This is an optimization exercise on Yosys and OpenROAD, whose aim is small area, not a production implementation.
RTL that was checked went through simulation tests only; none was proved equivalent to the original.
Some runs may be left out. An edit can pass the tests and still lose a function that they never use.
For runs 3 to 7 and 12 to 16, only the layout was checked, not whether the RTL still works.

==> design.v <==
`timescale 1ps / 1ps
module tv80_reg ( 
  DOBH, DOAL, DOCL, DOBL, DOCH, DOAH, 
  AddrC, AddrA, AddrB, DIH, DIL, clk, CEN, WEH, WEL
  );
    input  [2:0] AddrC;
    output [7:0] DOBH;
    input  [2:0] AddrA;
    input  [2:0] AddrB;
    input  [7:0] DIH;
    output [7:0] DOAL;
    output [7:0] DOCL;
    input  [7:0] DIL;
    output [7:0] DOBL;
    output [7:0] DOCH;
    output [7:0] DOAH;
    input  clk, CEN, WEH, WEL;
  reg [7:0] RegsH [0:7];
  reg [7:0] RegsL [0:7];
  always @(posedge clk)
    begin
      if (CEN)
        begin
          if (WEH) RegsH[AddrA] <= DIH;
          if (WEL) RegsL[AddrA] <= DIL;
        end
    end
  assign DOAH = RegsH[AddrA];
  assign DOAL = RegsL[AddrA];
  assign DOBH = RegsH[AddrB];
  assign DOBL = RegsL[AddrB];
  assign DOCH = RegsH[AddrC];
  assign DOCL = RegsL[AddrC];
  wire [7:0] B = RegsH[0];
  wire [7:0] C = RegsL[0];
  wire [7:0] D = RegsH[1];
  wire [7:0] E = RegsL[1];
  wire [7:0] H = RegsH[2];
  wire [7:0] L = RegsL[2];
  wire [15:0] IX = { RegsH[3], RegsL[3] };
  wire [15:0] IY = { RegsH[7], RegsL[7] };
endmodule
`timescale 1ps / 1ps
module tv80_alu ( 
  Q, F_Out, 
  Arith16, Z16, ALU_Op, IR, ISet, BusA, BusB, F_In
  );
  parameter		Mode   = 0;
  parameter		Flag_C = 0;
  parameter		Flag_N = 1;
  parameter		Flag_P = 2;
  parameter		Flag_X = 3;
  parameter		Flag_H = 4;
  parameter		Flag_Y = 5;
  parameter		Flag_Z = 6;
  parameter		Flag_S = 7;
  input 		Arith16;
  input 		Z16;
  input [3:0]           ALU_Op ;
  input [5:0]           IR;
  input [1:0]           ISet;
  input [7:0]           BusA;
  input [7:0]           BusB;
  input [7:0]           F_In;
  output [7:0]          Q;
  output [7:0]          F_Out;
  reg [7:0]             Q;
  reg [7:0]             F_Out;
  function [4:0] AddSub4;
    input [3:0] A;
    input [3:0] B;
    input Sub;
    input Carry_In;
    begin
      AddSub4 = { 1'b0, A } + { 1'b0, (Sub)?~B:B } + {4'h0,Carry_In};
    end
  endfunction  
  function [3:0] AddSub3;
    input [2:0] A;
    input [2:0] B;
    input Sub;
    input Carry_In;
    begin
      AddSub3 = { 1'b0, A } + { 1'b0, (Sub)?~B:B } + {3'h0,Carry_In};
    end
  endfunction  
  function [1:0] AddSub1;
    input A;
    input B;
    input Sub;
    input Carry_In;
    begin
      AddSub1 = { 1'b0, A } + { 1'b0, (Sub)?~B:B } + {1'h0,Carry_In};
    end
  endfunction  
  reg UseCarry;
  reg Carry7_v;
  reg OverFlow_v;
  reg HalfCarry_v;
  reg Carry_v;
  reg [7:0] Q_v;
  reg [7:0] BitMask;
  always @( ALU_Op or BusA or BusB or F_In or IR)
    begin
      case (IR[5:3])
        3'b000 : BitMask = 8'b00000001;
        3'b001 : BitMask = 8'b00000010;
        3'b010 : BitMask = 8'b00000100; 
        3'b011 : BitMask = 8'b00001000; 
        3'b100 : BitMask = 8'b00010000; 
        3'b101 : BitMask = 8'b00100000; 
        3'b110 : BitMask = 8'b01000000; 
        default: BitMask = 8'b10000000; 
      endcase  
      UseCarry = ~ ALU_Op[2] && ALU_Op[0];
      { HalfCarry_v, Q_v[3:0] } = AddSub4(BusA[3:0], BusB[3:0], ALU_Op[1], ALU_Op[1] ^ (UseCarry && F_In[Flag_C]) );
      { Carry7_v, Q_v[6:4]  } = AddSub3(BusA[6:4], BusB[6:4], ALU_Op[1], HalfCarry_v);
      { Carry_v, Q_v[7] } = AddSub1(BusA[7], BusB[7], ALU_Op[1], Carry7_v);
      OverFlow_v = Carry_v ^ Carry7_v;
    end  
  reg [7:0] Q_t;
  reg [8:0] DAA_Q;
  always @ ( ALU_Op or Arith16 or BitMask or BusA or BusB
	    or Carry_v or F_In or HalfCarry_v or IR or ISet
	    or OverFlow_v or Q_v or Z16)
    begin
      Q_t = 8'hxx;
      DAA_Q = {9{1'bx}};
      F_Out = F_In;
      case (ALU_Op)
	4'b0000, 4'b0001,  4'b0010, 4'b0011, 4'b0100, 4'b0101, 4'b0110, 4'b0111 :
          begin
	    F_Out[Flag_N] = 1'b0;
	    F_Out[Flag_C] = 1'b0;
	    case (ALU_Op[2:0])
	      3'b000, 3'b001 :  
                begin
		  Q_t = Q_v;
		  F_Out[Flag_C] = Carry_v;
		  F_Out[Flag_H] = HalfCarry_v;
		  F_Out[Flag_P] = OverFlow_v;
                end
	      3'b010, 3'b011, 3'b111 :  
                begin
		  Q_t = Q_v;
		  F_Out[Flag_N] = 1'b1;
		  F_Out[Flag_C] = ~ Carry_v;
		  F_Out[Flag_H] = ~ HalfCarry_v;
		  F_Out[Flag_P] = OverFlow_v;
                end
	      3'b100 :  
                begin
		  Q_t[7:0] = BusA & BusB;
		  F_Out[Flag_H] = 1'b1;
                end
	      3'b101 :  
                begin
		  Q_t[7:0] = BusA ^ BusB;
		  F_Out[Flag_H] = 1'b0;
                end
	      default :  
                begin
		  Q_t[7:0] = BusA | BusB;
		  F_Out[Flag_H] = 1'b0;
                end
	    endcase  
	    if (ALU_Op[2:0] == 3'b111 ) 
              begin  
		F_Out[Flag_X] = BusB[3];
		F_Out[Flag_Y] = BusB[5];
	      end 
            else 
              begin
		F_Out[Flag_X] = Q_t[3];
		F_Out[Flag_Y] = Q_t[5];
	      end
	    if (Q_t[7:0] == 8'b00000000 ) 
              begin
		F_Out[Flag_Z] = 1'b1;
		if (Z16 == 1'b1 ) 
                  begin
		    F_Out[Flag_Z] = F_In[Flag_Z];	 
		  end
	      end 
            else 
              begin
		F_Out[Flag_Z] = 1'b0;
	      end  
	    F_Out[Flag_S] = Q_t[7];
	    case (ALU_Op[2:0])
	      3'b000, 3'b001, 3'b010, 3'b011, 3'b111 :  
                ;
	      default :
	        F_Out[Flag_P] = ~(^Q_t);                    
	    endcase  
	    if (Arith16 == 1'b1 ) 
              begin
		F_Out[Flag_S] = F_In[Flag_S];
		F_Out[Flag_Z] = F_In[Flag_Z];
		F_Out[Flag_P] = F_In[Flag_P];
	      end
          end  
	4'b1100 :
          begin
	    F_Out[Flag_H] = F_In[Flag_H];
	    F_Out[Flag_C] = F_In[Flag_C];
	    DAA_Q[7:0] = BusA;
	    DAA_Q[8] = 1'b0;
	    if (F_In[Flag_N] == 1'b0 ) 
              begin
		if (DAA_Q[3:0] > 9 || F_In[Flag_H] == 1'b1 ) 
                  begin
		    if ((DAA_Q[3:0] > 9) ) 
                      begin
			F_Out[Flag_H] = 1'b1;
		      end 
                    else 
                      begin
			F_Out[Flag_H] = 1'b0;
		      end
		    DAA_Q = DAA_Q + 6;
		  end  
		if (DAA_Q[8:4] > 9 || F_In[Flag_C] == 1'b1 ) 
                  begin
		    DAA_Q = DAA_Q + 96;  
		  end
	      end 
            else 
              begin
		if (DAA_Q[3:0] > 9 || F_In[Flag_H] == 1'b1 ) 
                  begin
		    if (DAA_Q[3:0] > 5 ) 
                      begin
			F_Out[Flag_H] = 1'b0;
		      end
		    DAA_Q[7:0] = DAA_Q[7:0] - 6;
		  end
		if (BusA > 153 || F_In[Flag_C] == 1'b1 ) 
                  begin
		    DAA_Q = DAA_Q - 352;  
		  end
	      end  
	    F_Out[Flag_X] = DAA_Q[3];
	    F_Out[Flag_Y] = DAA_Q[5];
	    F_Out[Flag_C] = F_In[Flag_C] || DAA_Q[8];
	    Q_t = DAA_Q[7:0];
	    if (DAA_Q[7:0] == 8'b00000000 ) 
              begin
		F_Out[Flag_Z] = 1'b1;
	      end 
            else 
              begin
		F_Out[Flag_Z] = 1'b0;
	      end
	    F_Out[Flag_S] = DAA_Q[7];
	    F_Out[Flag_P] = ~ (^DAA_Q);
          end  
	4'b1101, 4'b1110 :
          begin
	    Q_t[7:4] = BusA[7:4];
	    if (ALU_Op[0] == 1'b1 ) 
              begin
		Q_t[3:0] = BusB[7:4];
	      end 
            else 
              begin
		Q_t[3:0] = BusB[3:0];
	      end
	    F_Out[Flag_H] = 1'b0;
	    F_Out[Flag_N] = 1'b0;
	    F_Out[Flag_X] = Q_t[3];
	    F_Out[Flag_Y] = Q_t[5];
	    if (Q_t[7:0] == 8'b00000000 ) 
              begin
		F_Out[Flag_Z] = 1'b1;
	      end 
            else 
              begin
		F_Out[Flag_Z] = 1'b0;
	      end
	    F_Out[Flag_S] = Q_t[7];
            F_Out[Flag_P] = ~(^Q_t);
          end  
	4'b1001 :
          begin
	    Q_t[7:0] = BusB & BitMask;
	    F_Out[Flag_S] = Q_t[7];
	    if (Q_t[7:0] == 8'b00000000 ) 
              begin
		F_Out[Flag_Z] = 1'b1;
		F_Out[Flag_P] = 1'b1;
	      end 
            else 
              begin
		F_Out[Flag_Z] = 1'b0;
		F_Out[Flag_P] = 1'b0;
	      end
	    F_Out[Flag_H] = 1'b1;
	    F_Out[Flag_N] = 1'b0;
	    F_Out[Flag_X] = 1'b0;
	    F_Out[Flag_Y] = 1'b0;
	    if (IR[2:0] != 3'b110 ) 
              begin
		F_Out[Flag_X] = BusB[3];
		F_Out[Flag_Y] = BusB[5];
	      end
          end  
	4'b1010 :
	  Q_t[7:0] = BusB | BitMask;
	4'b1011 :
	  Q_t[7:0] = BusB & ~ BitMask;
	4'b1000 :
          begin
	    case (IR[5:3])
	      3'b000 :  
                begin
		  Q_t[7:1] = BusA[6:0];
		  Q_t[0] = BusA[7];
		  F_Out[Flag_C] = BusA[7];
                end
	      3'b010 :  
                begin
		  Q_t[7:1] = BusA[6:0];
		  Q_t[0] = F_In[Flag_C];
		  F_Out[Flag_C] = BusA[7];
                end
	      3'b001 :  
                begin
		  Q_t[6:0] = BusA[7:1];
		  Q_t[7] = BusA[0];
		  F_Out[Flag_C] = BusA[0];
                end
	      3'b011 :  
                begin                        
		  Q_t[6:0] = BusA[7:1];
		  Q_t[7] = F_In[Flag_C];
		  F_Out[Flag_C] = BusA[0];
                end
	      3'b100 :  
                begin
		  Q_t[7:1] = BusA[6:0];
		  Q_t[0] = 1'b0;
		  F_Out[Flag_C] = BusA[7];
                end
	      3'b110 :  
                begin
		  if (Mode == 3 ) 
                    begin
		      Q_t[7:4] = BusA[3:0];
		      Q_t[3:0] = BusA[7:4];
		      F_Out[Flag_C] = 1'b0;                            
		    end 
                  else 
                    begin
		      Q_t[7:1] = BusA[6:0];
		      Q_t[0] = 1'b1;
		      F_Out[Flag_C] = BusA[7];
		    end  
                end  
	      3'b101 :  
                begin
		  Q_t[6:0] = BusA[7:1];
		  Q_t[7] = BusA[7];
		  F_Out[Flag_C] = BusA[0];
                end
	      default :  
                begin
		  Q_t[6:0] = BusA[7:1];
		  Q_t[7] = 1'b0;
		  F_Out[Flag_C] = BusA[0];
                end
	    endcase  
	    F_Out[Flag_H] = 1'b0;
	    F_Out[Flag_N] = 1'b0;
	    F_Out[Flag_X] = Q_t[3];
	    F_Out[Flag_Y] = Q_t[5];
	    F_Out[Flag_S] = Q_t[7];
	    if (Q_t[7:0] == 8'b00000000 ) 
              begin
		F_Out[Flag_Z] = 1'b1;
	      end 
            else 
              begin
		F_Out[Flag_Z] = 1'b0;
	      end
            F_Out[Flag_P] = ~(^Q_t);
	    if (ISet == 2'b00 ) 
              begin
		F_Out[Flag_P] = F_In[Flag_P];
		F_Out[Flag_S] = F_In[Flag_S];
		F_Out[Flag_Z] = F_In[Flag_Z];
	      end
          end  
	default :
	  ;
      endcase  
      Q = Q_t;
    end  
endmodule  
`timescale 1ps / 1ps
module tv80_mcode 
  ( 
  MCycles, TStates, Prefix, Inc_PC, Inc_WZ, IncDec_16, Read_To_Reg, 
  Read_To_Acc, Set_BusA_To, Set_BusB_To, ALU_Op, Save_ALU, PreserveC, 
  Arith16, Set_Addr_To, IORQ, Jump, JumpE, JumpXY, Call, RstP, LDZ, 
  LDW, LDSPHL, Special_LD, ExchangeDH, ExchangeRp, ExchangeAF, 
  ExchangeRS, I_DJNZ, I_CPL, I_CCF, I_SCF, I_RETN, I_BT, I_BC, I_BTR, 
  I_RLD, I_RRD, I_INRC, SetDI, SetEI, IMode, Halt, NoRead, Write, 
  IR, ISet, MCycle, F, NMICycle, IntCycle
  );
  parameter             Mode   = 0;
  parameter             Flag_C = 0;
  parameter             Flag_N = 1;
  parameter             Flag_P = 2;
  parameter             Flag_X = 3;
  parameter             Flag_H = 4;
  parameter             Flag_Y = 5;
  parameter             Flag_Z = 6;
  parameter             Flag_S = 7;
  input [7:0]           IR;
  input [1:0]           ISet                    ;
  input [6:0]           MCycle                  ;
  input [7:0]           F                       ;
  input                 NMICycle                ;
  input                 IntCycle                ;
  output [2:0]          MCycles                 ;
  output [2:0]          TStates                 ;
  output [1:0]          Prefix                  ;  
  output                Inc_PC                  ;
  output                Inc_WZ                  ;
  output [3:0]          IncDec_16               ;  
  output                Read_To_Reg             ;
  output                Read_To_Acc             ;
  output [3:0]          Set_BusA_To     ;  
  output [3:0]          Set_BusB_To     ;  
  output [3:0]          ALU_Op                  ;
  output                Save_ALU                ;
  output                PreserveC               ;
  output                Arith16                 ;
  output [2:0]          Set_Addr_To             ;  
  output                IORQ                    ;
  output                Jump                    ;
  output                JumpE                   ;
  output                JumpXY                  ;
  output                Call                    ;
  output                RstP                    ;
  output                LDZ                     ;
  output                LDW                     ;
  output                LDSPHL                  ;
  output [2:0]          Special_LD              ;  
  output                ExchangeDH              ;
  output                ExchangeRp              ;
  output                ExchangeAF              ;
  output                ExchangeRS              ;
  output                I_DJNZ                  ;
  output                I_CPL                   ;
  output                I_CCF                   ;
  output                I_SCF                   ;
  output                I_RETN                  ;
  output                I_BT                    ;
  output                I_BC                    ;
  output                I_BTR                   ;
  output                I_RLD                   ;
  output                I_RRD                   ;
  output                I_INRC                  ;
  output                SetDI                   ;
  output                SetEI                   ;
  output [1:0]          IMode                   ;
  output                Halt                    ;
  output                NoRead                  ;
  output                Write   ;                
  reg [2:0]             MCycles                 ;
  reg [2:0]             TStates                 ;
  reg [1:0]             Prefix                  ;  
  reg                   Inc_PC                  ;
  reg                   Inc_WZ                  ;
  reg [3:0]             IncDec_16               ;  
  reg                   Read_To_Reg             ;
  reg                   Read_To_Acc             ;
  reg [3:0]             Set_BusA_To     ;  
  reg [3:0]             Set_BusB_To     ;  
  reg [3:0]             ALU_Op                  ;
  reg                   Save_ALU                ;
  reg                   PreserveC               ;
  reg                   Arith16                 ;
  reg [2:0]             Set_Addr_To             ;  
  reg                   IORQ                    ;
  reg                   Jump                    ;
  reg                   JumpE                   ;
  reg                   JumpXY                  ;
  reg                   Call                    ;
  reg                   RstP                    ;
  reg                   LDZ                     ;
  reg                   LDW                     ;
  reg                   LDSPHL                  ;
  reg [2:0]             Special_LD              ;  
  reg                   ExchangeDH              ;
  reg                   ExchangeRp              ;
  reg                   ExchangeAF              ;
  reg                   ExchangeRS              ;
  reg                   I_DJNZ                  ;
  reg                   I_CPL                   ;
  reg                   I_CCF                   ;
  reg                   I_SCF                   ;
  reg                   I_RETN                  ;
  reg                   I_BT                    ;
  reg                   I_BC                    ;
  reg                   I_BTR                   ;
  reg                   I_RLD                   ;
  reg                   I_RRD                   ;
  reg                   I_INRC                  ;
  reg                   SetDI                   ;
  reg                   SetEI                   ;
  reg [1:0]             IMode                   ;
  reg                   Halt                    ;
  reg                   NoRead                  ;
  reg                   Write   ;                
  parameter             aNone   = 3'b111;
  parameter             aBC     = 3'b000;
  parameter             aDE     = 3'b001;
  parameter             aXY     = 3'b010;
  parameter             aIOA    = 3'b100;
  parameter             aSP     = 3'b101;
  parameter             aZI     = 3'b110;
  function is_cc_true;
    input [7:0] FF;
    input [2:0] cc;
    begin
      if (Mode == 3 ) 
        begin
          case (cc)
            3'b000  : is_cc_true = FF[7] == 1'b0;  
            3'b001  : is_cc_true = FF[7] == 1'b1;  
            3'b010  : is_cc_true = FF[4] == 1'b0;  
            3'b011  : is_cc_true = FF[4] == 1'b1;  
            3'b100  : is_cc_true = 0;
            3'b101  : is_cc_true = 0;
            3'b110  : is_cc_true = 0;
            3'b111  : is_cc_true = 0;
          endcase
        end 
      else 
        begin
          case (cc)
            3'b000  : is_cc_true = FF[6] == 1'b0;  
            3'b001  : is_cc_true = FF[6] == 1'b1;  
            3'b010  : is_cc_true = FF[0] == 1'b0;  
            3'b011  : is_cc_true = FF[0] == 1'b1;  
            3'b100  : is_cc_true = FF[2] == 1'b0;  
            3'b101  : is_cc_true = FF[2] == 1'b1;  
            3'b110  : is_cc_true = FF[7] == 1'b0;  
            3'b111  : is_cc_true = FF[7] == 1'b1;  
          endcase
        end
    end
  endfunction  
  reg [2:0] DDD;
  reg [2:0] SSS;
  reg [1:0] DPAIR;
  always @ ( F or IR or ISet or IntCycle or MCycle
            or NMICycle)
    begin
      DDD = IR[5:3];
      SSS = IR[2:0];
      DPAIR = IR[5:4];
      MCycles = 3'b001;
      if (MCycle[0] ) 
        begin
          TStates = 3'b100;
        end 
      else 
        begin
          TStates = 3'b011;
        end
      Prefix = 2'b00;
      Inc_PC = 1'b0;
      Inc_WZ = 1'b0;
      IncDec_16 = 4'b0000;
      Read_To_Acc = 1'b0;
      Read_To_Reg = 1'b0;
      Set_BusB_To = 4'b0000;
      Set_BusA_To = 4'b0000;
      ALU_Op = { 1'b0, IR[5:3] };
      Save_ALU = 1'b0;
      PreserveC = 1'b0;
      Arith16 = 1'b0;
      IORQ = 1'b0;
      Set_Addr_To = aNone;
      Jump = 1'b0;
      JumpE = 1'b0;
      JumpXY = 1'b0;
      Call = 1'b0;
      RstP = 1'b0;
      LDZ = 1'b0;
      LDW = 1'b0;
      LDSPHL = 1'b0;
      Special_LD = 3'b000;
      ExchangeDH = 1'b0;
      ExchangeRp = 1'b0;
      ExchangeAF = 1'b0;
      ExchangeRS = 1'b0;
      I_DJNZ = 1'b0;
      I_CPL = 1'b0;
      I_CCF = 1'b0;
      I_SCF = 1'b0;
      I_RETN = 1'b0;
      I_BT = 1'b0;
      I_BC = 1'b0;
      I_BTR = 1'b0;
      I_RLD = 1'b0;
      I_RRD = 1'b0;
      I_INRC = 1'b0;
      SetDI = 1'b0;
      SetEI = 1'b0;
      IMode = 2'b11;
      Halt = 1'b0;
      NoRead = 1'b0;
      Write = 1'b0;
      case (ISet)
        2'b00  :
          begin
            casez (IR)
              8'b01zzzzzz :
                begin
                  if (IR[5:0] == 6'b110110)
                    Halt = 1'b1;
                  else if (IR[2:0] == 3'b110)
                    begin
                      MCycles = 3'b010;
                      if (MCycle[0])
                        Set_Addr_To = aXY;
                      if (MCycle[1])
                        begin
                          Set_BusA_To[2:0] = DDD;
                          Read_To_Reg = 1'b1;
                        end
                    end  
                  else if (IR[5:3] == 3'b110)
                    begin
                      MCycles = 3'b010;
                      if (MCycle[0])
                        begin
                          Set_Addr_To = aXY;
                          Set_BusB_To[2:0] = SSS;
                          Set_BusB_To[3] = 1'b0;
                        end
                      if (MCycle[1])
                        Write = 1'b1;
                    end  
                  else
                    begin
                      Set_BusB_To[2:0] = SSS;
                      ExchangeRp = 1'b1;
                      Set_BusA_To[2:0] = DDD;
                      Read_To_Reg = 1'b1;
                    end  
                end  
              8'b00zzz110 :
                begin
                  if (IR[5:3] == 3'b110)
                    begin
                      MCycles = 3'b011;
                      if (MCycle[1])
                        begin
                          Inc_PC = 1'b1;
                          Set_Addr_To = aXY;
                          Set_BusB_To[2:0] = SSS;
                          Set_BusB_To[3] = 1'b0;
                        end
                      if (MCycle[2])
                        Write = 1'b1;
                    end  
                  else
                    begin
                      MCycles = 3'b010;
                      if (MCycle[1])
                        begin
                          Inc_PC = 1'b1;
                          Set_BusA_To[2:0] = DDD;
                          Read_To_Reg = 1'b1;
                        end
                    end
                end
              8'b00001010  :
                begin
                  MCycles = 3'b010;
                  if (MCycle[0])
                    Set_Addr_To = aBC;
                  if (MCycle[1])
                    Read_To_Acc = 1'b1;
                end  
              8'b00011010  :
                begin
                  MCycles = 3'b010;
                  if (MCycle[0])
                    Set_Addr_To = aDE;
                  if (MCycle[1])
                    Read_To_Acc = 1'b1;
                end  
              8'b00111010  :
                begin
                  if (Mode == 3 ) 
                    begin
                      MCycles = 3'b010;
                      if (MCycle[0])
                        Set_Addr_To = aXY;
                      if (MCycle[1])
                        begin
                          Read_To_Acc = 1'b1;
                          IncDec_16 = 4'b1110;
                        end
                    end 
                  else 
                    begin
                      MCycles = 3'b100;
                      if (MCycle[1])
                        begin
                          Inc_PC = 1'b1;
                          LDZ = 1'b1;
                        end
                      if (MCycle[2])
                        begin
                          Set_Addr_To = aZI;
                          Inc_PC = 1'b1;
                        end
                      if (MCycle[3])
                        begin
                          Read_To_Acc = 1'b1;
                        end
                    end  
                end  
              8'b00000010  :
                begin
                  MCycles = 3'b010;
                  if (MCycle[0])
                    begin
                      Set_Addr_To = aBC;
                      Set_BusB_To = 4'b0111;
                    end
                  if (MCycle[1])
                    begin
                      Write = 1'b1;
                    end
                end  
              8'b00010010  :
                begin
                  MCycles = 3'b010;
                  case (1'b1)  
                    MCycle[0] :
                      begin
                        Set_Addr_To = aDE;
                        Set_BusB_To = 4'b0111;
                      end
                    MCycle[1] :
                      Write = 1'b1;
                    default :;
                  endcase  
                end  
              8'b00110010  :
                begin
                  if (Mode == 3 ) 
                    begin
                      MCycles = 3'b010;
                      case (1'b1)  
                        MCycle[0] :
                          begin
                            Set_Addr_To = aXY;
                            Set_BusB_To = 4'b0111;
                          end
                        MCycle[1] :
                          begin
                            Write = 1'b1;
                            IncDec_16 = 4'b1110;
                          end
                        default :;
                      endcase  
                    end 
                  else 
                    begin
                      MCycles = 3'b100;
                      case (1'b1)  
                        MCycle[1] :
                          begin
                            Inc_PC = 1'b1;
                            LDZ = 1'b1;
                          end
                        MCycle[2] :
                          begin
                            Set_Addr_To = aZI;
                            Inc_PC = 1'b1;
                            Set_BusB_To = 4'b0111;
                          end
                        MCycle[3] :
                          begin
                            Write = 1'b1;
                          end
                        default :;
                      endcase
                    end  
                end  
              8'b00000001,8'b00010001,8'b00100001,8'b00110001  :
                begin
                  MCycles = 3'b011;
                  case (1'b1)  
                    MCycle[1] :
                      begin
                        Inc_PC = 1'b1;
                        Read_To_Reg = 1'b1;
                        if (DPAIR == 2'b11 ) 
                          begin
                            Set_BusA_To[3:0] = 4'b1000;
                          end 
                        else 
                          begin
                            Set_BusA_To[2:1] = DPAIR;
                            Set_BusA_To[0] = 1'b1;
                          end
                      end  
                    MCycle[2] :
                      begin
                        Inc_PC = 1'b1;
                        Read_To_Reg = 1'b1;
                        if (DPAIR == 2'b11 ) 
                          begin
                            Set_BusA_To[3:0] = 4'b1001;
                          end 
                        else 
                          begin
                            Set_BusA_To[2:1] = DPAIR;
                            Set_BusA_To[0] = 1'b0;
                          end
                      end  
                    default :;
                  endcase  
                end  
              8'b00101010  :
                begin
                  if (Mode == 3 ) 
                    begin
                      MCycles = 3'b010;
                      case (1'b1)  
                        MCycle[0] :
                          Set_Addr_To = aXY;
                        MCycle[1] :
                          begin
                            Read_To_Acc = 1'b1;
                            IncDec_16 = 4'b0110;
                          end
                        default :;
                      endcase
                    end 
                  else 
                    begin
                      MCycles = 3'b101;
                      case (1'b1)  
                        MCycle[1] :
                          begin
                            Inc_PC = 1'b1;
                            LDZ = 1'b1;
                          end
                        MCycle[2] :
                          begin
                            Set_Addr_To = aZI;
                            Inc_PC = 1'b1;
                            LDW = 1'b1;
                          end
                        MCycle[3] :
                          begin
                            Set_BusA_To[2:0] = 3'b101;  
                            Read_To_Reg = 1'b1;
                            Inc_WZ = 1'b1;
                            Set_Addr_To = aZI;
                          end
                        MCycle[4] :
                          begin
                            Set_BusA_To[2:0] = 3'b100;  
                            Read_To_Reg = 1'b1;
                          end
                        default :;
                      endcase
                    end  
                end  
              8'b00100010  :
                begin
                  if (Mode == 3 ) 
                    begin
                      MCycles = 3'b010;
                      case (1'b1)  
                        MCycle[0] :
                          begin
                            Set_Addr_To = aXY;
                            Set_BusB_To = 4'b0111;
                          end
                        MCycle[1] :
                          begin
                            Write = 1'b1;
                            IncDec_16 = 4'b0110;
                          end
                        default :;
                      endcase
                    end 
                  else 
                    begin
                      MCycles = 3'b101;
                      case (1'b1)  
                        MCycle[1] :
                          begin
                            Inc_PC = 1'b1;
                            LDZ = 1'b1;
                          end
                        MCycle[2] :
                          begin
                            Set_Addr_To = aZI;
                            Inc_PC = 1'b1;
                            LDW = 1'b1;
                            Set_BusB_To = 4'b0101;  
                          end
                        MCycle[3] :
                          begin
                            Inc_WZ = 1'b1;
                            Set_Addr_To = aZI;
                            Write = 1'b1;
                            Set_BusB_To = 4'b0100;  
                          end
                        MCycle[4] :                          
                          Write = 1'b1;
                        default :;
                      endcase
                    end  
                end  
              8'b11111001  :
                begin
                  TStates = 3'b110;
                  LDSPHL = 1'b1;
                end
              8'b11zz0101 :
                begin
                  MCycles = 3'b011;
                  case (1'b1)  
                    MCycle[0] :
                      begin
                        TStates = 3'b101;
                        IncDec_16 = 4'b1111;
                        Set_Addr_To = aSP;
                        if (DPAIR == 2'b11 ) 
                          begin
                            Set_BusB_To = 4'b0111;
                          end 
                        else
                          begin
                            Set_BusB_To[2:1] = DPAIR;
                            Set_BusB_To[0] = 1'b0;
                            Set_BusB_To[3] = 1'b0;
                          end
                      end  
                    MCycle[1] :
                      begin
                        IncDec_16 = 4'b1111;
                        Set_Addr_To = aSP;
                        if (DPAIR == 2'b11 ) 
                          begin
                            Set_BusB_To = 4'b1011;
                          end 
                        else 
                          begin
                            Set_BusB_To[2:1] = DPAIR;
                            Set_BusB_To[0] = 1'b1;
                            Set_BusB_To[3] = 1'b0;
                          end
                        Write = 1'b1;
                      end  
                    MCycle[2] :
                      Write = 1'b1;
                    default :;
                  endcase  
                end  
              8'b11zz0001 :
                begin
                  MCycles = 3'b011;
                  case (1'b1)  
                    MCycle[0] :
                      Set_Addr_To = aSP;
                    MCycle[1] :
                      begin
                        IncDec_16 = 4'b0111;
                        Set_Addr_To = aSP;
                        Read_To_Reg = 1'b1;
                        if (DPAIR == 2'b11 ) 
                          begin
                            Set_BusA_To[3:0] = 4'b1011;
                          end 
                        else 
                          begin
                            Set_BusA_To[2:1] = DPAIR;
                            Set_BusA_To[0] = 1'b1;
                          end
                      end  
                    MCycle[2] :
                      begin
                        IncDec_16 = 4'b0111;
                        Read_To_Reg = 1'b1;
                        if (DPAIR == 2'b11 ) 
                          begin
                            Set_BusA_To[3:0] = 4'b0111;
                          end 
                        else 
                          begin
                            Set_BusA_To[2:1] = DPAIR;
                            Set_BusA_To[0] = 1'b0;
                          end
                      end  
                    default :;
                  endcase  
                end  
              8'b11101011  :
                begin
                  if (Mode != 3 ) 
                    begin
                      ExchangeDH = 1'b1;
                    end
                end
              8'b00001000  :
                begin
                  if (Mode == 3 ) 
                    begin
                      MCycles = 3'b101;
                      case (1'b1)  
                        MCycle[1] :
                          begin
                            Inc_PC = 1'b1;
                            LDZ = 1'b1;
                          end
                        MCycle[2] :
                          begin
                            Set_Addr_To = aZI;
                            Inc_PC = 1'b1;
                            LDW = 1'b1;
                            Set_BusB_To = 4'b1000;
                          end
                        MCycle[3] :
                          begin
                            Inc_WZ = 1'b1;
                            Set_Addr_To = aZI;
                            Write = 1'b1;
                            Set_BusB_To = 4'b1001;
                          end
                        MCycle[4] :
                          Write = 1'b1;
                        default :;
                      endcase
                    end 
                  else if (Mode < 2 ) 
                    begin
                      ExchangeAF = 1'b1;
                    end
                end  
              8'b11011001  :
                begin
                  if (Mode == 3 ) 
                    begin
                      MCycles = 3'b011;
                      case (1'b1)  
                        MCycle[0] :
                          Set_Addr_To = aSP;
                        MCycle[1] :
                          begin
                            IncDec_16 = 4'b0111;
                            Set_Addr_To = aSP;
                            LDZ = 1'b1;
                          end
                        MCycle[2] :
                          begin
                            Jump = 1'b1;
                            IncDec_16 = 4'b0111;
                            I_RETN = 1'b1;
                            SetEI = 1'b1;
                          end
                        default :;
                      endcase
                    end 
                  else if (Mode < 2 ) 
                    begin
                      ExchangeRS = 1'b1;
                    end
                end  
              8'b11100011  :
                begin
                  if (Mode != 3 ) 
                    begin
                      MCycles = 3'b101;
                      case (1'b1)  
                        MCycle[0] :
                          Set_Addr_To = aSP;
                        MCycle[1] :
                          begin
                            Read_To_Reg = 1'b1;
                            Set_BusA_To = 4'b0101;
                            Set_BusB_To = 4'b0101;
                            Set_Addr_To = aSP;
                          end
                        MCycle[2] :
                          begin
                            IncDec_16 = 4'b0111;
                            Set_Addr_To = aSP;
                            TStates = 3'b100;
                            Write = 1'b1;
                          end
                        MCycle[3] :
                          begin
                            Read_To_Reg = 1'b1;
                            Set_BusA_To = 4'b0100;
                            Set_BusB_To = 4'b0100;
                            Set_Addr_To = aSP;
                          end
                        MCycle[4] :
                          begin
                            IncDec_16 = 4'b1111;
                            TStates = 3'b101;
                            Write = 1'b1;
                          end
                        default :;
                      endcase
                    end  
                end  
              8'b10zzzzzz :
                begin
                  if (IR[2:0] == 3'b110)
                    begin
                      MCycles = 3'b010;
                      case (1'b1)  
                        MCycle[0] :
                          Set_Addr_To = aXY;
                        MCycle[1] :
                          begin
                            Read_To_Reg = 1'b1;
                            Save_ALU = 1'b1;
                            Set_BusB_To[2:0] = SSS;
                            Set_BusA_To[2:0] = 3'b111;
                          end
                        default :;
                      endcase  
                    end  
                  else
                    begin
                      Set_BusB_To[2:0] = SSS;
                      Set_BusA_To[2:0] = 3'b111;
                      Read_To_Reg = 1'b1;
                      Save_ALU = 1'b1;
                    end  
                end  
              8'b11zzz110 :
                begin
                  MCycles = 3'b010;
                  if (MCycle[1] ) 
                    begin
                      Inc_PC = 1'b1;
                      Read_To_Reg = 1'b1;
                      Save_ALU = 1'b1;
                      Set_BusB_To[2:0] = SSS;
                      Set_BusA_To[2:0] = 3'b111;
                    end
                end
              8'b00zzz100 :
                begin
                  if (IR[5:3] == 3'b110)
                    begin
                      MCycles = 3'b011;
                      case (1'b1)  
                        MCycle[0] :
                          Set_Addr_To = aXY;
                        MCycle[1] :
                          begin
                            TStates = 3'b100;
                            Set_Addr_To = aXY;
                            Read_To_Reg = 1'b1;
                            Save_ALU = 1'b1;
                            PreserveC = 1'b1;
                            ALU_Op = 4'b0000;
                            Set_BusB_To = 4'b1010;
                            Set_BusA_To[2:0] = DDD;
                          end  
                        MCycle[2] :
                          Write = 1'b1;
                        default :;
                      endcase  
                    end  
                  else
                    begin
                      Set_BusB_To = 4'b1010;
                      Set_BusA_To[2:0] = DDD;
                      Read_To_Reg = 1'b1;
                      Save_ALU = 1'b1;
                      PreserveC = 1'b1;
                      ALU_Op = 4'b0000;
                    end
                end
              8'b00zzz101 :
                begin               
                  if (IR[5:3] == 3'b110)
                    begin
                      MCycles = 3'b011;
                      case (1'b1)  
                        MCycle[0] :
                          Set_Addr_To = aXY;
                        MCycle[1] :
                          begin
                            TStates = 3'b100;
                            Set_Addr_To = aXY;
                            ALU_Op = 4'b0010;
                            Read_To_Reg = 1'b1;
                            Save_ALU = 1'b1;
                            PreserveC = 1'b1;
                            Set_BusB_To = 4'b1010;
                            Set_BusA_To[2:0] = DDD;
                          end  
                        MCycle[2] :
                          Write = 1'b1;
                        default :;
                      endcase  
                    end
                  else
                    begin
                      Set_BusB_To = 4'b1010;
                      Set_BusA_To[2:0] = DDD;
                      Read_To_Reg = 1'b1;
                      Save_ALU = 1'b1;
                      PreserveC = 1'b1;
                      ALU_Op = 4'b0010;
                    end
                end
              8'b00100111  :
                begin
                  Set_BusA_To[2:0] = 3'b111;
                  Read_To_Reg = 1'b1;
                  ALU_Op = 4'b1100;
                  Save_ALU = 1'b1;
                end
              8'b00101111  :
                I_CPL = 1'b1;
              8'b00111111  :
                I_CCF = 1'b1;
              8'b00110111  :
                I_SCF = 1'b1;
              8'b00000000  :
                begin
                  if (NMICycle == 1'b1 ) 
                    begin
                      MCycles = 3'b011;
                      case (1'b1)  
                        MCycle[0] :
                          begin
                            TStates = 3'b101;
                            IncDec_16 = 4'b1111;
                            Set_Addr_To = aSP;
                            Set_BusB_To = 4'b1101;
                          end
                        MCycle[1] :
                          begin
                            TStates = 3'b100;
                            Write = 1'b1;
                            IncDec_16 = 4'b1111;
                            Set_Addr_To = aSP;
                            Set_BusB_To = 4'b1100;
                          end
                        MCycle[2] :
                          begin
                            TStates = 3'b100;
                            Write = 1'b1;
                          end
                        default :;
                      endcase  
                    end 
                  else if (IntCycle == 1'b1 ) 
                    begin
                      MCycles = 3'b101;
                      case (1'b1)  
                        MCycle[0] :
                          begin
                            LDZ = 1'b1;
                            TStates = 3'b101;
                            IncDec_16 = 4'b1111;
                            Set_Addr_To = aSP;
                            Set_BusB_To = 4'b1101;
                          end
                        MCycle[1] :
                          begin
                            TStates = 3'b100;
                            Write = 1'b1;
                            IncDec_16 = 4'b1111;
                            Set_Addr_To = aSP;
                            Set_BusB_To = 4'b1100;
                          end
                        MCycle[2] :
                          begin
                            TStates = 3'b100;
                            Write = 1'b1;
                          end
                        MCycle[3] :
                          begin
                            Inc_PC = 1'b1;
                            LDZ = 1'b1;
                          end
                        MCycle[4] :
                          Jump = 1'b1;
                        default :;
                      endcase
                    end
                end  
              8'b11110011  :
                SetDI = 1'b1;
              8'b11111011  :
                SetEI = 1'b1;
              8'b00zz1001  :
                begin
                  MCycles = 3'b011;
                  case (1'b1)  
                    MCycle[1] :
                      begin
                        NoRead = 1'b1;
                        ALU_Op = 4'b0000;
                        Read_To_Reg = 1'b1;
                        Save_ALU = 1'b1;
                        Set_BusA_To[2:0] = 3'b101;
                        case (IR[5:4])
                          0,1,2  :
                            begin
                              Set_BusB_To[2:1] = IR[5:4];
                              Set_BusB_To[0] = 1'b1;
                            end
                          default :
                            Set_BusB_To = 4'b1000;
                        endcase  
                        TStates = 3'b100;
                        Arith16 = 1'b1;
                      end  
                    MCycle[2] :
                      begin
                        NoRead = 1'b1;
                        Read_To_Reg = 1'b1;
                        Save_ALU = 1'b1;
                        ALU_Op = 4'b0001;
                        Set_BusA_To[2:0] = 3'b100;
                        case (IR[5:4])
                          0,1,2  :
                            Set_BusB_To[2:1] = IR[5:4];
                          default :
                            Set_BusB_To = 4'b1001;
                        endcase
                        Arith16 = 1'b1;
                      end  
                    default :;
                  endcase  
                end  
              8'b00zz0011 :
                begin
                  TStates = 3'b110;
                  IncDec_16[3:2] = 2'b01;
                  IncDec_16[1:0] = DPAIR;
                end
              8'b00zz1011 :
                begin
                  TStates = 3'b110;
                  IncDec_16[3:2] = 2'b11;
                  IncDec_16[1:0] = DPAIR;
                end
              8'b00000111,
                  8'b00010111,
                  8'b00001111,
                  8'b00011111 :
                    begin
                      Set_BusA_To[2:0] = 3'b111;
                      ALU_Op = 4'b1000;
                      Read_To_Reg = 1'b1;
                      Save_ALU = 1'b1;
                    end  
              8'b11000011  :
                begin
                  MCycles = 3'b011;
                  if (MCycle[1])
                    begin
                      Inc_PC = 1'b1;
                      LDZ = 1'b1;
                    end
                  if (MCycle[2])
                    begin
                      Inc_PC = 1'b1;
                      Jump = 1'b1;
                    end
                end  
              8'b11zzz010  :
                begin
                  if (IR[5] == 1'b1 && Mode == 3 ) 
                    begin
                      case (IR[4:3])
                        2'b00  :
                          begin
                            MCycles = 3'b010;
                            case (1'b1)  
                              MCycle[0] :
                                begin
                                  Set_Addr_To = aBC;
                                  Set_BusB_To   = 4'b0111;
                                end
                              MCycle[1] :
                                begin
                                  Write = 1'b1;
                                  IORQ = 1'b1;
                                end
                              default :;
                            endcase  
                          end  
                        2'b01  :
                          begin
                            MCycles = 3'b100;
                            case (1'b1)  
                              MCycle[1] :
                                begin
                                  Inc_PC = 1'b1;
                                  LDZ = 1'b1;
                                end
                              MCycle[2] :
                                begin
                                  Set_Addr_To = aZI;
                                  Inc_PC = 1'b1;
                                  Set_BusB_To = 4'b0111;
                                end
                              MCycle[3] :
                                Write = 1'b1;
                              default :;
                            endcase  
                          end  
                        2'b10  :
                          begin
                            MCycles = 3'b010;
                            case (1'b1)  
                              MCycle[0] :
                                Set_Addr_To = aBC;
                              MCycle[1] :
                                begin
                                  Read_To_Acc = 1'b1;
                                  IORQ = 1'b1;
                                end
                              default :;
                            endcase  
                          end  
                        2'b11  :
                          begin
                            MCycles = 3'b100;
                            case (1'b1)  
                              MCycle[1] :
                                begin
                                  Inc_PC = 1'b1;
                                  LDZ = 1'b1;
                                end
                              MCycle[2] :
                                begin
                                  Set_Addr_To = aZI;
                                  Inc_PC = 1'b1;
                                end
                              MCycle[3] :
                                Read_To_Acc = 1'b1;
                              default :;
                            endcase  
                          end
                      endcase
                    end 
                  else 
                    begin
                      MCycles = 3'b011;
                      case (1'b1)  
                        MCycle[1] :
                          begin
                            Inc_PC = 1'b1;
                            LDZ = 1'b1;
                          end
                        MCycle[2] :
                          begin
                            Inc_PC = 1'b1;
                            if (is_cc_true(F, IR[5:3]) ) 
                              begin
                                Jump = 1'b1;
                              end
                          end
                        default :;
                      endcase
                    end  
                end  
              8'b00011000  :
                begin
                  if (Mode != 2 ) 
                    begin
                      MCycles = 3'b011;
                      case (1'b1)  
                        MCycle[1] :
                          Inc_PC = 1'b1;
                        MCycle[2] :
                          begin
                            NoRead = 1'b1;
                            JumpE = 1'b1;
                            TStates = 3'b101;
                          end
                        default :;
                      endcase
                    end  
                end  
              8'b001zz000  :
                begin
                  if (Mode != 2 ) 
                    begin
                      MCycles = 3'd3;
                      case (1'b1)  
                        MCycle[1] :
                          begin
                            Inc_PC = 1'b1;
                            case (IR[4:3])
                              0 : MCycles = (F[Flag_Z]) ? 3'd2 : 3'd3;
                              1 : MCycles = (!F[Flag_Z]) ? 3'd2 : 3'd3;
                              2 : MCycles = (F[Flag_C]) ? 3'd2 : 3'd3;
                              3 : MCycles = (!F[Flag_C]) ? 3'd2 : 3'd3;
                            endcase
                          end
                        MCycle[2] :
                          begin
                            NoRead = 1'b1;
                            JumpE = 1'b1;
                            TStates = 3'd5;
                          end
                        default :;
                      endcase
                    end  
                end  
              8'b11101001  :
                JumpXY = 1'b1;
              8'b00010000  :
                begin
                  if (Mode == 3 ) 
                    begin
                      I_DJNZ = 1'b1;
                    end 
                  else if (Mode < 2 ) 
                    begin
                      MCycles = 3'b011;
                      case (1'b1)  
                        MCycle[0] :
                          begin
                            TStates = 3'b101;
                            I_DJNZ = 1'b1;
                            Set_BusB_To = 4'b1010;
                            Set_BusA_To[2:0] = 3'b000;
                            Read_To_Reg = 1'b1;
                            Save_ALU = 1'b1;
                            ALU_Op = 4'b0010;
                          end
                        MCycle[1] :
                          begin
                            I_DJNZ = 1'b1;
                            Inc_PC = 1'b1;
                          end
                        MCycle[2] :
                          begin
                            NoRead = 1'b1;
                            JumpE = 1'b1;
                            TStates = 3'b101;
                          end
                        default :;
                      endcase
                    end  
                end  
              8'b11001101  :
                begin
                  MCycles = 3'b101;
                  case (1'b1)  
                    MCycle[1] :
                      begin
                        Inc_PC = 1'b1;
                        LDZ = 1'b1;
                      end
                    MCycle[2] :
                      begin
                        IncDec_16 = 4'b1111;
                        Inc_PC = 1'b1;
                        TStates = 3'b100;
                        Set_Addr_To = aSP;
                        LDW = 1'b1;
                        Set_BusB_To = 4'b1101;
                      end
                    MCycle[3] :
                      begin
                        Write = 1'b1;
                        IncDec_16 = 4'b1111;
                        Set_Addr_To = aSP;
                        Set_BusB_To = 4'b1100;
                      end
                    MCycle[4] :
                      begin
                        Write = 1'b1;
                        Call = 1'b1;
                      end
                    default :;
                  endcase  
                end  
              8'b11zzz100  :
                begin
                  if (IR[5] == 1'b0 || Mode != 3 ) 
                    begin
                      MCycles = 3'b101;
                      case (1'b1)  
                        MCycle[1] :
                          begin
                            Inc_PC = 1'b1;
                            LDZ = 1'b1;
                          end
                        MCycle[2] :
                          begin
                            Inc_PC = 1'b1;
                            LDW = 1'b1;
                            if (is_cc_true(F, IR[5:3]) ) 
                              begin
                                IncDec_16 = 4'b1111;
                                Set_Addr_To = aSP;
                                TStates = 3'b100;
                                Set_BusB_To = 4'b1101;
                              end 
                            else 
                              begin
                                MCycles = 3'b011;
                              end  
                          end  
                        MCycle[3] :
                          begin
                            Write = 1'b1;
                            IncDec_16 = 4'b1111;
                            Set_Addr_To = aSP;
                            Set_BusB_To = 4'b1100;
                          end
                        MCycle[4] :
                          begin
                            Write = 1'b1;
                            Call = 1'b1;
                          end
                        default :;
                      endcase
                    end  
                end  
              8'b11001001  :
                begin
                  MCycles = 3'b011;
                  case (1'b1)  
                    MCycle[0] :
                      begin
                        TStates = 3'b101;
                        Set_Addr_To = aSP;
                      end
                    MCycle[1] :
                      begin
                        IncDec_16 = 4'b0111;
                        Set_Addr_To = aSP;
                        LDZ = 1'b1;
                      end
                    MCycle[2] :
                      begin
                        Jump = 1'b1;
                        IncDec_16 = 4'b0111;
                      end
                    default :;
                  endcase  
                end  
              8'b11000000,8'b11001000,8'b11010000,8'b11011000,8'b11100000,8'b11101000,8'b11110000,8'b11111000  :
                begin                  
                  if (IR[5] == 1'b1 && Mode == 3 ) 
                    begin
                      case (IR[4:3])
                        2'b00  :
                          begin
                            MCycles = 3'b011;
                            case (1'b1)  
                              MCycle[1] :
                                begin
                                  Inc_PC = 1'b1;
                                  Set_Addr_To = aIOA;
                                  Set_BusB_To   = 4'b0111;
                                end
                              MCycle[2] :
                                Write = 1'b1;
                              default :;
                            endcase  
                          end  
                        2'b01  :
                          begin
                            MCycles = 3'b011;
                            case (1'b1)  
                              MCycle[1] :
                                begin
                                  ALU_Op = 4'b0000;
                                  Inc_PC = 1'b1;
                                  Read_To_Reg = 1'b1;
                                  Save_ALU = 1'b1;
                                  Set_BusA_To = 4'b1000;
                                  Set_BusB_To = 4'b0110;
                                end
                              MCycle[2] :
                                begin
                                  NoRead = 1'b1;
                                  Read_To_Reg = 1'b1;
                                  Save_ALU = 1'b1;
                                  ALU_Op = 4'b0001;
                                  Set_BusA_To = 4'b1001;
                                  Set_BusB_To = 4'b1110;         
                                end
                              default :;
                            endcase  
                          end  
                        2'b10  :
                          begin
                            MCycles = 3'b011;
                            case (1'b1)  
                              MCycle[1] :
                                begin
                                  Inc_PC = 1'b1;
                                  Set_Addr_To = aIOA;
                                end
                              MCycle[2] :
                                Read_To_Acc = 1'b1;
                              default :;
                            endcase  
                          end  
                        2'b11  :
                          begin
                            MCycles = 3'b101;
                            case (1'b1)  
                              MCycle[1] :
                                begin
                                  Inc_PC = 1'b1;
                                  LDZ = 1'b1;
                                end
                              MCycle[2] :
                                begin
                                  Set_Addr_To = aZI;
                                  Inc_PC = 1'b1;
                                  LDW = 1'b1;
                                end
                              MCycle[3] :
                                begin
                                  Set_BusA_To[2:0] = 3'b101;  
                                  Read_To_Reg = 1'b1;
                                  Inc_WZ = 1'b1;
                                  Set_Addr_To = aZI;
                                end
                              MCycle[4] :
                                begin
                                  Set_BusA_To[2:0] = 3'b100;  
                                  Read_To_Reg = 1'b1;
                                end
                              default :;
                            endcase  
                          end  
                      endcase  
                    end 
                  else 
                    begin
                      MCycles = 3'b011;
                      case (1'b1)  
                        MCycle[0] :
                          begin
                            if (is_cc_true(F, IR[5:3]) )                              
                              begin
                                Set_Addr_To = aSP;
                              end 
                            else 
                              begin
                                MCycles = 3'b001;
                              end
                            TStates = 3'b101;
                          end  
                        MCycle[1] :
                          begin
                            IncDec_16 = 4'b0111;
                            Set_Addr_To = aSP;
                            LDZ = 1'b1;
                          end
                        MCycle[2] :
                          begin
                            Jump = 1'b1;
                            IncDec_16 = 4'b0111;
                          end
                        default :;
                      endcase
                    end  
                end  
              8'b11000111,8'b11001111,8'b11010111,8'b11011111,8'b11100111,8'b11101111,8'b11110111,8'b11111111  :
                begin
                  MCycles = 3'b011;
                  case (1'b1)  
                    MCycle[0] :
                      begin
                        TStates = 3'b101;
                        IncDec_16 = 4'b1111;
                        Set_Addr_To = aSP;
                        Set_BusB_To = 4'b1101;
                      end
                    MCycle[1] :
                      begin
                        Write = 1'b1;
                        IncDec_16 = 4'b1111;
                        Set_Addr_To = aSP;
                        Set_BusB_To = 4'b1100;
                      end
                    MCycle[2] :
                      begin
                        Write = 1'b1;
                        RstP = 1'b1;
                      end
                    default :;
                  endcase  
                end  
              8'b11011011  :
                begin
                  if (Mode != 3 ) 
                    begin
                      MCycles = 3'b011;
                      case (1'b1)  
                        MCycle[1] :
                          begin
                            Inc_PC = 1'b1;
                            Set_Addr_To = aIOA;
                          end
                        MCycle[2] :
                          begin
                            Read_To_Acc = 1'b1;
                            IORQ = 1'b1;
                          end
                        default :;
                      endcase
                    end  
                end  
              8'b11010011  :
                begin
                  if (Mode != 3 ) 
                    begin
                      MCycles = 3'b011;
                      case (1'b1)  
                        MCycle[1] :
                          begin
                            Inc_PC = 1'b1;
                            Set_Addr_To = aIOA;
                            Set_BusB_To = 4'b0111;
                          end
                        MCycle[2] :
                          begin
                            Write = 1'b1;
                            IORQ = 1'b1;
                          end
                        default :;
                      endcase
                    end  
                end  
              8'b11001011  :
                begin
                  if (Mode != 2 ) 
                    begin
                      Prefix = 2'b01;
                    end
                end              
              8'b11101101  :
                begin
                  if (Mode < 2 ) 
                    begin
                      Prefix = 2'b10;
                    end
                end
              8'b11011101,8'b11111101  :
                begin
                  if (Mode < 2 ) 
                    begin
                      Prefix = 2'b11;
                    end
                end
            endcase  
          end  
        2'b01  :
          begin
            Set_BusA_To[2:0] = IR[2:0];
            Set_BusB_To[2:0] = IR[2:0];
            casez (IR)
              8'b00000000,8'b00000001,8'b00000010,8'b00000011,8'b00000100,8'b00000101,8'b00000111,
              8'b00010000,8'b00010001,8'b00010010,8'b00010011,8'b00010100,8'b00010101,8'b00010111,
              8'b00001000,8'b00001001,8'b00001010,8'b00001011,8'b00001100,8'b00001101,8'b00001111,
              8'b00011000,8'b00011001,8'b00011010,8'b00011011,8'b00011100,8'b00011101,8'b00011111,
              8'b00100000,8'b00100001,8'b00100010,8'b00100011,8'b00100100,8'b00100101,8'b00100111,
              8'b00101000,8'b00101001,8'b00101010,8'b00101011,8'b00101100,8'b00101101,8'b00101111,
              8'b00110000,8'b00110001,8'b00110010,8'b00110011,8'b00110100,8'b00110101,8'b00110111,
              8'b00111000,8'b00111001,8'b00111010,8'b00111011,8'b00111100,8'b00111101,8'b00111111 :
                begin
                  if (MCycle[0] ) begin
                    ALU_Op = 4'b1000;
                    Read_To_Reg = 1'b1;
                    Save_ALU = 1'b1;
                  end
                end  
              8'b00zzz110  :
                begin
                  MCycles = 3'b011;
                  case (1'b1)  
                    MCycle[0], MCycle[6] :
                      Set_Addr_To = aXY;
                    MCycle[1] :
                      begin
                        ALU_Op = 4'b1000;
                        Read_To_Reg = 1'b1;
                        Save_ALU = 1'b1;
                        Set_Addr_To = aXY;
                        TStates = 3'b100;
                      end
                    MCycle[2] :
                      Write = 1'b1;
                    default :;
                  endcase  
                end  
              8'b01000000,8'b01000001,8'b01000010,8'b01000011,8'b01000100,8'b01000101,8'b01000111,
                  8'b01001000,8'b01001001,8'b01001010,8'b01001011,8'b01001100,8'b01001101,8'b01001111,
                  8'b01010000,8'b01010001,8'b01010010,8'b01010011,8'b01010100,8'b01010101,8'b01010111,
                  8'b01011000,8'b01011001,8'b01011010,8'b01011011,8'b01011100,8'b01011101,8'b01011111,
                  8'b01100000,8'b01100001,8'b01100010,8'b01100011,8'b01100100,8'b01100101,8'b01100111,
                  8'b01101000,8'b01101001,8'b01101010,8'b01101011,8'b01101100,8'b01101101,8'b01101111,
                  8'b01110000,8'b01110001,8'b01110010,8'b01110011,8'b01110100,8'b01110101,8'b01110111,
                  8'b01111000,8'b01111001,8'b01111010,8'b01111011,8'b01111100,8'b01111101,8'b01111111 :
                    begin
                      if (MCycle[0] )
                        begin
                          Set_BusB_To[2:0] = IR[2:0];
                          ALU_Op = 4'b1001;
                        end
                    end  
              8'b01000110,8'b01001110,8'b01010110,8'b01011110,8'b01100110,8'b01101110,8'b01110110,8'b01111110  :
                begin
                  MCycles = 3'b010;
                  case (1'b1)  
                    MCycle[0], MCycle[6] :
                      Set_Addr_To = aXY;
                    MCycle[1] :
                      begin
                        ALU_Op = 4'b1001;
                        TStates = 3'b100;
                      end
                    default :;
                  endcase  
                end  
              8'b11000000,8'b11000001,8'b11000010,8'b11000011,8'b11000100,8'b11000101,8'b11000111,
                  8'b11001000,8'b11001001,8'b11001010,8'b11001011,8'b11001100,8'b11001101,8'b11001111,
                  8'b11010000,8'b11010001,8'b11010010,8'b11010011,8'b11010100,8'b11010101,8'b11010111,
                  8'b11011000,8'b11011001,8'b11011010,8'b11011011,8'b11011100,8'b11011101,8'b11011111,
                  8'b11100000,8'b11100001,8'b11100010,8'b11100011,8'b11100100,8'b11100101,8'b11100111,
                  8'b11101000,8'b11101001,8'b11101010,8'b11101011,8'b11101100,8'b11101101,8'b11101111,
                  8'b11110000,8'b11110001,8'b11110010,8'b11110011,8'b11110100,8'b11110101,8'b11110111,
                  8'b11111000,8'b11111001,8'b11111010,8'b11111011,8'b11111100,8'b11111101,8'b11111111 :
                    begin
                      if (MCycle[0] ) 
                        begin
                          ALU_Op = 4'b1010;
                          Read_To_Reg = 1'b1;
                          Save_ALU = 1'b1;
                        end
                    end  
              8'b11000110,8'b11001110,8'b11010110,8'b11011110,8'b11100110,8'b11101110,8'b11110110,8'b11111110  :
                begin
                  MCycles = 3'b011;
                  case (1'b1)  
                    MCycle[0], MCycle[6] :
                      Set_Addr_To = aXY;
                    MCycle[1] :
                      begin
                        ALU_Op = 4'b1010;
                        Read_To_Reg = 1'b1;
                        Save_ALU = 1'b1;
                        Set_Addr_To = aXY;
                        TStates = 3'b100;
                      end
                    MCycle[2] :
                      Write = 1'b1;
                    default :;
                  endcase  
                end  
              8'b10000000,8'b10000001,8'b10000010,8'b10000011,8'b10000100,8'b10000101,8'b10000111,
                  8'b10001000,8'b10001001,8'b10001010,8'b10001011,8'b10001100,8'b10001101,8'b10001111,
                  8'b10010000,8'b10010001,8'b10010010,8'b10010011,8'b10010100,8'b10010101,8'b10010111,
                  8'b10011000,8'b10011001,8'b10011010,8'b10011011,8'b10011100,8'b10011101,8'b10011111,
                  8'b10100000,8'b10100001,8'b10100010,8'b10100011,8'b10100100,8'b10100101,8'b10100111,
                  8'b10101000,8'b10101001,8'b10101010,8'b10101011,8'b10101100,8'b10101101,8'b10101111,
                  8'b10110000,8'b10110001,8'b10110010,8'b10110011,8'b10110100,8'b10110101,8'b10110111,
                  8'b10111000,8'b10111001,8'b10111010,8'b10111011,8'b10111100,8'b10111101,8'b10111111 :
                    begin
                      if (MCycle[0] ) 
                        begin
                          ALU_Op = 4'b1011;
                          Read_To_Reg = 1'b1;
                          Save_ALU = 1'b1;
                        end
                    end  
              8'b10000110,8'b10001110,8'b10010110,8'b10011110,8'b10100110,8'b10101110,8'b10110110,8'b10111110  :
                begin
                  MCycles = 3'b011;
                  case (1'b1)  
                    MCycle[0], MCycle[6] :
                      Set_Addr_To = aXY;
                    MCycle[1] :
                      begin
                        ALU_Op = 4'b1011;
                        Read_To_Reg = 1'b1;
                        Save_ALU = 1'b1;
                        Set_Addr_To = aXY;
                        TStates = 3'b100;
                      end
                    MCycle[2] :
                      Write = 1'b1;
                    default :;
                  endcase  
                end  
            endcase  
          end  
        default :
          begin : default_ed_block
            casez (IR)
              8'b01010111  :
                begin
                  Special_LD = 3'b100;
                  TStates = 3'b101;
                end
              8'b01011111  :
                begin
                  Special_LD = 3'b101;
                  TStates = 3'b101;
                end
              8'b01000111  :
                begin
                  Special_LD = 3'b110;
                  TStates = 3'b101;
                end
              8'b01001111  :
                begin
                  Special_LD = 3'b111;
                  TStates = 3'b101;
                end
              8'b01001011,8'b01011011,8'b01101011,8'b01111011  :
                begin
                  MCycles = 3'b101;
                  case (1'b1)  
                    MCycle[1] :
                      begin
                        Inc_PC = 1'b1;
                        LDZ = 1'b1;
                      end
                    MCycle[2] :
                      begin
                        Set_Addr_To = aZI;
                        Inc_PC = 1'b1;
                        LDW = 1'b1;
                      end
                    MCycle[3] :
                      begin
                        Read_To_Reg = 1'b1;
                        if (IR[5:4] == 2'b11 ) 
                          begin
                            Set_BusA_To = 4'b1000;
                          end 
                        else 
                          begin
                            Set_BusA_To[2:1] = IR[5:4];
                            Set_BusA_To[0] = 1'b1;
                          end
                        Inc_WZ = 1'b1;
                        Set_Addr_To = aZI;
                      end  
                    MCycle[4] :
                      begin
                        Read_To_Reg = 1'b1;
                        if (IR[5:4] == 2'b11 ) 
                          begin
                            Set_BusA_To = 4'b1001;
                          end 
                        else 
                          begin
                            Set_BusA_To[2:1] = IR[5:4];
                            Set_BusA_To[0] = 1'b0;
                          end
                      end  
                    default :;
                  endcase  
                end  
              8'b01000011,8'b01010011,8'b01100011,8'b01110011  :
                begin
                  MCycles = 3'b101;
                  case (1'b1)  
                    MCycle[1] :
                      begin
                        Inc_PC = 1'b1;
                        LDZ = 1'b1;
                      end
                    MCycle[2] :
                      begin
                        Set_Addr_To = aZI;
                        Inc_PC = 1'b1;
                        LDW = 1'b1;
                        if (IR[5:4] == 2'b11 ) 
                          begin
                            Set_BusB_To = 4'b1000;
                          end 
                        else 
                          begin
                            Set_BusB_To[2:1] = IR[5:4];
                            Set_BusB_To[0] = 1'b1;
                            Set_BusB_To[3] = 1'b0;
                          end
                      end  
                    MCycle[3] :
                      begin
                        Inc_WZ = 1'b1;
                        Set_Addr_To = aZI;
                        Write = 1'b1;
                        if (IR[5:4] == 2'b11 ) 
                          begin
                            Set_BusB_To = 4'b1001;
                          end 
                        else 
                          begin
                            Set_BusB_To[2:1] = IR[5:4];
                            Set_BusB_To[0] = 1'b0;
                            Set_BusB_To[3] = 1'b0;
                          end
                      end  
                    MCycle[4] :
                      begin
                        Write = 1'b1;
                      end
                    default :;
                  endcase  
                end  
              8'b10100000 , 8'b10101000 , 8'b10110000 , 8'b10111000  :
                begin
                  MCycles = 3'b100;
                  case (1'b1)  
                    MCycle[0] :
                      begin
                        Set_Addr_To = aXY;
                        IncDec_16 = 4'b1100;  
                      end
                    MCycle[1] :
                      begin
                        Set_BusB_To = 4'b0110;
                        Set_BusA_To[2:0] = 3'b111;
                        ALU_Op = 4'b0000;
                        Set_Addr_To = aDE;
                        if (IR[3] == 1'b0 ) 
                          begin
                            IncDec_16 = 4'b0110;  
                          end 
                        else 
                          begin
                            IncDec_16 = 4'b1110;
                          end
                      end  
                    MCycle[2] :
                      begin
                        I_BT = 1'b1;
                        TStates = 3'b101;
                        Write = 1'b1;
                        if (IR[3] == 1'b0 ) 
                          begin
                            IncDec_16 = 4'b0101;  
                          end 
                        else 
                          begin
                            IncDec_16 = 4'b1101;
                          end
                      end  
                    MCycle[3] :
                      begin
                        NoRead = 1'b1;
                        TStates = 3'b101;
                      end
                    default :;
                  endcase  
                end  
              8'b10100001 , 8'b10101001 , 8'b10110001 , 8'b10111001  :
                begin
                  MCycles = 3'b100;
                  case (1'b1)  
                    MCycle[0] :
                      begin
                        Set_Addr_To = aXY;
                        IncDec_16 = 4'b1100;  
                      end
                    MCycle[1] :
                      begin
                        Set_BusB_To = 4'b0110;
                        Set_BusA_To[2:0] = 3'b111;
                        ALU_Op = 4'b0111;
                        Save_ALU = 1'b1;
                        PreserveC = 1'b1;
                        if (IR[3] == 1'b0 ) 
                          begin
                            IncDec_16 = 4'b0110;
                          end 
                        else 
                          begin
                            IncDec_16 = 4'b1110;
                          end
                      end  
                    MCycle[2] :
                      begin
                        NoRead = 1'b1;
                        I_BC = 1'b1;
                        TStates = 3'b101;
                      end
                    MCycle[3] :
                      begin
                        NoRead = 1'b1;
                        TStates = 3'b101;
                      end
                    default :;
                  endcase  
                end  
              8'b01000100,8'b01001100,8'b01010100,8'b01011100,8'b01100100,8'b01101100,8'b01110100,8'b01111100  :
                begin
                  ALU_Op = 4'b0010;
                  Set_BusB_To = 4'b0111;
                  Set_BusA_To = 4'b1010;
                  Read_To_Acc = 1'b1;
                  Save_ALU = 1'b1;
                end
              8'b01000110,8'b01001110,8'b01100110,8'b01101110  :
                begin
                  IMode = 2'b00;
                end
              8'b01010110,8'b01110110  :
                IMode = 2'b01;
              8'b01011110,8'b01110111  :
                IMode = 2'b10;
              8'b01001010,8'b01011010,8'b01101010,8'b01111010  :
                begin
                  MCycles = 3'b011;
                  case (1'b1)  
                    MCycle[1] :
                      begin
                        NoRead = 1'b1;
                        ALU_Op = 4'b0001;
                        Read_To_Reg = 1'b1;
                        Save_ALU = 1'b1;
                        Set_BusA_To[2:0] = 3'b101;
                        case (IR[5:4])
                          0,1,2  :
                            begin
                              Set_BusB_To[2:1] = IR[5:4];
                              Set_BusB_To[0] = 1'b1;
                            end
                          default :
                            Set_BusB_To = 4'b1000;
                        endcase
                        TStates = 3'b100;
                      end  
                    MCycle[2] :
                      begin
                        NoRead = 1'b1;
                        Read_To_Reg = 1'b1;
                        Save_ALU = 1'b1;
                        ALU_Op = 4'b0001;
                        Set_BusA_To[2:0] = 3'b100;
                        case (IR[5:4])
                          0,1,2  :
                            begin
                              Set_BusB_To[2:1] = IR[5:4];
                              Set_BusB_To[0] = 1'b0;
                            end
                          default :
                            Set_BusB_To = 4'b1001;
                        endcase  
                      end  
                    default :;
                  endcase  
                end  
              8'b01000010,8'b01010010,8'b01100010,8'b01110010  :
                begin
                  MCycles = 3'b011;
                  case (1'b1)  
                    MCycle[1] :
                      begin
                        NoRead = 1'b1;
                        ALU_Op = 4'b0011;
                        Read_To_Reg = 1'b1;
                        Save_ALU = 1'b1;
                        Set_BusA_To[2:0] = 3'b101;
                        case (IR[5:4])
                          0,1,2  :
                            begin
                              Set_BusB_To[2:1] = IR[5:4];
                              Set_BusB_To[0] = 1'b1;
                            end
                          default :
                            Set_BusB_To = 4'b1000;
                        endcase
                        TStates = 3'b100;
                      end  
                    MCycle[2] :
                      begin
                        NoRead = 1'b1;
                        ALU_Op = 4'b0011;
                        Read_To_Reg = 1'b1;
                        Save_ALU = 1'b1;
                        Set_BusA_To[2:0] = 3'b100;
                        case (IR[5:4])
                          0,1,2  :
                            Set_BusB_To[2:1] = IR[5:4];
                          default :
                            Set_BusB_To = 4'b1001;
                        endcase
                      end  
                    default :;
                  endcase  
                end  
              8'b01101111  :
                begin
                  MCycles = 3'b100;
                  case (1'b1)  
                    MCycle[1] :
                      begin
                        NoRead = 1'b1;
                        Set_Addr_To = aXY;
                      end
                    MCycle[2] :
                      begin
                        Read_To_Reg = 1'b1;
                        Set_BusB_To[2:0] = 3'b110;
                        Set_BusA_To[2:0] = 3'b111;
                        ALU_Op = 4'b1101;
                        TStates = 3'b100;
                        Set_Addr_To = aXY;
                        Save_ALU = 1'b1;
                      end
                    MCycle[3] :
                      begin
                        I_RLD = 1'b1;
                        Write = 1'b1;
                      end
                    default :;
                  endcase  
                end  
              8'b01100111  :
                begin
                  MCycles = 3'b100;
                  case (1'b1)  
                    MCycle[1] :
                      Set_Addr_To = aXY;
                    MCycle[2] :
                      begin
                        Read_To_Reg = 1'b1;
                        Set_BusB_To[2:0] = 3'b110;
                        Set_BusA_To[2:0] = 3'b111;
                        ALU_Op = 4'b1110;
                        TStates = 3'b100;
                        Set_Addr_To = aXY;
                        Save_ALU = 1'b1;
                      end
                    MCycle[3] :
                      begin
                        I_RRD = 1'b1;
                        Write = 1'b1;
                      end
                    default :;
                  endcase  
                end  
              8'b01000101,8'b01001101,8'b01010101,8'b01011101,8'b01100101,8'b01101101,8'b01110101,8'b01111101  :
                begin
                  MCycles = 3'b011;
                  case (1'b1)  
                    MCycle[0] :
                      Set_Addr_To = aSP;
                    MCycle[1] :
                      begin
                        IncDec_16 = 4'b0111;
                        Set_Addr_To = aSP;
                        LDZ = 1'b1;
                      end
                    MCycle[2] :
                      begin
                        Jump = 1'b1;
                        IncDec_16 = 4'b0111;
                        I_RETN = 1'b1;
                      end
                    default :;
                  endcase  
                end  
              8'b01000000,8'b01001000,8'b01010000,8'b01011000,8'b01100000,8'b01101000,8'b01110000,8'b01111000  :
                begin
                  MCycles = 3'b010;
                  case (1'b1)  
                    MCycle[0] :
                      Set_Addr_To = aBC;
                    MCycle[1] :
                      begin
                        IORQ = 1'b1;
                        if (IR[5:3] != 3'b110 ) 
                          begin
                            Read_To_Reg = 1'b1;
                            Set_BusA_To[2:0] = IR[5:3];
                          end
                        I_INRC = 1'b1;
                      end
                    default :;
                  endcase  
                end  
              8'b01000001,8'b01001001,8'b01010001,8'b01011001,8'b01100001,8'b01101001,8'b01110001,8'b01111001  :
                begin
                  MCycles = 3'b010;
                  case (1'b1)  
                    MCycle[0] :
                      begin
                        Set_Addr_To = aBC;
                        Set_BusB_To[2:0]        = IR[5:3];
                        if (IR[5:3] == 3'b110 ) 
                          begin
                            Set_BusB_To[3] = 1'b1;
                          end
                      end
                    MCycle[1] :
                      begin
                        Write = 1'b1;
                        IORQ = 1'b1;
                      end
                    default :;
                  endcase  
                end  
              8'b10100010 , 8'b10101010 , 8'b10110010 , 8'b10111010  :
                begin
                  MCycles = 3'b100;
                  case (1'b1)  
                    MCycle[0] :
                      begin
                        Set_Addr_To = aBC;
                        Set_BusB_To = 4'b1010;
                        Set_BusA_To = 4'b0000;
                        Read_To_Reg = 1'b1;
                        Save_ALU = 1'b1;
                        ALU_Op = 4'b0010;
                      end
                    MCycle[1] :
                      begin
                        IORQ = 1'b1;
                        Set_BusB_To = 4'b0110;
                        Set_Addr_To = aXY;
                      end
                    MCycle[2] :
                      begin
                        if (IR[3] == 1'b0 ) 
                          begin
			    IncDec_16 = 4'b0110;
                          end 
                        else 
                          begin
			    IncDec_16 = 4'b1110;
                          end
                        TStates = 3'b100;
                        Write = 1'b1;
                        I_BTR = 1'b1;
                      end  
                    MCycle[3] :
                      begin
                        NoRead = 1'b1;
                        TStates = 3'b101;
                      end
                    default :;
                  endcase  
                end  
              8'b10100011 , 8'b10101011 , 8'b10110011 , 8'b10111011  :
                begin
                  MCycles = 3'b100;
                  case (1'b1)  
                    MCycle[0] :
                      begin
                        TStates = 3'b101;
                        Set_Addr_To = aXY;
                        Set_BusB_To = 4'b1010;
                        Set_BusA_To = 4'b0000;
                        Read_To_Reg = 1'b1;
                        Save_ALU = 1'b1;
                        ALU_Op = 4'b0010;
                      end
                    MCycle[1] :
                      begin
                        Set_BusB_To = 4'b0110;
                        Set_Addr_To = aBC;
                        if (IR[3] == 1'b0 ) 
                          begin
                            IncDec_16 = 4'b0110;
                          end 
                        else 
                          begin
                            IncDec_16 = 4'b1110;
                          end
                      end
                    MCycle[2] :
                      begin
                        if (IR[3] == 1'b0 ) 
                          begin
                            IncDec_16 = 4'b0010;
                          end 
                        else 
                          begin
                            IncDec_16 = 4'b1010;
                          end
                        IORQ = 1'b1;
                        Write = 1'b1;
                        I_BTR = 1'b1;
                      end  
                    MCycle[3] :
                      begin
                        NoRead = 1'b1;
                        TStates = 3'b101;
                      end
                    default :;
                  endcase  
                end  
              default : ;
            endcase  
          end  
      endcase  
      if (Mode == 1 ) 
        begin
          if (MCycle[0] ) 
            begin
            end 
          else 
            begin
              TStates = 3'b011;
            end
        end
      if (Mode == 3 ) 
        begin
          if (MCycle[0] ) 
            begin
            end 
          else 
            begin
              TStates = 3'b100;
            end
        end
      if (Mode < 2 ) 
        begin
          if (MCycle[5] ) 
            begin
              Inc_PC = 1'b1;
              if (Mode == 1 ) 
                begin
                  Set_Addr_To = aXY;
                  TStates = 3'b100;
                  Set_BusB_To[2:0] = SSS;
                  Set_BusB_To[3] = 1'b0;
                end
              if (IR == 8'b00110110 || IR == 8'b11001011 ) 
                begin
                  Set_Addr_To = aNone;
                end
            end
          if (MCycle[6] ) 
            begin
              if (Mode == 0 ) 
                begin
                  TStates = 3'b101;
                end
              if (ISet != 2'b01 ) 
                begin
                  Set_Addr_To = aXY;
                end
              Set_BusB_To[2:0] = SSS;
              Set_BusB_To[3] = 1'b0;
              if (IR == 8'b00110110 || ISet == 2'b01 ) 
                begin
                  Inc_PC = 1'b1;
                end 
              else 
                begin
                  NoRead = 1'b1;
                end
            end
        end  
    end  
endmodule  
`timescale 1ps / 1ps
module tv80_core ( 
  m1_n, iorq, no_read, write, rfsh_n, halt_n, busak_n, A, dout, mc,
  ts, intcycle_n, IntE, stop,
  reset_n, clk, cen, wait_n, int_n, nmi_n, busrq_n, dinst, di
  );
  parameter Mode = 1;    
  parameter IOWait = 1;  
  parameter Flag_C = 0;
  parameter Flag_N = 1;
  parameter Flag_P = 2;
  parameter Flag_X = 3;
  parameter Flag_H = 4;
  parameter Flag_Y = 5;
  parameter Flag_Z = 6;
  parameter Flag_S = 7;
  input     reset_n;            
  input     clk;                
  input     cen;                
  input     wait_n;             
  input     int_n;              
  input     nmi_n;              
  input     busrq_n;            
  output    m1_n;               
  output    iorq;               
  output    no_read;            
  output    write;              
  output    rfsh_n;             
  output    halt_n;             
  output    busak_n;            
  output [15:0] A; 
  input [7:0]   dinst;  
  input [7:0]   di;     
  output [7:0]  dout;     
  output [6:0]  mc;     
  output [6:0]  ts;     
  output        intcycle_n;     
  output        IntE;           
  output        stop;           
  reg    m1_n;          
  reg    iorq; 
  reg    halt_n;                
  reg    busak_n;               
  reg [15:0] A; 
  reg [7:0]  dout;        
  reg [6:0]  mc;        
  reg [6:0]  ts;        
  reg   intcycle_n;     
  reg   IntE;           
  reg   stop;           
  parameter     aNone    = 3'b111;
  parameter     aBC      = 3'b000;
  parameter     aDE      = 3'b001;
  parameter     aXY      = 3'b010;
  parameter     aIOA     = 3'b100;
  parameter     aSP      = 3'b101;
  parameter     aZI      = 3'b110;
  reg [7:0]     ACC, F;
  reg [7:0]     Ap, Fp;
  reg [7:0]     I;
  reg [15:0]    SP, PC;
  reg [7:0]     RegDIH;
  reg [7:0]     RegDIL;
  wire [15:0]   RegBusA;
  wire [15:0]   RegBusB;
  wire [15:0]   RegBusC;
  reg [2:0]     RegAddrA_r;
  reg [2:0]     RegAddrA;
  reg [2:0]     RegAddrB_r;
  reg [2:0]     RegAddrB;
  reg [2:0]     RegAddrC;
  reg           RegWEH;
  reg           RegWEL;
  reg           Alternate;
  reg [15:0]    TmpAddr;         
  reg [7:0]     IR;              
  reg [1:0]     ISet;            
  reg [15:0]    RegBusA_r;
  reg [15:0]    ID16;
  reg [7:0]     Save_Mux;
  reg [6:0]     tstate;
  reg [6:0]     mcycle;
  reg           last_mcycle, last_tstate;
  reg           IntE_FF1;
  reg           IntE_FF2;
  reg           Halt_FF;
  reg           BusReq_s;
  reg           BusAck;
  reg           ClkEn;
  reg           NMI_s;
  reg           INT_s;
  reg [1:0]     IStatus;
  reg [7:0]     DI_Reg;
  reg           T_Res;
  reg [1:0]     XY_State;
  reg [2:0]     Pre_XY_F_M;
  reg           NextIs_XY_Fetch;
  reg           XY_Ind;
  reg           No_BTR;
  reg           BTR_r;
  reg           Auto_Wait;
  reg           Auto_Wait_t1;
  reg           Auto_Wait_t2;
  reg           IncDecZ;
  reg [7:0]     BusB;
  reg [7:0]     BusA;
  wire [7:0]    ALU_Q;
  wire [7:0]    F_Out;
  reg [4:0]     Read_To_Reg_r;
  reg           Arith16_r;
  reg           Z16_r;
  reg [3:0]     ALU_Op_r;
  reg           Save_ALU_r;
  reg           PreserveC_r;
  reg [2:0]     mcycles;
  wire [2:0]    mcycles_d;
  wire [2:0]    tstates;
  reg           IntCycle;
  reg           NMICycle;
  wire          Inc_PC;
  wire          Inc_WZ;
  wire [3:0]    IncDec_16;
  wire [1:0]    Prefix;
  wire          Read_To_Acc;
  wire          Read_To_Reg;
  wire [3:0]     Set_BusB_To;
  wire [3:0]     Set_BusA_To;
  wire [3:0]     ALU_Op;
  wire           Save_ALU;
  wire           PreserveC;
  wire           Arith16;
  wire [2:0]     Set_Addr_To;
  wire           Jump;
  wire           JumpE;
  wire           JumpXY;
  wire           Call;
  wire           RstP;
  wire           LDZ;
  wire           LDW;
  wire           LDSPHL;
  wire           iorq_i;
  wire [2:0]     Special_LD;
  wire           ExchangeDH;
  wire           ExchangeRp;
  wire           ExchangeAF;
  wire           ExchangeRS;
  wire           I_DJNZ;
  wire           I_CPL;
  wire           I_CCF;
  wire           I_SCF;
  wire           I_RETN;
  wire           I_BT;
  wire           I_BC;
  wire           I_BTR;
  wire           I_RLD;
  wire           I_RRD;
  wire           I_INRC;
  wire           SetDI;
  wire           SetEI;
  wire [1:0]     IMode;
  wire           Halt;
  reg [15:0]     PC16;
  reg [15:0]     PC16_B;
  reg [15:0]     SP16, SP16_A, SP16_B;
  reg [15:0]     ID16_B;
  reg            Oldnmi_n;
  tv80_mcode #(Mode, Flag_C, Flag_N, Flag_P, Flag_X, Flag_H, Flag_Y, Flag_Z, Flag_S) i_mcode
    (
     .IR                   (IR),
     .ISet                 (ISet),
     .MCycle               (mcycle),
     .F                    (F),
     .NMICycle             (NMICycle),
     .IntCycle             (IntCycle),
     .MCycles              (mcycles_d),
     .TStates              (tstates),
     .Prefix               (Prefix),
     .Inc_PC               (Inc_PC),
     .Inc_WZ               (Inc_WZ),
     .IncDec_16            (IncDec_16),
     .Read_To_Acc          (Read_To_Acc),
     .Read_To_Reg          (Read_To_Reg),
     .Set_BusB_To          (Set_BusB_To),
     .Set_BusA_To          (Set_BusA_To),
     .ALU_Op               (ALU_Op),
     .Save_ALU             (Save_ALU),
     .PreserveC            (PreserveC),
     .Arith16              (Arith16),
     .Set_Addr_To          (Set_Addr_To),
     .IORQ                 (iorq_i),
     .Jump                 (Jump),
     .JumpE                (JumpE),
     .JumpXY               (JumpXY),
     .Call                 (Call),
     .RstP                 (RstP),
     .LDZ                  (LDZ),
     .LDW                  (LDW),
     .LDSPHL               (LDSPHL),
     .Special_LD           (Special_LD),
     .ExchangeDH           (ExchangeDH),
     .ExchangeRp           (ExchangeRp),
     .ExchangeAF           (ExchangeAF),
     .ExchangeRS           (ExchangeRS),
     .I_DJNZ               (I_DJNZ),
     .I_CPL                (I_CPL),
     .I_CCF                (I_CCF),
     .I_SCF                (I_SCF),
     .I_RETN               (I_RETN),
     .I_BT                 (I_BT),
     .I_BC                 (I_BC),
     .I_BTR                (I_BTR),
     .I_RLD                (I_RLD),
     .I_RRD                (I_RRD),
     .I_INRC               (I_INRC),
     .SetDI                (SetDI),
     .SetEI                (SetEI),
     .IMode                (IMode),
     .Halt                 (Halt),
     .NoRead               (no_read),
     .Write                (write)
     );
  tv80_alu #(Mode, Flag_C, Flag_N, Flag_P, Flag_X, Flag_H, Flag_Y, Flag_Z, Flag_S) i_alu
    (
     .Arith16              (Arith16_r),
     .Z16                  (Z16_r),
     .ALU_Op               (ALU_Op_r),
     .IR                   (IR[5:0]),
     .ISet                 (ISet),
     .BusA                 (BusA),
     .BusB                 (BusB),
     .F_In                 (F),
     .Q                    (ALU_Q),
     .F_Out                (F_Out)
     );
  function [6:0] number_to_bitvec;
    input [2:0] num;
    begin
      case (num)
        1 : number_to_bitvec = 7'b0000001;
        2 : number_to_bitvec = 7'b0000010;
        3 : number_to_bitvec = 7'b0000100;
        4 : number_to_bitvec = 7'b0001000;
        5 : number_to_bitvec = 7'b0010000;
        6 : number_to_bitvec = 7'b0100000;
        7 : number_to_bitvec = 7'b1000000;
        default : number_to_bitvec = 7'bx;
      endcase  
    end
  endfunction  
  function [2:0] mcyc_to_number;
    input [6:0] mcyc;
    begin
      casez (mcyc)
        7'b1zzzzzz : mcyc_to_number = 3'h7;
        7'b01zzzzz : mcyc_to_number = 3'h6;
        7'b001zzzz : mcyc_to_number = 3'h5;
        7'b0001zzz : mcyc_to_number = 3'h4;
        7'b00001zz : mcyc_to_number = 3'h3;
        7'b000001z : mcyc_to_number = 3'h2;
        7'b0000001 : mcyc_to_number = 3'h1;
        default : mcyc_to_number = 3'h1;
      endcase
    end
  endfunction
  always @( mcycle or mcycles or tstate or tstates)
    begin
      case (mcycles)
        1 : last_mcycle = mcycle[0];
        2 : last_mcycle = mcycle[1];
        3 : last_mcycle = mcycle[2];
        4 : last_mcycle = mcycle[3];
        5 : last_mcycle = mcycle[4];
        6 : last_mcycle = mcycle[5];
        7 : last_mcycle = mcycle[6];
        default : last_mcycle = 1'bx;
      endcase  
      case (tstates)
        0 : last_tstate = tstate[0];
        1 : last_tstate = tstate[1];
        2 : last_tstate = tstate[2];
        3 : last_tstate = tstate[3];
        4 : last_tstate = tstate[4];
        5 : last_tstate = tstate[5];
        6 : last_tstate = tstate[6];
        default : last_tstate = 1'bx;
      endcase
    end  
  always @( ALU_Q or BusAck or BusB or DI_Reg
	   or ExchangeRp or IR or Save_ALU_r or Set_Addr_To or XY_Ind
	   or XY_State or cen or last_tstate or mcycle)
    begin
      ClkEn = cen && ~ BusAck;
      if (last_tstate)
        T_Res = 1'b1;
      else T_Res = 1'b0;
      if (XY_State != 2'b00 && XY_Ind == 1'b0 &&
          ((Set_Addr_To == aXY) ||
           (mcycle[0] && IR == 8'b11001011) ||
           (mcycle[0] && IR == 8'b00110110)))
        NextIs_XY_Fetch = 1'b1;
      else 
        NextIs_XY_Fetch = 1'b0;
      if (ExchangeRp)
        Save_Mux = BusB;
      else if (!Save_ALU_r)
        Save_Mux = DI_Reg;
      else
        Save_Mux = ALU_Q;
    end  
  always @ (posedge clk or negedge reset_n)
    begin
      if (reset_n == 1'b0 ) 
        begin
          PC <= 0;   
          A <= 0;
          TmpAddr <= 0;
          IR <= 8'b00000000;
          ISet <= 2'b00;
          XY_State <= 2'b00;
          IStatus <= 2'b00;
          mcycles <= 3'b000;
          dout <= 8'b00000000;
          ACC <= 8'hFF;
          F <= 8'hFF;
          Ap <= 8'hFF;
          Fp <= 8'hFF;
          I <= 0;
          SP <= 16'hFFFF;
          Alternate <= 1'b0;
          Read_To_Reg_r <= 5'b00000;
          Arith16_r <= 1'b0;
          BTR_r <= 1'b0;
          Z16_r <= 1'b0;
          ALU_Op_r <= 4'b0000;
          Save_ALU_r <= 1'b0;
          PreserveC_r <= 1'b0;
          XY_Ind <= 1'b0;
        end 
      else 
        begin
          if (ClkEn == 1'b1 ) 
            begin
              ALU_Op_r <= 4'b0000;
              Save_ALU_r <= 1'b0;
              Read_To_Reg_r <= 5'b00000;
              mcycles <= mcycles_d;
              if (IMode != 2'b11 ) 
                begin
                  IStatus <= IMode;
                end
              Arith16_r <= Arith16;
              PreserveC_r <= PreserveC;
              if (ISet == 2'b10 && ALU_Op[2] == 1'b0 && ALU_Op[0] == 1'b1 && mcycle[2] ) 
                begin
                  Z16_r <= 1'b1;
                end 
              else 
                begin
                  Z16_r <= 1'b0;
                end
              if (mcycle[0] && (tstate[1] | tstate[2] | tstate[3] )) 
                begin
                  if (tstate[2] && wait_n == 1'b1 ) 
                    begin
                      if (Jump == 1'b0 && Call == 1'b0 && NMICycle == 1'b0 && IntCycle == 1'b0 && ~ (Halt_FF == 1'b1 || Halt == 1'b1) ) 
                        begin
                          PC <= PC16;
                        end
                      if (IntCycle == 1'b1 && IStatus == 2'b01 ) 
                        begin
                          IR <= 8'b11111111;
                        end 
                      else if (Halt_FF == 1'b1 || (IntCycle == 1'b1 && IStatus == 2'b10) || NMICycle == 1'b1 ) 
                        begin
                          IR <= 8'b00000000;
			  TmpAddr[7:0] <= dinst;  
                        end 
                      else 
                        begin
                          IR <= dinst;
                        end
                      ISet <= 2'b00;
                      if (Prefix != 2'b00 ) 
                        begin
                          if (Prefix == 2'b11 ) 
                            begin
                              if (IR[5] == 1'b1 ) 
                                begin
                                  XY_State <= 2'b10;
                                end 
                              else 
                                begin
                                  XY_State <= 2'b01;
                                end
                            end 
                          else 
                            begin
                              if (Prefix == 2'b10 ) 
                                begin
                                  XY_State <= 2'b00;
                                  XY_Ind <= 1'b0;
                                end
                              ISet <= Prefix;
                            end
                        end 
                      else 
                        begin
                          XY_State <= 2'b00;
                          XY_Ind <= 1'b0;
                        end
                    end  
                end 
              else 
                begin
                  if (mcycle[5] ) 
                    begin
                      XY_Ind <= 1'b1;
                      if (Prefix == 2'b01 ) 
                        begin
                          ISet <= 2'b01;
                        end
                    end
                  if (T_Res == 1'b1 ) 
                    begin
                      BTR_r <= (I_BT || I_BC || I_BTR) && ~ No_BTR;
                      if (Jump == 1'b1 ) 
                        begin
                          A[15:8] <= DI_Reg;
                          A[7:0] <= TmpAddr[7:0];
                          PC[15:8] <= DI_Reg;
                          PC[7:0] <= TmpAddr[7:0];
                        end 
                      else if (JumpXY == 1'b1 ) 
                        begin
                          A <= RegBusC;
                          PC <= RegBusC;
                        end else if (Call == 1'b1 || RstP == 1'b1 ) 
                          begin
                            A <= TmpAddr;
                            PC <= TmpAddr;
                          end 
                        else if (last_mcycle && NMICycle == 1'b1 ) 
                          begin
                            A <= 16'b0000000001100110;
                            PC <= 16'b0000000001100110;
                          end 
                        else if (mcycle[2] && IntCycle == 1'b1 && IStatus == 2'b10 ) 
                          begin
                            A[15:8] <= I;
                            A[7:0] <= TmpAddr[7:0];
                            PC[15:8] <= I;
                            PC[7:0] <= TmpAddr[7:0];
                          end 
                        else 
                          begin
                            case (Set_Addr_To)
                              aXY :
                                begin
                                  if (XY_State == 2'b00 ) 
                                    begin
                                      A <= RegBusC;
                                    end 
                                  else 
                                    begin
                                      if (NextIs_XY_Fetch == 1'b1 )
                                        begin
                                          A <= PC;
                                        end 
                                      else 
                                        begin
                                          A <= TmpAddr;
                                        end
                                    end  
                                end  
                              aIOA :
                                begin
                                  if (Mode == 3 ) 
                                    begin
                                      A[15:8] <= 8'hFF;
                                    end 
                                  else if (Mode == 2 ) 
                                    begin
                                      A[15:8] <= DI_Reg;
                                    end 
                                  else 
                                    begin
                                      A[15:8] <= ACC;
                                    end
                                  A[7:0] <= DI_Reg;
                                end  
                              aSP :
                                begin
                                  A <= SP;
                                end
                              aBC :
                                begin
                                  if (Mode == 3 && iorq_i == 1'b1 ) 
                                    begin
                                      A[15:8] <= 8'hFF;
                                      A[7:0] <= RegBusC[7:0];
                                    end 
                                  else 
                                    begin
                                      A <= RegBusC;
                                    end
                                end  
                              aDE :
                                begin
                                  A <= RegBusC;
                                end
                              aZI :
                                begin                                  
                                  if (Inc_WZ == 1'b1 ) 
                                    begin
                                      A <= TmpAddr + 1;
                                    end 
                                  else 
                                    begin
                                      A[15:8] <= DI_Reg;
                                      A[7:0] <= TmpAddr[7:0];
                                    end
                                end  
                              default   :
                                begin                                    
                                  A <= PC;
                                end
                            endcase  
                          end  
                      Save_ALU_r <= Save_ALU;
                      ALU_Op_r <= ALU_Op;
                      if (I_CPL == 1'b1 ) 
                        begin
                          ACC <= ~ ACC;
                          F[Flag_Y] <= ~ ACC[5];
                          F[Flag_H] <= 1'b1;
                          F[Flag_X] <= ~ ACC[3];
                          F[Flag_N] <= 1'b1;
                        end
                      if (I_CCF == 1'b1 ) 
                        begin
                          F[Flag_C] <= ~ F[Flag_C];
                          F[Flag_Y] <= ACC[5];
                          F[Flag_H] <= F[Flag_C];
                          F[Flag_X] <= ACC[3];
                          F[Flag_N] <= 1'b0;
                        end
                      if (I_SCF == 1'b1 ) 
                        begin
                          F[Flag_C] <= 1'b1;
                          F[Flag_Y] <= ACC[5];
                          F[Flag_H] <= 1'b0;
                          F[Flag_X] <= ACC[3];
                          F[Flag_N] <= 1'b0;
                        end
                    end  
                  if (tstate[2] && wait_n == 1'b1 ) 
                    begin
                      if (ISet == 2'b01 && mcycle[6] ) 
                        begin
                          IR <= dinst;
                        end
                      if (JumpE == 1'b1 ) 
                        begin
                          PC <= PC16;
                        end 
                      else if (Inc_PC == 1'b1 ) 
                        begin
                          PC <= PC16;
                        end
                      if (BTR_r == 1'b1 ) 
                        begin
                          PC <= PC16;
                        end
                      if (RstP == 1'b1 ) 
                        begin
                          TmpAddr <= { 10'h0, IR[5:3], 3'h0 };
                        end
                    end
                  if (tstate[3] && mcycle[5] ) 
                    begin
                      TmpAddr <= SP16;
                    end
                  if ((tstate[2] && wait_n == 1'b1) || (tstate[4] && mcycle[0]) ) 
                    begin
                      if (IncDec_16[2:0] == 3'b111 ) 
                        begin
                          SP <= SP16;
                        end
                    end
                  if (LDSPHL == 1'b1 ) 
                    begin
                      SP <= RegBusC;
                    end
                  if (ExchangeAF == 1'b1 ) 
                    begin
                      Ap <= ACC;
                      ACC <= Ap;
                      Fp <= F;
                      F <= Fp;
                    end
                  if (ExchangeRS == 1'b1 ) 
                    begin
                      Alternate <= ~ Alternate;
                    end
                end  
              if (tstate[3] ) 
                begin
                  if (LDZ == 1'b1 ) 
                    begin
                      TmpAddr[7:0] <= DI_Reg;
                    end
                  if (LDW == 1'b1 ) 
                    begin
                      TmpAddr[15:8] <= DI_Reg;
                    end
                  if (Special_LD[2] == 1'b1 ) 
                    begin
                      case (Special_LD[1:0])
                        2'b00 :
                          begin
                            ACC <= I;
                            F[Flag_P] <= IntE_FF2;
			    F[Flag_Z] <= (I == 0);
			    F[Flag_S] <= I[7];
			    F[Flag_H] <= 0;
			    F[Flag_N] <= 0; 
                          end
                        2'b01 :
                          begin
                            ACC <= 0;
                            F[Flag_P] <= IntE_FF2;
			    F[Flag_Z] <= (I == 0);
			    F[Flag_S] <= I[7];
			    F[Flag_H] <= 0;
			    F[Flag_N] <= 0; 
                          end
                        2'b10 :
                          I <= ACC;
                        default : ;
                      endcase
                    end
                end  
              if ((I_DJNZ == 1'b0 && Save_ALU_r == 1'b1) || ALU_Op_r == 4'b1001 ) 
                begin
                  if (Mode == 3 ) 
                    begin
                      F[6] <= F_Out[6];
                      F[5] <= F_Out[5];
                      F[7] <= F_Out[7];
                      if (PreserveC_r == 1'b0 ) 
                        begin
                          F[4] <= F_Out[4];
                        end
                    end 
                  else 
                    begin
                      F[7:1] <= F_Out[7:1];
                      if (PreserveC_r == 1'b0 ) 
                        begin
                          F[Flag_C] <= F_Out[0];
                        end
                    end
                end  
              if (T_Res == 1'b1 && I_INRC == 1'b1 ) 
                begin
                  F[Flag_H] <= 1'b0;
                  F[Flag_N] <= 1'b0;
                  if (DI_Reg[7:0] == 8'b00000000 ) 
                    begin
                      F[Flag_Z] <= 1'b1;
                    end 
                  else 
                    begin
                      F[Flag_Z] <= 1'b0;
                    end
                  F[Flag_S] <= DI_Reg[7];
                  F[Flag_P] <= ~ (^DI_Reg[7:0]);
                end  
              if (tstate[1] && Auto_Wait_t1 == 1'b0 ) 
                begin
                  dout <= BusB;
                  if (I_RLD == 1'b1 ) 
                    begin
                      dout[3:0] <= BusA[3:0];
                      dout[7:4] <= BusB[3:0];
                    end
                  if (I_RRD == 1'b1 ) 
                    begin
                      dout[3:0] <= BusB[7:4];
                      dout[7:4] <= BusA[3:0];
                    end
                end
              if (T_Res == 1'b1 ) 
                begin
                  Read_To_Reg_r[3:0] <= Set_BusA_To;
                  Read_To_Reg_r[4] <= Read_To_Reg;
                  if (Read_To_Acc == 1'b1 ) 
                    begin
                      Read_To_Reg_r[3:0] <= 4'b0111;
                      Read_To_Reg_r[4] <= 1'b1;
                    end
                end
              if (tstate[1] && I_BT == 1'b1 ) 
                begin
                  F[Flag_X] <= ALU_Q[3];
                  F[Flag_Y] <= ALU_Q[1];
                  F[Flag_H] <= 1'b0;
                  F[Flag_N] <= 1'b0;
                end
              if (I_BC == 1'b1 || I_BT == 1'b1 ) 
                begin
                  F[Flag_P] <= IncDecZ;
                end
              if ((tstate[1] && Save_ALU_r == 1'b0 && Auto_Wait_t1 == 1'b0) ||
                  (Save_ALU_r == 1'b1 && ALU_Op_r != 4'b0111) ) 
                begin
                  case (Read_To_Reg_r)
                    5'b10111 :
                      ACC <= Save_Mux;
                    5'b10110 :
                      dout <= Save_Mux;
                    5'b11000 :
                      SP[7:0] <= Save_Mux;
                    5'b11001 :
                      SP[15:8] <= Save_Mux;
                    5'b11011 :
                      F <= Save_Mux;
                    default : ;
                  endcase
                end  
            end  
        end  
    end
  always @ (posedge clk)
    begin
      if (ClkEn == 1'b1 ) 
        begin
          RegAddrA_r <=  { Alternate, Set_BusA_To[2:1] };
          if (XY_Ind == 1'b0 && XY_State != 2'b00 && Set_BusA_To[2:1] == 2'b10 ) 
            begin
              RegAddrA_r <= { XY_State[1],  2'b11 };
            end
          RegAddrB_r <= { Alternate, Set_BusB_To[2:1] };
          if (XY_Ind == 1'b0 && XY_State != 2'b00 && Set_BusB_To[2:1] == 2'b10 ) 
            begin
              RegAddrB_r <= { XY_State[1],  2'b11 };
            end
          RegAddrC <= { Alternate,  Set_Addr_To[1:0] };
          if ((JumpXY == 1'b1 || LDSPHL == 1'b1) ) 
            begin
              RegAddrC <= { Alternate, 2'b10 };
            end
          if (((JumpXY == 1'b1 || LDSPHL == 1'b1) && XY_State != 2'b00) || (mcycle[5]) ) 
            begin
              RegAddrC <= { XY_State[1],  2'b11 };
            end
          if (I_DJNZ == 1'b1 && Save_ALU_r == 1'b1 && Mode < 2 ) 
            begin
              IncDecZ <= F_Out[Flag_Z];
            end
          if ((tstate[2] || (tstate[3] && mcycle[0])) && IncDec_16[2:0] == 3'b100 ) 
            begin
              if (ID16 == 0 ) 
                begin
                  IncDecZ <= 1'b0;
                end 
              else 
                begin
                  IncDecZ <= 1'b1;
                end
            end
          RegBusA_r <= RegBusA;
        end
    end  
  always @( Alternate or ExchangeDH or IncDec_16
	   or RegAddrA_r or RegAddrB_r or XY_State or mcycle or tstate)
    begin
      if ((tstate[2] || (tstate[3] && mcycle[0] && IncDec_16[2] == 1'b1)) && XY_State == 2'b00)
        RegAddrA = { Alternate, IncDec_16[1:0] };
      else if ((tstate[2] || (tstate[3] && mcycle[0] && IncDec_16[2] == 1'b1)) && IncDec_16[1:0] == 2'b10)
        RegAddrA = { XY_State[1], 2'b11 };
      else if (ExchangeDH == 1'b1 && tstate[3])
        RegAddrA = { Alternate, 2'b10 };
      else if (ExchangeDH == 1'b1 && tstate[4])
        RegAddrA = { Alternate, 2'b01 };
      else
        RegAddrA = RegAddrA_r;
      if (ExchangeDH == 1'b1 && tstate[3])
        RegAddrB = { Alternate, 2'b01 };
      else
        RegAddrB = RegAddrB_r;
    end  
  always @( ALU_Op_r or Auto_Wait_t1 or ExchangeDH
	   or IncDec_16 or Read_To_Reg_r or Save_ALU_r or mcycle
	   or tstate or wait_n)
    begin
      RegWEH = 1'b0;
      RegWEL = 1'b0;
      if ((tstate[1] && ~Save_ALU_r && ~Auto_Wait_t1) ||
          (Save_ALU_r && (ALU_Op_r != 4'b0111)) ) 
        begin
          case (Read_To_Reg_r)
            5'b10000 , 5'b10001 , 5'b10010 , 5'b10011 , 5'b10100 , 5'b10101 :
              begin
                RegWEH = ~ Read_To_Reg_r[0];
                RegWEL = Read_To_Reg_r[0];
              end  
            default : ;
          endcase  
        end  
      if (ExchangeDH && (tstate[3] || tstate[4]) ) 
        begin
          RegWEH = 1'b1;
          RegWEL = 1'b1;
        end
      if (IncDec_16[2] && ((tstate[2] && wait_n && ~mcycle[0]) || (tstate[3] && mcycle[0])) ) 
        begin
          case (IncDec_16[1:0])
            2'b00 , 2'b01 , 2'b10 :
              begin
                RegWEH = 1'b1;
                RegWEL = 1'b1;
              end  
            default : ;
          endcase
        end
    end  
  always @( ExchangeDH or ID16 or IncDec_16 or RegBusA_r
	   or RegBusB or Save_Mux or mcycle or tstate)
    begin
      RegDIH = Save_Mux;
      RegDIL = Save_Mux;
      if (ExchangeDH == 1'b1 && tstate[3] ) 
        begin
          RegDIH = RegBusB[15:8];
          RegDIL = RegBusB[7:0];
        end
      else if (ExchangeDH == 1'b1 && tstate[4] ) 
        begin
          RegDIH = RegBusA_r[15:8];
          RegDIL = RegBusA_r[7:0];
        end
      else if (IncDec_16[2] == 1'b1 && ((tstate[2] && ~mcycle[0]) || (tstate[3] && mcycle[0])) ) 
        begin
          RegDIH = ID16[15:8];
          RegDIL = ID16[7:0];
        end
    end
  tv80_reg i_reg
    (
     .clk                  (clk),
     .CEN                  (ClkEn),
     .WEH                  (RegWEH),
     .WEL                  (RegWEL),
     .AddrA                (RegAddrA),
     .AddrB                (RegAddrB),
     .AddrC                (RegAddrC),
     .DIH                  (RegDIH),
     .DIL                  (RegDIL),
     .DOAH                 (RegBusA[15:8]),
     .DOAL                 (RegBusA[7:0]),
     .DOBH                 (RegBusB[15:8]),
     .DOBL                 (RegBusB[7:0]),
     .DOCH                 (RegBusC[15:8]),
     .DOCL                 (RegBusC[7:0])
     );
  always @ (posedge clk)
    begin
      if (ClkEn == 1'b1 ) 
        begin
          case (Set_BusB_To)
            4'b0111 :
              BusB <= ACC;
            4'b0000 , 4'b0001 , 4'b0010 , 4'b0011 , 4'b0100 , 4'b0101 :
              begin
                if (Set_BusB_To[0] == 1'b1 ) 
                  begin
                    BusB <= RegBusB[7:0];
                  end 
                else 
                  begin
                    BusB <= RegBusB[15:8];
                  end
              end
            4'b0110 :
              BusB <= DI_Reg;
            4'b1000 :
              BusB <= SP[7:0];
            4'b1001 :
              BusB <= SP[15:8];
            4'b1010 :
              BusB <= 8'b00000001;
            4'b1011 :
              BusB <= F;
            4'b1100 :
              BusB <= PC[7:0];
            4'b1101 :
              BusB <= PC[15:8];
            4'b1110 :
              BusB <= 8'b00000000;
            default :
              BusB <= 8'h0;
          endcase
          case (Set_BusA_To)
            4'b0111 :
              BusA <= ACC;
            4'b0000 , 4'b0001 , 4'b0010 , 4'b0011 , 4'b0100 , 4'b0101 :
              begin
                if (Set_BusA_To[0] == 1'b1 )
                  begin
                    BusA <= RegBusA[7:0];
                  end 
                else 
                  begin
                    BusA <= RegBusA[15:8];
                  end
              end
            4'b0110 :
              BusA <= DI_Reg;
            4'b1000 :
              BusA <= SP[7:0];
            4'b1001 :
              BusA <= SP[15:8];
            4'b1010 :
              BusA <= 8'b00000000;
            default :
              BusA <=  8'h0;
          endcase
        end
    end
  assign rfsh_n = 1'b1;
  always @( BusAck or Halt_FF or I_DJNZ or IntCycle
	   or IntE_FF1 or di or iorq_i or mcycle or tstate)
    begin
      mc = mcycle;
      ts = tstate;
      DI_Reg = di;
      halt_n = ~ Halt_FF;
      busak_n = ~ BusAck;
      intcycle_n = ~ IntCycle;
      IntE = IntE_FF1;
      iorq = iorq_i;
      stop = I_DJNZ;
    end
  always @ (posedge clk or negedge reset_n)
    begin : sync_inputs
      if (~reset_n) 
        begin
          BusReq_s <= 1'b0;
          INT_s <= 1'b0;
          NMI_s <= 1'b0;
          Oldnmi_n <= 1'b0;
        end 
      else
        begin
          if (cen == 1'b1 ) 
            begin
              BusReq_s <= ~ busrq_n;
              INT_s <= ~ int_n;
              if (NMICycle == 1'b1 ) 
                begin
                  NMI_s <= 1'b0;
                end 
              else if (nmi_n == 1'b0 && Oldnmi_n == 1'b1 ) 
                begin
                  NMI_s <= 1'b1;
                end
              Oldnmi_n <= nmi_n;
            end
        end
    end
  always @ (posedge clk or negedge reset_n)
    begin
      if (reset_n == 1'b0 ) 
        begin
          mcycle <= 7'b0000001;
          tstate <= 7'b0000001;
          Pre_XY_F_M <= 3'b000;
          Halt_FF <= 1'b0;
          BusAck <= 1'b0;
          NMICycle <= 1'b0;
          IntCycle <= 1'b0;
          IntE_FF1 <= 1'b0;
          IntE_FF2 <= 1'b0;
          No_BTR <= 1'b0;
          Auto_Wait_t1 <= 1'b0;
          Auto_Wait_t2 <= 1'b0;
          m1_n <= 1'b1;
        end 
      else
        begin
          if (cen == 1'b1 ) 
            begin
              if (T_Res == 1'b1 ) 
                begin
                  Auto_Wait_t1 <= 1'b0;
                end 
              else 
                begin
		  Auto_Wait_t1 <= Auto_Wait || (iorq_i & ~Auto_Wait_t2);
                end
              Auto_Wait_t2 <= Auto_Wait_t1 & !T_Res;
              No_BTR <= (I_BT && (~ IR[4] || ~ F[Flag_P])) ||
                        (I_BC && (~ IR[4] || F[Flag_Z] || ~ F[Flag_P])) ||
                        (I_BTR && (~ IR[4] || F[Flag_Z]));
              if (tstate[2] ) 
                begin
                  if (SetEI == 1'b1 ) 
                    begin
                      if (!NMICycle)
                        IntE_FF1 <= 1'b1;
                      IntE_FF2 <= 1'b1;
                    end
                  if (I_RETN == 1'b1 ) 
                    begin
                      IntE_FF1 <= IntE_FF2;
                    end
                end
              if (tstate[3] ) 
                begin
                  if (SetDI == 1'b1 ) 
                    begin
                      IntE_FF1 <= 1'b0;
                      IntE_FF2 <= 1'b0;
                    end
                end
              if (IntCycle == 1'b1 || NMICycle == 1'b1 ) 
                begin
                  Halt_FF <= 1'b0;
                end
              if (mcycle[0] && tstate[2] && wait_n == 1'b1 ) 
                begin
                  m1_n <= 1'b1;
                end
              if (BusReq_s == 1'b1 && BusAck == 1'b1 ) 
                begin
                end 
              else 
                begin
                  BusAck <= 1'b0;
                  if (tstate[2] && wait_n == 1'b0 ) 
                    begin
                    end 
                  else if (T_Res == 1'b1 ) 
                    begin
                      if (Halt == 1'b1 ) 
                        begin
                          Halt_FF <= 1'b1;
                        end
                      if (BusReq_s == 1'b1 ) 
                        begin
                          BusAck <= 1'b1;
                        end 
                      else 
                        begin
                          tstate <= 7'b0000010;
                          if (NextIs_XY_Fetch == 1'b1 ) 
                            begin
                              mcycle <= 7'b0100000;
                              Pre_XY_F_M <= mcyc_to_number(mcycle);
                              if (IR == 8'b00110110 && Mode == 0 ) 
                                begin
                                  Pre_XY_F_M <= 3'b010;
                                end
                            end 
                          else if ((mcycle[6]) || (mcycle[5] && Mode == 1 && ISet != 2'b01) ) 
                            begin
                              mcycle <= number_to_bitvec(Pre_XY_F_M + 1);
                            end 
                          else if ((last_mcycle) ||
                                   No_BTR == 1'b1 ||
                                   (mcycle[1] && I_DJNZ == 1'b1 && IncDecZ == 1'b1) ) 
                            begin
                              m1_n <= 1'b0;
                              mcycle <= 7'b0000001;
                              IntCycle <= 1'b0;
                              NMICycle <= 1'b0;
                              if (NMI_s == 1'b1 && Prefix == 2'b00 ) 
                                begin
                                  NMICycle <= 1'b1;
                                  IntE_FF1 <= 1'b0;
                                end 
                              else if ((IntE_FF1 == 1'b1 && INT_s == 1'b1) && Prefix == 2'b00 && SetEI == 1'b0 ) 
                                begin
                                  IntCycle <= 1'b1;
                                  IntE_FF1 <= 1'b0;
                                  IntE_FF2 <= 1'b0;
                                end
                            end 
                          else 
                            begin
                              mcycle <= { mcycle[5:0], mcycle[6] };
                            end
                        end
                    end 
                  else 
                    begin    
                      if ( ~(Auto_Wait == 1'b1 && Auto_Wait_t2 == 1'b0) &&
                           ~(IOWait == 1 && iorq_i == 1'b1 && Auto_Wait_t1 == 1'b0) ) 
                        begin
                          tstate <= { tstate[5:0], tstate[6] };
                        end
                    end
                end
              if (tstate[0]) 
                begin
                  m1_n <= 1'b0;
                end
            end
        end
    end
  always @( BTR_r or DI_Reg or IncDec_16 or JumpE or PC
	   or RegBusA or RegBusC or SP or tstate)
    begin
      if (JumpE == 1'b1 ) 
        begin
          PC16_B = { {8{DI_Reg[7]}}, DI_Reg };
        end 
      else if (BTR_r == 1'b1 ) 
        begin
          PC16_B = -2;
        end
      else
        begin
          PC16_B = 1;
        end
      if (tstate[3])
        begin
          SP16_A = RegBusC;
          SP16_B = { {8{DI_Reg[7]}}, DI_Reg };
        end
      else
        begin
          SP16_A = SP;
          if (IncDec_16[3] == 1'b1)
            SP16_B = -1;
          else
            SP16_B = 1;
        end
      if (IncDec_16[3])  
        ID16_B = -1;
      else
        ID16_B = 1;
      ID16 = RegBusA + ID16_B;
      PC16 = PC + PC16_B;
      SP16 = SP16_A + SP16_B;
    end  
  always @( IntCycle or NMICycle or mcycle)
    begin
      Auto_Wait = 1'b0;
      if (IntCycle == 1'b1 || NMICycle == 1'b1 ) 
        begin
          if (mcycle[0] ) 
            begin
              Auto_Wait = 1'b1;
            end
        end
    end  
endmodule  
`timescale 1ps / 1ps
module tv80s
#(
    parameter Mode    = 0,   
    parameter T2Write = 1,   
    parameter IOWait  = 1    
)
(
    input         reset_n, 
    input         clk, 
    input         cen,       
    input         wait_n, 
    input         int_n, 
    input         nmi_n, 
    input         busrq_n, 
    output        busak_n, 
    output        m1_n, 
    output        mreq_n, 
    output        iorq_n, 
    output        rd_n, 
    output        wr_n, 
    output        rfsh_n, 
    output        halt_n, 
    output [15:0] A, 
    input  [7:0]  di,
    output [7:0]  dout
);
  reg           mreq_n_reg; 
  reg           iorq_n_reg; 
  reg           rd_n_reg; 
  reg           wr_n_reg;
  reg  [7:0]    di_reg;
  wire          intcycle_n;
  wire          no_read;
  wire          write;
  wire          iorq;
  wire [6:0]    mcycle;
  wire [6:0]    tstate;
  assign mreq_n = mreq_n_reg;
  assign iorq_n = iorq_n_reg;
  assign rd_n   = rd_n_reg;
  assign wr_n   = wr_n_reg;
  tv80_core #(Mode, IOWait) i_tv80_core
  (
    .cen         (cen),
    .m1_n        (m1_n),
    .iorq        (iorq),
    .no_read     (no_read),
    .write       (write),
    .rfsh_n      (rfsh_n),
    .halt_n      (halt_n),
    .wait_n      (wait_n),
    .int_n       (int_n),
    .nmi_n       (nmi_n),
    .reset_n     (reset_n),
    .busrq_n     (busrq_n),
    .busak_n     (busak_n),
    .clk         (clk),
    .IntE        (),
    .stop        (),
    .A           (A),
    .dinst       (di),      
    .di          (di_reg),  
    .dout        (dout),
    .mc          (mcycle),
    .ts          (tstate),
    .intcycle_n  (intcycle_n)
  );
  always @(posedge clk or negedge reset_n) begin
    if (!reset_n) begin
      rd_n_reg   <= 1'b1;
      wr_n_reg   <= 1'b1;
      iorq_n_reg <= 1'b1;
      mreq_n_reg <= 1'b1;
      di_reg     <= 8'b0;
    end
    else if (cen) begin
      rd_n_reg   <= 1'b1;
      wr_n_reg   <= 1'b1;
      iorq_n_reg <= 1'b1;
      mreq_n_reg <= 1'b1;
      if (mcycle[0]) begin
        if (tstate[1] || (tstate[2] && (wait_n == 1'b0))) begin
          rd_n_reg   <= ~intcycle_n;
          mreq_n_reg <= ~intcycle_n;
          iorq_n_reg <= intcycle_n;
        end
      end else begin
        if ((tstate[1] || (tstate[2] && (wait_n == 1'b0))) && (no_read == 1'b0) && (write == 1'b0)) begin
          rd_n_reg   <= 1'b0;
          iorq_n_reg <= ~iorq;
          mreq_n_reg <= iorq;
        end
        if (T2Write == 0) begin
          if (tstate[2] && write) begin
            wr_n_reg   <= 1'b0;
            iorq_n_reg <= ~iorq;
            mreq_n_reg <= iorq;
          end
        end else begin
          if ((tstate[1] || (tstate[2] && (wait_n == 1'b0))) && write) begin
            wr_n_reg   <= 1'b0;
            iorq_n_reg <= ~iorq;
            mreq_n_reg <= iorq;
          end
        end
      end
      if (tstate[2] && wait_n)
        di_reg <= di;
    end
  end
endmodule
==> run.sh <==
#!/bin/bash
# synth_recipe.tcl (not shown) runs the flow's synth.tcl, then flattens the netlist and writes it again
# the make line also repeats each setting of config.mk as NAME=value (left out here)
make -C /OpenROAD-flow-scripts/flow DESIGN_CONFIG=/design/flow/config.mk WORK_HOME=/design/flow/orfs CLKGATE_MAP_FILE= SYNTH_SCRIPT=/design/flow/synth_recipe.tcl finish
==> config.mk <==
export PLATFORM = sky130hd
export DESIGN_NAME = tv80s
export DESIGN_NICKNAME = tv80s
export VERILOG_FILES = /design/flow/design.v
export SDC_FILE = /design/flow/constraint.sdc
export NUM_CORES = 8
export LEC_CHECK = 0
export CAP_MARGIN = 20
export CORE_MARGIN = 2
export CORE_UTILIZATION = 40
export SLEW_MARGIN = 20
==> constraint.sdc <==
create_clock -name core_clock -period 10.0 [get_ports {clk}]
set_input_delay 2.0000 -clock core_clock [delete_from_list [all_inputs] [get_ports {clk}]]
set_output_delay 2.0000 -clock core_clock [all_outputs]
set_load 0.01 [all_outputs]
Fig. 1: run 1, clock wires, drivers and flops
Drawn at 1.5 px/µm.
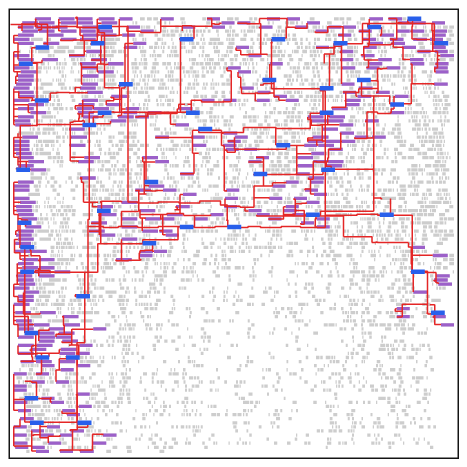
clock wires: drawn in red, length 5,840 µm. clock drivers: drawn in blue, count 44. flip-flops: drawn in purple, count 358.
Position of the flops: widely spread. There are 45 routed clock nets.
Clk Latency, worst-skew pair: 640 ps
worst clock skew: 26.05 ps

Fig. 2: run 1, the metal 2 layer
Drawn at 2 px/µm.
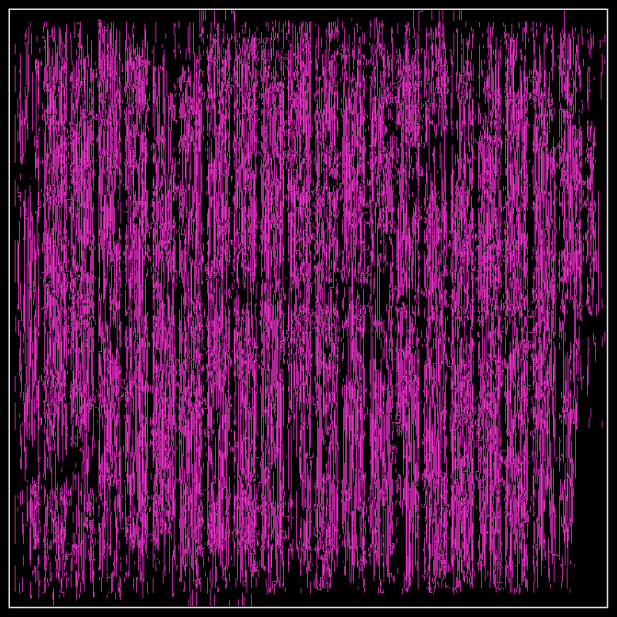
The longest straight run is 103 µm. The layer carries 84.8 mm of wire. 3,656 nets have wire on it. The wires run mostly vertical.
Detailed Route WL: 212.5 mm
M2 GR Usage: 65.19%
detailed-route via count: 40,360

Fig. 3: run 1, top view of the die
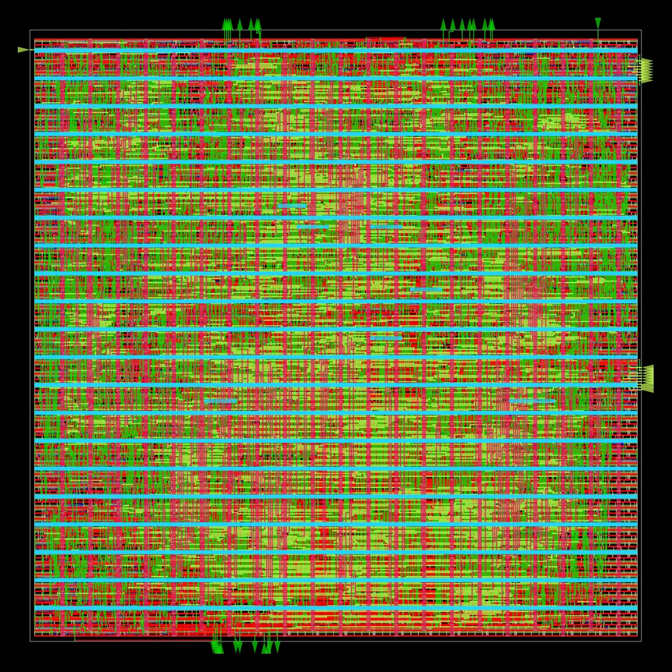
final design utilization: 44.75%
vertical die dimension: 298.3 µm
Die Footprint: 0.08899 mm²

==> impl_metrics.py, run 1 <==
metrics = {
    "critical_path": {
        "worst_setup_path_start_kind": "flip-flop",
        "critical_path_depth": 33,
        "reg2reg_setup_slack_ps": 680,
        "crit_family": "compound AO/OA/AOI/OAI gates",
        "crit_path_dat_ps": 9690,
        "cp_max_fo": 25,
        "worst-setup-path-type": "reg -> reg",
        "crit-reg2reg-launch": "i_tv80_core.IR[6]",
        "worst_r2r_path_depth": 33,
        "rr_endpoint": "i_tv80_core.IncDecZ",
        "crit_path_end_kind": "flip-flop",
        "cpMaxStageDelayCell": "ha_1",
        "worst_path_largest_cell_delay_ps": 770,
    },
    "layout": {
        "sequential_share_of_cell_area_pct": 25.84,
        "n_fill_cell": 8632,
        "clock_buffer_count": 55,
        "design.final.nets": 4493,
        "final_cell_mix": "nand2_1 (545), nor2_1 (423), a21oi_1 (346)",
        "multi_input_comb_area_mm2": 0.02285,
        "num-nonclk-inverters": 124,
        "n_antenna_cell": 7,
        "area_share_clock_buf_inv_pct": 3.890,
        "top_class_by_area": "multi-input gates",
        "final_common_cell": "nand2_1",
        "layout.comb_gates.multi_input": 3575,
        "multi_input_area_share_pct": 59.69,
        "area.growth.synth_to_final_pct": 10.48,
        "reg.largest.list": "i_tv80_core.i_reg.RegsH x64, i_tv80_core.i_reg.RegsL x64",
        "register_area_mm2": 0.009889,
        "layout-drive-gt1-share_pct": 12.59,
        "layout.sequential_cells": 358,
    },
    "synth": {
        "synth_nets": 4557,
        "netlist_instances": 4431,
        "ys_dominant_reg_cell": "edfxtp_1",
        "fraction_of_registers_with_async_set_reset_pct": 52.51,
        "synth_enable_flop_cells": 170,
        "netlist_top_cells_area": "edfxtp_1 (15%), dfrtp_1 (9.6%), nand2_1 (5.9%), a21oi_1 (5.0%), o21ai_0 (4.8%)",
        "library_cell_with_the_largest_summed_area_after_synthesis": "edfxtp_1",
        "yosys_register_bits": 358,
        "synth.lib_cells_used.distinct": 120,
        "post-synth-top-count-cell": "nand2_1",
        "yosys.area_share.adder_pct": 4.239,
        "synthesized_area_fraction_occupied_by_ao_oa_aoi_and_oai_cells_pct": 30.08,
        "synth_warnings": 5,
        "yosys.area_share.xor_xnor_pct": 2.549,
        "synthMuxAreaShare_pct": 7.074,
    },
    "global_route": {
        "groute.layer.met3.usage_pct": 17.65,
        "grt_first_pass_wirelength_mm": 294.4,
        "grt.total_usage_pct": 46.21,
        "grt_busiest_layer": "met2",
        "grt_met1_use_pct": 61.09,
        "grt_antenna_before_repair": 13,
        "grt_pass1_vias": 36720,
    },
    "detailed_routing": {
        "number_of_vias_per_cell_after_detailed_routing": 7.268,
        "drt_iter0_drc": 6950,
        "routed_wire_length_per_instance_um": 38.26,
        "met2RoutedLength_mm": 84.82,
        "drtAntennaViolNets": 0,
        "drtPass1Iterations": 10,
        "drc": 0,
        "dr.max_layer_used": "met5",
        "dr_wl_met3_mm": 30.84,
    },
    "sta": {
        "finalMaxSlewViolations": 0,
        "worst_pin_slew_ps": 1218,
        "grt_setup_unrepaired": "false",
        "layout_worst_path_cycle_share_pct": 93.24,
        "hold_violations": 0,
        "final-setup-viol-count": 0,
        "time_the_final_worst_path_needs_with_i_o_delays_and_setup_ps": 9324,
        "timing.slew.headroom_pct": 16.47,
        "setup-tns-final_ps": 0,
    },
    "min_path": {
        "hold_path.startpoint": "iorq_n_reg",
        "worst_hold_path.num_cells": 2,
        "hold_path_class": "reg -> reg",
        "worst_hold_endpoint": "iorq_n_reg",
    },
    "placement": {
        "place_congestion": 1.104,
        "detailedPlacementHpwl_mm": 162.4,
        "dpl_cell_area_mm2": 0.03676,
        "dp.cells": 5464,
        "preCtsSetupSlack_ps": 1102,
    },
    "clocking": {
        "clock_root_buffer": "clkbuf_16",
        "cts_hold_repair.buffers": 0,
        "ctsHtreeMaxLevel": 2,
        "clkSinkCount": 358,
        "cts_buffers": 44,
        "cts.repair_timing.setup_buffer_count": 0,
        "cts_tree": "yes",
        "cts.repair.resized": 0,
    },
    "floorplanning": {
        "core_area_mm2": 0.08555,
        "chipWidth_um": 298.3,
        "core.rowCount": 107,
    },
    "run": {
        "drv_cap": 0,
    },
    "status": {
        "status": "no timing/DRC/antenna violations",
    },
}
==> inputs of run 2 (changes only) <==
--- a/config.mk
+++ b/config.mk
@@ -7,5 +7,7 @@
 export LEC_CHECK = 0
 export CAP_MARGIN = 20
 export CORE_MARGIN = 2
-export CORE_UTILIZATION = 40
+export CORE_UTILIZATION = 65
+export CTS_BUF_LIST = sky130_fd_sc_hd__clkbuf_4 sky130_fd_sc_hd__clkbuf_8
+export GPL_TIMING_DRIVEN = 0
 export SLEW_MARGIN = 20
==> impl_metrics.py, run 2 <==
metrics = {
    "placement": {
        "place_congestion": 1.391,
        "preCtsSetupSlack_ps": -407.1,
        "detailedPlacementHpwl_mm": 140.0,
        "placement.io_buffers": 45,
        "dp.cells": 5177,
        "dpl_cell_area_mm2": 0.03618,
    },
    "synth": {
        "synth.lib_cells_used.distinct": 120,
        "synth_nets": 4557,
        "post-synth-top-count-cell": "nand2_1",
        "library_cell_with_the_largest_summed_area_after_synthesis": "edfxtp_1",
        "synth_enable_flop_cells": 170,
        "netlist_top_cells_area": "edfxtp_1 (15%), dfrtp_1 (9.6%), nand2_1 (5.9%), a21oi_1 (5.0%), o21ai_0 (4.8%)",
        "largest_family_of_logic_cells_by_synthesized_area": "compound AO/OA/AOI/OAI gates",
        "fraction_of_registers_with_async_set_reset_pct": 52.51,
        "yosys.area_share.adder_pct": 4.239,
        "seq_area_frac_synth_pct": 28.51,
        "synth_common_cells": "nand2_1 (547), nor2_1 (429), a21oi_1 (346), o21ai_0 (330), clkbuf_1 (264)",
        "ys_dominant_reg_cell": "edfxtp_1",
        "post-synth-top-area-fraction_pct": 14.73,
        "synth_warnings": 5,
        "yosys.area_share.xor_xnor_pct": 2.549,
        "synthesized_area_fraction_occupied_by_ao_oa_aoi_and_oai_cells_pct": 30.08,
        "yosys_register_bits": 358,
        "syn_area_mm2": 0.03465,
        "synthSimpleGateAreaFrac_pct": 21.56,
        "synthMuxAreaShare_pct": 7.074,
        "syn_area_per_cell_um2": 7.820,
        "netlist_instances": 4431,
    },
    "clocking": {
        "cts.repair_timing.setup_buffer_count": 0,
        "cts.repair.resized": 5,
        "cts_hold_repair.buffers": 0,
        "clkSinkCount": 358,
        "cts_max_path_buffers": 3,
        "ctsHtreeMaxLevel": 2,
        "clock_root_buffer": "clkbuf_8",
        "cts_buffers": 57,
    },
    "status": {
        "haltStage": "global routing (5_1_grt)",
        "status": "did not finish",
        "flow.first_error": "[ERROR GRT-0116] Global routing finished with congestion. Check the congestion regions in the DRC Viewer.",
    },
    "floorplanning": {
        "chipWidth_um": 234.9,
        "die_height_um": 234.9,
        "top_level_ports": 47,
        "floorplan.initialDensity_pct": 65.80,
        "core.rowCount": 84,
    },
    "global_route": {
        "grt_max_degree": 102,
    },
}
==> inputs of run 3 (changes only) <==
--- a/design.v
+++ b/design.v
@@ -1,7 +1,6 @@
-`timescale 1ps / 1ps
 module tv80_reg ( 
   DOBH, DOAL, DOCL, DOBL, DOCH, DOAH, 
-  AddrC, AddrA, AddrB, DIH, DIL, clk, CEN, WEH, WEL
+  AddrC, AddrA, AddrB, DIH, DIL, clk, CEN, WEH, WEL, DHswap
   );
     input  [2:0] AddrC;
     output [7:0] DOBH;
@@ -15,30 +14,56 @@
     output [7:0] DOCH;
     output [7:0] DOAH;
     input  clk, CEN, WEH, WEL;
+    input  [1:0] DHswap;
+  function [2:0] phys;
+    input [2:0] a;
+    input [1:0] sw;
+    begin
+      phys = a;
+      if ((a[1:0] == 2'b01 || a[1:0] == 2'b10) && sw[a[2]])
+        phys[1:0] = ~a[1:0];
+    end
+  endfunction
+  wire [2:0] pA = phys(AddrA, DHswap);
+  wire [2:0] pB = phys(AddrB, DHswap);
+  wire [2:0] pC = phys(AddrC, DHswap);
   reg [7:0] RegsH [0:7];
   reg [7:0] RegsL [0:7];
+  integer i;
   always @(posedge clk)
     begin
       if (CEN)
         begin
-          if (WEH) RegsH[AddrA] <= DIH;
-          if (WEL) RegsL[AddrA] <= DIL;
+          for (i = 0; i < 8; i = i + 1) begin
+            if (WEH && pA == i) RegsH[i] <= DIH;
+            if (WEL && pA == i) RegsL[i] <= DIL;
+          end
         end
     end
-  assign DOAH = RegsH[AddrA];
-  assign DOAL = RegsL[AddrA];
-  assign DOBH = RegsH[AddrB];
-  assign DOBL = RegsL[AddrB];
-  assign DOCH = RegsH[AddrC];
-  assign DOCL = RegsL[AddrC];
-  wire [7:0] B = RegsH[0];
-  wire [7:0] C = RegsL[0];
-  wire [7:0] D = RegsH[1];
-  wire [7:0] E = RegsL[1];
-  wire [7:0] H = RegsH[2];
-  wire [7:0] L = RegsL[2];
-  wire [15:0] IX = { RegsH[3], RegsL[3] };
-  wire [15:0] IY = { RegsH[7], RegsL[7] };
+  reg [7:0] sa, sb, sc;
+  reg [7:0] ah, al, bh, bl, ch, cl;
+  always @* begin
+    for (i = 0; i < 8; i = i + 1) begin
+      sa[i] = (pA == i);
+      sb[i] = (pB == i);
+      sc[i] = (pC == i);
+    end
+    ah = 0; al = 0; bh = 0; bl = 0; ch = 0; cl = 0;
+    for (i = 0; i < 8; i = i + 1) begin
+      ah = ah | ({8{sa[i]}} & RegsH[i]);
+      al = al | ({8{sa[i]}} & RegsL[i]);
+      bh = bh | ({8{sb[i]}} & RegsH[i]);
+      bl = bl | ({8{sb[i]}} & RegsL[i]);
+      ch = ch | ({8{sc[i]}} & RegsH[i]);
+      cl = cl | ({8{sc[i]}} & RegsL[i]);
+    end
+  end
+  assign DOAH = ah;
+  assign DOAL = al;
+  assign DOBH = bh;
+  assign DOBL = bl;
+  assign DOCH = ch;
+  assign DOCL = cl;
 endmodule
 `timescale 1ps / 1ps
 module tv80_alu ( 
@@ -100,7 +125,7 @@
   reg Carry_v;
   reg [7:0] Q_v;
   reg [7:0] BitMask;
-  always @( ALU_Op or BusA or BusB or F_In or IR)
+  always @*
     begin
       case (IR[5:3])
         3'b000 : BitMask = 8'b00000001;
@@ -120,9 +145,7 @@
     end  
   reg [7:0] Q_t;
   reg [8:0] DAA_Q;
-  always @ ( ALU_Op or Arith16 or BitMask or BusA or BusB
-	    or Carry_v or F_In or HalfCarry_v or IR or ISet
-	    or OverFlow_v or Q_v or Z16)
+  always @*
     begin
       Q_t = 8'hxx;
       DAA_Q = {9{1'bx}};
@@ -557,8 +580,7 @@
   reg [2:0] DDD;
   reg [2:0] SSS;
   reg [1:0] DPAIR;
-  always @ ( F or IR or ISet or IntCycle or MCycle
-            or NMICycle)
+  always @*
     begin
       DDD = IR[5:3];
       SSS = IR[2:0];
@@ -2660,7 +2682,7 @@
   reg [15:0]    TmpAddr;         
   reg [7:0]     IR;              
   reg [1:0]     ISet;            
-  reg [15:0]    RegBusA_r;
+  reg [1:0]     DHswap;          
   reg [15:0]    ID16;
   reg [7:0]     Save_Mux;
   reg [6:0]     tstate;
@@ -2847,7 +2869,7 @@
       endcase
     end
   endfunction
-  always @( mcycle or mcycles or tstate or tstates)
+  always @*
     begin
       case (mcycles)
         1 : last_mcycle = mcycle[0];
@@ -2870,9 +2892,7 @@
         default : last_tstate = 1'bx;
       endcase
     end  
-  always @( ALU_Q or BusAck or BusB or DI_Reg
-	   or ExchangeRp or IR or Save_ALU_r or Set_Addr_To or XY_Ind
-	   or XY_State or cen or last_tstate or mcycle)
+  always @*
     begin
       ClkEn = cen && ~ BusAck;
       if (last_tstate)
@@ -3345,7 +3365,7 @@
             end
           if ((tstate[2] || (tstate[3] && mcycle[0])) && IncDec_16[2:0] == 3'b100 ) 
             begin
-              if (ID16 == 0 ) 
+              if (RegBusA == (IncDec_16[3] ? 16'h0001 : 16'hFFFF) ) 
                 begin
                   IncDecZ <= 1'b0;
                 end 
@@ -3354,11 +3374,11 @@
                   IncDecZ <= 1'b1;
                 end
             end
-          RegBusA_r <= RegBusA;
+          if (ExchangeDH == 1'b1 && tstate[4])
+            DHswap[Alternate] <= ~DHswap[Alternate];
         end
     end  
-  always @( Alternate or ExchangeDH or IncDec_16
-	   or RegAddrA_r or RegAddrB_r or XY_State or mcycle or tstate)
+  always @*
     begin
       if ((tstate[2] || (tstate[3] && mcycle[0] && IncDec_16[2] == 1'b1)) && XY_State == 2'b00)
         RegAddrA = { Alternate, IncDec_16[1:0] };
@@ -3375,9 +3395,7 @@
       else
         RegAddrB = RegAddrB_r;
     end  
-  always @( ALU_Op_r or Auto_Wait_t1 or ExchangeDH
-	   or IncDec_16 or Read_To_Reg_r or Save_ALU_r or mcycle
-	   or tstate or wait_n)
+  always @*
     begin
       RegWEH = 1'b0;
       RegWEL = 1'b0;
@@ -3393,11 +3411,6 @@
             default : ;
           endcase  
         end  
-      if (ExchangeDH && (tstate[3] || tstate[4]) ) 
-        begin
-          RegWEH = 1'b1;
-          RegWEL = 1'b1;
-        end
       if (IncDec_16[2] && ((tstate[2] && wait_n && ~mcycle[0]) || (tstate[3] && mcycle[0])) ) 
         begin
           case (IncDec_16[1:0])
@@ -3410,22 +3423,11 @@
           endcase
         end
     end  
-  always @( ExchangeDH or ID16 or IncDec_16 or RegBusA_r
-	   or RegBusB or Save_Mux or mcycle or tstate)
+  always @*
     begin
       RegDIH = Save_Mux;
       RegDIL = Save_Mux;
-      if (ExchangeDH == 1'b1 && tstate[3] ) 
-        begin
-          RegDIH = RegBusB[15:8];
-          RegDIL = RegBusB[7:0];
-        end
-      else if (ExchangeDH == 1'b1 && tstate[4] ) 
-        begin
-          RegDIH = RegBusA_r[15:8];
-          RegDIL = RegBusA_r[7:0];
-        end
-      else if (IncDec_16[2] == 1'b1 && ((tstate[2] && ~mcycle[0]) || (tstate[3] && mcycle[0])) ) 
+      if (IncDec_16[2] == 1'b1 && ((tstate[2] && ~mcycle[0]) || (tstate[3] && mcycle[0])) ) 
         begin
           RegDIH = ID16[15:8];
           RegDIL = ID16[7:0];
@@ -3435,6 +3437,7 @@
     (
      .clk                  (clk),
      .CEN                  (ClkEn),
+     .DHswap               (DHswap),
      .WEH                  (RegWEH),
      .WEL                  (RegWEL),
      .AddrA                (RegAddrA),
@@ -3514,8 +3517,7 @@
         end
     end
   assign rfsh_n = 1'b1;
-  always @( BusAck or Halt_FF or I_DJNZ or IntCycle
-	   or IntE_FF1 or di or iorq_i or mcycle or tstate)
+  always @*
     begin
       mc = mcycle;
       ts = tstate;
@@ -3694,8 +3696,7 @@
             end
         end
     end
-  always @( BTR_r or DI_Reg or IncDec_16 or JumpE or PC
-	   or RegBusA or RegBusC or SP or tstate)
+  always @*
     begin
       if (JumpE == 1'b1 ) 
         begin
@@ -3730,7 +3731,7 @@
       PC16 = PC + PC16_B;
       SP16 = SP16_A + SP16_B;
     end  
-  always @( IntCycle or NMICycle or mcycle)
+  always @*
     begin
       Auto_Wait = 1'b0;
       if (IntCycle == 1'b1 || NMICycle == 1'b1 ) 
--- a/config.mk
+++ b/config.mk
@@ -7,7 +7,5 @@
 export LEC_CHECK = 0
 export CAP_MARGIN = 20
 export CORE_MARGIN = 2
-export CORE_UTILIZATION = 65
-export CTS_BUF_LIST = sky130_fd_sc_hd__clkbuf_4 sky130_fd_sc_hd__clkbuf_8
-export GPL_TIMING_DRIVEN = 0
+export CORE_UTILIZATION = 40
 export SLEW_MARGIN = 20
Fig. 4: run 3, clock wires, drivers and flops
Drawn at 1.5 px/µm.
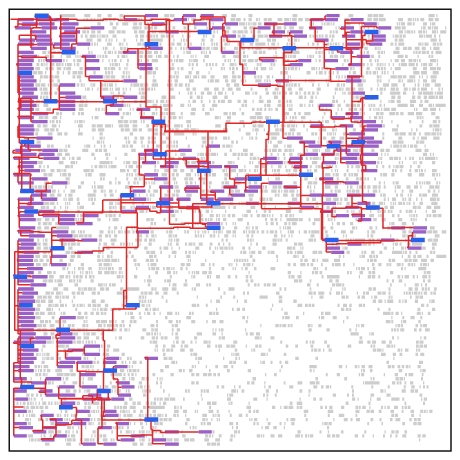
clock wires: drawn in red, length 5,470 µm. clock drivers: drawn in blue, count 41. flip-flops: drawn in purple, count 344.
Position of the flops: widely spread. There are 42 routed clock nets.
Clk Latency, worst-skew pair: 620 ps

==> impl_metrics.py, run 3 <==
metrics = {
    "synth": {
        "fraction_of_registers_with_async_set_reset_pct": 54.65,
        "synthMuxAreaShare_pct": 6.803,
        "synthSimpleGateAreaFrac_pct": 21.13,
        "netlist_instances": 4318,
        "ys_dominant_reg_cell": "edfxtp_1",
    },
    "layout": {
        "multi_input_area_share_pct": 59.72,
        "final_common_cell": "nand2_1",
        "finalCoreUtilization_pct": 44.72,
        "reg.largest.list": "i_tv80_core.i_reg.RegsH x64, i_tv80_core.i_reg.RegsL x64",
        "register_area_mm2": 0.009467,
        "top_class_by_area": "multi-input gates",
        "layout.sequential_cells": 344,
        "sequential_share_of_cell_area_pct": 25.41,
        "n_fill_cell": 8557,
    },
    "clocking": {
        "cts.repair.resized": 0,
        "cts_hold_repair.buffers": 0,
        "cts.repair_timing.setup_buffer_count": 0,
        "clkSinkCount": 344,
        "clock_root_buffer": "clkbuf_16",
        "cts_buffers": 41,
    },
    "placement": {
        "dp.cells": 5318,
        "placement.io_buffers": 45,
        "detailedPlacementHpwl_mm": 160.3,
    },
    "sta": {
        "timing.slew.headroom_pct": 13.53,
        "finalMaxSlewViolations": 0,
        "setup-tns-final_ps": 0,
        "worst_clock_skew_ps": 45.84,
    },
    "detailed_routing": {
        "dr.max_layer_used": "met5",
        "number_of_vias_per_cell_after_detailed_routing": 7.247,
        "drtPass1Iterations": 10,
        "drt_iter0_drc": 6092,
        "drtAntennaViolNets": 0,
    },
    "floorplanning": {
        "die_height_um": 293.4,
        "chipWidth_um": 293.4,
        "core.rowCount": 106,
    },
    "min_path": {
        "hold_path.startpoint": "i_tv80_core.m1_n",
        "hold_path_class": "reg -> reg",
        "worst_hold_path.num_cells": 2,
    },
    "global_route": {
        "grt_busiest_layer": "met2",
        "grt_first_pass_wirelength_mm": 288.5,
        "grt_max_degree": 77,
        "grt_met1_use_pct": 59.71,
        "grt_antenna_before_repair": 13,
    },
    "critical_path": {
        "crit_path_end_kind": "flip-flop",
        "worst_path_largest_cell_delay_ps": 610,
        "crit_path_dat_ps": 9830,
        "reg2reg_setup_slack_ps": 610,
        "cp_max_fo": 14,
    },
    "status": {
        "status": "no timing/DRC/antenna violations",
    },
}
Fig. 5: run 3, the metal 2 layer
Drawn at 2 px/µm.
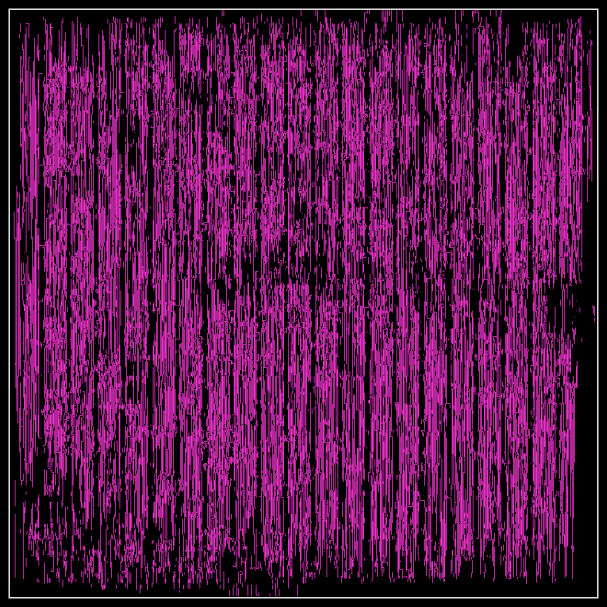
3,602 nets have wire on it. The wires run mostly vertical. The layer holds 41% of the routed length.
M2 GR Usage: 68.33%
Detailed Route WL: 208.6 mm
detailed-route via count: 39,080

Fig. 6: run 3, top view of the die
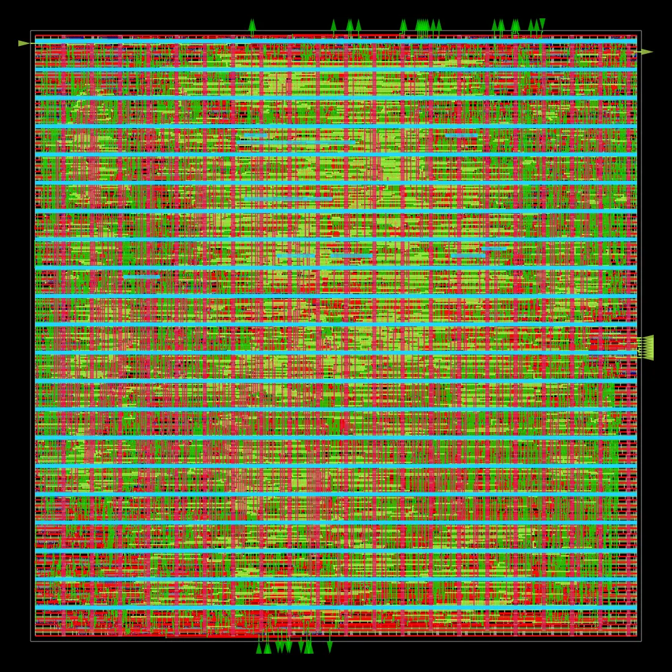

==> inputs of run 4 (changes only) <==
--- a/design.v
+++ b/design.v
@@ -65,7 +65,6 @@
   assign DOCH = ch;
   assign DOCL = cl;
 endmodule
-`timescale 1ps / 1ps
 module tv80_alu ( 
   Q, F_Out, 
   Arith16, Z16, ALU_Op, IR, ISet, BusA, BusB, F_In
@@ -91,335 +90,142 @@
   output [7:0]          F_Out;
   reg [7:0]             Q;
   reg [7:0]             F_Out;
-  function [4:0] AddSub4;
-    input [3:0] A;
-    input [3:0] B;
-    input Sub;
-    input Carry_In;
-    begin
-      AddSub4 = { 1'b0, A } + { 1'b0, (Sub)?~B:B } + {4'h0,Carry_In};
-    end
-  endfunction  
-  function [3:0] AddSub3;
-    input [2:0] A;
-    input [2:0] B;
-    input Sub;
-    input Carry_In;
-    begin
-      AddSub3 = { 1'b0, A } + { 1'b0, (Sub)?~B:B } + {3'h0,Carry_In};
-    end
-  endfunction  
-  function [1:0] AddSub1;
-    input A;
-    input B;
-    input Sub;
-    input Carry_In;
-    begin
-      AddSub1 = { 1'b0, A } + { 1'b0, (Sub)?~B:B } + {1'h0,Carry_In};
-    end
-  endfunction  
-  reg UseCarry;
-  reg Carry7_v;
-  reg OverFlow_v;
-  reg HalfCarry_v;
-  reg Carry_v;
-  reg [7:0] Q_v;
+  wire [3:0] lo    = BusA[3:0];
+  wire [3:0] hi    = BusA[7:4];
+  wire       lo_gt9 = lo[3] & (lo[2] | lo[1]);
+  wire       lo_gt5 = lo[3] | (lo[2] & lo[1]);
+  wire       c1    = lo_gt9 | F_In[Flag_H];
+  wire       hi_gt9 = hi[3] & (hi[2] | hi[1]);
+  wire       c2    = F_In[Flag_C] | hi_gt9 | (hi == 4'd9 & lo_gt9);   
+  wire       daa   = (ALU_Op == 4'b1100);
+  wire       sub   = daa ? F_In[Flag_N] : ALU_Op[1];
+  wire       cin   = sub ^ (~ALU_Op[2] & ALU_Op[0] & F_In[Flag_C]);
+  wire [7:0] opb   = daa ? {1'b0, c2, c2, 1'b0, 1'b0, c1, c1, 1'b0} : BusB;
+  wire [7:0] bx    = opb ^ {8{sub}};
+  wire [8:0] sum   = {1'b0, BusA} + {1'b0, bx} + {8'b0, cin};
+  wire       hc    = BusA[4] ^ bx[4] ^ sum[4];    
+  wire       c7    = BusA[7] ^ bx[7] ^ sum[7];    
+  wire       ovf   = sum[8] ^ c7;
+  wire       a_ge60 = BusA[7] | (BusA[6] & BusA[5]);
+  wire       a_ge66 = BusA[7] | (BusA[6] & BusA[5] & (BusA[4] | BusA[3] | (BusA[2] & BusA[1])));
+  wire       a_lt6  = (BusA[7:3] == 5'b0) & ~(BusA[2] & BusA[1]);
+  wire       d8    = F_In[Flag_N] ? (c2 & (c1 ? (a_ge66 | a_lt6) : a_ge60)) : sum[8];
   reg [7:0] BitMask;
-  always @*
-    begin
-      case (IR[5:3])
-        3'b000 : BitMask = 8'b00000001;
-        3'b001 : BitMask = 8'b00000010;
-        3'b010 : BitMask = 8'b00000100; 
-        3'b011 : BitMask = 8'b00001000; 
-        3'b100 : BitMask = 8'b00010000; 
-        3'b101 : BitMask = 8'b00100000; 
-        3'b110 : BitMask = 8'b01000000; 
-        default: BitMask = 8'b10000000; 
-      endcase  
-      UseCarry = ~ ALU_Op[2] && ALU_Op[0];
-      { HalfCarry_v, Q_v[3:0] } = AddSub4(BusA[3:0], BusB[3:0], ALU_Op[1], ALU_Op[1] ^ (UseCarry && F_In[Flag_C]) );
-      { Carry7_v, Q_v[6:4]  } = AddSub3(BusA[6:4], BusB[6:4], ALU_Op[1], HalfCarry_v);
-      { Carry_v, Q_v[7] } = AddSub1(BusA[7], BusB[7], ALU_Op[1], Carry7_v);
-      OverFlow_v = Carry_v ^ Carry7_v;
-    end  
-  reg [7:0] Q_t;
-  reg [8:0] DAA_Q;
-  always @*
-    begin
-      Q_t = 8'hxx;
-      DAA_Q = {9{1'bx}};
-      F_Out = F_In;
-      case (ALU_Op)
-	4'b0000, 4'b0001,  4'b0010, 4'b0011, 4'b0100, 4'b0101, 4'b0110, 4'b0111 :
-          begin
-	    F_Out[Flag_N] = 1'b0;
-	    F_Out[Flag_C] = 1'b0;
-	    case (ALU_Op[2:0])
-	      3'b000, 3'b001 :  
-                begin
-		  Q_t = Q_v;
-		  F_Out[Flag_C] = Carry_v;
-		  F_Out[Flag_H] = HalfCarry_v;
-		  F_Out[Flag_P] = OverFlow_v;
-                end
-	      3'b010, 3'b011, 3'b111 :  
-                begin
-		  Q_t = Q_v;
-		  F_Out[Flag_N] = 1'b1;
-		  F_Out[Flag_C] = ~ Carry_v;
-		  F_Out[Flag_H] = ~ HalfCarry_v;
-		  F_Out[Flag_P] = OverFlow_v;
-                end
-	      3'b100 :  
-                begin
-		  Q_t[7:0] = BusA & BusB;
-		  F_Out[Flag_H] = 1'b1;
-                end
-	      3'b101 :  
-                begin
-		  Q_t[7:0] = BusA ^ BusB;
-		  F_Out[Flag_H] = 1'b0;
-                end
-	      default :  
-                begin
-		  Q_t[7:0] = BusA | BusB;
-		  F_Out[Flag_H] = 1'b0;
-                end
-	    endcase  
-	    if (ALU_Op[2:0] == 3'b111 ) 
-              begin  
-		F_Out[Flag_X] = BusB[3];
-		F_Out[Flag_Y] = BusB[5];
-	      end 
-            else 
-              begin
-		F_Out[Flag_X] = Q_t[3];
-		F_Out[Flag_Y] = Q_t[5];
-	      end
-	    if (Q_t[7:0] == 8'b00000000 ) 
-              begin
-		F_Out[Flag_Z] = 1'b1;
-		if (Z16 == 1'b1 ) 
-                  begin
-		    F_Out[Flag_Z] = F_In[Flag_Z];	 
-		  end
-	      end 
-            else 
-              begin
-		F_Out[Flag_Z] = 1'b0;
-	      end  
-	    F_Out[Flag_S] = Q_t[7];
-	    case (ALU_Op[2:0])
-	      3'b000, 3'b001, 3'b010, 3'b011, 3'b111 :  
-                ;
-	      default :
-	        F_Out[Flag_P] = ~(^Q_t);                    
-	    endcase  
-	    if (Arith16 == 1'b1 ) 
-              begin
-		F_Out[Flag_S] = F_In[Flag_S];
-		F_Out[Flag_Z] = F_In[Flag_Z];
-		F_Out[Flag_P] = F_In[Flag_P];
-	      end
-          end  
-	4'b1100 :
-          begin
-	    F_Out[Flag_H] = F_In[Flag_H];
-	    F_Out[Flag_C] = F_In[Flag_C];
-	    DAA_Q[7:0] = BusA;
-	    DAA_Q[8] = 1'b0;
-	    if (F_In[Flag_N] == 1'b0 ) 
-              begin
-		if (DAA_Q[3:0] > 9 || F_In[Flag_H] == 1'b1 ) 
-                  begin
-		    if ((DAA_Q[3:0] > 9) ) 
-                      begin
-			F_Out[Flag_H] = 1'b1;
-		      end 
-                    else 
-                      begin
-			F_Out[Flag_H] = 1'b0;
-		      end
-		    DAA_Q = DAA_Q + 6;
-		  end  
-		if (DAA_Q[8:4] > 9 || F_In[Flag_C] == 1'b1 ) 
-                  begin
-		    DAA_Q = DAA_Q + 96;  
-		  end
-	      end 
-            else 
-              begin
-		if (DAA_Q[3:0] > 9 || F_In[Flag_H] == 1'b1 ) 
-                  begin
-		    if (DAA_Q[3:0] > 5 ) 
-                      begin
-			F_Out[Flag_H] = 1'b0;
-		      end
-		    DAA_Q[7:0] = DAA_Q[7:0] - 6;
-		  end
-		if (BusA > 153 || F_In[Flag_C] == 1'b1 ) 
-                  begin
-		    DAA_Q = DAA_Q - 352;  
-		  end
-	      end  
-	    F_Out[Flag_X] = DAA_Q[3];
-	    F_Out[Flag_Y] = DAA_Q[5];
-	    F_Out[Flag_C] = F_In[Flag_C] || DAA_Q[8];
-	    Q_t = DAA_Q[7:0];
-	    if (DAA_Q[7:0] == 8'b00000000 ) 
-              begin
-		F_Out[Flag_Z] = 1'b1;
-	      end 
-            else 
-              begin
-		F_Out[Flag_Z] = 1'b0;
-	      end
-	    F_Out[Flag_S] = DAA_Q[7];
-	    F_Out[Flag_P] = ~ (^DAA_Q);
-          end  
-	4'b1101, 4'b1110 :
-          begin
-	    Q_t[7:4] = BusA[7:4];
-	    if (ALU_Op[0] == 1'b1 ) 
-              begin
-		Q_t[3:0] = BusB[7:4];
-	      end 
-            else 
-              begin
-		Q_t[3:0] = BusB[3:0];
-	      end
-	    F_Out[Flag_H] = 1'b0;
-	    F_Out[Flag_N] = 1'b0;
-	    F_Out[Flag_X] = Q_t[3];
-	    F_Out[Flag_Y] = Q_t[5];
-	    if (Q_t[7:0] == 8'b00000000 ) 
-              begin
-		F_Out[Flag_Z] = 1'b1;
-	      end 
-            else 
-              begin
-		F_Out[Flag_Z] = 1'b0;
-	      end
-	    F_Out[Flag_S] = Q_t[7];
-            F_Out[Flag_P] = ~(^Q_t);
-          end  
-	4'b1001 :
-          begin
-	    Q_t[7:0] = BusB & BitMask;
-	    F_Out[Flag_S] = Q_t[7];
-	    if (Q_t[7:0] == 8'b00000000 ) 
-              begin
-		F_Out[Flag_Z] = 1'b1;
-		F_Out[Flag_P] = 1'b1;
-	      end 
-            else 
-              begin
-		F_Out[Flag_Z] = 1'b0;
-		F_Out[Flag_P] = 1'b0;
-	      end
-	    F_Out[Flag_H] = 1'b1;
-	    F_Out[Flag_N] = 1'b0;
-	    F_Out[Flag_X] = 1'b0;
-	    F_Out[Flag_Y] = 1'b0;
-	    if (IR[2:0] != 3'b110 ) 
-              begin
-		F_Out[Flag_X] = BusB[3];
-		F_Out[Flag_Y] = BusB[5];
-	      end
-          end  
-	4'b1010 :
-	  Q_t[7:0] = BusB | BitMask;
-	4'b1011 :
-	  Q_t[7:0] = BusB & ~ BitMask;
-	4'b1000 :
-          begin
-	    case (IR[5:3])
-	      3'b000 :  
-                begin
-		  Q_t[7:1] = BusA[6:0];
-		  Q_t[0] = BusA[7];
-		  F_Out[Flag_C] = BusA[7];
-                end
-	      3'b010 :  
-                begin
-		  Q_t[7:1] = BusA[6:0];
-		  Q_t[0] = F_In[Flag_C];
-		  F_Out[Flag_C] = BusA[7];
-                end
-	      3'b001 :  
-                begin
-		  Q_t[6:0] = BusA[7:1];
-		  Q_t[7] = BusA[0];
-		  F_Out[Flag_C] = BusA[0];
-                end
-	      3'b011 :  
-                begin                        
-		  Q_t[6:0] = BusA[7:1];
-		  Q_t[7] = F_In[Flag_C];
-		  F_Out[Flag_C] = BusA[0];
-                end
-	      3'b100 :  
-                begin
-		  Q_t[7:1] = BusA[6:0];
-		  Q_t[0] = 1'b0;
-		  F_Out[Flag_C] = BusA[7];
-                end
-	      3'b110 :  
-                begin
-		  if (Mode == 3 ) 
-                    begin
-		      Q_t[7:4] = BusA[3:0];
-		      Q_t[3:0] = BusA[7:4];
-		      F_Out[Flag_C] = 1'b0;                            
-		    end 
-                  else 
-                    begin
-		      Q_t[7:1] = BusA[6:0];
-		      Q_t[0] = 1'b1;
-		      F_Out[Flag_C] = BusA[7];
-		    end  
-                end  
-	      3'b101 :  
-                begin
-		  Q_t[6:0] = BusA[7:1];
-		  Q_t[7] = BusA[7];
-		  F_Out[Flag_C] = BusA[0];
-                end
-	      default :  
-                begin
-		  Q_t[6:0] = BusA[7:1];
-		  Q_t[7] = 1'b0;
-		  F_Out[Flag_C] = BusA[0];
-                end
-	    endcase  
-	    F_Out[Flag_H] = 1'b0;
-	    F_Out[Flag_N] = 1'b0;
-	    F_Out[Flag_X] = Q_t[3];
-	    F_Out[Flag_Y] = Q_t[5];
-	    F_Out[Flag_S] = Q_t[7];
-	    if (Q_t[7:0] == 8'b00000000 ) 
-              begin
-		F_Out[Flag_Z] = 1'b1;
-	      end 
-            else 
-              begin
-		F_Out[Flag_Z] = 1'b0;
-	      end
-            F_Out[Flag_P] = ~(^Q_t);
-	    if (ISet == 2'b00 ) 
-              begin
-		F_Out[Flag_P] = F_In[Flag_P];
-		F_Out[Flag_S] = F_In[Flag_S];
-		F_Out[Flag_Z] = F_In[Flag_Z];
-	      end
-          end  
-	default :
-	  ;
-      endcase  
-      Q = Q_t;
-    end  
-endmodule  
+  always @* begin
+    BitMask = 8'b0;
+    BitMask[IR[5:3]] = 1'b1;
+  end
+  reg       rfill;
+  reg [7:0] rot;
+  always @* begin
+    if (IR[3] == 1'b0) begin
+      case (IR[5:4])
+        2'b00: rfill = BusA[7];
+        2'b01: rfill = F_In[Flag_C];
+        2'b10: rfill = 1'b0;
+        default: rfill = 1'b1;
+      endcase
+      rot = {BusA[6:0], rfill};
+    end else begin
+      case (IR[5:4])
+        2'b00: rfill = BusA[0];
+        2'b01: rfill = F_In[Flag_C];
+        2'b10: rfill = BusA[7];
+        default: rfill = 1'b0;
+      endcase
+      rot = {rfill, BusA[7:1]};
+    end
+  end
+  wire parity = ~(^Q);
+  wire zero   = (Q == 8'b0);
+  always @* begin
+    case (ALU_Op)
+      4'b0000, 4'b0001, 4'b0010, 4'b0011, 4'b0111: Q = sum[7:0];
+      4'b0100: Q = BusA & BusB;
+      4'b0101: Q = BusA ^ BusB;
+      4'b0110: Q = BusA | BusB;
+      4'b1100: Q = sum[7:0];
+      4'b1101: Q = {BusA[7:4], BusB[7:4]};
+      4'b1110: Q = {BusA[7:4], BusB[3:0]};
+      4'b1001: Q = BusB & BitMask;
+      4'b1010: Q = BusB | BitMask;
+      4'b1011: Q = BusB & ~BitMask;
+      4'b1000: Q = rot;
+      default: Q = 8'bx;
+    endcase
+  end
+  always @* begin
+    F_Out = F_In;
+    case (ALU_Op)
+      4'b0000, 4'b0001, 4'b0010, 4'b0011, 4'b0100, 4'b0101, 4'b0110, 4'b0111: begin
+        F_Out[Flag_N] = (ALU_Op[2:0] == 3'b010) | (ALU_Op[2:0] == 3'b011) | (ALU_Op[2:0] == 3'b111);
+        if (ALU_Op[2:0] == 3'b100 || ALU_Op[2:0] == 3'b101 || ALU_Op[2:0] == 3'b110) begin
+          F_Out[Flag_C] = 1'b0;
+          F_Out[Flag_H] = (ALU_Op[2:0] == 3'b100);
+          F_Out[Flag_P] = parity;
+        end else begin
+          F_Out[Flag_C] = sum[8] ^ sub;
+          F_Out[Flag_H] = hc ^ sub;
+          F_Out[Flag_P] = ovf;
+        end
+        if (ALU_Op[2:0] == 3'b111) begin
+          F_Out[Flag_X] = BusB[3];
+          F_Out[Flag_Y] = BusB[5];
+        end else begin
+          F_Out[Flag_X] = Q[3];
+          F_Out[Flag_Y] = Q[5];
+        end
+        F_Out[Flag_Z] = zero & (~Z16 | F_In[Flag_Z]);
+        F_Out[Flag_S] = Q[7];
+        if (Arith16) begin
+          F_Out[Flag_S] = F_In[Flag_S];
+          F_Out[Flag_Z] = F_In[Flag_Z];
+          F_Out[Flag_P] = F_In[Flag_P];
+        end
+      end
+      4'b1100: begin
+        F_Out[Flag_H] = F_In[Flag_N] ? (F_In[Flag_H] & ~lo_gt5) : lo_gt9;
+        F_Out[Flag_C] = c2;
+        F_Out[Flag_X] = Q[3];
+        F_Out[Flag_Y] = Q[5];
+        F_Out[Flag_Z] = zero;
+        F_Out[Flag_S] = Q[7];
+        F_Out[Flag_P] = parity ^ d8;
+      end
+      4'b1101, 4'b1110: begin
+        F_Out[Flag_H] = 1'b0;
+        F_Out[Flag_N] = 1'b0;
+        F_Out[Flag_X] = Q[3];
+        F_Out[Flag_Y] = Q[5];
+        F_Out[Flag_Z] = zero;
+        F_Out[Flag_S] = Q[7];
+        F_Out[Flag_P] = parity;
+      end
+      4'b1001: begin
+        F_Out[Flag_S] = Q[7];
+        F_Out[Flag_Z] = zero;
+        F_Out[Flag_P] = zero;
+        F_Out[Flag_H] = 1'b1;
+        F_Out[Flag_N] = 1'b0;
+        F_Out[Flag_X] = (IR[2:0] != 3'b110) & BusB[3];
+        F_Out[Flag_Y] = (IR[2:0] != 3'b110) & BusB[5];
+      end
+      4'b1000: begin
+        F_Out[Flag_C] = IR[3] ? BusA[0] : BusA[7];
+        F_Out[Flag_H] = 1'b0;
+        F_Out[Flag_N] = 1'b0;
+        F_Out[Flag_X] = Q[3];
+        F_Out[Flag_Y] = Q[5];
+        if (ISet != 2'b00) begin
+          F_Out[Flag_S] = Q[7];
+          F_Out[Flag_Z] = zero;
+          F_Out[Flag_P] = parity;
+        end
+      end
+      default: ;
+    endcase
+  end
+endmodule
 `timescale 1ps / 1ps
 module tv80_mcode 
   ( 
Fig. 7: run 4, top view of the die
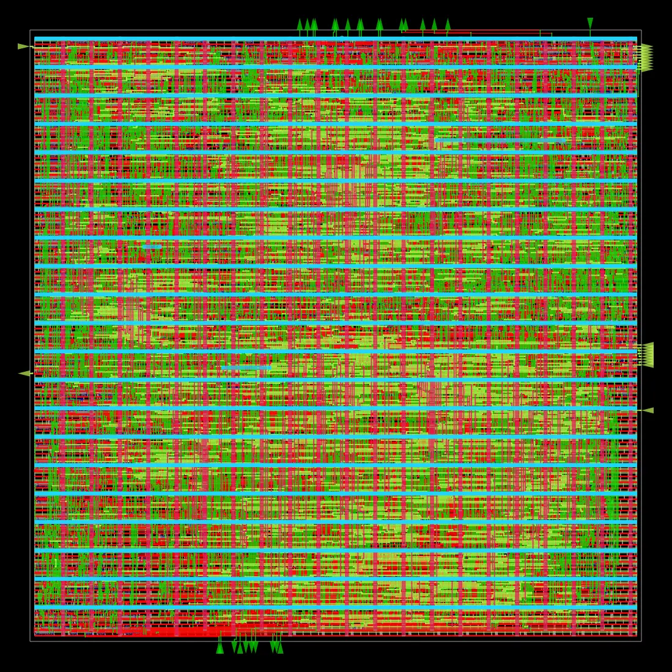
vertical die dimension: 292.4 µm
Die Footprint: 0.08552 mm²

Fig. 8: run 4, metal 3
Drawn at 2 px/µm.
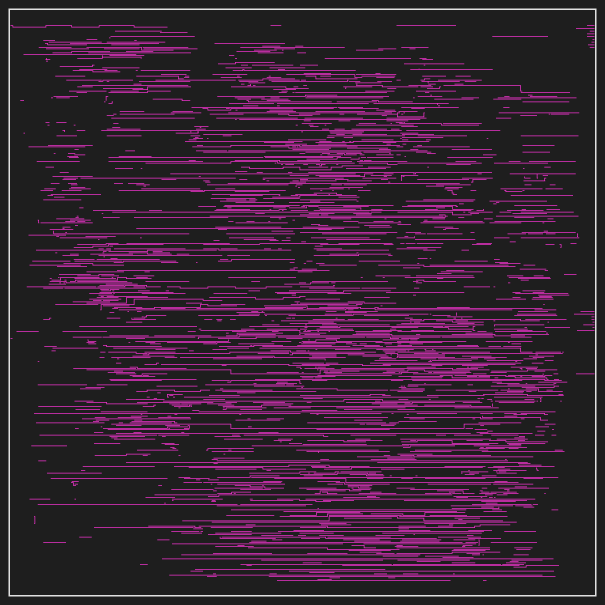
The longest straight run is 196 µm. The layer holds 15% of the routed length. 844 nets have wire on it. The layer carries 30.0 mm of wire.
Detailed Route WL: 199.9 mm
detailed-route via count: 39,090
GR Util met3: 17.46%

==> impl_metrics.py, run 4 <==
metrics = {
    "floorplanning": {
        "core_area_mm2": 0.08224,
        "core.rowCount": 105,
        "floorplan.initialDensity_pct": 40.47,
        "chipWidth_um": 292.4,
    },
    "critical_path": {
        "reg2reg_setup_slack_ps": 1790,
        "crit_path_end_kind": "flip-flop",
        "worst_path_largest_cell_delay_ps": 720,
        "crit_family": "compound AO/OA/AOI/OAI gates",
        "critical_path_depth": 29,
        "cpMaxStageDelayCell": "dfrtp_2",
        "worst_r2r_path_depth": 29,
        "cp_max_fo": 30,
        "worst_setup_path_start_kind": "flip-flop",
        "rr_endpoint": "i_tv80_core.PC[15]",
        "crit-reg2reg-launch": "i_tv80_core.IR[0]",
        "crit_path_dat_ps": 8720,
    },
    "global_route": {
        "grt_first_pass_wirelength_mm": 277.8,
        "grt_met1_use_pct": 62.74,
        "grt_antenna_before_repair": 16,
        "grt_max_degree": 83,
        "grt.total_usage_pct": 45.16,
        "grt_busiest_layer": "met1",
        "grt_pass1_vias": 35300,
        "global_route.usage.met2_pct": 62.41,
    },
    "layout": {
        "clock_buffer_count": 58,
        "sequential_share_of_cell_area_pct": 25.91,
        "area_share_clock_buf_inv_pct": 3.874,
        "design.final.nets": 4281,
        "layout.comb_gates.multi_input": 3472,
        "top_class_by_area": "multi-input gates",
        "num-nonclk-inverters": 107,
        "layout.sequential_cells": 344,
        "n_antenna_cell": 14,
        "final_cell_mix": "nand2_1 (501), nor2_1 (414), a21oi_1 (392)",
        "register_area_mm2": 0.009473,
        "area.growth.synth_to_final_pct": 9.850,
        "final_common_cell": "nand2_1",
        "n_fill_cell": 8308,
    },
    "clocking": {
        "clock_root_buffer": "clkbuf_16",
        "clk_latency_ps": 620,
        "cts_hold_repair.buffers": 0,
        "clkSinkCount": 344,
        "ctsHtreeMaxLevel": 2,
        "cts_tree": "yes",
        "cts.repair_timing.setup_buffer_count": 0,
        "cts_buffers": 43,
    },
    "synth": {
        "synth_warnings": 7,
        "syn_area_per_cell_um2": 7.803,
        "yosys.area_share.adder_pct": 2.932,
        "synthMuxAreaShare_pct": 5.357,
        "post-synth-top-area-fraction_pct": 14.08,
        "seq_area_frac_synth_pct": 28.42,
        "largest_family_of_logic_cells_by_synthesized_area": "compound AO/OA/AOI/OAI gates",
        "synth_common_cells": "nand2_1 (502), nor2_1 (427), a21oi_1 (392), o21ai_0 (316), clkbuf_1 (243)",
        "synthSimpleGateAreaFrac_pct": 22.81,
        "synthesized_area_fraction_occupied_by_ao_oa_aoi_and_oai_cells_pct": 32.47,
        "synth_nets": 4355,
        "yosys.area_share.xor_xnor_pct": 2.102,
        "fraction_of_registers_with_async_set_reset_pct": 54.65,
        "synth_enable_flop_cells": 156,
        "post-synth-top-count-cell": "nand2_1",
        "netlist_instances": 4265,
        "syn_area_mm2": 0.03328,
    },
    "min_path": {
        "worst_hold_path.num_cells": 2,
        "hold_path.startpoint": "i_tv80_core.A[7]",
        "worst_hold_endpoint": "i_tv80_core.A[7]",
    },
    "status": {
        "status": "no timing/DRC/antenna violations",
    },
    "sta": {
        "layout_worst_path_cycle_share_pct": 82.15,
        "hold_violations": 0,
        "time_the_final_worst_path_needs_with_i_o_delays_and_setup_ps": 8215,
        "final-setup-viol-count": 0,
        "timing.slew.headroom_pct": 18.69,
        "setup-tns-final_ps": 0,
        "worst_pin_slew_ps": 1207,
        "finalMaxSlewViolations": 0,
    },
    "placement": {
        "preCtsSetupSlack_ps": 2126,
        "detailedPlacementHpwl_mm": 152.6,
        "place_congestion": 1.107,
        "dp.cells": 5215,
        "placement.io_buffers": 45,
    },
    "detailed_routing": {
        "dr_wl_met3_mm": 29.96,
        "met2RoutedLength_mm": 78.92,
        "drtPass1Iterations": 15,
        "drc": 0,
        "drt_iter0_drc": 6440,
    },
    "run": {
        "drv_cap": 0,
    },
}
Fig. 9: run 4, the metal 2 layer
Drawn at 2 px/µm.
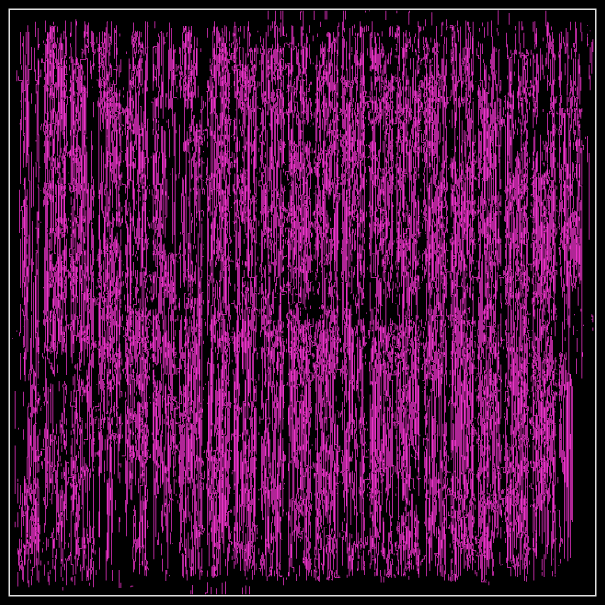

==> inputs of run 5 (changes only) <==
--- a/design.v
+++ b/design.v
@@ -2573,9 +2573,9 @@
   wire [1:0]     IMode;
   wire           Halt;
   reg [15:0]     PC16;
-  reg [15:0]     PC16_B;
-  reg [15:0]     SP16, SP16_A, SP16_B;
-  reg [15:0]     ID16_B;
+  reg [7:0]      PC16_B;
+  reg [15:0]     SP16, SP16_A;
+  reg [7:0]      SP16_B;
   reg            Oldnmi_n;
   tv80_mcode #(Mode, Flag_C, Flag_N, Flag_P, Flag_X, Flag_H, Flag_Y, Flag_Z, Flag_S) i_mcode
     (
@@ -2645,6 +2645,37 @@
      .Q                    (ALU_Q),
      .F_Out                (F_Out)
      );
+  function [15:0] incdec16;
+    input [15:0] a;
+    input        dec;
+    reg   [15:0] x, c;
+    integer      k;
+    begin
+      x = a ^ {16{dec}};
+      c[0] = 1'b1;
+      for (k = 1; k < 16; k = k + 1)
+        c[k] = c[k-1] & x[k-1];
+      incdec16 = a ^ c;
+    end
+  endfunction
+  function [15:0] add16s8;
+    input [15:0] a;
+    input [7:0]  b;
+    reg   [8:0]  lo;
+    reg   [7:0]  x, c;
+    reg          inc, dec;
+    integer      k;
+    begin
+      lo  = {1'b0, a[7:0]} + {1'b0, b};
+      inc = lo[8] & ~b[7];
+      dec = ~lo[8] & b[7];
+      x = a[15:8] ^ {8{dec}};
+      c[0] = inc | dec;
+      for (k = 1; k < 8; k = k + 1)
+        c[k] = c[k-1] & x[k-1];
+      add16s8 = {a[15:8] ^ c, lo[7:0]};
+    end
+  endfunction
   function [6:0] number_to_bitvec;
     input [2:0] num;
     begin
@@ -2923,7 +2954,7 @@
                                 begin                                  
                                   if (Inc_WZ == 1'b1 ) 
                                     begin
-                                      A <= TmpAddr + 1;
+                                      A <= incdec16(TmpAddr, 1'b0);
                                     end 
                                   else 
                                     begin
@@ -3504,38 +3535,25 @@
     end
   always @*
     begin
-      if (JumpE == 1'b1 ) 
-        begin
-          PC16_B = { {8{DI_Reg[7]}}, DI_Reg };
-        end 
-      else if (BTR_r == 1'b1 ) 
-        begin
-          PC16_B = -2;
-        end
+      if (JumpE == 1'b1)
+        PC16_B = DI_Reg;
+      else if (BTR_r == 1'b1)
+        PC16_B = 8'hFE;            
       else
-        begin
-          PC16_B = 1;
-        end
+        PC16_B = 8'h01;
       if (tstate[3])
         begin
           SP16_A = RegBusC;
-          SP16_B = { {8{DI_Reg[7]}}, DI_Reg };
+          SP16_B = DI_Reg;
         end
       else
         begin
           SP16_A = SP;
-          if (IncDec_16[3] == 1'b1)
-            SP16_B = -1;
-          else
-            SP16_B = 1;
+          SP16_B = IncDec_16[3] ? 8'hFF : 8'h01;
         end
-      if (IncDec_16[3])  
-        ID16_B = -1;
-      else
-        ID16_B = 1;
-      ID16 = RegBusA + ID16_B;
-      PC16 = PC + PC16_B;
-      SP16 = SP16_A + SP16_B;
+      ID16 = incdec16(RegBusA, IncDec_16[3]);
+      PC16 = add16s8(PC, PC16_B);
+      SP16 = add16s8(SP16_A, SP16_B);
     end  
   always @*
     begin
Fig. 10: run 5, the metal 2 layer
Drawn at 2 px/µm.
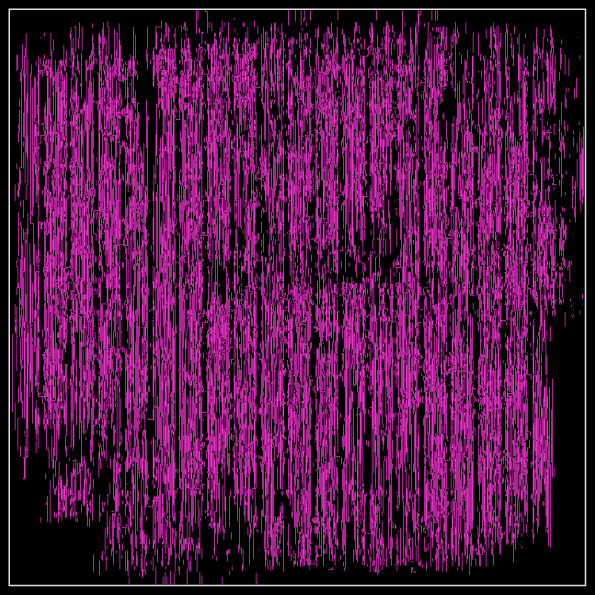
The wires run mostly vertical. The longest straight run is 99.6 µm. The layer carries 75.6 mm of wire. 3,372 nets have wire on it. The layer holds 40% of the routed length.
M2 GR Usage: 62.51%
Detailed Route WL: 189.1 mm
detailed-route via count: 37,960

==> impl_metrics.py, run 5 <==
metrics = {
    "floorplanning": {
        "core.rowCount": 103,
        "floorplan.die_area_mm2": 0.08259,
        "top_level_ports": 47,
    },
    "synth": {
        "synthSimpleGateAreaFrac_pct": 22.41,
        "synth.lib_cells_used.distinct": 119,
        "synthesized_area_fraction_occupied_by_ao_oa_aoi_and_oai_cells_pct": 32.06,
        "library_cell_with_the_largest_summed_area_after_synthesis": "edfxtp_1",
        "synth_common_cells": "nand2_1 (451), nor2_1 (426), o21ai_0 (345), a21oi_1 (344), clkbuf_1 (263)",
        "synth_nets": 4251,
        "fraction_of_registers_with_async_set_reset_pct": 54.65,
    },
    "layout": {
        "design.final.nets": 4159,
        "finalCoreUtilization_pct": 44.69,
        "register_area_mm2": 0.009467,
        "num-nonclk-inverters": 116,
        "n_fill_cell": 8045,
        "layout.sequential_cells": 344,
        "sequential_share_of_cell_area_pct": 26.72,
        "layout-drive-gt1-share_pct": 10.79,
        "layout.comb_gates.multi_input": 3357,
        "top_class_by_area": "multi-input gates",
    },
    "detailed_routing": {
        "drt_iter0_drc": 6987,
        "drtPass1Iterations": 8,
        "dr_wl_met3_mm": 28.33,
        "met2RoutedLength_mm": 75.65,
        "dr.max_layer_used": "met5",
    },
    "global_route": {
        "grt_met1_use_pct": 58.64,
        "grt_first_pass_wirelength_mm": 264.6,
        "grt_pass1_vias": 34470,
    },
    "run": {
        "drv_cap": 0,
    },
    "clocking": {
        "clkSinkCount": 344,
        "ctsHtreeMaxLevel": 2,
        "clk_latency_ps": 630,
        "cts_max_path_buffers": 3,
        "cts_tree": "yes",
    },
    "critical_path": {
        "worst_setup_path_start_kind": "flip-flop",
        "critical_path_depth": 32,
        "worst_r2r_path_depth": 32,
        "crit-reg2reg-launch": "i_tv80_core.IR[6]",
    },
    "sta": {
        "grt_setup_unrepaired": "false",
        "layout_worst_path_cycle_share_pct": 85.99,
        "worst_clock_skew_ps": 54.83,
        "final-setup-viol-count": 0,
        "hold_violations": 0,
    },
    "status": {
        "status": "no timing/DRC/antenna violations",
    },
    "placement": {
        "dpl_cell_area_mm2": 0.03395,
        "placement.io_buffers": 45,
    },
}
Fig. 11: run 5, logic cells by family
Drawn at 1.5 px/µm.
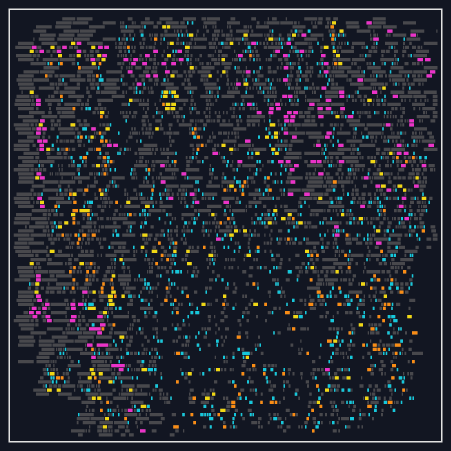
and/or cells: drawn in orange, cells 181, most used and3_1, where widely spread. mux cells: drawn in magenta, cells 169, most used mux2i_1, where widely spread. nand cells: drawn in cyan, cells 691, most used nand2_1, where widely spread. non-inverting ao/oa cells: drawn in yellow, cells 155, most used o22a_1, where widely spread.
share of cell area taken by multi-input logic gates: 59.10%
most frequent standard cell in the layout excluding fill and tap cells: nand2_1
Final Non-Filler Cells: 5,178

Fig. 12: run 5, clock wires, drivers and flops
Drawn at 1.5 px/µm.
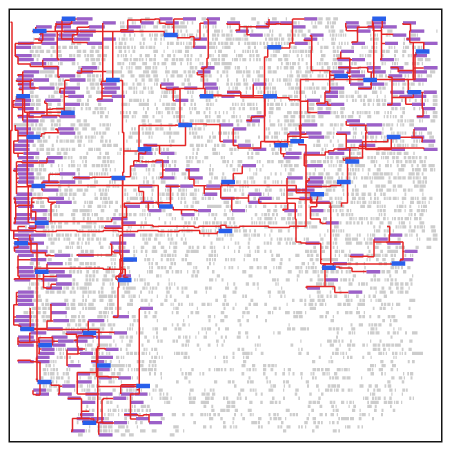

==> inputs of run 6 (changes only) <==
--- a/config.mk
+++ b/config.mk
@@ -8,4 +8,5 @@
 export CAP_MARGIN = 20
 export CORE_MARGIN = 2
 export CORE_UTILIZATION = 40
+export GPL_TIMING_DRIVEN = 0
 export SLEW_MARGIN = 20
Fig. 13: run 6, clock wires, drivers and flops
Drawn at 1.5 px/µm.
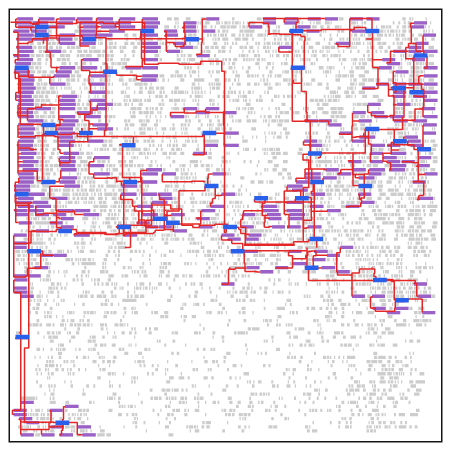
clock wires: drawn in red, length 5,370 µm. flip-flops: drawn in purple, count 344. clock drivers: drawn in blue, count 43.
There are 44 routed clock nets.
Clk Latency, worst-skew pair: 630 ps
worst clock skew: 48.54 ps

==> impl_metrics.py, run 6 <==
metrics = {
    "critical_path": {
        "worst-setup-path-type": "reg -> reg",
        "critical_path_depth": 34,
        "crit_family": "buffers and inverters",
        "rr_endpoint": "i_tv80_core.PC[15]",
        "crit_path_dat_ps": 10550,
        "cpMaxStageDelayCell": "buf_1",
        "crit_path_end_kind": "flip-flop",
        "cp_max_fo": 10,
        "worst_path_largest_cell_delay_ps": 670,
        "reg2reg_setup_slack_ps": -2,
        "worst_setup_path_start_kind": "flip-flop",
    },
    "detailed_routing": {
        "route.vias.total": 40640,
        "drtAntennaViolNets": 0,
        "dr_wl_met3_mm": 37.91,
        "number_of_vias_per_cell_after_detailed_routing": 7.532,
    },
    "sta": {
        "fin_ws_ps": -1.537,
        "timing.slew.headroom_pct": 8.118,
        "layout_worst_path_cycle_share_pct": 100.0,
        "final-setup-viol-count": 1,
        "hold_violations": 0,
        "grt_setup_unrepaired": "false",
    },
    "synth": {
        "synthMuxAreaShare_pct": 5.508,
        "netlist_top_cells_area": "edfxtp_1 (15%), dfrtp_1 (10%), o21ai_0 (5.4%), a21oi_1 (5.4%), nand2_1 (5.3%)",
        "synth_common_cells": "nand2_1 (451), nor2_1 (426), o21ai_0 (345), a21oi_1 (344), clkbuf_1 (263)",
        "yosys_register_bits": 344,
        "syn_area_per_cell_um2": 7.694,
        "yosys.area_share.adder_pct": 2.501,
        "synth_warnings": 7,
        "library_cell_with_the_largest_summed_area_after_synthesis": "edfxtp_1",
        "fraction_of_registers_with_async_set_reset_pct": 54.65,
        "post-synth-top-area-fraction_pct": 14.58,
        "synth_nets": 4251,
        "ys_dominant_reg_cell": "edfxtp_1",
        "synthSimpleGateAreaFrac_pct": 22.41,
        "yosys.area_share.xor_xnor_pct": 1.963,
    },
    "floorplanning": {
        "floorplan.initialDensity_pct": 40.53,
        "die_height_um": 287.4,
        "core_area_mm2": 0.07926,
        "top_level_ports": 47,
    },
    "clocking": {
        "cts_hold_repair.buffers": 0,
        "cts.repair.resized": 6,
        "cts_max_path_buffers": 3,
        "ctsHtreeMaxLevel": 2,
        "clkSinkCount": 344,
    },
    "layout": {
        "area.growth.synth_to_final_pct": 12.23,
        "multi_input_comb_area_mm2": 0.02107,
        "layout-drive-gt1-share_pct": 9.118,
        "final_cell_mix": "nand2_1 (450), nor2_1 (419), a21oi_1 (340)",
        "sequential_share_of_cell_area_pct": 26.23,
        "top_class_by_area": "multi-input gates",
        "num-nonclk-inverters": 116,
        "layout.sequential_cells": 344,
        "n_fill_cell": 8060,
        "reg.largest.list": "i_tv80_core.i_reg.RegsH x64, i_tv80_core.i_reg.RegsL x64",
        "multi_input_area_share_pct": 58.44,
        "register_area_mm2": 0.009458,
    },
    "placement": {
        "detailedPlacementHpwl_mm": 168.5,
        "dpl_cell_area_mm2": 0.03441,
        "place_congestion": 1.120,
    },
    "global_route": {
        "groute.layer.met3.usage_pct": 24.33,
        "grt_busiest_layer": "met1",
        "global_route.usage.met2_pct": 65.78,
        "grt_pass1_vias": 36230,
        "grt_first_pass_wirelength_mm": 290.5,
        "grt_max_degree": 97,
    },
    "min_path": {
        "worst_hold_path.num_cells": 1,
        "worst_hold_endpoint": "i_tv80_core.BTR_r",
    },
    "status": {
        "check.faults": "negative setup slack",
        "status": "failed layout checks",
    },
    "run": {
        "drv_cap": 0,
    },
}
Fig. 14: run 6, top view of the die
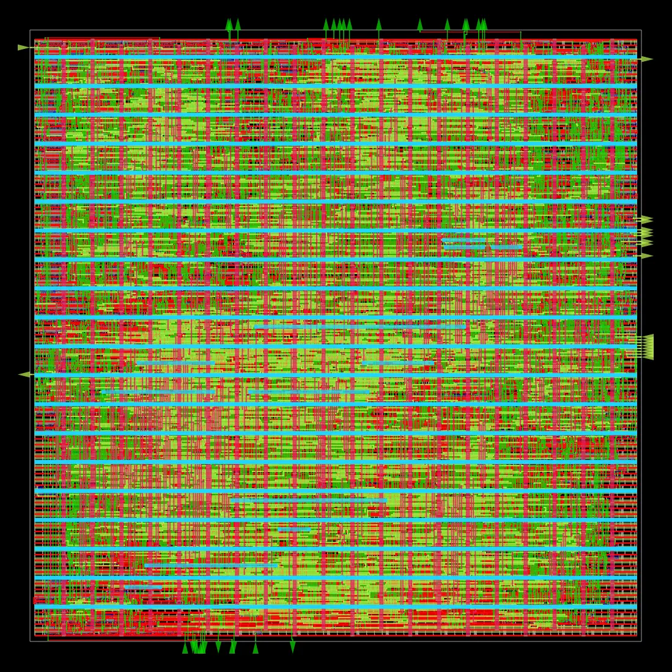
final design utilization: 45.49%
Final Non-Filler Cells: 5,395
Detailed Route WL: 214.7 mm

Fig. 15: run 6, logic cells by family
Drawn at 1.5 px/µm.
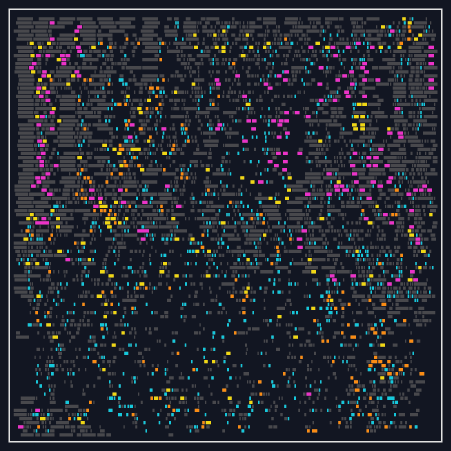

==> inputs of run 7 (changes only) <==
--- a/config.mk
+++ b/config.mk
@@ -8,5 +8,5 @@
 export CAP_MARGIN = 20
 export CORE_MARGIN = 2
 export CORE_UTILIZATION = 40
-export GPL_TIMING_DRIVEN = 0
+export CTS_BUF_LIST = sky130_fd_sc_hd__clkbuf_4 sky130_fd_sc_hd__clkbuf_8
 export SLEW_MARGIN = 20
Fig. 16: run 7, logic cells by family
Drawn at 1.5 px/µm.
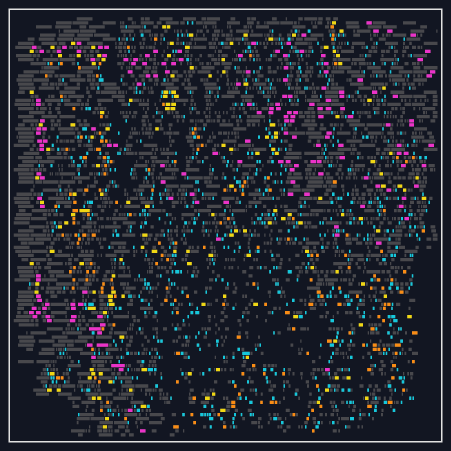
mux cells: drawn in magenta, cells 169, most used mux2i_1, where widely spread. nand cells: drawn in cyan, cells 691, most used nand2_1, where widely spread. and/or cells: drawn in orange, cells 181, most used and3_1, where widely spread. non-inverting ao/oa cells: drawn in yellow, cells 155, most used o22a_1, where widely spread.
Final Non-Filler Cells: 5,227
share of cell area taken by multi-input logic gates: 59.12%

==> impl_metrics.py, run 7 <==
metrics = {
    "critical_path": {
        "crit_path_end_kind": "flip-flop",
        "crit_path_dat_ps": 9230,
        "crit-reg2reg-launch": "i_tv80_core.IR[6]",
        "reg2reg_setup_slack_ps": 1400,
        "worst-setup-path-type": "reg -> reg",
        "rr_endpoint": "i_tv80_core.SP[14]",
        "worst_path_largest_cell_delay_ps": 700,
        "crit_family": "simple AND/OR/NAND/NOR gates",
        "cp_max_fo": 16,
    },
    "synth": {
        "syn_area_mm2": 0.03212,
        "synth.lib_cells_used.distinct": 119,
        "ys_dominant_reg_cell": "edfxtp_1",
        "yosys.area_share.xor_xnor_pct": 1.963,
        "fraction_of_registers_with_async_set_reset_pct": 54.65,
        "post-synth-top-area-fraction_pct": 14.58,
        "post-synth-top-count-cell": "nand2_1",
        "library_cell_with_the_largest_summed_area_after_synthesis": "edfxtp_1",
        "netlist_top_cells_area": "edfxtp_1 (15%), dfrtp_1 (10%), o21ai_0 (5.4%), a21oi_1 (5.4%), nand2_1 (5.3%)",
        "synthSimpleGateAreaFrac_pct": 22.41,
        "synthMuxAreaShare_pct": 5.508,
    },
    "detailed_routing": {
        "drc": 0,
        "drtPass1Iterations": 9,
        "dr_wl_met3_mm": 27.67,
        "met2RoutedLength_mm": 75.66,
        "dr.max_layer_used": "met5",
    },
    "global_route": {
        "grt.total_usage_pct": 44.64,
        "global_route.usage.met2_pct": 62.81,
        "grt_met1_use_pct": 59.03,
        "grt_busiest_layer": "met2",
    },
    "status": {
        "status": "no timing/DRC/antenna violations",
    },
    "layout": {
        "final_common_cell": "nand2_1",
        "layout-drive-gt1-share_pct": 11.96,
        "n_antenna_cell": 13,
        "layout.comb_gates.multi_input": 3357,
        "num-nonclk-inverters": 116,
        "area_share_clock_buf_inv_pct": 3.997,
        "area.growth.synth_to_final_pct": 10.20,
        "register_area_mm2": 0.009467,
        "layout.sequential_cells": 344,
    },
    "clocking": {
        "cts_tree": "yes",
        "clkSinkCount": 344,
        "ctsHtreeMaxLevel": 3,
        "cts.repair.resized": 0,
        "clock_root_buffer": "clkbuf_8",
        "cts.repair_timing.setup_buffer_count": 0,
        "cts_buffers": 69,
    },
    "sta": {
        "finalMaxSlewViolations": 0,
        "hold_violations": 0,
        "setup-tns-final_ps": 0,
        "worst_pin_slew_ps": 1265,
    },
    "placement": {
        "preCtsSetupSlack_ps": 1727,
        "detailedPlacementHpwl_mm": 142.9,
    },
    "min_path": {
        "hold_path.startpoint": "iorq_n_reg",
        "hold_path_class": "reg -> reg",
    },
    "floorplanning": {
        "top_level_ports": 47,
        "core_area_mm2": 0.07926,
        "die_height_um": 287.4,
        "floorplan.initialDensity_pct": 40.53,
    },
    "run": {
        "drv_cap": 0,
    },
}
Fig. 17: run 7, metal 3
Drawn at 2 px/µm.
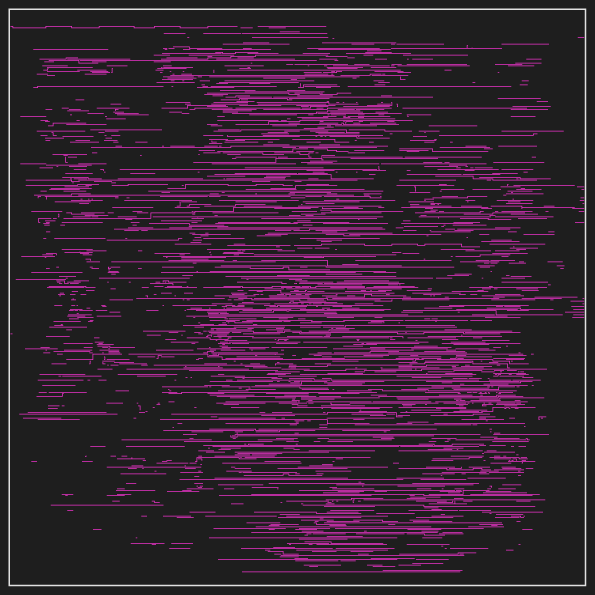
847 nets have wire on it. The longest straight run is 160 µm. The wires run mostly horizontal.
GR Util met3: 16.98%
Detailed Route WL: 189.7 mm
detailed-route via count: 38,260

Fig. 18: run 7, top view of the die
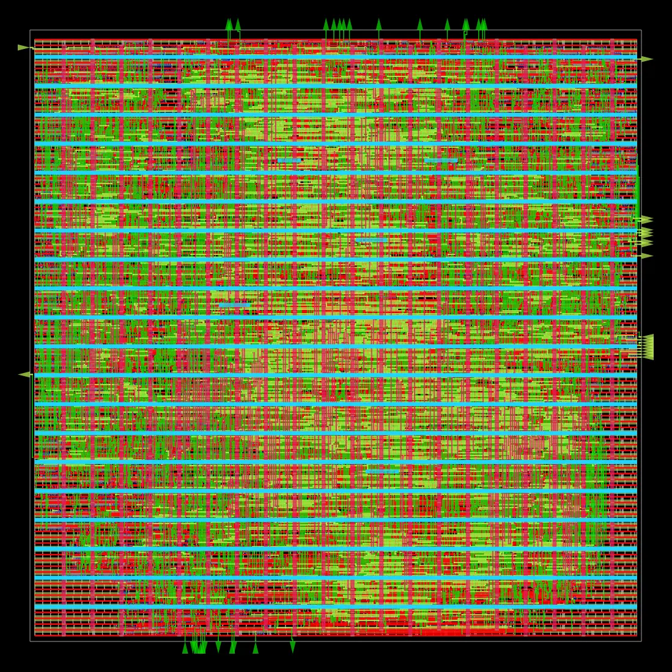

==> inputs of run 8 (changes only) <==
--- a/design.v
+++ b/design.v
@@ -2749,6 +2749,47 @@
       else
         Save_Mux = ALU_Q;
     end  
+  reg        s_jp, s_jxy, s_call, s_nmi, s_im2, s_def, s_jmp;
+  reg        a_dt, a_c, a_t, a_pc, a_io, a_sp, a_inc;
+  reg [15:0] A_next;
+  reg [15:0] TmpAddr_inc;
+  always @*
+    begin
+      s_jp   = Jump;
+      s_jxy  = ~Jump & JumpXY;
+      s_call = ~Jump & ~JumpXY & (Call | RstP);
+      s_nmi  = ~Jump & ~JumpXY & ~(Call | RstP) & last_mcycle & NMICycle;
+      s_im2  = ~Jump & ~JumpXY & ~(Call | RstP) & ~(last_mcycle & NMICycle) &
+               mcycle[2] & IntCycle & (IStatus == 2'b10);
+      s_def  = ~Jump & ~JumpXY & ~(Call | RstP) & ~(last_mcycle & NMICycle) &
+               ~(mcycle[2] & IntCycle & (IStatus == 2'b10));
+      s_jmp  = ~s_def;
+      a_dt  = s_jp | (s_def & (Set_Addr_To == aZI) & ~Inc_WZ);
+      a_c   = s_jxy | (s_def & (((Set_Addr_To == aXY) & (XY_State == 2'b00)) |
+                                 (Set_Addr_To == aBC) | (Set_Addr_To == aDE)));
+      a_t   = s_call | (s_def & (Set_Addr_To == aXY) & (XY_State != 2'b00) & ~NextIs_XY_Fetch);
+      a_pc  = s_def & (((Set_Addr_To == aXY) & (XY_State != 2'b00) & NextIs_XY_Fetch) |
+                       (Set_Addr_To == 3'b011) | (Set_Addr_To == aNone));
+      a_io  = s_def & (Set_Addr_To == aIOA);
+      a_sp  = s_def & (Set_Addr_To == aSP);
+      a_inc = s_def & (Set_Addr_To == aZI) & Inc_WZ;
+      TmpAddr_inc = incdec16(TmpAddr, 1'b0);
+      A_next[15:8] = ({8{a_dt}}  & DI_Reg)         |
+                     ({8{a_c}}   & RegBusC[15:8])  |
+                     ({8{a_t}}   & TmpAddr[15:8])  |
+                     ({8{s_im2}} & I)              |
+                     ({8{a_pc}}  & PC[15:8])       |
+                     ({8{a_io}}  & ACC)            |
+                     ({8{a_sp}}  & SP[15:8])       |
+                     ({8{a_inc}} & TmpAddr_inc[15:8]);
+      A_next[7:0]  = ({8{a_dt | a_t | s_im2}} & TmpAddr[7:0]) |
+                     ({8{a_c}}   & RegBusC[7:0])   |
+                     ({8{s_nmi}} & 8'h66)          |
+                     ({8{a_pc}}  & PC[7:0])        |
+                     ({8{a_io}}  & DI_Reg)         |
+                     ({8{a_sp}}  & SP[7:0])        |
+                     ({8{a_inc}} & TmpAddr_inc[7:0]);
+    end
   always @ (posedge clk or negedge reset_n)
     begin
       if (reset_n == 1'b0 ) 
@@ -2865,109 +2906,9 @@
                   if (T_Res == 1'b1 ) 
                     begin
                       BTR_r <= (I_BT || I_BC || I_BTR) && ~ No_BTR;
-                      if (Jump == 1'b1 ) 
-                        begin
-                          A[15:8] <= DI_Reg;
-                          A[7:0] <= TmpAddr[7:0];
-                          PC[15:8] <= DI_Reg;
-                          PC[7:0] <= TmpAddr[7:0];
-                        end 
-                      else if (JumpXY == 1'b1 ) 
-                        begin
-                          A <= RegBusC;
-                          PC <= RegBusC;
-                        end else if (Call == 1'b1 || RstP == 1'b1 ) 
-                          begin
-                            A <= TmpAddr;
-                            PC <= TmpAddr;
-                          end 
-                        else if (last_mcycle && NMICycle == 1'b1 ) 
-                          begin
-                            A <= 16'b0000000001100110;
-                            PC <= 16'b0000000001100110;
-                          end 
-                        else if (mcycle[2] && IntCycle == 1'b1 && IStatus == 2'b10 ) 
-                          begin
-                            A[15:8] <= I;
-                            A[7:0] <= TmpAddr[7:0];
-                            PC[15:8] <= I;
-                            PC[7:0] <= TmpAddr[7:0];
-                          end 
-                        else 
-                          begin
-                            case (Set_Addr_To)
-                              aXY :
-                                begin
-                                  if (XY_State == 2'b00 ) 
-                                    begin
-                                      A <= RegBusC;
-                                    end 
-                                  else 
-                                    begin
-                                      if (NextIs_XY_Fetch == 1'b1 )
-                                        begin
-                                          A <= PC;
-                                        end 
-                                      else 
-                                        begin
-                                          A <= TmpAddr;
-                                        end
-                                    end  
-                                end  
-                              aIOA :
-                                begin
-                                  if (Mode == 3 ) 
-                                    begin
-                                      A[15:8] <= 8'hFF;
-                                    end 
-                                  else if (Mode == 2 ) 
-                                    begin
-                                      A[15:8] <= DI_Reg;
-                                    end 
-                                  else 
-                                    begin
-                                      A[15:8] <= ACC;
-                                    end
-                                  A[7:0] <= DI_Reg;
-                                end  
-                              aSP :
-                                begin
-                                  A <= SP;
-                                end
-                              aBC :
-                                begin
-                                  if (Mode == 3 && iorq_i == 1'b1 ) 
-                                    begin
-                                      A[15:8] <= 8'hFF;
-                                      A[7:0] <= RegBusC[7:0];
-                                    end 
-                                  else 
-                                    begin
-                                      A <= RegBusC;
-                                    end
-                                end  
-                              aDE :
-                                begin
-                                  A <= RegBusC;
-                                end
-                              aZI :
-                                begin                                  
-                                  if (Inc_WZ == 1'b1 ) 
-                                    begin
-                                      A <= incdec16(TmpAddr, 1'b0);
-                                    end 
-                                  else 
-                                    begin
-                                      A[15:8] <= DI_Reg;
-                                      A[7:0] <= TmpAddr[7:0];
-                                    end
-                                end  
-                              default   :
-                                begin                                    
-                                  A <= PC;
-                                end
-                            endcase  
-                          end  
+                      A <= A_next;
+                      if (s_jmp)
+                        PC <= A_next;
                       Save_ALU_r <= Save_ALU;
                       ALU_Op_r <= ALU_Op;
                       if (I_CPL == 1'b1 ) 
@@ -3212,7 +3153,12 @@
                 end
             end
           if (ExchangeDH == 1'b1 && tstate[4])
-            DHswap[Alternate] <= ~DHswap[Alternate];
+            begin
+              if (Alternate)
+                DHswap[1] <= ~DHswap[1];
+              else
+                DHswap[0] <= ~DHswap[0];
+            end
         end
     end  
   always @*
==> flow/run.sh (new file) <==
#!/bin/bash
# Standard ORFS flow, with an area-oriented ABC mapping script (deepsyn) in
# place of ORFS's speed script; timing is then repaired by OpenROAD as usual.
set -euo pipefail
rm -rf scripts_local
cp -r "$FLOW_HOME/scripts" scripts_local
cp flow/abc_map.script scripts_local/abc_speed.script
bash standard.sh SCRIPTS_DIR="$PWD/scripts_local" > standard.log 2>&1
==> flow/abc_map.script (new file) <==
&get -n
&st
&deepsyn -J 20
&dch
&nf -R 1000
&put
topo
stime -c
==> standard.sh (new file) <==
#!/bin/bash
# synth_recipe.tcl (not shown) runs the flow's synth.tcl, then flattens the netlist and writes it again
# the make line also repeats each setting of config.mk as NAME=value (left out here)
make -C /OpenROAD-flow-scripts/flow DESIGN_CONFIG=/design/flow/config.mk WORK_HOME=/design/flow/orfs CLKGATE_MAP_FILE= SYNTH_SCRIPT=/design/flow/synth_recipe.tcl "${@:-finish}"
--- a/config.mk
+++ b/config.mk
@@ -8,5 +8,4 @@
 export CAP_MARGIN = 20
 export CORE_MARGIN = 2
 export CORE_UTILIZATION = 40
-export CTS_BUF_LIST = sky130_fd_sc_hd__clkbuf_4 sky130_fd_sc_hd__clkbuf_8
 export SLEW_MARGIN = 20
removed: run.sh
Fig. 19: run 8, top view of the die
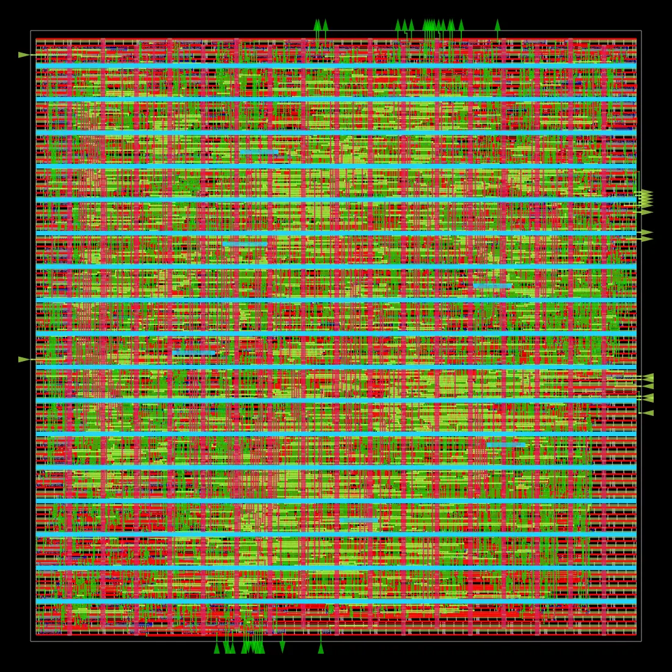
die span in x: 248.2 µm
Die Footprint: 0.06161 mm²
Detailed Route WL: 133.6 mm
final design utilization: 47.18%
I/O pin cnt: 47

Fig. 20: run 8, clock wires, drivers and flops
Drawn at 2 px/µm.
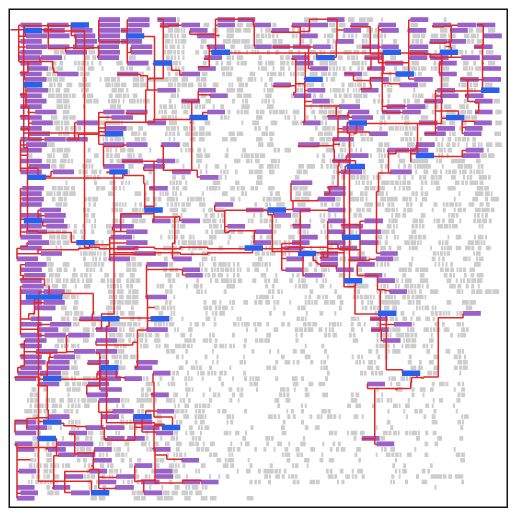
clock wires: drawn in red, length 5,040 µm. flip-flops: drawn in purple, count 344. clock drivers: drawn in blue, count 41.
There are 42 routed clock nets. Position of the flops: widely spread.
worst clock skew: 38.06 ps
Clk Latency, worst-skew pair: 600 ps

==> impl_metrics.py, run 8 <==
metrics = {
    "layout": {
        "clock_buffer_count": 52,
        "design.final.nets": 3054,
        "multi_input_comb_area_mm2": 0.01425,
        "n_antenna_cell": 1,
        "reg.largest.list": "i_tv80_core.i_reg.RegsH x64, i_tv80_core.i_reg.RegsL x64",
        "area_share_clock_buf_inv_pct": 4.862,
        "area.growth.synth_to_final_pct": 16.70,
        "sequential_share_of_cell_area_pct": 33.97,
        "top_class_by_area": "multi-input gates",
        "num-nonclk-inverters": 82,
        "n_fill_cell": 5763,
        "final_common_cell": "nand2_1",
        "final_cell_mix": "nand2_1 (393), nor2_1 (305), a21oi_1 (191)",
        "layout.sequential_cells": 344,
    },
    "synth": {
        "syn_area_per_cell_um2": 8.669,
        "netlist_top_cells_area": "edfxtp_1 (20%), dfrtp_1 (14%), nand2_1 (6.2%), dfstp_2 (6.1%), nor2_1 (4.8%)",
        "post-synth-top-area-fraction_pct": 19.63,
        "yosys.area_share.adder_pct": 3.325,
        "netlist_instances": 2752,
        "synth.lib_cells_used.distinct": 67,
        "synthesized_area_fraction_occupied_by_ao_oa_aoi_and_oai_cells_pct": 29.75,
        "yosys_register_bits": 344,
        "synth_warnings": 7,
        "synthMuxAreaShare_pct": 1.731,
        "synth_nets": 2828,
        "fraction_of_registers_with_async_set_reset_pct": 54.65,
        "synthSimpleGateAreaFrac_pct": 22.42,
        "synth_common_cells": "nand2_1 (394), nor2_1 (305), a21oi_1 (192), o21ai_0 (191), edfxtp_1 (156)",
        "seq_area_frac_synth_pct": 39.64,
    },
    "status": {
        "status": "no timing/DRC/antenna violations",
    },
    "critical_path": {
        "cpMaxStageDelayCell": "or4_1",
        "worst_r2r_path_depth": 33,
        "reg2reg_setup_slack_ps": 580,
        "cp_max_fo": 9,
        "crit-reg2reg-launch": "i_tv80_core.IR[6]",
        "rr_endpoint": "i_tv80_core.i_reg.RegsH[6][6]",
        "worst_path_largest_cell_delay_ps": 720,
        "worst-setup-path-type": "reg -> reg",
        "crit_path_dat_ps": 9760,
        "critical_path_depth": 33,
        "crit_path_end_kind": "flip-flop",
        "crit_family": "simple AND/OR/NAND/NOR gates",
    },
    "detailed_routing": {
        "number_of_vias_per_cell_after_detailed_routing": 7.296,
        "routed_wire_length_per_instance_um": 35.33,
        "drtAntennaViolNets": 0,
        "met2RoutedLength_mm": 55.01,
        "route.vias.total": 27590,
        "drtPass1Iterations": 9,
        "drc": 0,
    },
    "clocking": {
        "cts.repair_timing.setup_buffer_count": 0,
        "cts_tree": "yes",
        "clkSinkCount": 344,
        "cts_max_path_buffers": 3,
        "cts_hold_repair.buffers": 0,
        "clock_root_buffer": "clkbuf_16",
        "ctsHtreeMaxLevel": 2,
        "cts_buffers": 41,
    },
    "run": {
        "drv_cap": 0,
    },
    "sta": {
        "time_the_final_worst_path_needs_with_i_o_delays_and_setup_ps": 9423,
        "setup-tns-final_ps": 0,
        "worst_pin_slew_ps": 1213,
        "layout_worst_path_cycle_share_pct": 94.23,
        "finalMaxSlewViolations": 0,
    },
    "floorplanning": {
        "floorplan.initialDensity_pct": 40.42,
        "core.rowCount": 89,
        "core_area_mm2": 0.05902,
    },
    "global_route": {
        "grt_max_degree": 78,
        "grt_busiest_layer": "met2",
        "global_route.usage.met2_pct": 62.70,
        "grt_first_pass_wirelength_mm": 189.3,
        "grt_pass1_vias": 25890,
        "grt.total_usage_pct": 42.79,
    },
    "min_path": {
        "worst_hold_endpoint": "i_tv80_core.A[11]",
        "hold_path_class": "reg -> reg",
        "worst_hold_path.num_cells": 1,
    },
    "placement": {
        "preCtsSetupSlack_ps": 380.3,
        "dpl_cell_area_mm2": 0.02646,
        "placement.io_buffers": 45,
        "place_congestion": 1.071,
        "detailedPlacementHpwl_mm": 101.1,
    },
}
Fig. 21: run 8, placement view
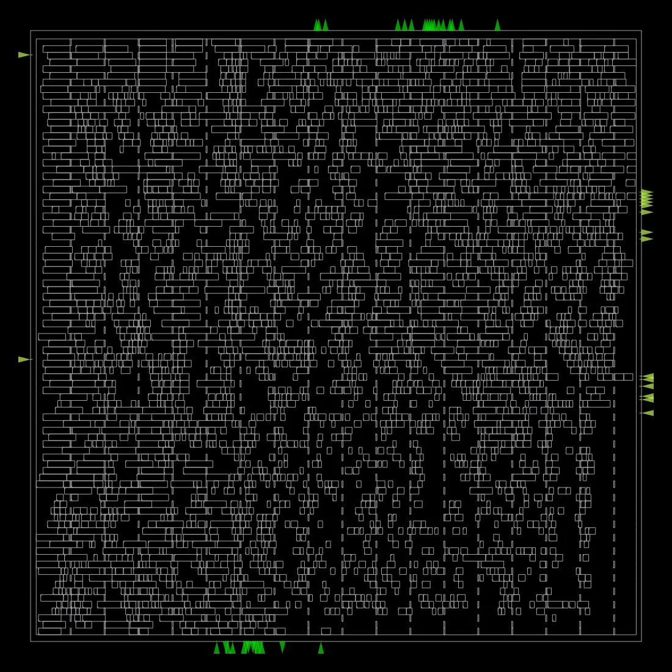

==> inputs of run 9 (changes only) <==
==> flow/run.sh (replaced) <==
#!/bin/bash
# ORFS flow (standard.sh) with:
#  - an area-oriented ABC script (deepsyn + area-recovering mapping) in place
#    of ORFS's speed script; OpenROAD repairs timing as usual afterwards,
#  - CTS without dummy loads and with larger sink clusters,
#  - port buffers from the smallest buffer cell,
#  - a higher placement density.
set -euo pipefail
rm -rf scripts_local
cp -r "$FLOW_HOME/scripts" scripts_local
cp flow/abc_map.script scripts_local/abc_speed.script
bash standard.sh SCRIPTS_DIR="$PWD/scripts_local" \
  "CTS_ARGS=-sink_clustering_enable -repair_clock_nets -dont_use_dummy_load -sink_clustering_size 24 -sink_clustering_max_diameter 80" \
  "BUFFER_PORTS_ARGS=-buffer_cell sky130_fd_sc_hd__buf_1" \
  PLACE_DENSITY=0.75 \
  finish > standard.log 2>&1
==> flow/abc_map.script (replaced) <==
&get -n
&st
&deepsyn -J 20
&dch
&nf -R 20
&put
topo
stime -c
Fig. 22: run 9, placement view
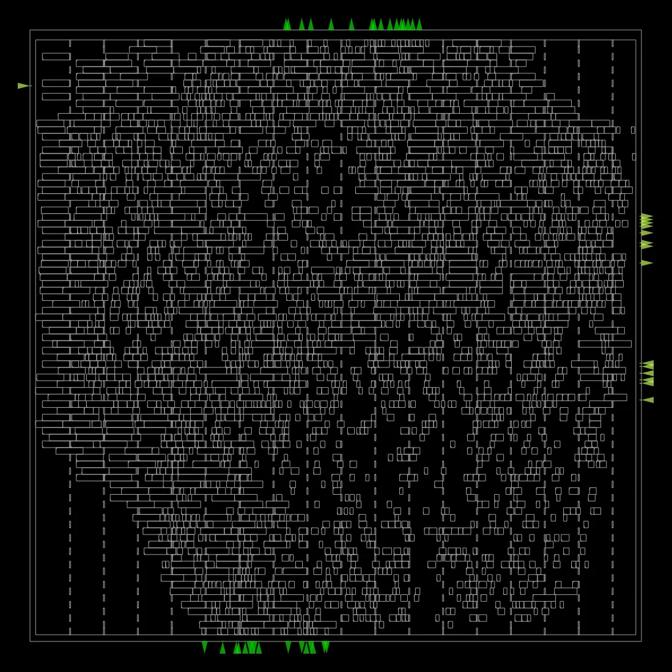
Placement Rows: 89
final design utilization: 45.70%
fillcell total: 5,780
area inside the core boundary: 0.05913 mm²

Fig. 23: run 9, the metal 2 layer
Drawn at 2 px/µm.
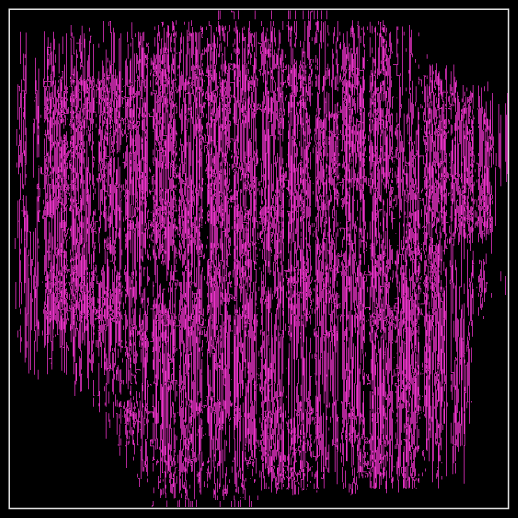
The layer holds 42% of the routed length. 2,570 nets have wire on it.
detailed-route via count: 27,230
Detailed Route WL: 127.3 mm
M2 GR Usage: 59.88%

==> impl_metrics.py, run 9 <==
metrics = {
    "critical_path": {
        "crit_path_dat_ps": 9660,
        "reg2reg_setup_slack_ps": 700,
        "critical_path_depth": 27,
        "worst_setup_path_start_kind": "flip-flop",
        "cp_max_fo": 15,
        "rr_endpoint": "i_tv80_core.i_reg.RegsH[4][6]",
        "worst_r2r_path_depth": 27,
        "cpMaxStageDelayCell": "dfrtp_1",
    },
    "layout": {
        "final_common_cell": "nand2_1",
        "final_cell_mix": "nand2_1 (380), nor2_1 (305), a21oi_1 (193)",
        "num-nonclk-inverters": 85,
        "layout-drive-gt1-share_pct": 8.637,
        "multi_input_comb_area_mm2": 0.01433,
        "layout.comb_gates.multi_input": 2319,
        "multi_input_area_share_pct": 53.02,
        "clock_buffer_count": 27,
        "fin_cells": 3741,
    },
    "global_route": {
        "grt_met1_use_pct": 53.23,
        "groute.layer.met3.usage_pct": 10.21,
        "grt_busiest_layer": "met2",
        "grt_max_degree": 149,
        "grt_pass1_vias": 25450,
        "grt_antenna_before_repair": 8,
        "grt.total_usage_pct": 39.83,
    },
    "synth": {
        "synth_enable_flop_cells": 156,
        "synth_nets": 2825,
        "yosys.area_share.xor_xnor_pct": 1.936,
        "netlist_top_cells_area": "edfxtp_1 (20%), dfrtp_1 (14%), dfstp_2 (6.0%), nand2_1 (6.0%), nor2_1 (4.8%)",
        "synthesized_area_fraction_occupied_by_ao_oa_aoi_and_oai_cells_pct": 29.85,
        "ys_dominant_reg_cell": "edfxtp_1",
        "largest_family_of_logic_cells_by_synthesized_area": "compound AO/OA/AOI/OAI gates",
        "library_cell_with_the_largest_summed_area_after_synthesis": "edfxtp_1",
        "netlist_instances": 2749,
        "syn_area_mm2": 0.02398,
        "synthSimpleGateAreaFrac_pct": 22.20,
        "yosys.area_share.adder_pct": 3.308,
        "synth.lib_cells_used.distinct": 72,
        "syn_area_per_cell_um2": 8.722,
    },
    "status": {
        "status": "no timing/DRC/antenna violations",
    },
    "detailed_routing": {
        "drt_iter0_drc": 5305,
        "dr.max_layer_used": "met5",
        "dr_wl_met3_mm": 15.87,
        "met2RoutedLength_mm": 53.70,
        "drtAntennaViolNets": 0,
        "drc": 0,
        "routed_wire_length_per_instance_um": 34.04,
    },
    "placement": {
        "detailedPlacementHpwl_mm": 97.77,
        "dp.cells": 3709,
        "dpl_cell_area_mm2": 0.02632,
        "preCtsSetupSlack_ps": 692.2,
    },
    "floorplanning": {
        "top_level_ports": 47,
        "die_height_um": 248.8,
        "floorplan.initialDensity_pct": 40.55,
        "chipWidth_um": 248.8,
    },
    "min_path": {
        "worst_hold_endpoint": "i_tv80_core.Read_To_Reg_r[4]",
        "hold_path_class": "reg -> reg",
    },
    "clocking": {
        "clock_root_buffer": "clkbuf_16",
        "clk_latency_ps": 620,
        "cts_max_path_buffers": 3,
        "cts.repair_timing.setup_buffer_count": 0,
        "ctsHtreeMaxLevel": 1,
        "cts_tree": "yes",
    },
    "sta": {
        "final-setup-viol-count": 0,
        "fin_ws_ps": 698.4,
        "worst_pin_slew_ps": 1250,
        "finalMaxSlewViolations": 0,
        "layout_worst_path_cycle_share_pct": 93.02,
        "worst_clock_skew_ps": 106.0,
        "timing.slew.headroom_pct": 16.69,
        "hold_violations": 0,
        "time_the_final_worst_path_needs_with_i_o_delays_and_setup_ps": 9302,
    },
}
Fig. 24: run 9, clock wires, drivers and flops
Drawn at 2 px/µm.
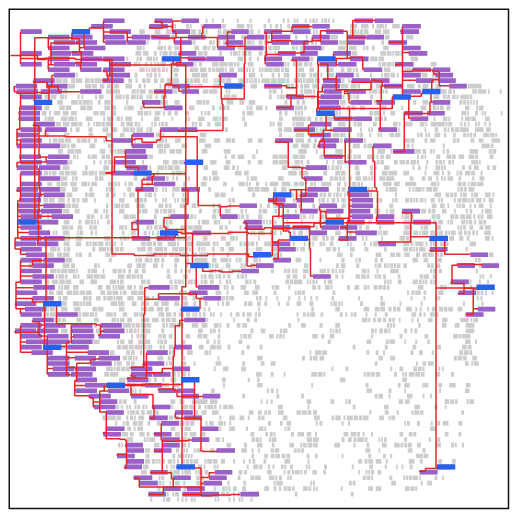

==> inputs of run 10 (changes only) <==
==> flow/abc_map.script (replaced) <==
&get -n
&st
&deepsyn -J 20
&dch
&nf -R 1000
&put
topo
stime -c
Fig. 25: run 10, clock wires, drivers and flops
Drawn at 2 px/µm.
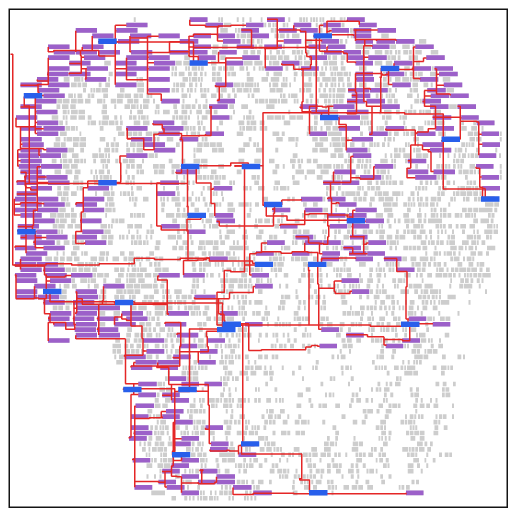
clock wires: drawn in red, length 4,800 µm. clock drivers: drawn in blue, count 27. flip-flops: drawn in purple, count 344.
Position of the flops: widely spread. There are 28 routed clock nets.
Clk Latency, worst-skew pair: 650 ps
worst clock skew: 121.5 ps

Fig. 26: run 10, top view of the die
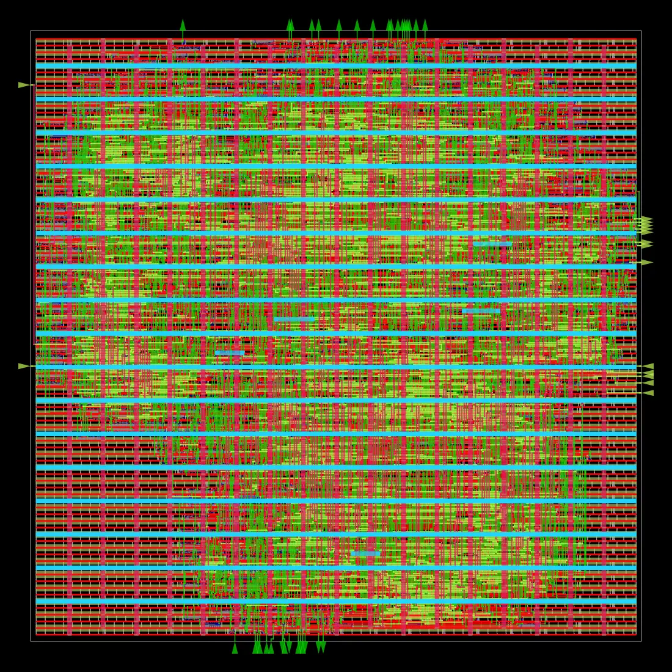
Detailed Route WL: 122.4 mm
Layout Cell Area excl Fill: 0.02674 mm²
Final Non-Filler Cells: 3,721
final design utilization: 45.31%

==> impl_metrics.py, run 10 <==
metrics = {
    "synth": {
        "netlist_top_cells_area": "edfxtp_1 (20%), dfrtp_1 (14%), nand2_1 (6.2%), dfstp_2 (6.1%), nor2_1 (4.8%)",
        "ys_dominant_reg_cell": "edfxtp_1",
        "yosys.area_share.xor_xnor_pct": 1.799,
        "yosys.area_share.adder_pct": 3.325,
        "synth_nets": 2828,
        "synth_enable_flop_cells": 156,
        "seq_area_frac_synth_pct": 39.64,
    },
    "layout": {
        "top_class_by_area": "multi-input gates",
        "design.final.nets": 3023,
        "layout-drive-gt1-share_pct": 7.946,
        "final_cell_mix": "nand2_1 (394), nor2_1 (304), a21oi_1 (189)",
        "register_area_mm2": 0.009459,
        "final_common_cell": "nand2_1",
    },
    "sta": {
        "grt_setup_unrepaired": "false",
        "worst_pin_slew_ps": 1192,
        "layout_worst_path_cycle_share_pct": 94.35,
        "hold_violations": 0,
        "fin_ws_ps": 565.1,
        "timing.slew.headroom_pct": 19.69,
    },
    "global_route": {
        "groute.layer.met3.usage_pct": 11.81,
        "grt_met1_use_pct": 51.11,
        "global_route.usage.met2_pct": 56.96,
        "grt_first_pass_wirelength_mm": 175.8,
    },
    "min_path": {
        "hold_path.startpoint": "i_tv80_core.Read_To_Reg_r[4]",
    },
    "detailed_routing": {
        "dr_wl_met3_mm": 18.04,
        "drtPass1Iterations": 13,
        "met2RoutedLength_mm": 50.02,
        "drtAntennaViolNets": 0,
        "number_of_vias_per_cell_after_detailed_routing": 7.375,
    },
    "floorplanning": {
        "floorplan.initialDensity_pct": 40.42,
        "die_height_um": 248.2,
        "top_level_ports": 47,
        "floorplan.die_area_mm2": 0.06161,
    },
    "placement": {
        "placement.io_buffers": 45,
        "dpl_cell_area_mm2": 0.02605,
    },
    "status": {
        "status": "no timing/DRC/antenna violations",
    },
    "critical_path": {
        "crit_path_end_kind": "flip-flop",
        "critical_path_depth": 32,
    },
    "clocking": {
        "cts.repair.resized": 0,
    },
}
Fig. 27: run 10, logic cells by family
Drawn at 2 px/µm.
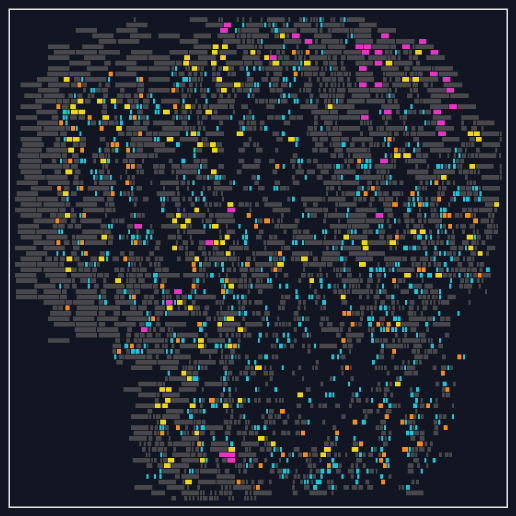

==> inputs of run 11 (changes only) <==
--- a/design.v
+++ b/design.v
@@ -2491,8 +2491,10 @@
   reg [1:0]     DHswap;          
   reg [15:0]    ID16;
   reg [7:0]     Save_Mux;
-  reg [6:0]     tstate;
-  reg [6:0]     mcycle;
+  reg [2:0]     ts_b;
+  reg [2:0]     mc_b;
+  wire [6:0]    tstate = 7'b0000001 << ts_b;
+  wire [6:0]    mcycle = 7'b0000001 << mc_b;
   reg           last_mcycle, last_tstate;
   reg           IntE_FF1;
   reg           IntE_FF2;
@@ -3343,8 +3345,8 @@
     begin
       if (reset_n == 1'b0 ) 
         begin
-          mcycle <= 7'b0000001;
-          tstate <= 7'b0000001;
+          mc_b <= 3'd0;
+          ts_b <= 3'd0;
           Pre_XY_F_M <= 3'b000;
           Halt_FF <= 1'b0;
           BusAck <= 1'b0;
@@ -3423,11 +3425,11 @@
                         end 
                       else 
                         begin
-                          tstate <= 7'b0000010;
+                          ts_b <= 3'd1;
                           if (NextIs_XY_Fetch == 1'b1 ) 
                             begin
-                              mcycle <= 7'b0100000;
-                              Pre_XY_F_M <= mcyc_to_number(mcycle);
+                              mc_b <= 3'd5;
+                              Pre_XY_F_M <= mc_b + 3'd1;
                               if (IR == 8'b00110110 && Mode == 0 ) 
                                 begin
                                   Pre_XY_F_M <= 3'b010;
@@ -3435,14 +3437,14 @@
                             end 
                           else if ((mcycle[6]) || (mcycle[5] && Mode == 1 && ISet != 2'b01) ) 
                             begin
-                              mcycle <= number_to_bitvec(Pre_XY_F_M + 1);
+                              mc_b <= Pre_XY_F_M;
                             end 
                           else if ((last_mcycle) ||
                                    No_BTR == 1'b1 ||
                                    (mcycle[1] && I_DJNZ == 1'b1 && IncDecZ == 1'b1) ) 
                             begin
                               m1_n <= 1'b0;
-                              mcycle <= 7'b0000001;
+                              mc_b <= 3'd0;
                               IntCycle <= 1'b0;
                               NMICycle <= 1'b0;
                               if (NMI_s == 1'b1 && Prefix == 2'b00 ) 
@@ -3459,7 +3461,7 @@
                             end 
                           else 
                             begin
-                              mcycle <= { mcycle[5:0], mcycle[6] };
+                              mc_b <= (mc_b == 3'd6) ? 3'd0 : mc_b + 3'd1;
                             end
                         end
                     end 
@@ -3468,7 +3470,7 @@
                       if ( ~(Auto_Wait == 1'b1 && Auto_Wait_t2 == 1'b0) &&
                            ~(IOWait == 1 && iorq_i == 1'b1 && Auto_Wait_t1 == 1'b0) ) 
                         begin
-                          tstate <= { tstate[5:0], tstate[6] };
+                          ts_b <= (ts_b == 3'd6) ? 3'd0 : ts_b + 3'd1;
                         end
                     end
                 end
Fig. 28: run 11, logic cells by family
Drawn at 2 px/µm.
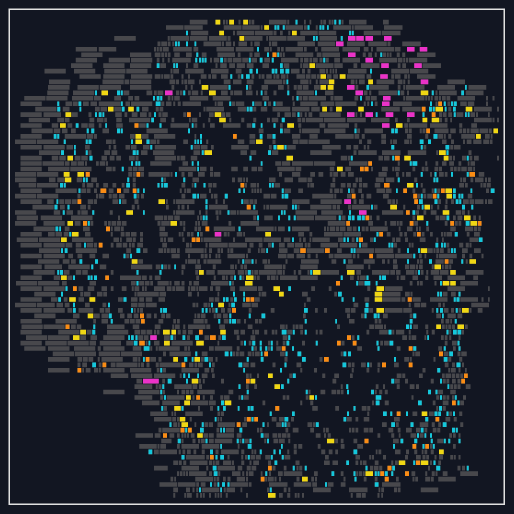
mux cells: drawn in magenta, cells 28, most used mux2_1. non-inverting ao/oa cells: drawn in yellow, cells 120, most used a221o_1, where widely spread. and/or cells: drawn in orange, cells 99, most used and2_0. nand cells: drawn in cyan, cells 584, most used nand2_1, where widely spread.
share of cell area taken by multi-input logic gates: 53.51%
Final Non-Filler Cells: 3,723

==> impl_metrics.py, run 11 <==
metrics = {
    "critical_path": {
        "crit_path_end_kind": "flip-flop",
        "worst_r2r_path_depth": 32,
        "critical_path_depth": 32,
        "crit-reg2reg-launch": "i_tv80_core.IR[6]",
        "crit_family": "simple AND/OR/NAND/NOR gates",
        "cpMaxStageDelayCell": "o21ai_0",
        "rr_endpoint": "i_tv80_core.i_reg.RegsH[2][7]",
        "worst_setup_path_start_kind": "flip-flop",
        "crit_path_dat_ps": 9260,
        "worst_path_largest_cell_delay_ps": 690,
        "worst-setup-path-type": "reg -> reg",
        "cp_max_fo": 15,
        "reg2reg_setup_slack_ps": 1050,
    },
    "floorplanning": {
        "die_height_um": 246.8,
        "chipWidth_um": 246.8,
        "top_level_ports": 47,
        "core_area_mm2": 0.05803,
        "core.rowCount": 88,
        "floorplan.initialDensity_pct": 40.63,
        "floorplan.die_area_mm2": 0.06090,
    },
    "global_route": {
        "grt_met1_use_pct": 51.40,
        "grt_pass1_vias": 25230,
        "grt_max_degree": 145,
        "grt_busiest_layer": "met2",
        "global_route.usage.met2_pct": 58.37,
        "grt_antenna_before_repair": 2,
        "grt_first_pass_wirelength_mm": 176.1,
        "groute.layer.met3.usage_pct": 11.29,
    },
    "min_path": {
        "hold_path.startpoint": "i_tv80_core.A[8]",
        "hold_path_class": "reg -> reg",
        "worst_hold_path.num_cells": 2,
        "worst_hold_endpoint": "i_tv80_core.A[8]",
    },
    "layout": {
        "clock_buffer_count": 27,
        "n_antenna_cell": 2,
        "multi_input_comb_area_mm2": 0.01417,
        "reg.largest.list": "i_tv80_core.i_reg.RegsH x64, i_tv80_core.i_reg.RegsL x64",
        "final_common_cell": "nand2_1",
        "layout-drive-gt1-share_pct": 7.781,
        "area.growth.synth_to_final_pct": 12.33,
        "final_cell_area_mm2": 0.02648,
        "num-nonclk-inverters": 81,
        "final_cell_mix": "nand2_1 (400), nor2_1 (333), a21oi_1 (240)",
        "n_fill_cell": 5650,
        "layout.sequential_cells": 336,
        "design.final.nets": 3040,
        "top_class_by_area": "multi-input gates",
        "layout.comb_gates.multi_input": 2343,
        "sequential_share_of_cell_area_pct": 34.95,
        "register_area_mm2": 0.009255,
    },
    "detailed_routing": {
        "route.vias.total": 26870,
        "number_of_vias_per_cell_after_detailed_routing": 7.216,
        "postRouteWirelength_mm": 121.6,
        "drtAntennaViolNets": 0,
        "drtPass1Iterations": 11,
        "dr_wl_met3_mm": 16.36,
        "dr.max_layer_used": "met5",
        "drc": 0,
        "met2RoutedLength_mm": 51.00,
        "drt_iter0_drc": 4950,
    },
    "clocking": {
        "cts.repair.resized": 0,
        "cts_tree": "yes",
        "ctsHtreeMaxLevel": 1,
        "clock_root_buffer": "clkbuf_16",
        "cts_max_path_buffers": 3,
        "clkSinkCount": 336,
        "cts_buffers": 27,
        "cts_hold_repair.buffers": 0,
    },
    "synth": {
        "synth_enable_flop_cells": 156,
        "synth.lib_cells_used.distinct": 69,
        "synthSimpleGateAreaFrac_pct": 23.23,
        "library_cell_with_the_largest_summed_area_after_synthesis": "edfxtp_1",
        "fraction_of_registers_with_async_set_reset_pct": 53.57,
        "synthMuxAreaShare_pct": 1.316,
        "syn_area_per_cell_um2": 8.539,
        "synth_common_cells": "nand2_1 (400), nor2_1 (333), a21oi_1 (243), o21ai_0 (179), edfxtp_1 (156)",
        "netlist_top_cells_area": "edfxtp_1 (20%), dfrtp_1 (13%), nand2_1 (6.4%), dfstp_2 (5.9%), nor2_1 (5.3%)",
        "post-synth-top-area-fraction_pct": 19.87,
        "synthesized_area_fraction_occupied_by_ao_oa_aoi_and_oai_cells_pct": 28.69,
        "syn_area_mm2": 0.02358,
        "netlist_instances": 2761,
        "seq_area_frac_synth_pct": 39.26,
        "yosys.area_share.adder_pct": 3.683,
        "largest_family_of_logic_cells_by_synthesized_area": "compound AO/OA/AOI/OAI gates",
        "post-synth-top-count-cell": "nand2_1",
        "ys_dominant_reg_cell": "edfxtp_1",
        "yosys.area_share.xor_xnor_pct": 2.489,
        "synth_warnings": 7,
        "synth_nets": 2843,
    },
    "placement": {
        "preCtsSetupSlack_ps": 1509,
        "place_congestion": 1.056,
        "detailedPlacementHpwl_mm": 91.71,
        "dpl_cell_area_mm2": 0.02577,
        "placement.io_buffers": 45,
    },
    "sta": {
        "hold_violations": 0,
        "finalMaxSlewViolations": 0,
        "layout_worst_path_cycle_share_pct": 89.51,
        "worst_pin_slew_ps": 1348,
        "timing.slew.headroom_pct": 10.13,
        "final-setup-viol-count": 0,
        "time_the_final_worst_path_needs_with_i_o_delays_and_setup_ps": 8951,
    },
    "status": {
        "status": "no timing/DRC/antenna violations",
    },
}
Fig. 29: run 11, clock wires, drivers and flops
Drawn at 2 px/µm.
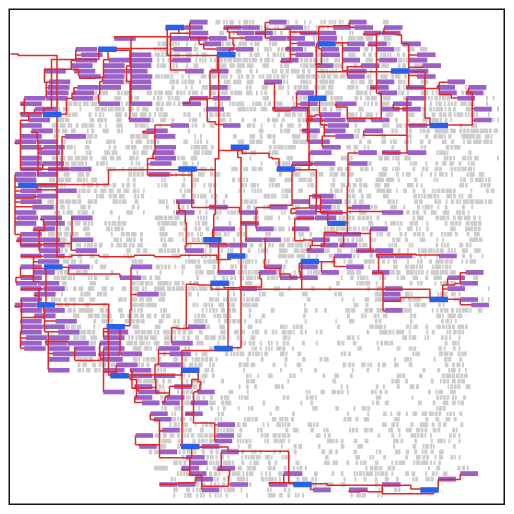
clock wires: drawn in red, length 4,370 µm. clock drivers: drawn in blue, count 27. flip-flops: drawn in purple, count 336.
There are 28 routed clock nets. Position of the flops: widely spread.
Clk Latency, worst-skew pair: 630 ps
worst clock skew: 79.55 ps

Fig. 30: run 11, top view of the die
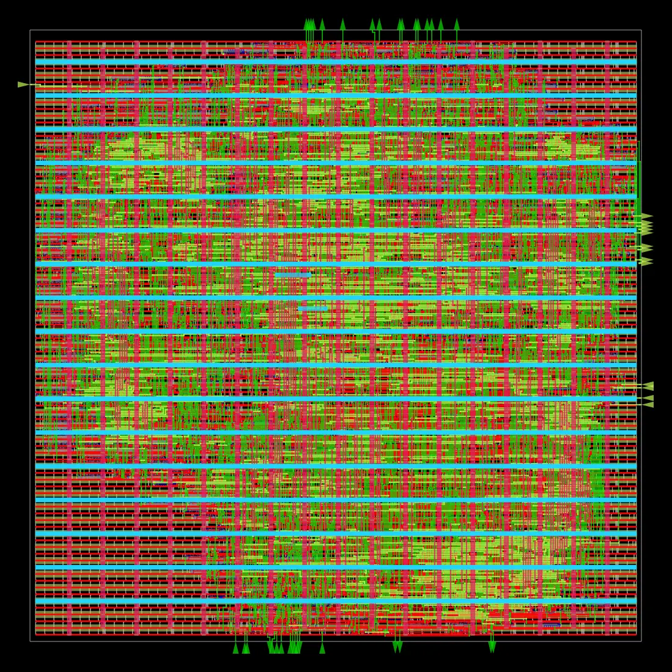

==> inputs of run 12 (changes only) <==
--- a/design.v
+++ b/design.v
@@ -3169,16 +3169,9 @@
         RegAddrA = { Alternate, IncDec_16[1:0] };
       else if ((tstate[2] || (tstate[3] && mcycle[0] && IncDec_16[2] == 1'b1)) && IncDec_16[1:0] == 2'b10)
         RegAddrA = { XY_State[1], 2'b11 };
-      else if (ExchangeDH == 1'b1 && tstate[3])
-        RegAddrA = { Alternate, 2'b10 };
-      else if (ExchangeDH == 1'b1 && tstate[4])
-        RegAddrA = { Alternate, 2'b01 };
       else
         RegAddrA = RegAddrA_r;
-      if (ExchangeDH == 1'b1 && tstate[3])
-        RegAddrB = { Alternate, 2'b01 };
-      else
-        RegAddrB = RegAddrB_r;
+      RegAddrB = RegAddrB_r;
     end  
   always @*
     begin
Fig. 31: run 12, top view of the die
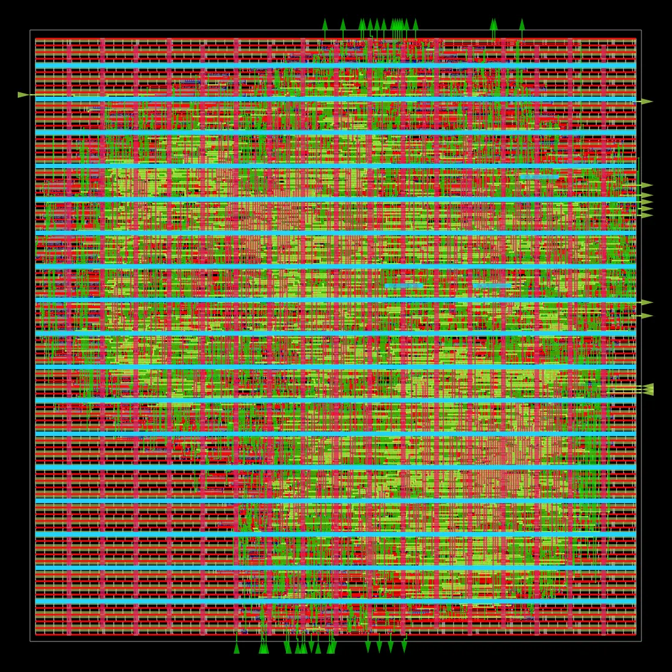
die span in x: 248.4 µm
Die Footprint: 0.06168 mm²
Layout Cell Area excl Fill: 0.02672 mm²
Final Non-Filler Cells: 3,736
Detailed Route WL: 116.4 mm

Fig. 32: run 12, logic cells by family
Drawn at 2 px/µm.
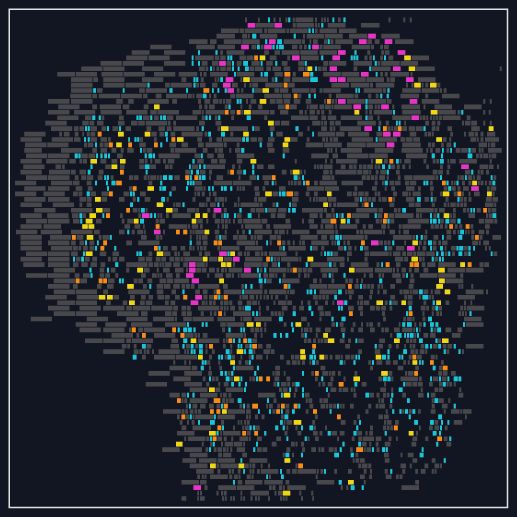
non-inverting ao/oa cells: drawn in yellow, cells 109. nand cells: drawn in cyan, cells 556, most used nand2_1, where widely spread. mux cells: drawn in magenta, cells 50, most used mux2_1. and/or cells: drawn in orange, cells 108, most used and3_1.
share of cell area taken by multi-input logic gates: 54.28%

==> impl_metrics.py, run 12 <==
metrics = {
    "layout": {
        "layout.sequential_cells": 336,
        "register_area_mm2": 0.009255,
        "final_cell_mix": "nand2_1 (393), nor2_1 (329), a21oi_1 (229)",
        "top_class_by_area": "multi-input gates",
        "layout.comb_gates.multi_input": 2366,
        "num-nonclk-inverters": 73,
        "area.growth.synth_to_final_pct": 11.89,
        "layout-drive-gt1-share_pct": 7.599,
        "multi_input_comb_area_mm2": 0.01451,
        "n_antenna_cell": 2,
        "final_common_cell": "nand2_1",
    },
    "floorplanning": {
        "core.rowCount": 89,
        "floorplan.initialDensity_pct": 40.47,
        "core_area_mm2": 0.05902,
        "top_level_ports": 47,
    },
    "synth": {
        "syn_area_mm2": 0.02388,
        "fraction_of_registers_with_async_set_reset_pct": 53.57,
        "synth_nets": 2858,
        "library_cell_with_the_largest_summed_area_after_synthesis": "edfxtp_1",
        "synthesized_area_fraction_occupied_by_ao_oa_aoi_and_oai_cells_pct": 28.96,
        "synth_enable_flop_cells": 156,
        "yosys.area_share.adder_pct": 3.636,
        "synth_warnings": 7,
        "synth_common_cells": "nand2_1 (394), nor2_1 (331), a21oi_1 (230), o21ai_0 (185), edfxtp_1 (156)",
        "synthSimpleGateAreaFrac_pct": 22.71,
        "netlist_top_cells_area": "edfxtp_1 (20%), dfrtp_1 (13%), nand2_1 (6.2%), dfstp_2 (5.8%), nor2_1 (5.2%)",
        "largest_family_of_logic_cells_by_synthesized_area": "compound AO/OA/AOI/OAI gates",
        "seq_area_frac_synth_pct": 38.75,
    },
    "clocking": {
        "cts.repair.resized": 0,
        "cts.repair_timing.setup_buffer_count": 0,
        "clk_latency_ps": 630,
        "cts_max_path_buffers": 3,
        "cts_tree": "yes",
        "clock_root_buffer": "clkbuf_16",
        "clkSinkCount": 336,
        "ctsHtreeMaxLevel": 1,
        "cts_hold_repair.buffers": 0,
    },
    "global_route": {
        "grt_busiest_layer": "met2",
        "grt_antenna_before_repair": 4,
        "global_route.usage.met2_pct": 53.76,
        "grt_max_degree": 157,
        "grt_pass1_vias": 25430,
        "grt_met1_use_pct": 46.88,
    },
    "placement": {
        "detailedPlacementHpwl_mm": 86.61,
        "placement.io_buffers": 45,
        "dpl_cell_area_mm2": 0.02602,
        "dp.cells": 3707,
        "place_congestion": 1.141,
    },
    "detailed_routing": {
        "drt_iter0_drc": 5155,
        "met2RoutedLength_mm": 47.06,
        "drc": 0,
        "drtPass1Iterations": 12,
        "dr_wl_met3_mm": 17.53,
        "drtAntennaViolNets": 0,
        "number_of_vias_per_cell_after_detailed_routing": 7.301,
        "routed_wire_length_per_instance_um": 31.17,
        "route.vias.total": 27280,
    },
    "critical_path": {
        "crit_family": "simple AND/OR/NAND/NOR gates",
        "crit-reg2reg-launch": "i_tv80_core.IR[0]",
        "cpMaxStageDelayCell": "dfrtp_1",
        "worst-setup-path-type": "reg -> reg",
        "worst_r2r_path_depth": 31,
        "crit_path_dat_ps": 9620,
        "reg2reg_setup_slack_ps": 710,
        "crit_path_end_kind": "flip-flop",
    },
    "sta": {
        "setup-tns-final_ps": 0,
        "grt_setup_unrepaired": "false",
        "layout_worst_path_cycle_share_pct": 92.94,
        "worst_pin_slew_ps": 1184,
        "fin_ws_ps": 706.3,
        "hold_violations": 0,
        "finalMaxSlewViolations": 0,
        "time_the_final_worst_path_needs_with_i_o_delays_and_setup_ps": 9294,
    },
    "min_path": {
        "worst_hold_path.num_cells": 1,
        "hold_path_class": "reg -> reg",
        "worst_hold_endpoint": "i_tv80_core.Oldnmi_n",
    },
    "status": {
        "status": "no timing/DRC/antenna violations",
    },
    "run": {
        "drv_cap": 0,
    },
}
Fig. 33: run 12, the metal 2 layer
Drawn at 2 px/µm.
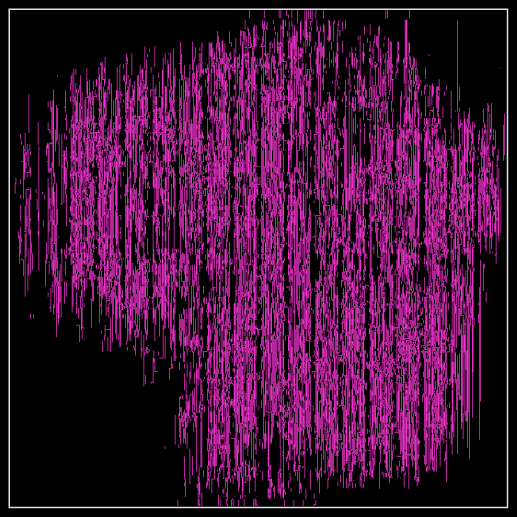

==> inputs of run 13 (changes only) <==
--- a/design.v
+++ b/design.v
@@ -1,6 +1,6 @@
 module tv80_reg ( 
-  DOBH, DOAL, DOCL, DOBL, DOCH, DOAH, 
-  AddrC, AddrA, AddrB, DIH, DIL, clk, CEN, WEH, WEL, DHswap
+  DOBH, DOAL, DOBL, DOAH, 
+  AddrC, AddrA, AddrB, SelC, DIH, DIL, clk, CEN, WEH, WEL, DHswap
   );
     input  [2:0] AddrC;
     output [7:0] DOBH;
@@ -8,13 +8,12 @@
     input  [2:0] AddrB;
     input  [7:0] DIH;
     output [7:0] DOAL;
-    output [7:0] DOCL;
     input  [7:0] DIL;
     output [7:0] DOBL;
-    output [7:0] DOCH;
     output [7:0] DOAH;
     input  clk, CEN, WEH, WEL;
     input  [1:0] DHswap;
+    input        SelC;    
   function [2:0] phys;
     input [2:0] a;
     input [1:0] sw;
@@ -27,6 +26,7 @@
   wire [2:0] pA = phys(AddrA, DHswap);
   wire [2:0] pB = phys(AddrB, DHswap);
   wire [2:0] pC = phys(AddrC, DHswap);
+  wire [2:0] pR = SelC ? pC : pA;
   reg [7:0] RegsH [0:7];
   reg [7:0] RegsL [0:7];
   integer i;
@@ -40,30 +40,25 @@
           end
         end
     end
-  reg [7:0] sa, sb, sc;
-  reg [7:0] ah, al, bh, bl, ch, cl;
+  reg [7:0] sa, sb;
+  reg [7:0] ah, al, bh, bl;
   always @* begin
     for (i = 0; i < 8; i = i + 1) begin
-      sa[i] = (pA == i);
+      sa[i] = (pR == i);
       sb[i] = (pB == i);
-      sc[i] = (pC == i);
     end
-    ah = 0; al = 0; bh = 0; bl = 0; ch = 0; cl = 0;
+    ah = 0; al = 0; bh = 0; bl = 0;
     for (i = 0; i < 8; i = i + 1) begin
       ah = ah | ({8{sa[i]}} & RegsH[i]);
       al = al | ({8{sa[i]}} & RegsL[i]);
       bh = bh | ({8{sb[i]}} & RegsH[i]);
       bl = bl | ({8{sb[i]}} & RegsL[i]);
-      ch = ch | ({8{sc[i]}} & RegsH[i]);
-      cl = cl | ({8{sc[i]}} & RegsL[i]);
     end
   end
   assign DOAH = ah;
   assign DOAL = al;
   assign DOBH = bh;
   assign DOBL = bl;
-  assign DOCH = ch;
-  assign DOCL = cl;
 endmodule
 module tv80_alu ( 
   Q, F_Out, 
@@ -2477,6 +2472,11 @@
   wire [15:0]   RegBusA;
   wire [15:0]   RegBusB;
   wire [15:0]   RegBusC;
+  wire          RegSelC;
+  assign RegBusC = RegBusA;
+  wire          BusA_steal = RegSelC &
+                             ~Set_BusA_To[3] & ~(Set_BusA_To[2] & Set_BusA_To[1]) &
+                             (Set_BusB_To[3] | (Set_BusB_To[2] & Set_BusB_To[1]));
   reg [2:0]     RegAddrA_r;
   reg [2:0]     RegAddrA;
   reg [2:0]     RegAddrB_r;
@@ -2792,6 +2792,9 @@
                      ({8{a_sp}}  & SP[7:0])        |
                      ({8{a_inc}} & TmpAddr_inc[7:0]);
     end
+  assign RegSelC = (T_Res & a_c) |
+                   (LDSPHL & ~(mcycle[0] & (tstate[1] | tstate[2] | tstate[3]))) |
+                   (tstate[3] & mcycle[5]);
   always @ (posedge clk or negedge reset_n)
     begin
       if (reset_n == 1'b0 ) 
@@ -3171,7 +3174,7 @@
         RegAddrA = { XY_State[1], 2'b11 };
       else
         RegAddrA = RegAddrA_r;
-      RegAddrB = RegAddrB_r;
+      RegAddrB = BusA_steal ? RegAddrA_r : RegAddrB_r;
     end  
   always @*
     begin
@@ -3227,8 +3230,7 @@
      .DOAL                 (RegBusA[7:0]),
      .DOBH                 (RegBusB[15:8]),
      .DOBL                 (RegBusB[7:0]),
-     .DOCH                 (RegBusC[15:8]),
-     .DOCL                 (RegBusC[7:0])
+     .SelC                 (RegSelC)
      );
   always @ (posedge clk)
     begin
@@ -3274,11 +3276,11 @@
               begin
                 if (Set_BusA_To[0] == 1'b1 )
                   begin
-                    BusA <= RegBusA[7:0];
+                    BusA <= BusA_steal ? RegBusB[7:0] : RegBusA[7:0];
                   end 
                 else 
                   begin
-                    BusA <= RegBusA[15:8];
+                    BusA <= BusA_steal ? RegBusB[15:8] : RegBusA[15:8];
                   end
               end
             4'b0110 :
Fig. 34: run 13, the metal 2 layer
Drawn at 2 px/µm.
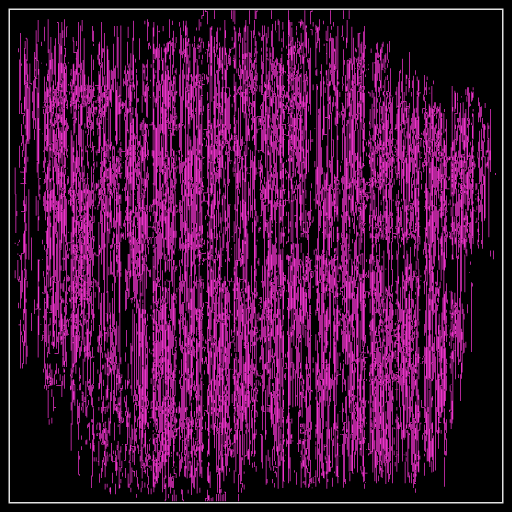
The longest straight run is 110 µm. The layer carries 51.6 mm of wire.
detailed-route via count: 26,560
Detailed Route WL: 124.7 mm

==> impl_metrics.py, run 13 <==
metrics = {
    "status": {
        "status": "no timing/DRC/antenna violations",
    },
    "detailed_routing": {
        "routed_wire_length_per_instance_um": 33.15,
        "drtPass1Iterations": 13,
        "dr_wl_met3_mm": 16.70,
        "drtAntennaViolNets": 0,
        "met2RoutedLength_mm": 51.58,
    },
    "placement": {
        "place_congestion": 1.113,
    },
    "clocking": {
        "clock_root_buffer": "clkbuf_16",
        "cts_buffers": 25,
        "cts.repair_timing.setup_buffer_count": 0,
        "clkSinkCount": 336,
    },
    "floorplanning": {
        "floorplan.initialDensity_pct": 40.51,
        "floorplan.die_area_mm2": 0.06049,
        "top_level_ports": 47,
        "die_height_um": 246.0,
    },
    "critical_path": {
        "worst_path_largest_cell_delay_ps": 410,
        "worst_setup_path_start_kind": "flip-flop",
        "cpMaxStageDelayCell": "dfrtp_1",
        "worst-setup-path-type": "reg -> reg",
        "critical_path_depth": 57,
    },
    "synth": {
        "syn_area_mm2": 0.02342,
        "synthSimpleGateAreaFrac_pct": 22.81,
        "synth_enable_flop_cells": 156,
        "seq_area_frac_synth_pct": 39.52,
        "post-synth-top-area-fraction_pct": 20.00,
        "yosys.area_share.xor_xnor_pct": 2.394,
        "fraction_of_registers_with_async_set_reset_pct": 53.57,
    },
    "layout": {
        "n_antenna_cell": 1,
        "area.growth.synth_to_final_pct": 14.87,
        "multi_input_area_share_pct": 52.01,
    },
    "sta": {
        "fin_ws_ps": 622.6,
        "final-setup-viol-count": 0,
        "worst_clock_skew_ps": 118.4,
        "worst_pin_slew_ps": 1194,
    },
    "min_path": {
        "worst_hold_endpoint": "i_tv80_core.Read_To_Reg_r[4]",
    },
    "global_route": {
        "groute.layer.met3.usage_pct": 10.95,
        "grt_max_degree": 69,
    },
}
Fig. 35: run 13, placement view
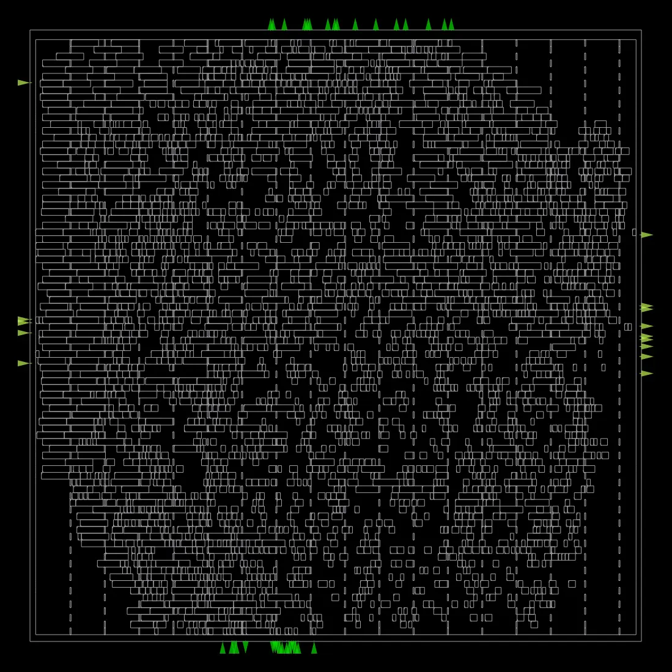
sequential share of cell area: 34.42%
final design utilization: 46.54%
Placement Rows: 88
fillcell total: 5,679
area inside the core boundary: 0.05781 mm²

Fig. 36: run 13, logic cells by family
Drawn at 2 px/µm.
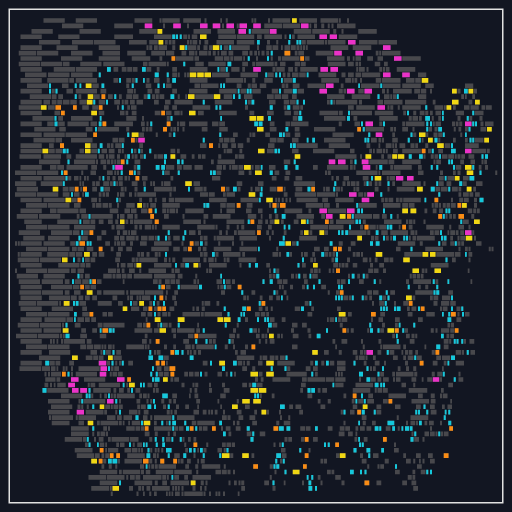

==> inputs of run 14 (changes only) <==
--- a/design.v
+++ b/design.v
@@ -2775,7 +2775,7 @@
       a_io  = s_def & (Set_Addr_To == aIOA);
       a_sp  = s_def & (Set_Addr_To == aSP);
       a_inc = s_def & (Set_Addr_To == aZI) & Inc_WZ;
-      TmpAddr_inc = incdec16(TmpAddr, 1'b0);
+      TmpAddr_inc = PC16;    
       A_next[15:8] = ({8{a_dt}}  & DI_Reg)         |
                      ({8{a_c}}   & RegBusC[15:8])  |
                      ({8{a_t}}   & TmpAddr[15:8])  |
@@ -3478,25 +3478,27 @@
     end
   always @*
     begin
-      if (JumpE == 1'b1)
+      if (T_Res)
+        PC16_B = 8'h01;
+      else if (JumpE == 1'b1)
         PC16_B = DI_Reg;
       else if (BTR_r == 1'b1)
         PC16_B = 8'hFE;            
       else
         PC16_B = 8'h01;
-      if (tstate[3])
+      PC16 = add16s8(T_Res ? TmpAddr : PC, PC16_B);
+      if (tstate[3] & mcycle[5])
         begin
-          SP16_A = RegBusC;
+          SP16_A = RegBusA;
           SP16_B = DI_Reg;
         end
       else
         begin
-          SP16_A = SP;
+          SP16_A = (IncDec_16[1:0] == 2'b11) ? SP : RegBusA;
           SP16_B = IncDec_16[3] ? 8'hFF : 8'h01;
         end
-      ID16 = incdec16(RegBusA, IncDec_16[3]);
-      PC16 = add16s8(PC, PC16_B);
       SP16 = add16s8(SP16_A, SP16_B);
+      ID16 = SP16;
     end  
   always @*
     begin
Fig. 37: run 14, logic cells by family
Drawn at 2 px/µm.
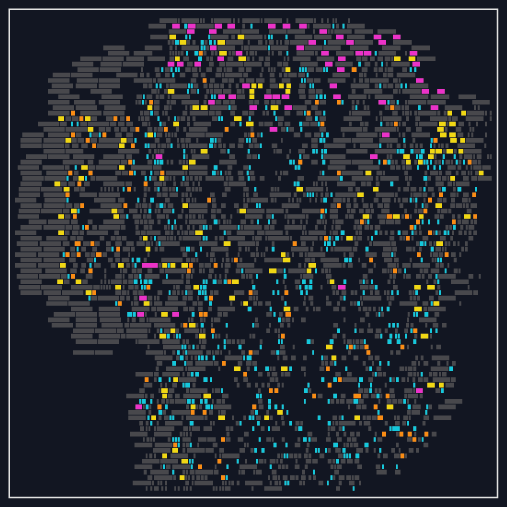
nand cells: drawn in cyan, cells 508, most used nand2_1. and/or cells: drawn in orange, cells 122, most used and3_1. non-inverting ao/oa cells: drawn in yellow, cells 134, most used a221o_1, where widely spread. mux cells: drawn in magenta, cells 58, most used mux2_1.
Final Non-Filler Cells: 3,653
share of cell area taken by multi-input logic gates: 51.32%

Fig. 38: run 14, the metal 2 layer
Drawn at 2 px/µm.
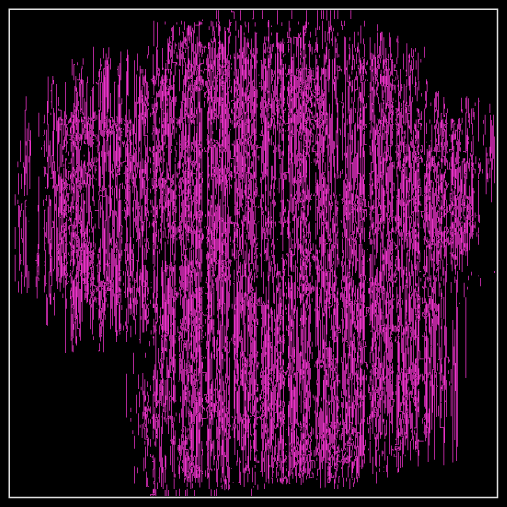
The longest straight run is 90.4 µm. The layer holds 41% of the routed length.
M2 GR Usage: 54.83%
detailed-route via count: 25,910

==> impl_metrics.py, run 14 <==
metrics = {
    "status": {
        "status": "no timing/DRC/antenna violations",
    },
    "clocking": {
        "ctsHtreeMaxLevel": 1,
        "cts_hold_repair.buffers": 0,
        "cts_tree": "yes",
        "clock_root_buffer": "clkbuf_16",
    },
    "layout": {
        "finalCoreUtilization_pct": 46.87,
        "n_fill_cell": 5510,
        "final_cell_mix": "nand2_1 (355), nor2_1 (336), buf_4 (200)",
        "sequential_share_of_cell_area_pct": 34.96,
        "n_antenna_cell": 1,
        "top_class_by_area": "multi-input gates",
        "area_share_clock_buf_inv_pct": 2.551,
        "layout.comb_gates.multi_input": 2201,
        "reg.largest.list": "i_tv80_core.i_reg.RegsH x64, i_tv80_core.i_reg.RegsL x64",
        "multi_input_comb_area_mm2": 0.01359,
        "final_common_cell": "nand2_1",
    },
    "placement": {
        "place_congestion": 1.110,
        "preCtsSetupSlack_ps": 124.0,
        "dp.cells": 3623,
        "placement.io_buffers": 45,
    },
    "critical_path": {
        "crit_family": "compound AO/OA/AOI/OAI gates",
        "worst_path_largest_cell_delay_ps": 380,
        "crit_path_end_kind": "flip-flop",
        "rr_endpoint": "i_tv80_core.SP[14]",
        "reg2reg_setup_slack_ps": 540,
    },
    "synth": {
        "yosys_register_bits": 336,
        "synth_warnings": 7,
        "netlist_instances": 2624,
        "ys_dominant_reg_cell": "edfxtp_1",
        "netlist_top_cells_area": "edfxtp_1 (20%), dfrtp_1 (14%), dfstp_2 (6.1%), nand2_1 (5.8%), nor2_1 (5.7%)",
        "fraction_of_registers_with_async_set_reset_pct": 53.57,
        "synth_common_cells": "nand2_1 (357), nor2_1 (345), a21oi_1 (187), o21ai_0 (179), edfxtp_1 (156)",
        "yosys.area_share.adder_pct": 3.190,
        "syn_area_mm2": 0.02291,
        "synthesized_area_fraction_occupied_by_ao_oa_aoi_and_oai_cells_pct": 28.47,
        "largest_family_of_logic_cells_by_synthesized_area": "compound AO/OA/AOI/OAI gates",
    },
    "min_path": {
        "worst_hold_endpoint": "i_tv80_core.A[6]",
        "hold_path.startpoint": "i_tv80_core.A[6]",
    },
    "detailed_routing": {
        "number_of_vias_per_cell_after_detailed_routing": 7.092,
        "drtAntennaViolNets": 0,
        "drtPass1Iterations": 10,
        "met2RoutedLength_mm": 46.57,
        "postRouteWirelength_mm": 113.6,
    },
    "sta": {
        "hold_violations": 0,
        "timing.slew.headroom_pct": 22.04,
        "fin_ws_ps": 544.5,
        "time_the_final_worst_path_needs_with_i_o_delays_and_setup_ps": 9456,
        "final-setup-viol-count": 0,
        "setup-tns-final_ps": 0,
        "worst_pin_slew_ps": 1163,
        "finalMaxSlewViolations": 0,
    },
    "run": {
        "drv_cap": 0,
    },
    "global_route": {
        "grt_antenna_before_repair": 3,
        "groute.layer.met3.usage_pct": 10.38,
    },
    "floorplanning": {
        "floorplan.initialDensity_pct": 40.55,
        "top_level_ports": 47,
    },
}
Fig. 39: run 14, top view of the die
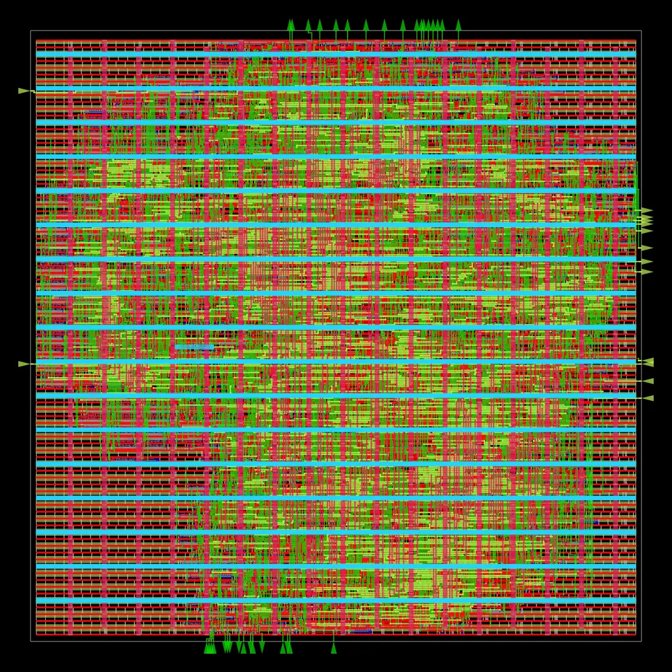

==> inputs of run 15 (changes only) <==
--- a/design.v
+++ b/design.v
@@ -1,6 +1,6 @@
 module tv80_reg ( 
   DOBH, DOAL, DOBL, DOAH, 
-  AddrC, AddrA, AddrB, SelC, DIH, DIL, clk, CEN, WEH, WEL, DHswap
+  AddrC, AddrA, AddrA_r, AddrB, SelC, IncDecT, DIH, DIL, clk, CEN, WEH, WEL, DHswap
   );
     input  [2:0] AddrC;
     output [7:0] DOBH;
@@ -13,7 +13,9 @@
     output [7:0] DOAH;
     input  clk, CEN, WEH, WEL;
     input  [1:0] DHswap;
-    input        SelC;    
+    input  [2:0] AddrA_r;   
+    input        SelC;      
+    input        IncDecT;   
   function [2:0] phys;
     input [2:0] a;
     input [1:0] sw;
@@ -26,7 +28,8 @@
   wire [2:0] pA = phys(AddrA, DHswap);
   wire [2:0] pB = phys(AddrB, DHswap);
   wire [2:0] pC = phys(AddrC, DHswap);
-  wire [2:0] pR = SelC ? pC : pA;
+  wire [2:0] pAr = phys(AddrA_r, DHswap);
+  wire [2:0] pR = IncDecT ? pA : (SelC ? pC : pAr);
   reg [7:0] RegsH [0:7];
   reg [7:0] RegsL [0:7];
   integer i;
@@ -3222,6 +3225,8 @@
      .WEH                  (RegWEH),
      .WEL                  (RegWEL),
      .AddrA                (RegAddrA),
+     .AddrA_r              (RegAddrA_r),
+     .IncDecT              (tstate[2] | (tstate[3] & mcycle[0])),
      .AddrB                (RegAddrB),
      .AddrC                (RegAddrC),
      .DIH                  (RegDIH),
@@ -3478,7 +3483,7 @@
     end
   always @*
     begin
-      if (T_Res)
+      if (~tstate[2])
         PC16_B = 8'h01;
       else if (JumpE == 1'b1)
         PC16_B = DI_Reg;
@@ -3486,7 +3491,7 @@
         PC16_B = 8'hFE;            
       else
         PC16_B = 8'h01;
-      PC16 = add16s8(T_Res ? TmpAddr : PC, PC16_B);
+      PC16 = add16s8(tstate[2] ? PC : TmpAddr, PC16_B);
       if (tstate[3] & mcycle[5])
         begin
           SP16_A = RegBusA;
Fig. 40: run 15, top view of the die
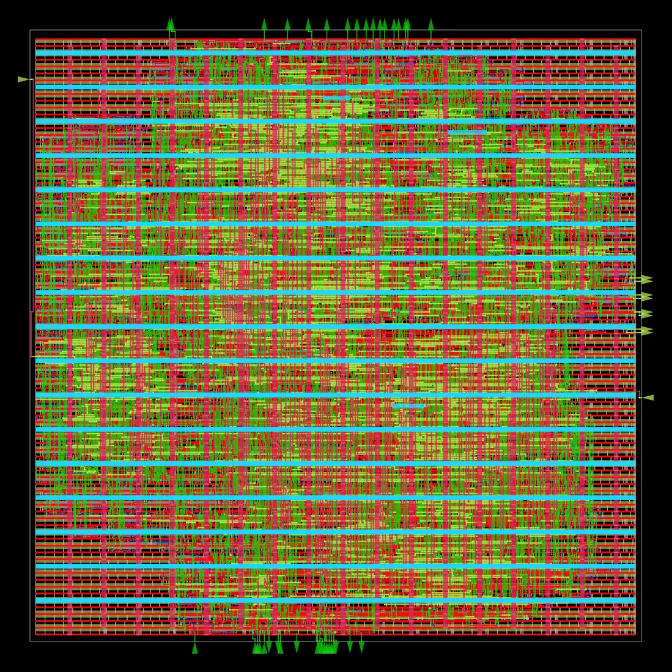
vertical die dimension: 243.0 µm
Layout Cell Area excl Fill: 0.02674 mm²
Final Non-Filler Cells: 3,737
Die Footprint: 0.05906 mm²
die span in x: 243.0 µm

Fig. 41: run 15, clock wires, drivers and flops
Drawn at 2 px/µm.
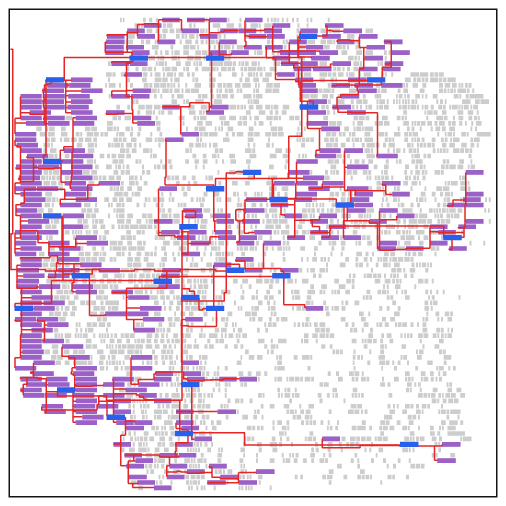
flip-flops: drawn in purple, count 336. clock drivers: drawn in blue, count 26. clock wires: drawn in red, length 4,330 µm.
Position of the flops: widely spread.
worst clock skew: 68.15 ps
Clk Latency, worst-skew pair: 610 ps

==> impl_metrics.py, run 15 <==
metrics = {
    "status": {
        "status": "no timing/DRC/antenna violations",
    },
    "detailed_routing": {
        "dr_wl_met3_mm": 16.09,
        "number_of_vias_per_cell_after_detailed_routing": 7.021,
        "drt_iter0_drc": 4443,
        "dr.max_layer_used": "met5",
        "route.vias.total": 26240,
        "postRouteWirelength_mm": 120.9,
        "drtPass1Iterations": 10,
    },
    "layout": {
        "final_common_cell": "nand2_1",
        "multi_input_area_share_pct": 49.79,
        "final_cell_mix": "nand2_1 (379), nor2_1 (330), buf_4 (264)",
        "n_fill_cell": 5589,
        "area_share_clock_buf_inv_pct": 2.433,
        "top_class_by_area": "multi-input gates",
        "reg.largest.list": "i_tv80_core.i_reg.RegsH x64, i_tv80_core.i_reg.RegsL x64",
        "area.growth.synth_to_final_pct": 17.03,
        "layout-drive-gt1-share_pct": 12.37,
        "clock_buffer_count": 26,
        "n_antenna_cell": 5,
        "finalCoreUtilization_pct": 47.43,
        "design.final.nets": 3049,
        "register_area_mm2": 0.009260,
        "sequential_share_of_cell_area_pct": 34.62,
        "multi_input_comb_area_mm2": 0.01332,
        "num-nonclk-inverters": 97,
    },
    "clocking": {
        "cts_buffers": 26,
        "clock_root_buffer": "clkbuf_16",
        "cts.repair_timing.setup_buffer_count": 0,
        "cts.repair.resized": 0,
        "cts_tree": "yes",
        "ctsHtreeMaxLevel": 1,
    },
    "global_route": {
        "grt.total_usage_pct": 39.67,
        "grt_antenna_before_repair": 6,
        "global_route.usage.met2_pct": 58.13,
        "groute.layer.met3.usage_pct": 11.29,
        "grt_pass1_vias": 24650,
        "grt_busiest_layer": "met2",
        "grt_met1_use_pct": 51.33,
        "grt_max_degree": 74,
        "grt_first_pass_wirelength_mm": 173.7,
    },
    "synth": {
        "synth_common_cells": "nand2_1 (380), nor2_1 (332), o21ai_0 (216), a21oi_1 (164), edfxtp_1 (156)",
        "syn_area_per_cell_um2": 8.657,
        "yosys.area_share.xor_xnor_pct": 2.108,
        "yosys.area_share.adder_pct": 3.197,
        "netlist_top_cells_area": "edfxtp_1 (20%), dfrtp_1 (14%), nand2_1 (6.2%), dfstp_2 (6.1%), nor2_1 (5.5%)",
        "synth_warnings": 7,
        "library_cell_with_the_largest_summed_area_after_synthesis": "edfxtp_1",
        "syn_area_mm2": 0.02285,
        "synth.lib_cells_used.distinct": 70,
        "synthMuxAreaShare_pct": 2.743,
        "yosys_register_bits": 336,
        "synth_nets": 2711,
        "synthesized_area_fraction_occupied_by_ao_oa_aoi_and_oai_cells_pct": 27.69,
        "post-synth-top-count-cell": "nand2_1",
        "synth_enable_flop_cells": 156,
    },
    "critical_path": {
        "crit_path_dat_ps": 9620,
        "crit-reg2reg-launch": "i_tv80_core.IR[4]",
        "rr_endpoint": "i_tv80_core.i_reg.RegsH[6][6]",
        "crit_path_end_kind": "flip-flop",
        "crit_family": "compound AO/OA/AOI/OAI gates",
        "cpMaxStageDelayCell": "mux2_1",
        "cp_max_fo": 14,
        "worst_setup_path_start_kind": "flip-flop",
        "worst_path_largest_cell_delay_ps": 400,
        "worst_r2r_path_depth": 46,
    },
    "sta": {
        "finalMaxSlewViolations": 0,
        "worst_pin_slew_ps": 1167,
        "time_the_final_worst_path_needs_with_i_o_delays_and_setup_ps": 9294,
        "final-setup-viol-count": 0,
        "fin_ws_ps": 706.0,
        "hold_violations": 0,
    },
    "floorplanning": {
        "core_area_mm2": 0.05639,
        "core.rowCount": 87,
    },
    "placement": {
        "place_congestion": 1.102,
        "preCtsSetupSlack_ps": 429.9,
        "placement.io_buffers": 45,
        "dp.cells": 3704,
        "detailedPlacementHpwl_mm": 93.03,
    },
    "run": {
        "drv_cap": 0,
    },
    "min_path": {
        "worst_hold_path.num_cells": 2,
        "hold_path_class": "reg -> reg",
        "worst_hold_endpoint": "i_tv80_core.mc_b[2]",
    },
}
Fig. 42: run 15, logic cells by family
Drawn at 2 px/µm.
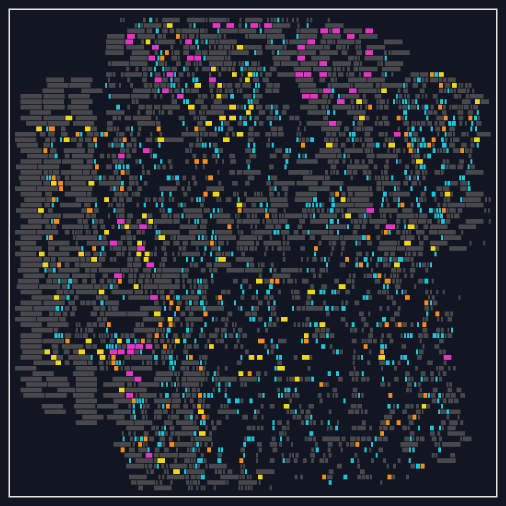

## Run 16: large edit since run 15, in outline
design.v: 3631 -> 3654 lines; modules unchanged: 4
  tv80_core: edited, 1107 -> 1130 lines
--- a/flow/run.sh
+++ b/flow/run.sh
@@ -3,4 +3,7 @@
 #  - an area-oriented ABC script (deepsyn + area-recovering mapping) in place
 #    of ORFS's speed script; OpenROAD repairs timing as usual afterwards,
+#  - the buffers that timing-driven global placement inserts removed again
+#    right after it (repair_design / repair_timing add back what is needed),
+#    with a 0.15 ns setup margin for repair_timing,
 #  - CTS without dummy loads and with larger sink clusters,
 #  - port buffers from the smallest buffer cell,
@@ -14,3 +17,5 @@
   "BUFFER_PORTS_ARGS=-buffer_cell sky130_fd_sc_hd__buf_1" \
   PLACE_DENSITY=0.75 \
+  POST_GLOBAL_PLACE_TCL="$PWD/flow/post_gpl.tcl" \
+  SETUP_SLACK_MARGIN=0.15 \
   finish > standard.log 2>&1
==> flow/post_gpl.tcl (new file) <==
# Drop the buffers that timing-driven global placement added (instances named
# place*): each buffer's loads are moved back to its input net. repair_design
# and repair_timing later add back only the buffers that are needed.
set block [ord::get_db_block]
set n 0
foreach inst [$block getInsts] {
  if {![string match "place*" [$inst getName]]} { continue }
  set master [$inst getMaster]
  if {![string match "sky130_fd_sc_hd__buf_*" [$master getName]]} { continue }
  set in_net [[$inst findITerm A] getNet]
  set out_net [[$inst findITerm X] getNet]
  if {$in_net == "NULL" || $out_net == "NULL"} { continue }
  if {[llength [$out_net getBTerms]] > 0} { continue }
  foreach it [$out_net getITerms] {
    if {[$it getInst] == $inst} { continue }
    $it disconnect
    $it connect $in_net
  }
  odb::dbInst_destroy $inst
  odb::dbNet_destroy $out_net
  incr n
}
puts "post-gpl: removed $n placement buffers"
Fig. 43: run 16, logic cells by family
Drawn at 2 px/µm.
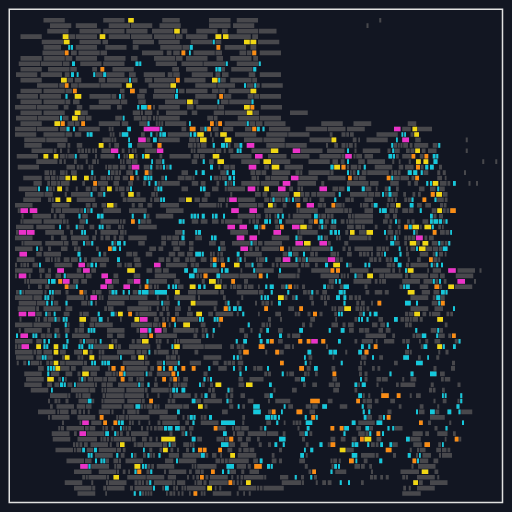
nand cells: drawn in cyan, cells 585, most used nand2_1. and/or cells: drawn in orange, cells 127, most used and3_1, where widely spread. non-inverting ao/oa cells: drawn in yellow, cells 119, most used a22o_1, where widely spread. mux cells: drawn in magenta, cells 63, most used mux2_1.
Final Non-Filler Cells: 3,587
share of cell area taken by multi-input logic gates: 54.08%

==> impl_metrics.py, run 16 <==
metrics = {
    "status": {
        "status": "no timing/DRC/antenna violations",
    },
    "critical_path": {
        "worst_setup_path_start_kind": "flip-flop",
    },
    "synth": {
        "synthSimpleGateAreaFrac_pct": 23.36,
        "syn_area_per_cell_um2": 8.697,
        "post-synth-top-count-cell": "nand2_1",
        "yosys_register_bits": 343,
        "post-synth-top-area-fraction_pct": 20.92,
        "synthesized_area_fraction_occupied_by_ao_oa_aoi_and_oai_cells_pct": 26.95,
        "synth_warnings": 7,
        "fraction_of_registers_with_async_set_reset_pct": 52.48,
        "synth_common_cells": "nand2_1 (407), nor2_1 (335), a21oi_1 (190), edfxtp_1 (163), o21ai_0 (157)",
        "seq_area_frac_synth_pct": 40.46,
        "synthMuxAreaShare_pct": 2.920,
    },
    "detailed_routing": {
        "number_of_vias_per_cell_after_detailed_routing": 7.358,
        "dr.max_layer_used": "met5",
        "postRouteWirelength_mm": 121.6,
        "met2RoutedLength_mm": 47.99,
    },
    "layout": {
        "final_cell_mix": "nand2_1 (396), nor2_1 (302), a21oi_1 (182)",
        "layout.comb_gates.multi_input": 2269,
        "n_fill_cell": 5608,
        "area_share_clock_buf_inv_pct": 2.442,
        "register_area_mm2": 0.009493,
        "final_common_cell": "nand2_1",
        "layout.sequential_cells": 343,
        "reg.largest.list": "i_tv80_core.i_reg.RegsH x64, i_tv80_core.i_reg.RegsL x64",
    },
    "clocking": {
        "cts_buffers": 26,
        "ctsHtreeMaxLevel": 1,
        "cts_max_path_buffers": 3,
        "cts.repair.resized": 110,
    },
    "min_path": {
        "worst_hold_path.num_cells": 1,
    },
    "sta": {
        "worst_pin_slew_ps": 1296,
        "hold_violations": 0,
        "timing.slew.headroom_pct": 12.79,
        "final-setup-viol-count": 0,
    },
    "placement": {
        "dpl_cell_area_mm2": 0.02493,
    },
    "global_route": {
        "grt_max_degree": 145,
        "grt.total_usage_pct": 39.23,
        "grt_busiest_layer": "met2",
    },
    "floorplanning": {
        "floorplan.die_area_mm2": 0.06044,
        "die_height_um": 245.8,
        "core.rowCount": 88,
        "core_area_mm2": 0.05781,
    },
}
Fig. 44: run 16, clock wires, drivers and flops
Drawn at 2 px/µm.
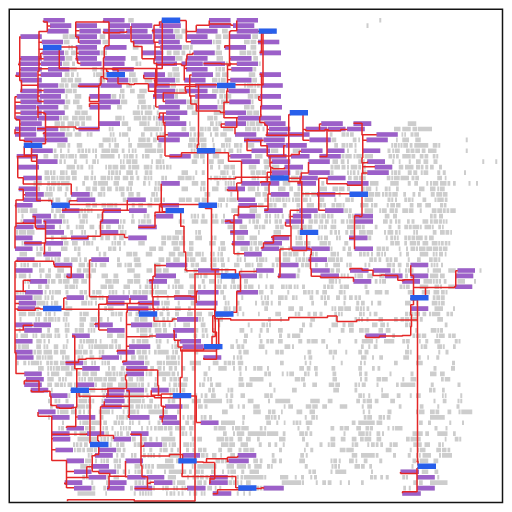
flip-flops: drawn in purple, count 343. clock drivers: drawn in blue, count 26. clock wires: drawn in red, length 4,450 µm.
There are 27 routed clock nets.
worst clock skew: 70.32 ps


## Gallery

Top view of the die.
picture 1
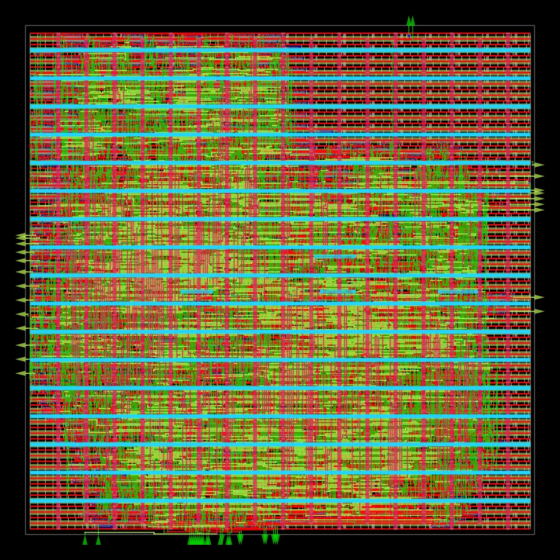
picture 2
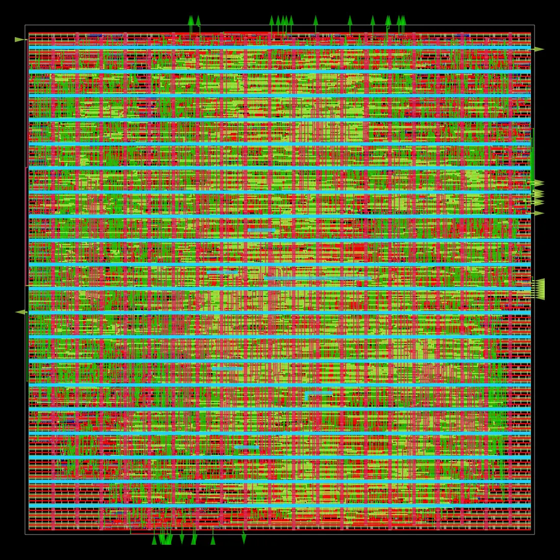
picture 3
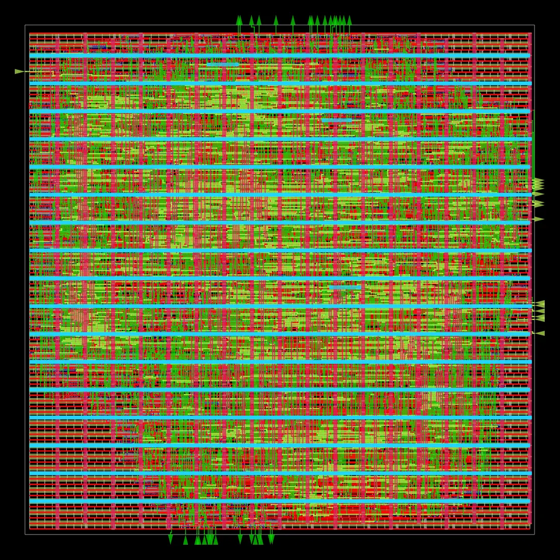
picture 2: run 5
picture 1: run 16
picture 3: run 9
- most wire: picture 2
- most cells: picture 2

==> afterwards: timing with drivers on the ports <==
No port has a modelled driver above. Below, the same layouts with a new extraction and two added sets of constraints. Step 1 (the two cells are an assumption about what drives the block):
set clk [get_ports {clk}]
set_driving_cell -lib_cell sky130_fd_sc_hd__clkbuf_16 $clk
set_driving_cell -lib_cell sky130_fd_sc_hd__buf_2 [delete_from_list [all_inputs] $clk]
Step 2, shift: input delay + t, output delay - t, t = (earliest + latest rising clock arrival at the registers) / 2. This alone moves slack from input paths to output paths. a / b / c = ideal ports / drivers / drivers and shift; a / b = the first two.
| run | t (ns) | setup WS [ns] | clock arrival spread, ns | worst register clock-pin slew, ns | worst data-port slew with drivers (ns) |
|---|---|---|---|---|---|
| run 1 | 0.704 | 0.676 / 0.676 / 0.676 | 0.027 / 0.027 | 0.07 / 0.07 | 0.08 |
| run 3 | 0.665 | 0.611 / 0.611 / 0.611 | 0.046 / 0.045 | 0.08 / 0.08 | 0.09 |
| run 4 | 0.681 | 1.785 / 1.785 / 1.785 | 0.022 / 0.023 | 0.07 / 0.07 | 0.10 |
| run 5 | 0.673 | 1.401 / 1.401 / 1.401 | 0.055 / 0.055 | 0.07 / 0.07 | 0.05 |
| run 6 | 0.682 | -0.002 / -0.002 / -0.002 | 0.049 / 0.049 | 0.08 / 0.08 | 0.08 |
| run 7 | 0.760 | 1.400 / 1.400 / 1.400 | 0.061 / 0.060 | 0.07 / 0.07 | 0.06 |
| run 8 | 0.640 | 0.577 / 0.577 / 0.577 | 0.038 / 0.038 | 0.07 / 0.07 | 0.10 |
| run 9 | 0.634 | 0.698 / 0.698 / 0.698 | 0.118 / 0.118 | 0.10 / 0.10 | 0.04 |
| run 10 | 0.654 | 0.565 / 0.565 / 0.565 | 0.121 / 0.122 | 0.10 / 0.10 | 0.12 |
| run 11 | 0.651 | 1.049 / 1.049 / 1.049 | 0.081 / 0.082 | 0.10 / 0.10 | 0.04 |
| run 12 | 0.640 | 0.706 / 0.706 / 0.706 | 0.114 / 0.114 | 0.09 / 0.09 | 0.04 |
| run 13 | 0.642 | 0.623 / 0.623 / 0.623 | 0.119 / 0.118 | 0.10 / 0.10 | 0.06 |
| run 14 | 0.647 | 0.544 / 0.544 / 0.544 | 0.104 / 0.104 | 0.09 / 0.09 | 0.11 |
| run 15 | 0.633 | 0.706 / 0.706 / 0.706 | 0.068 / 0.069 | 0.10 / 0.10 | 0.03 |
| run 16 | 0.632 | 0.426 / 0.426 / 0.426 | 0.071 / 0.070 | 0.10 / 0.10 | 0.08 |
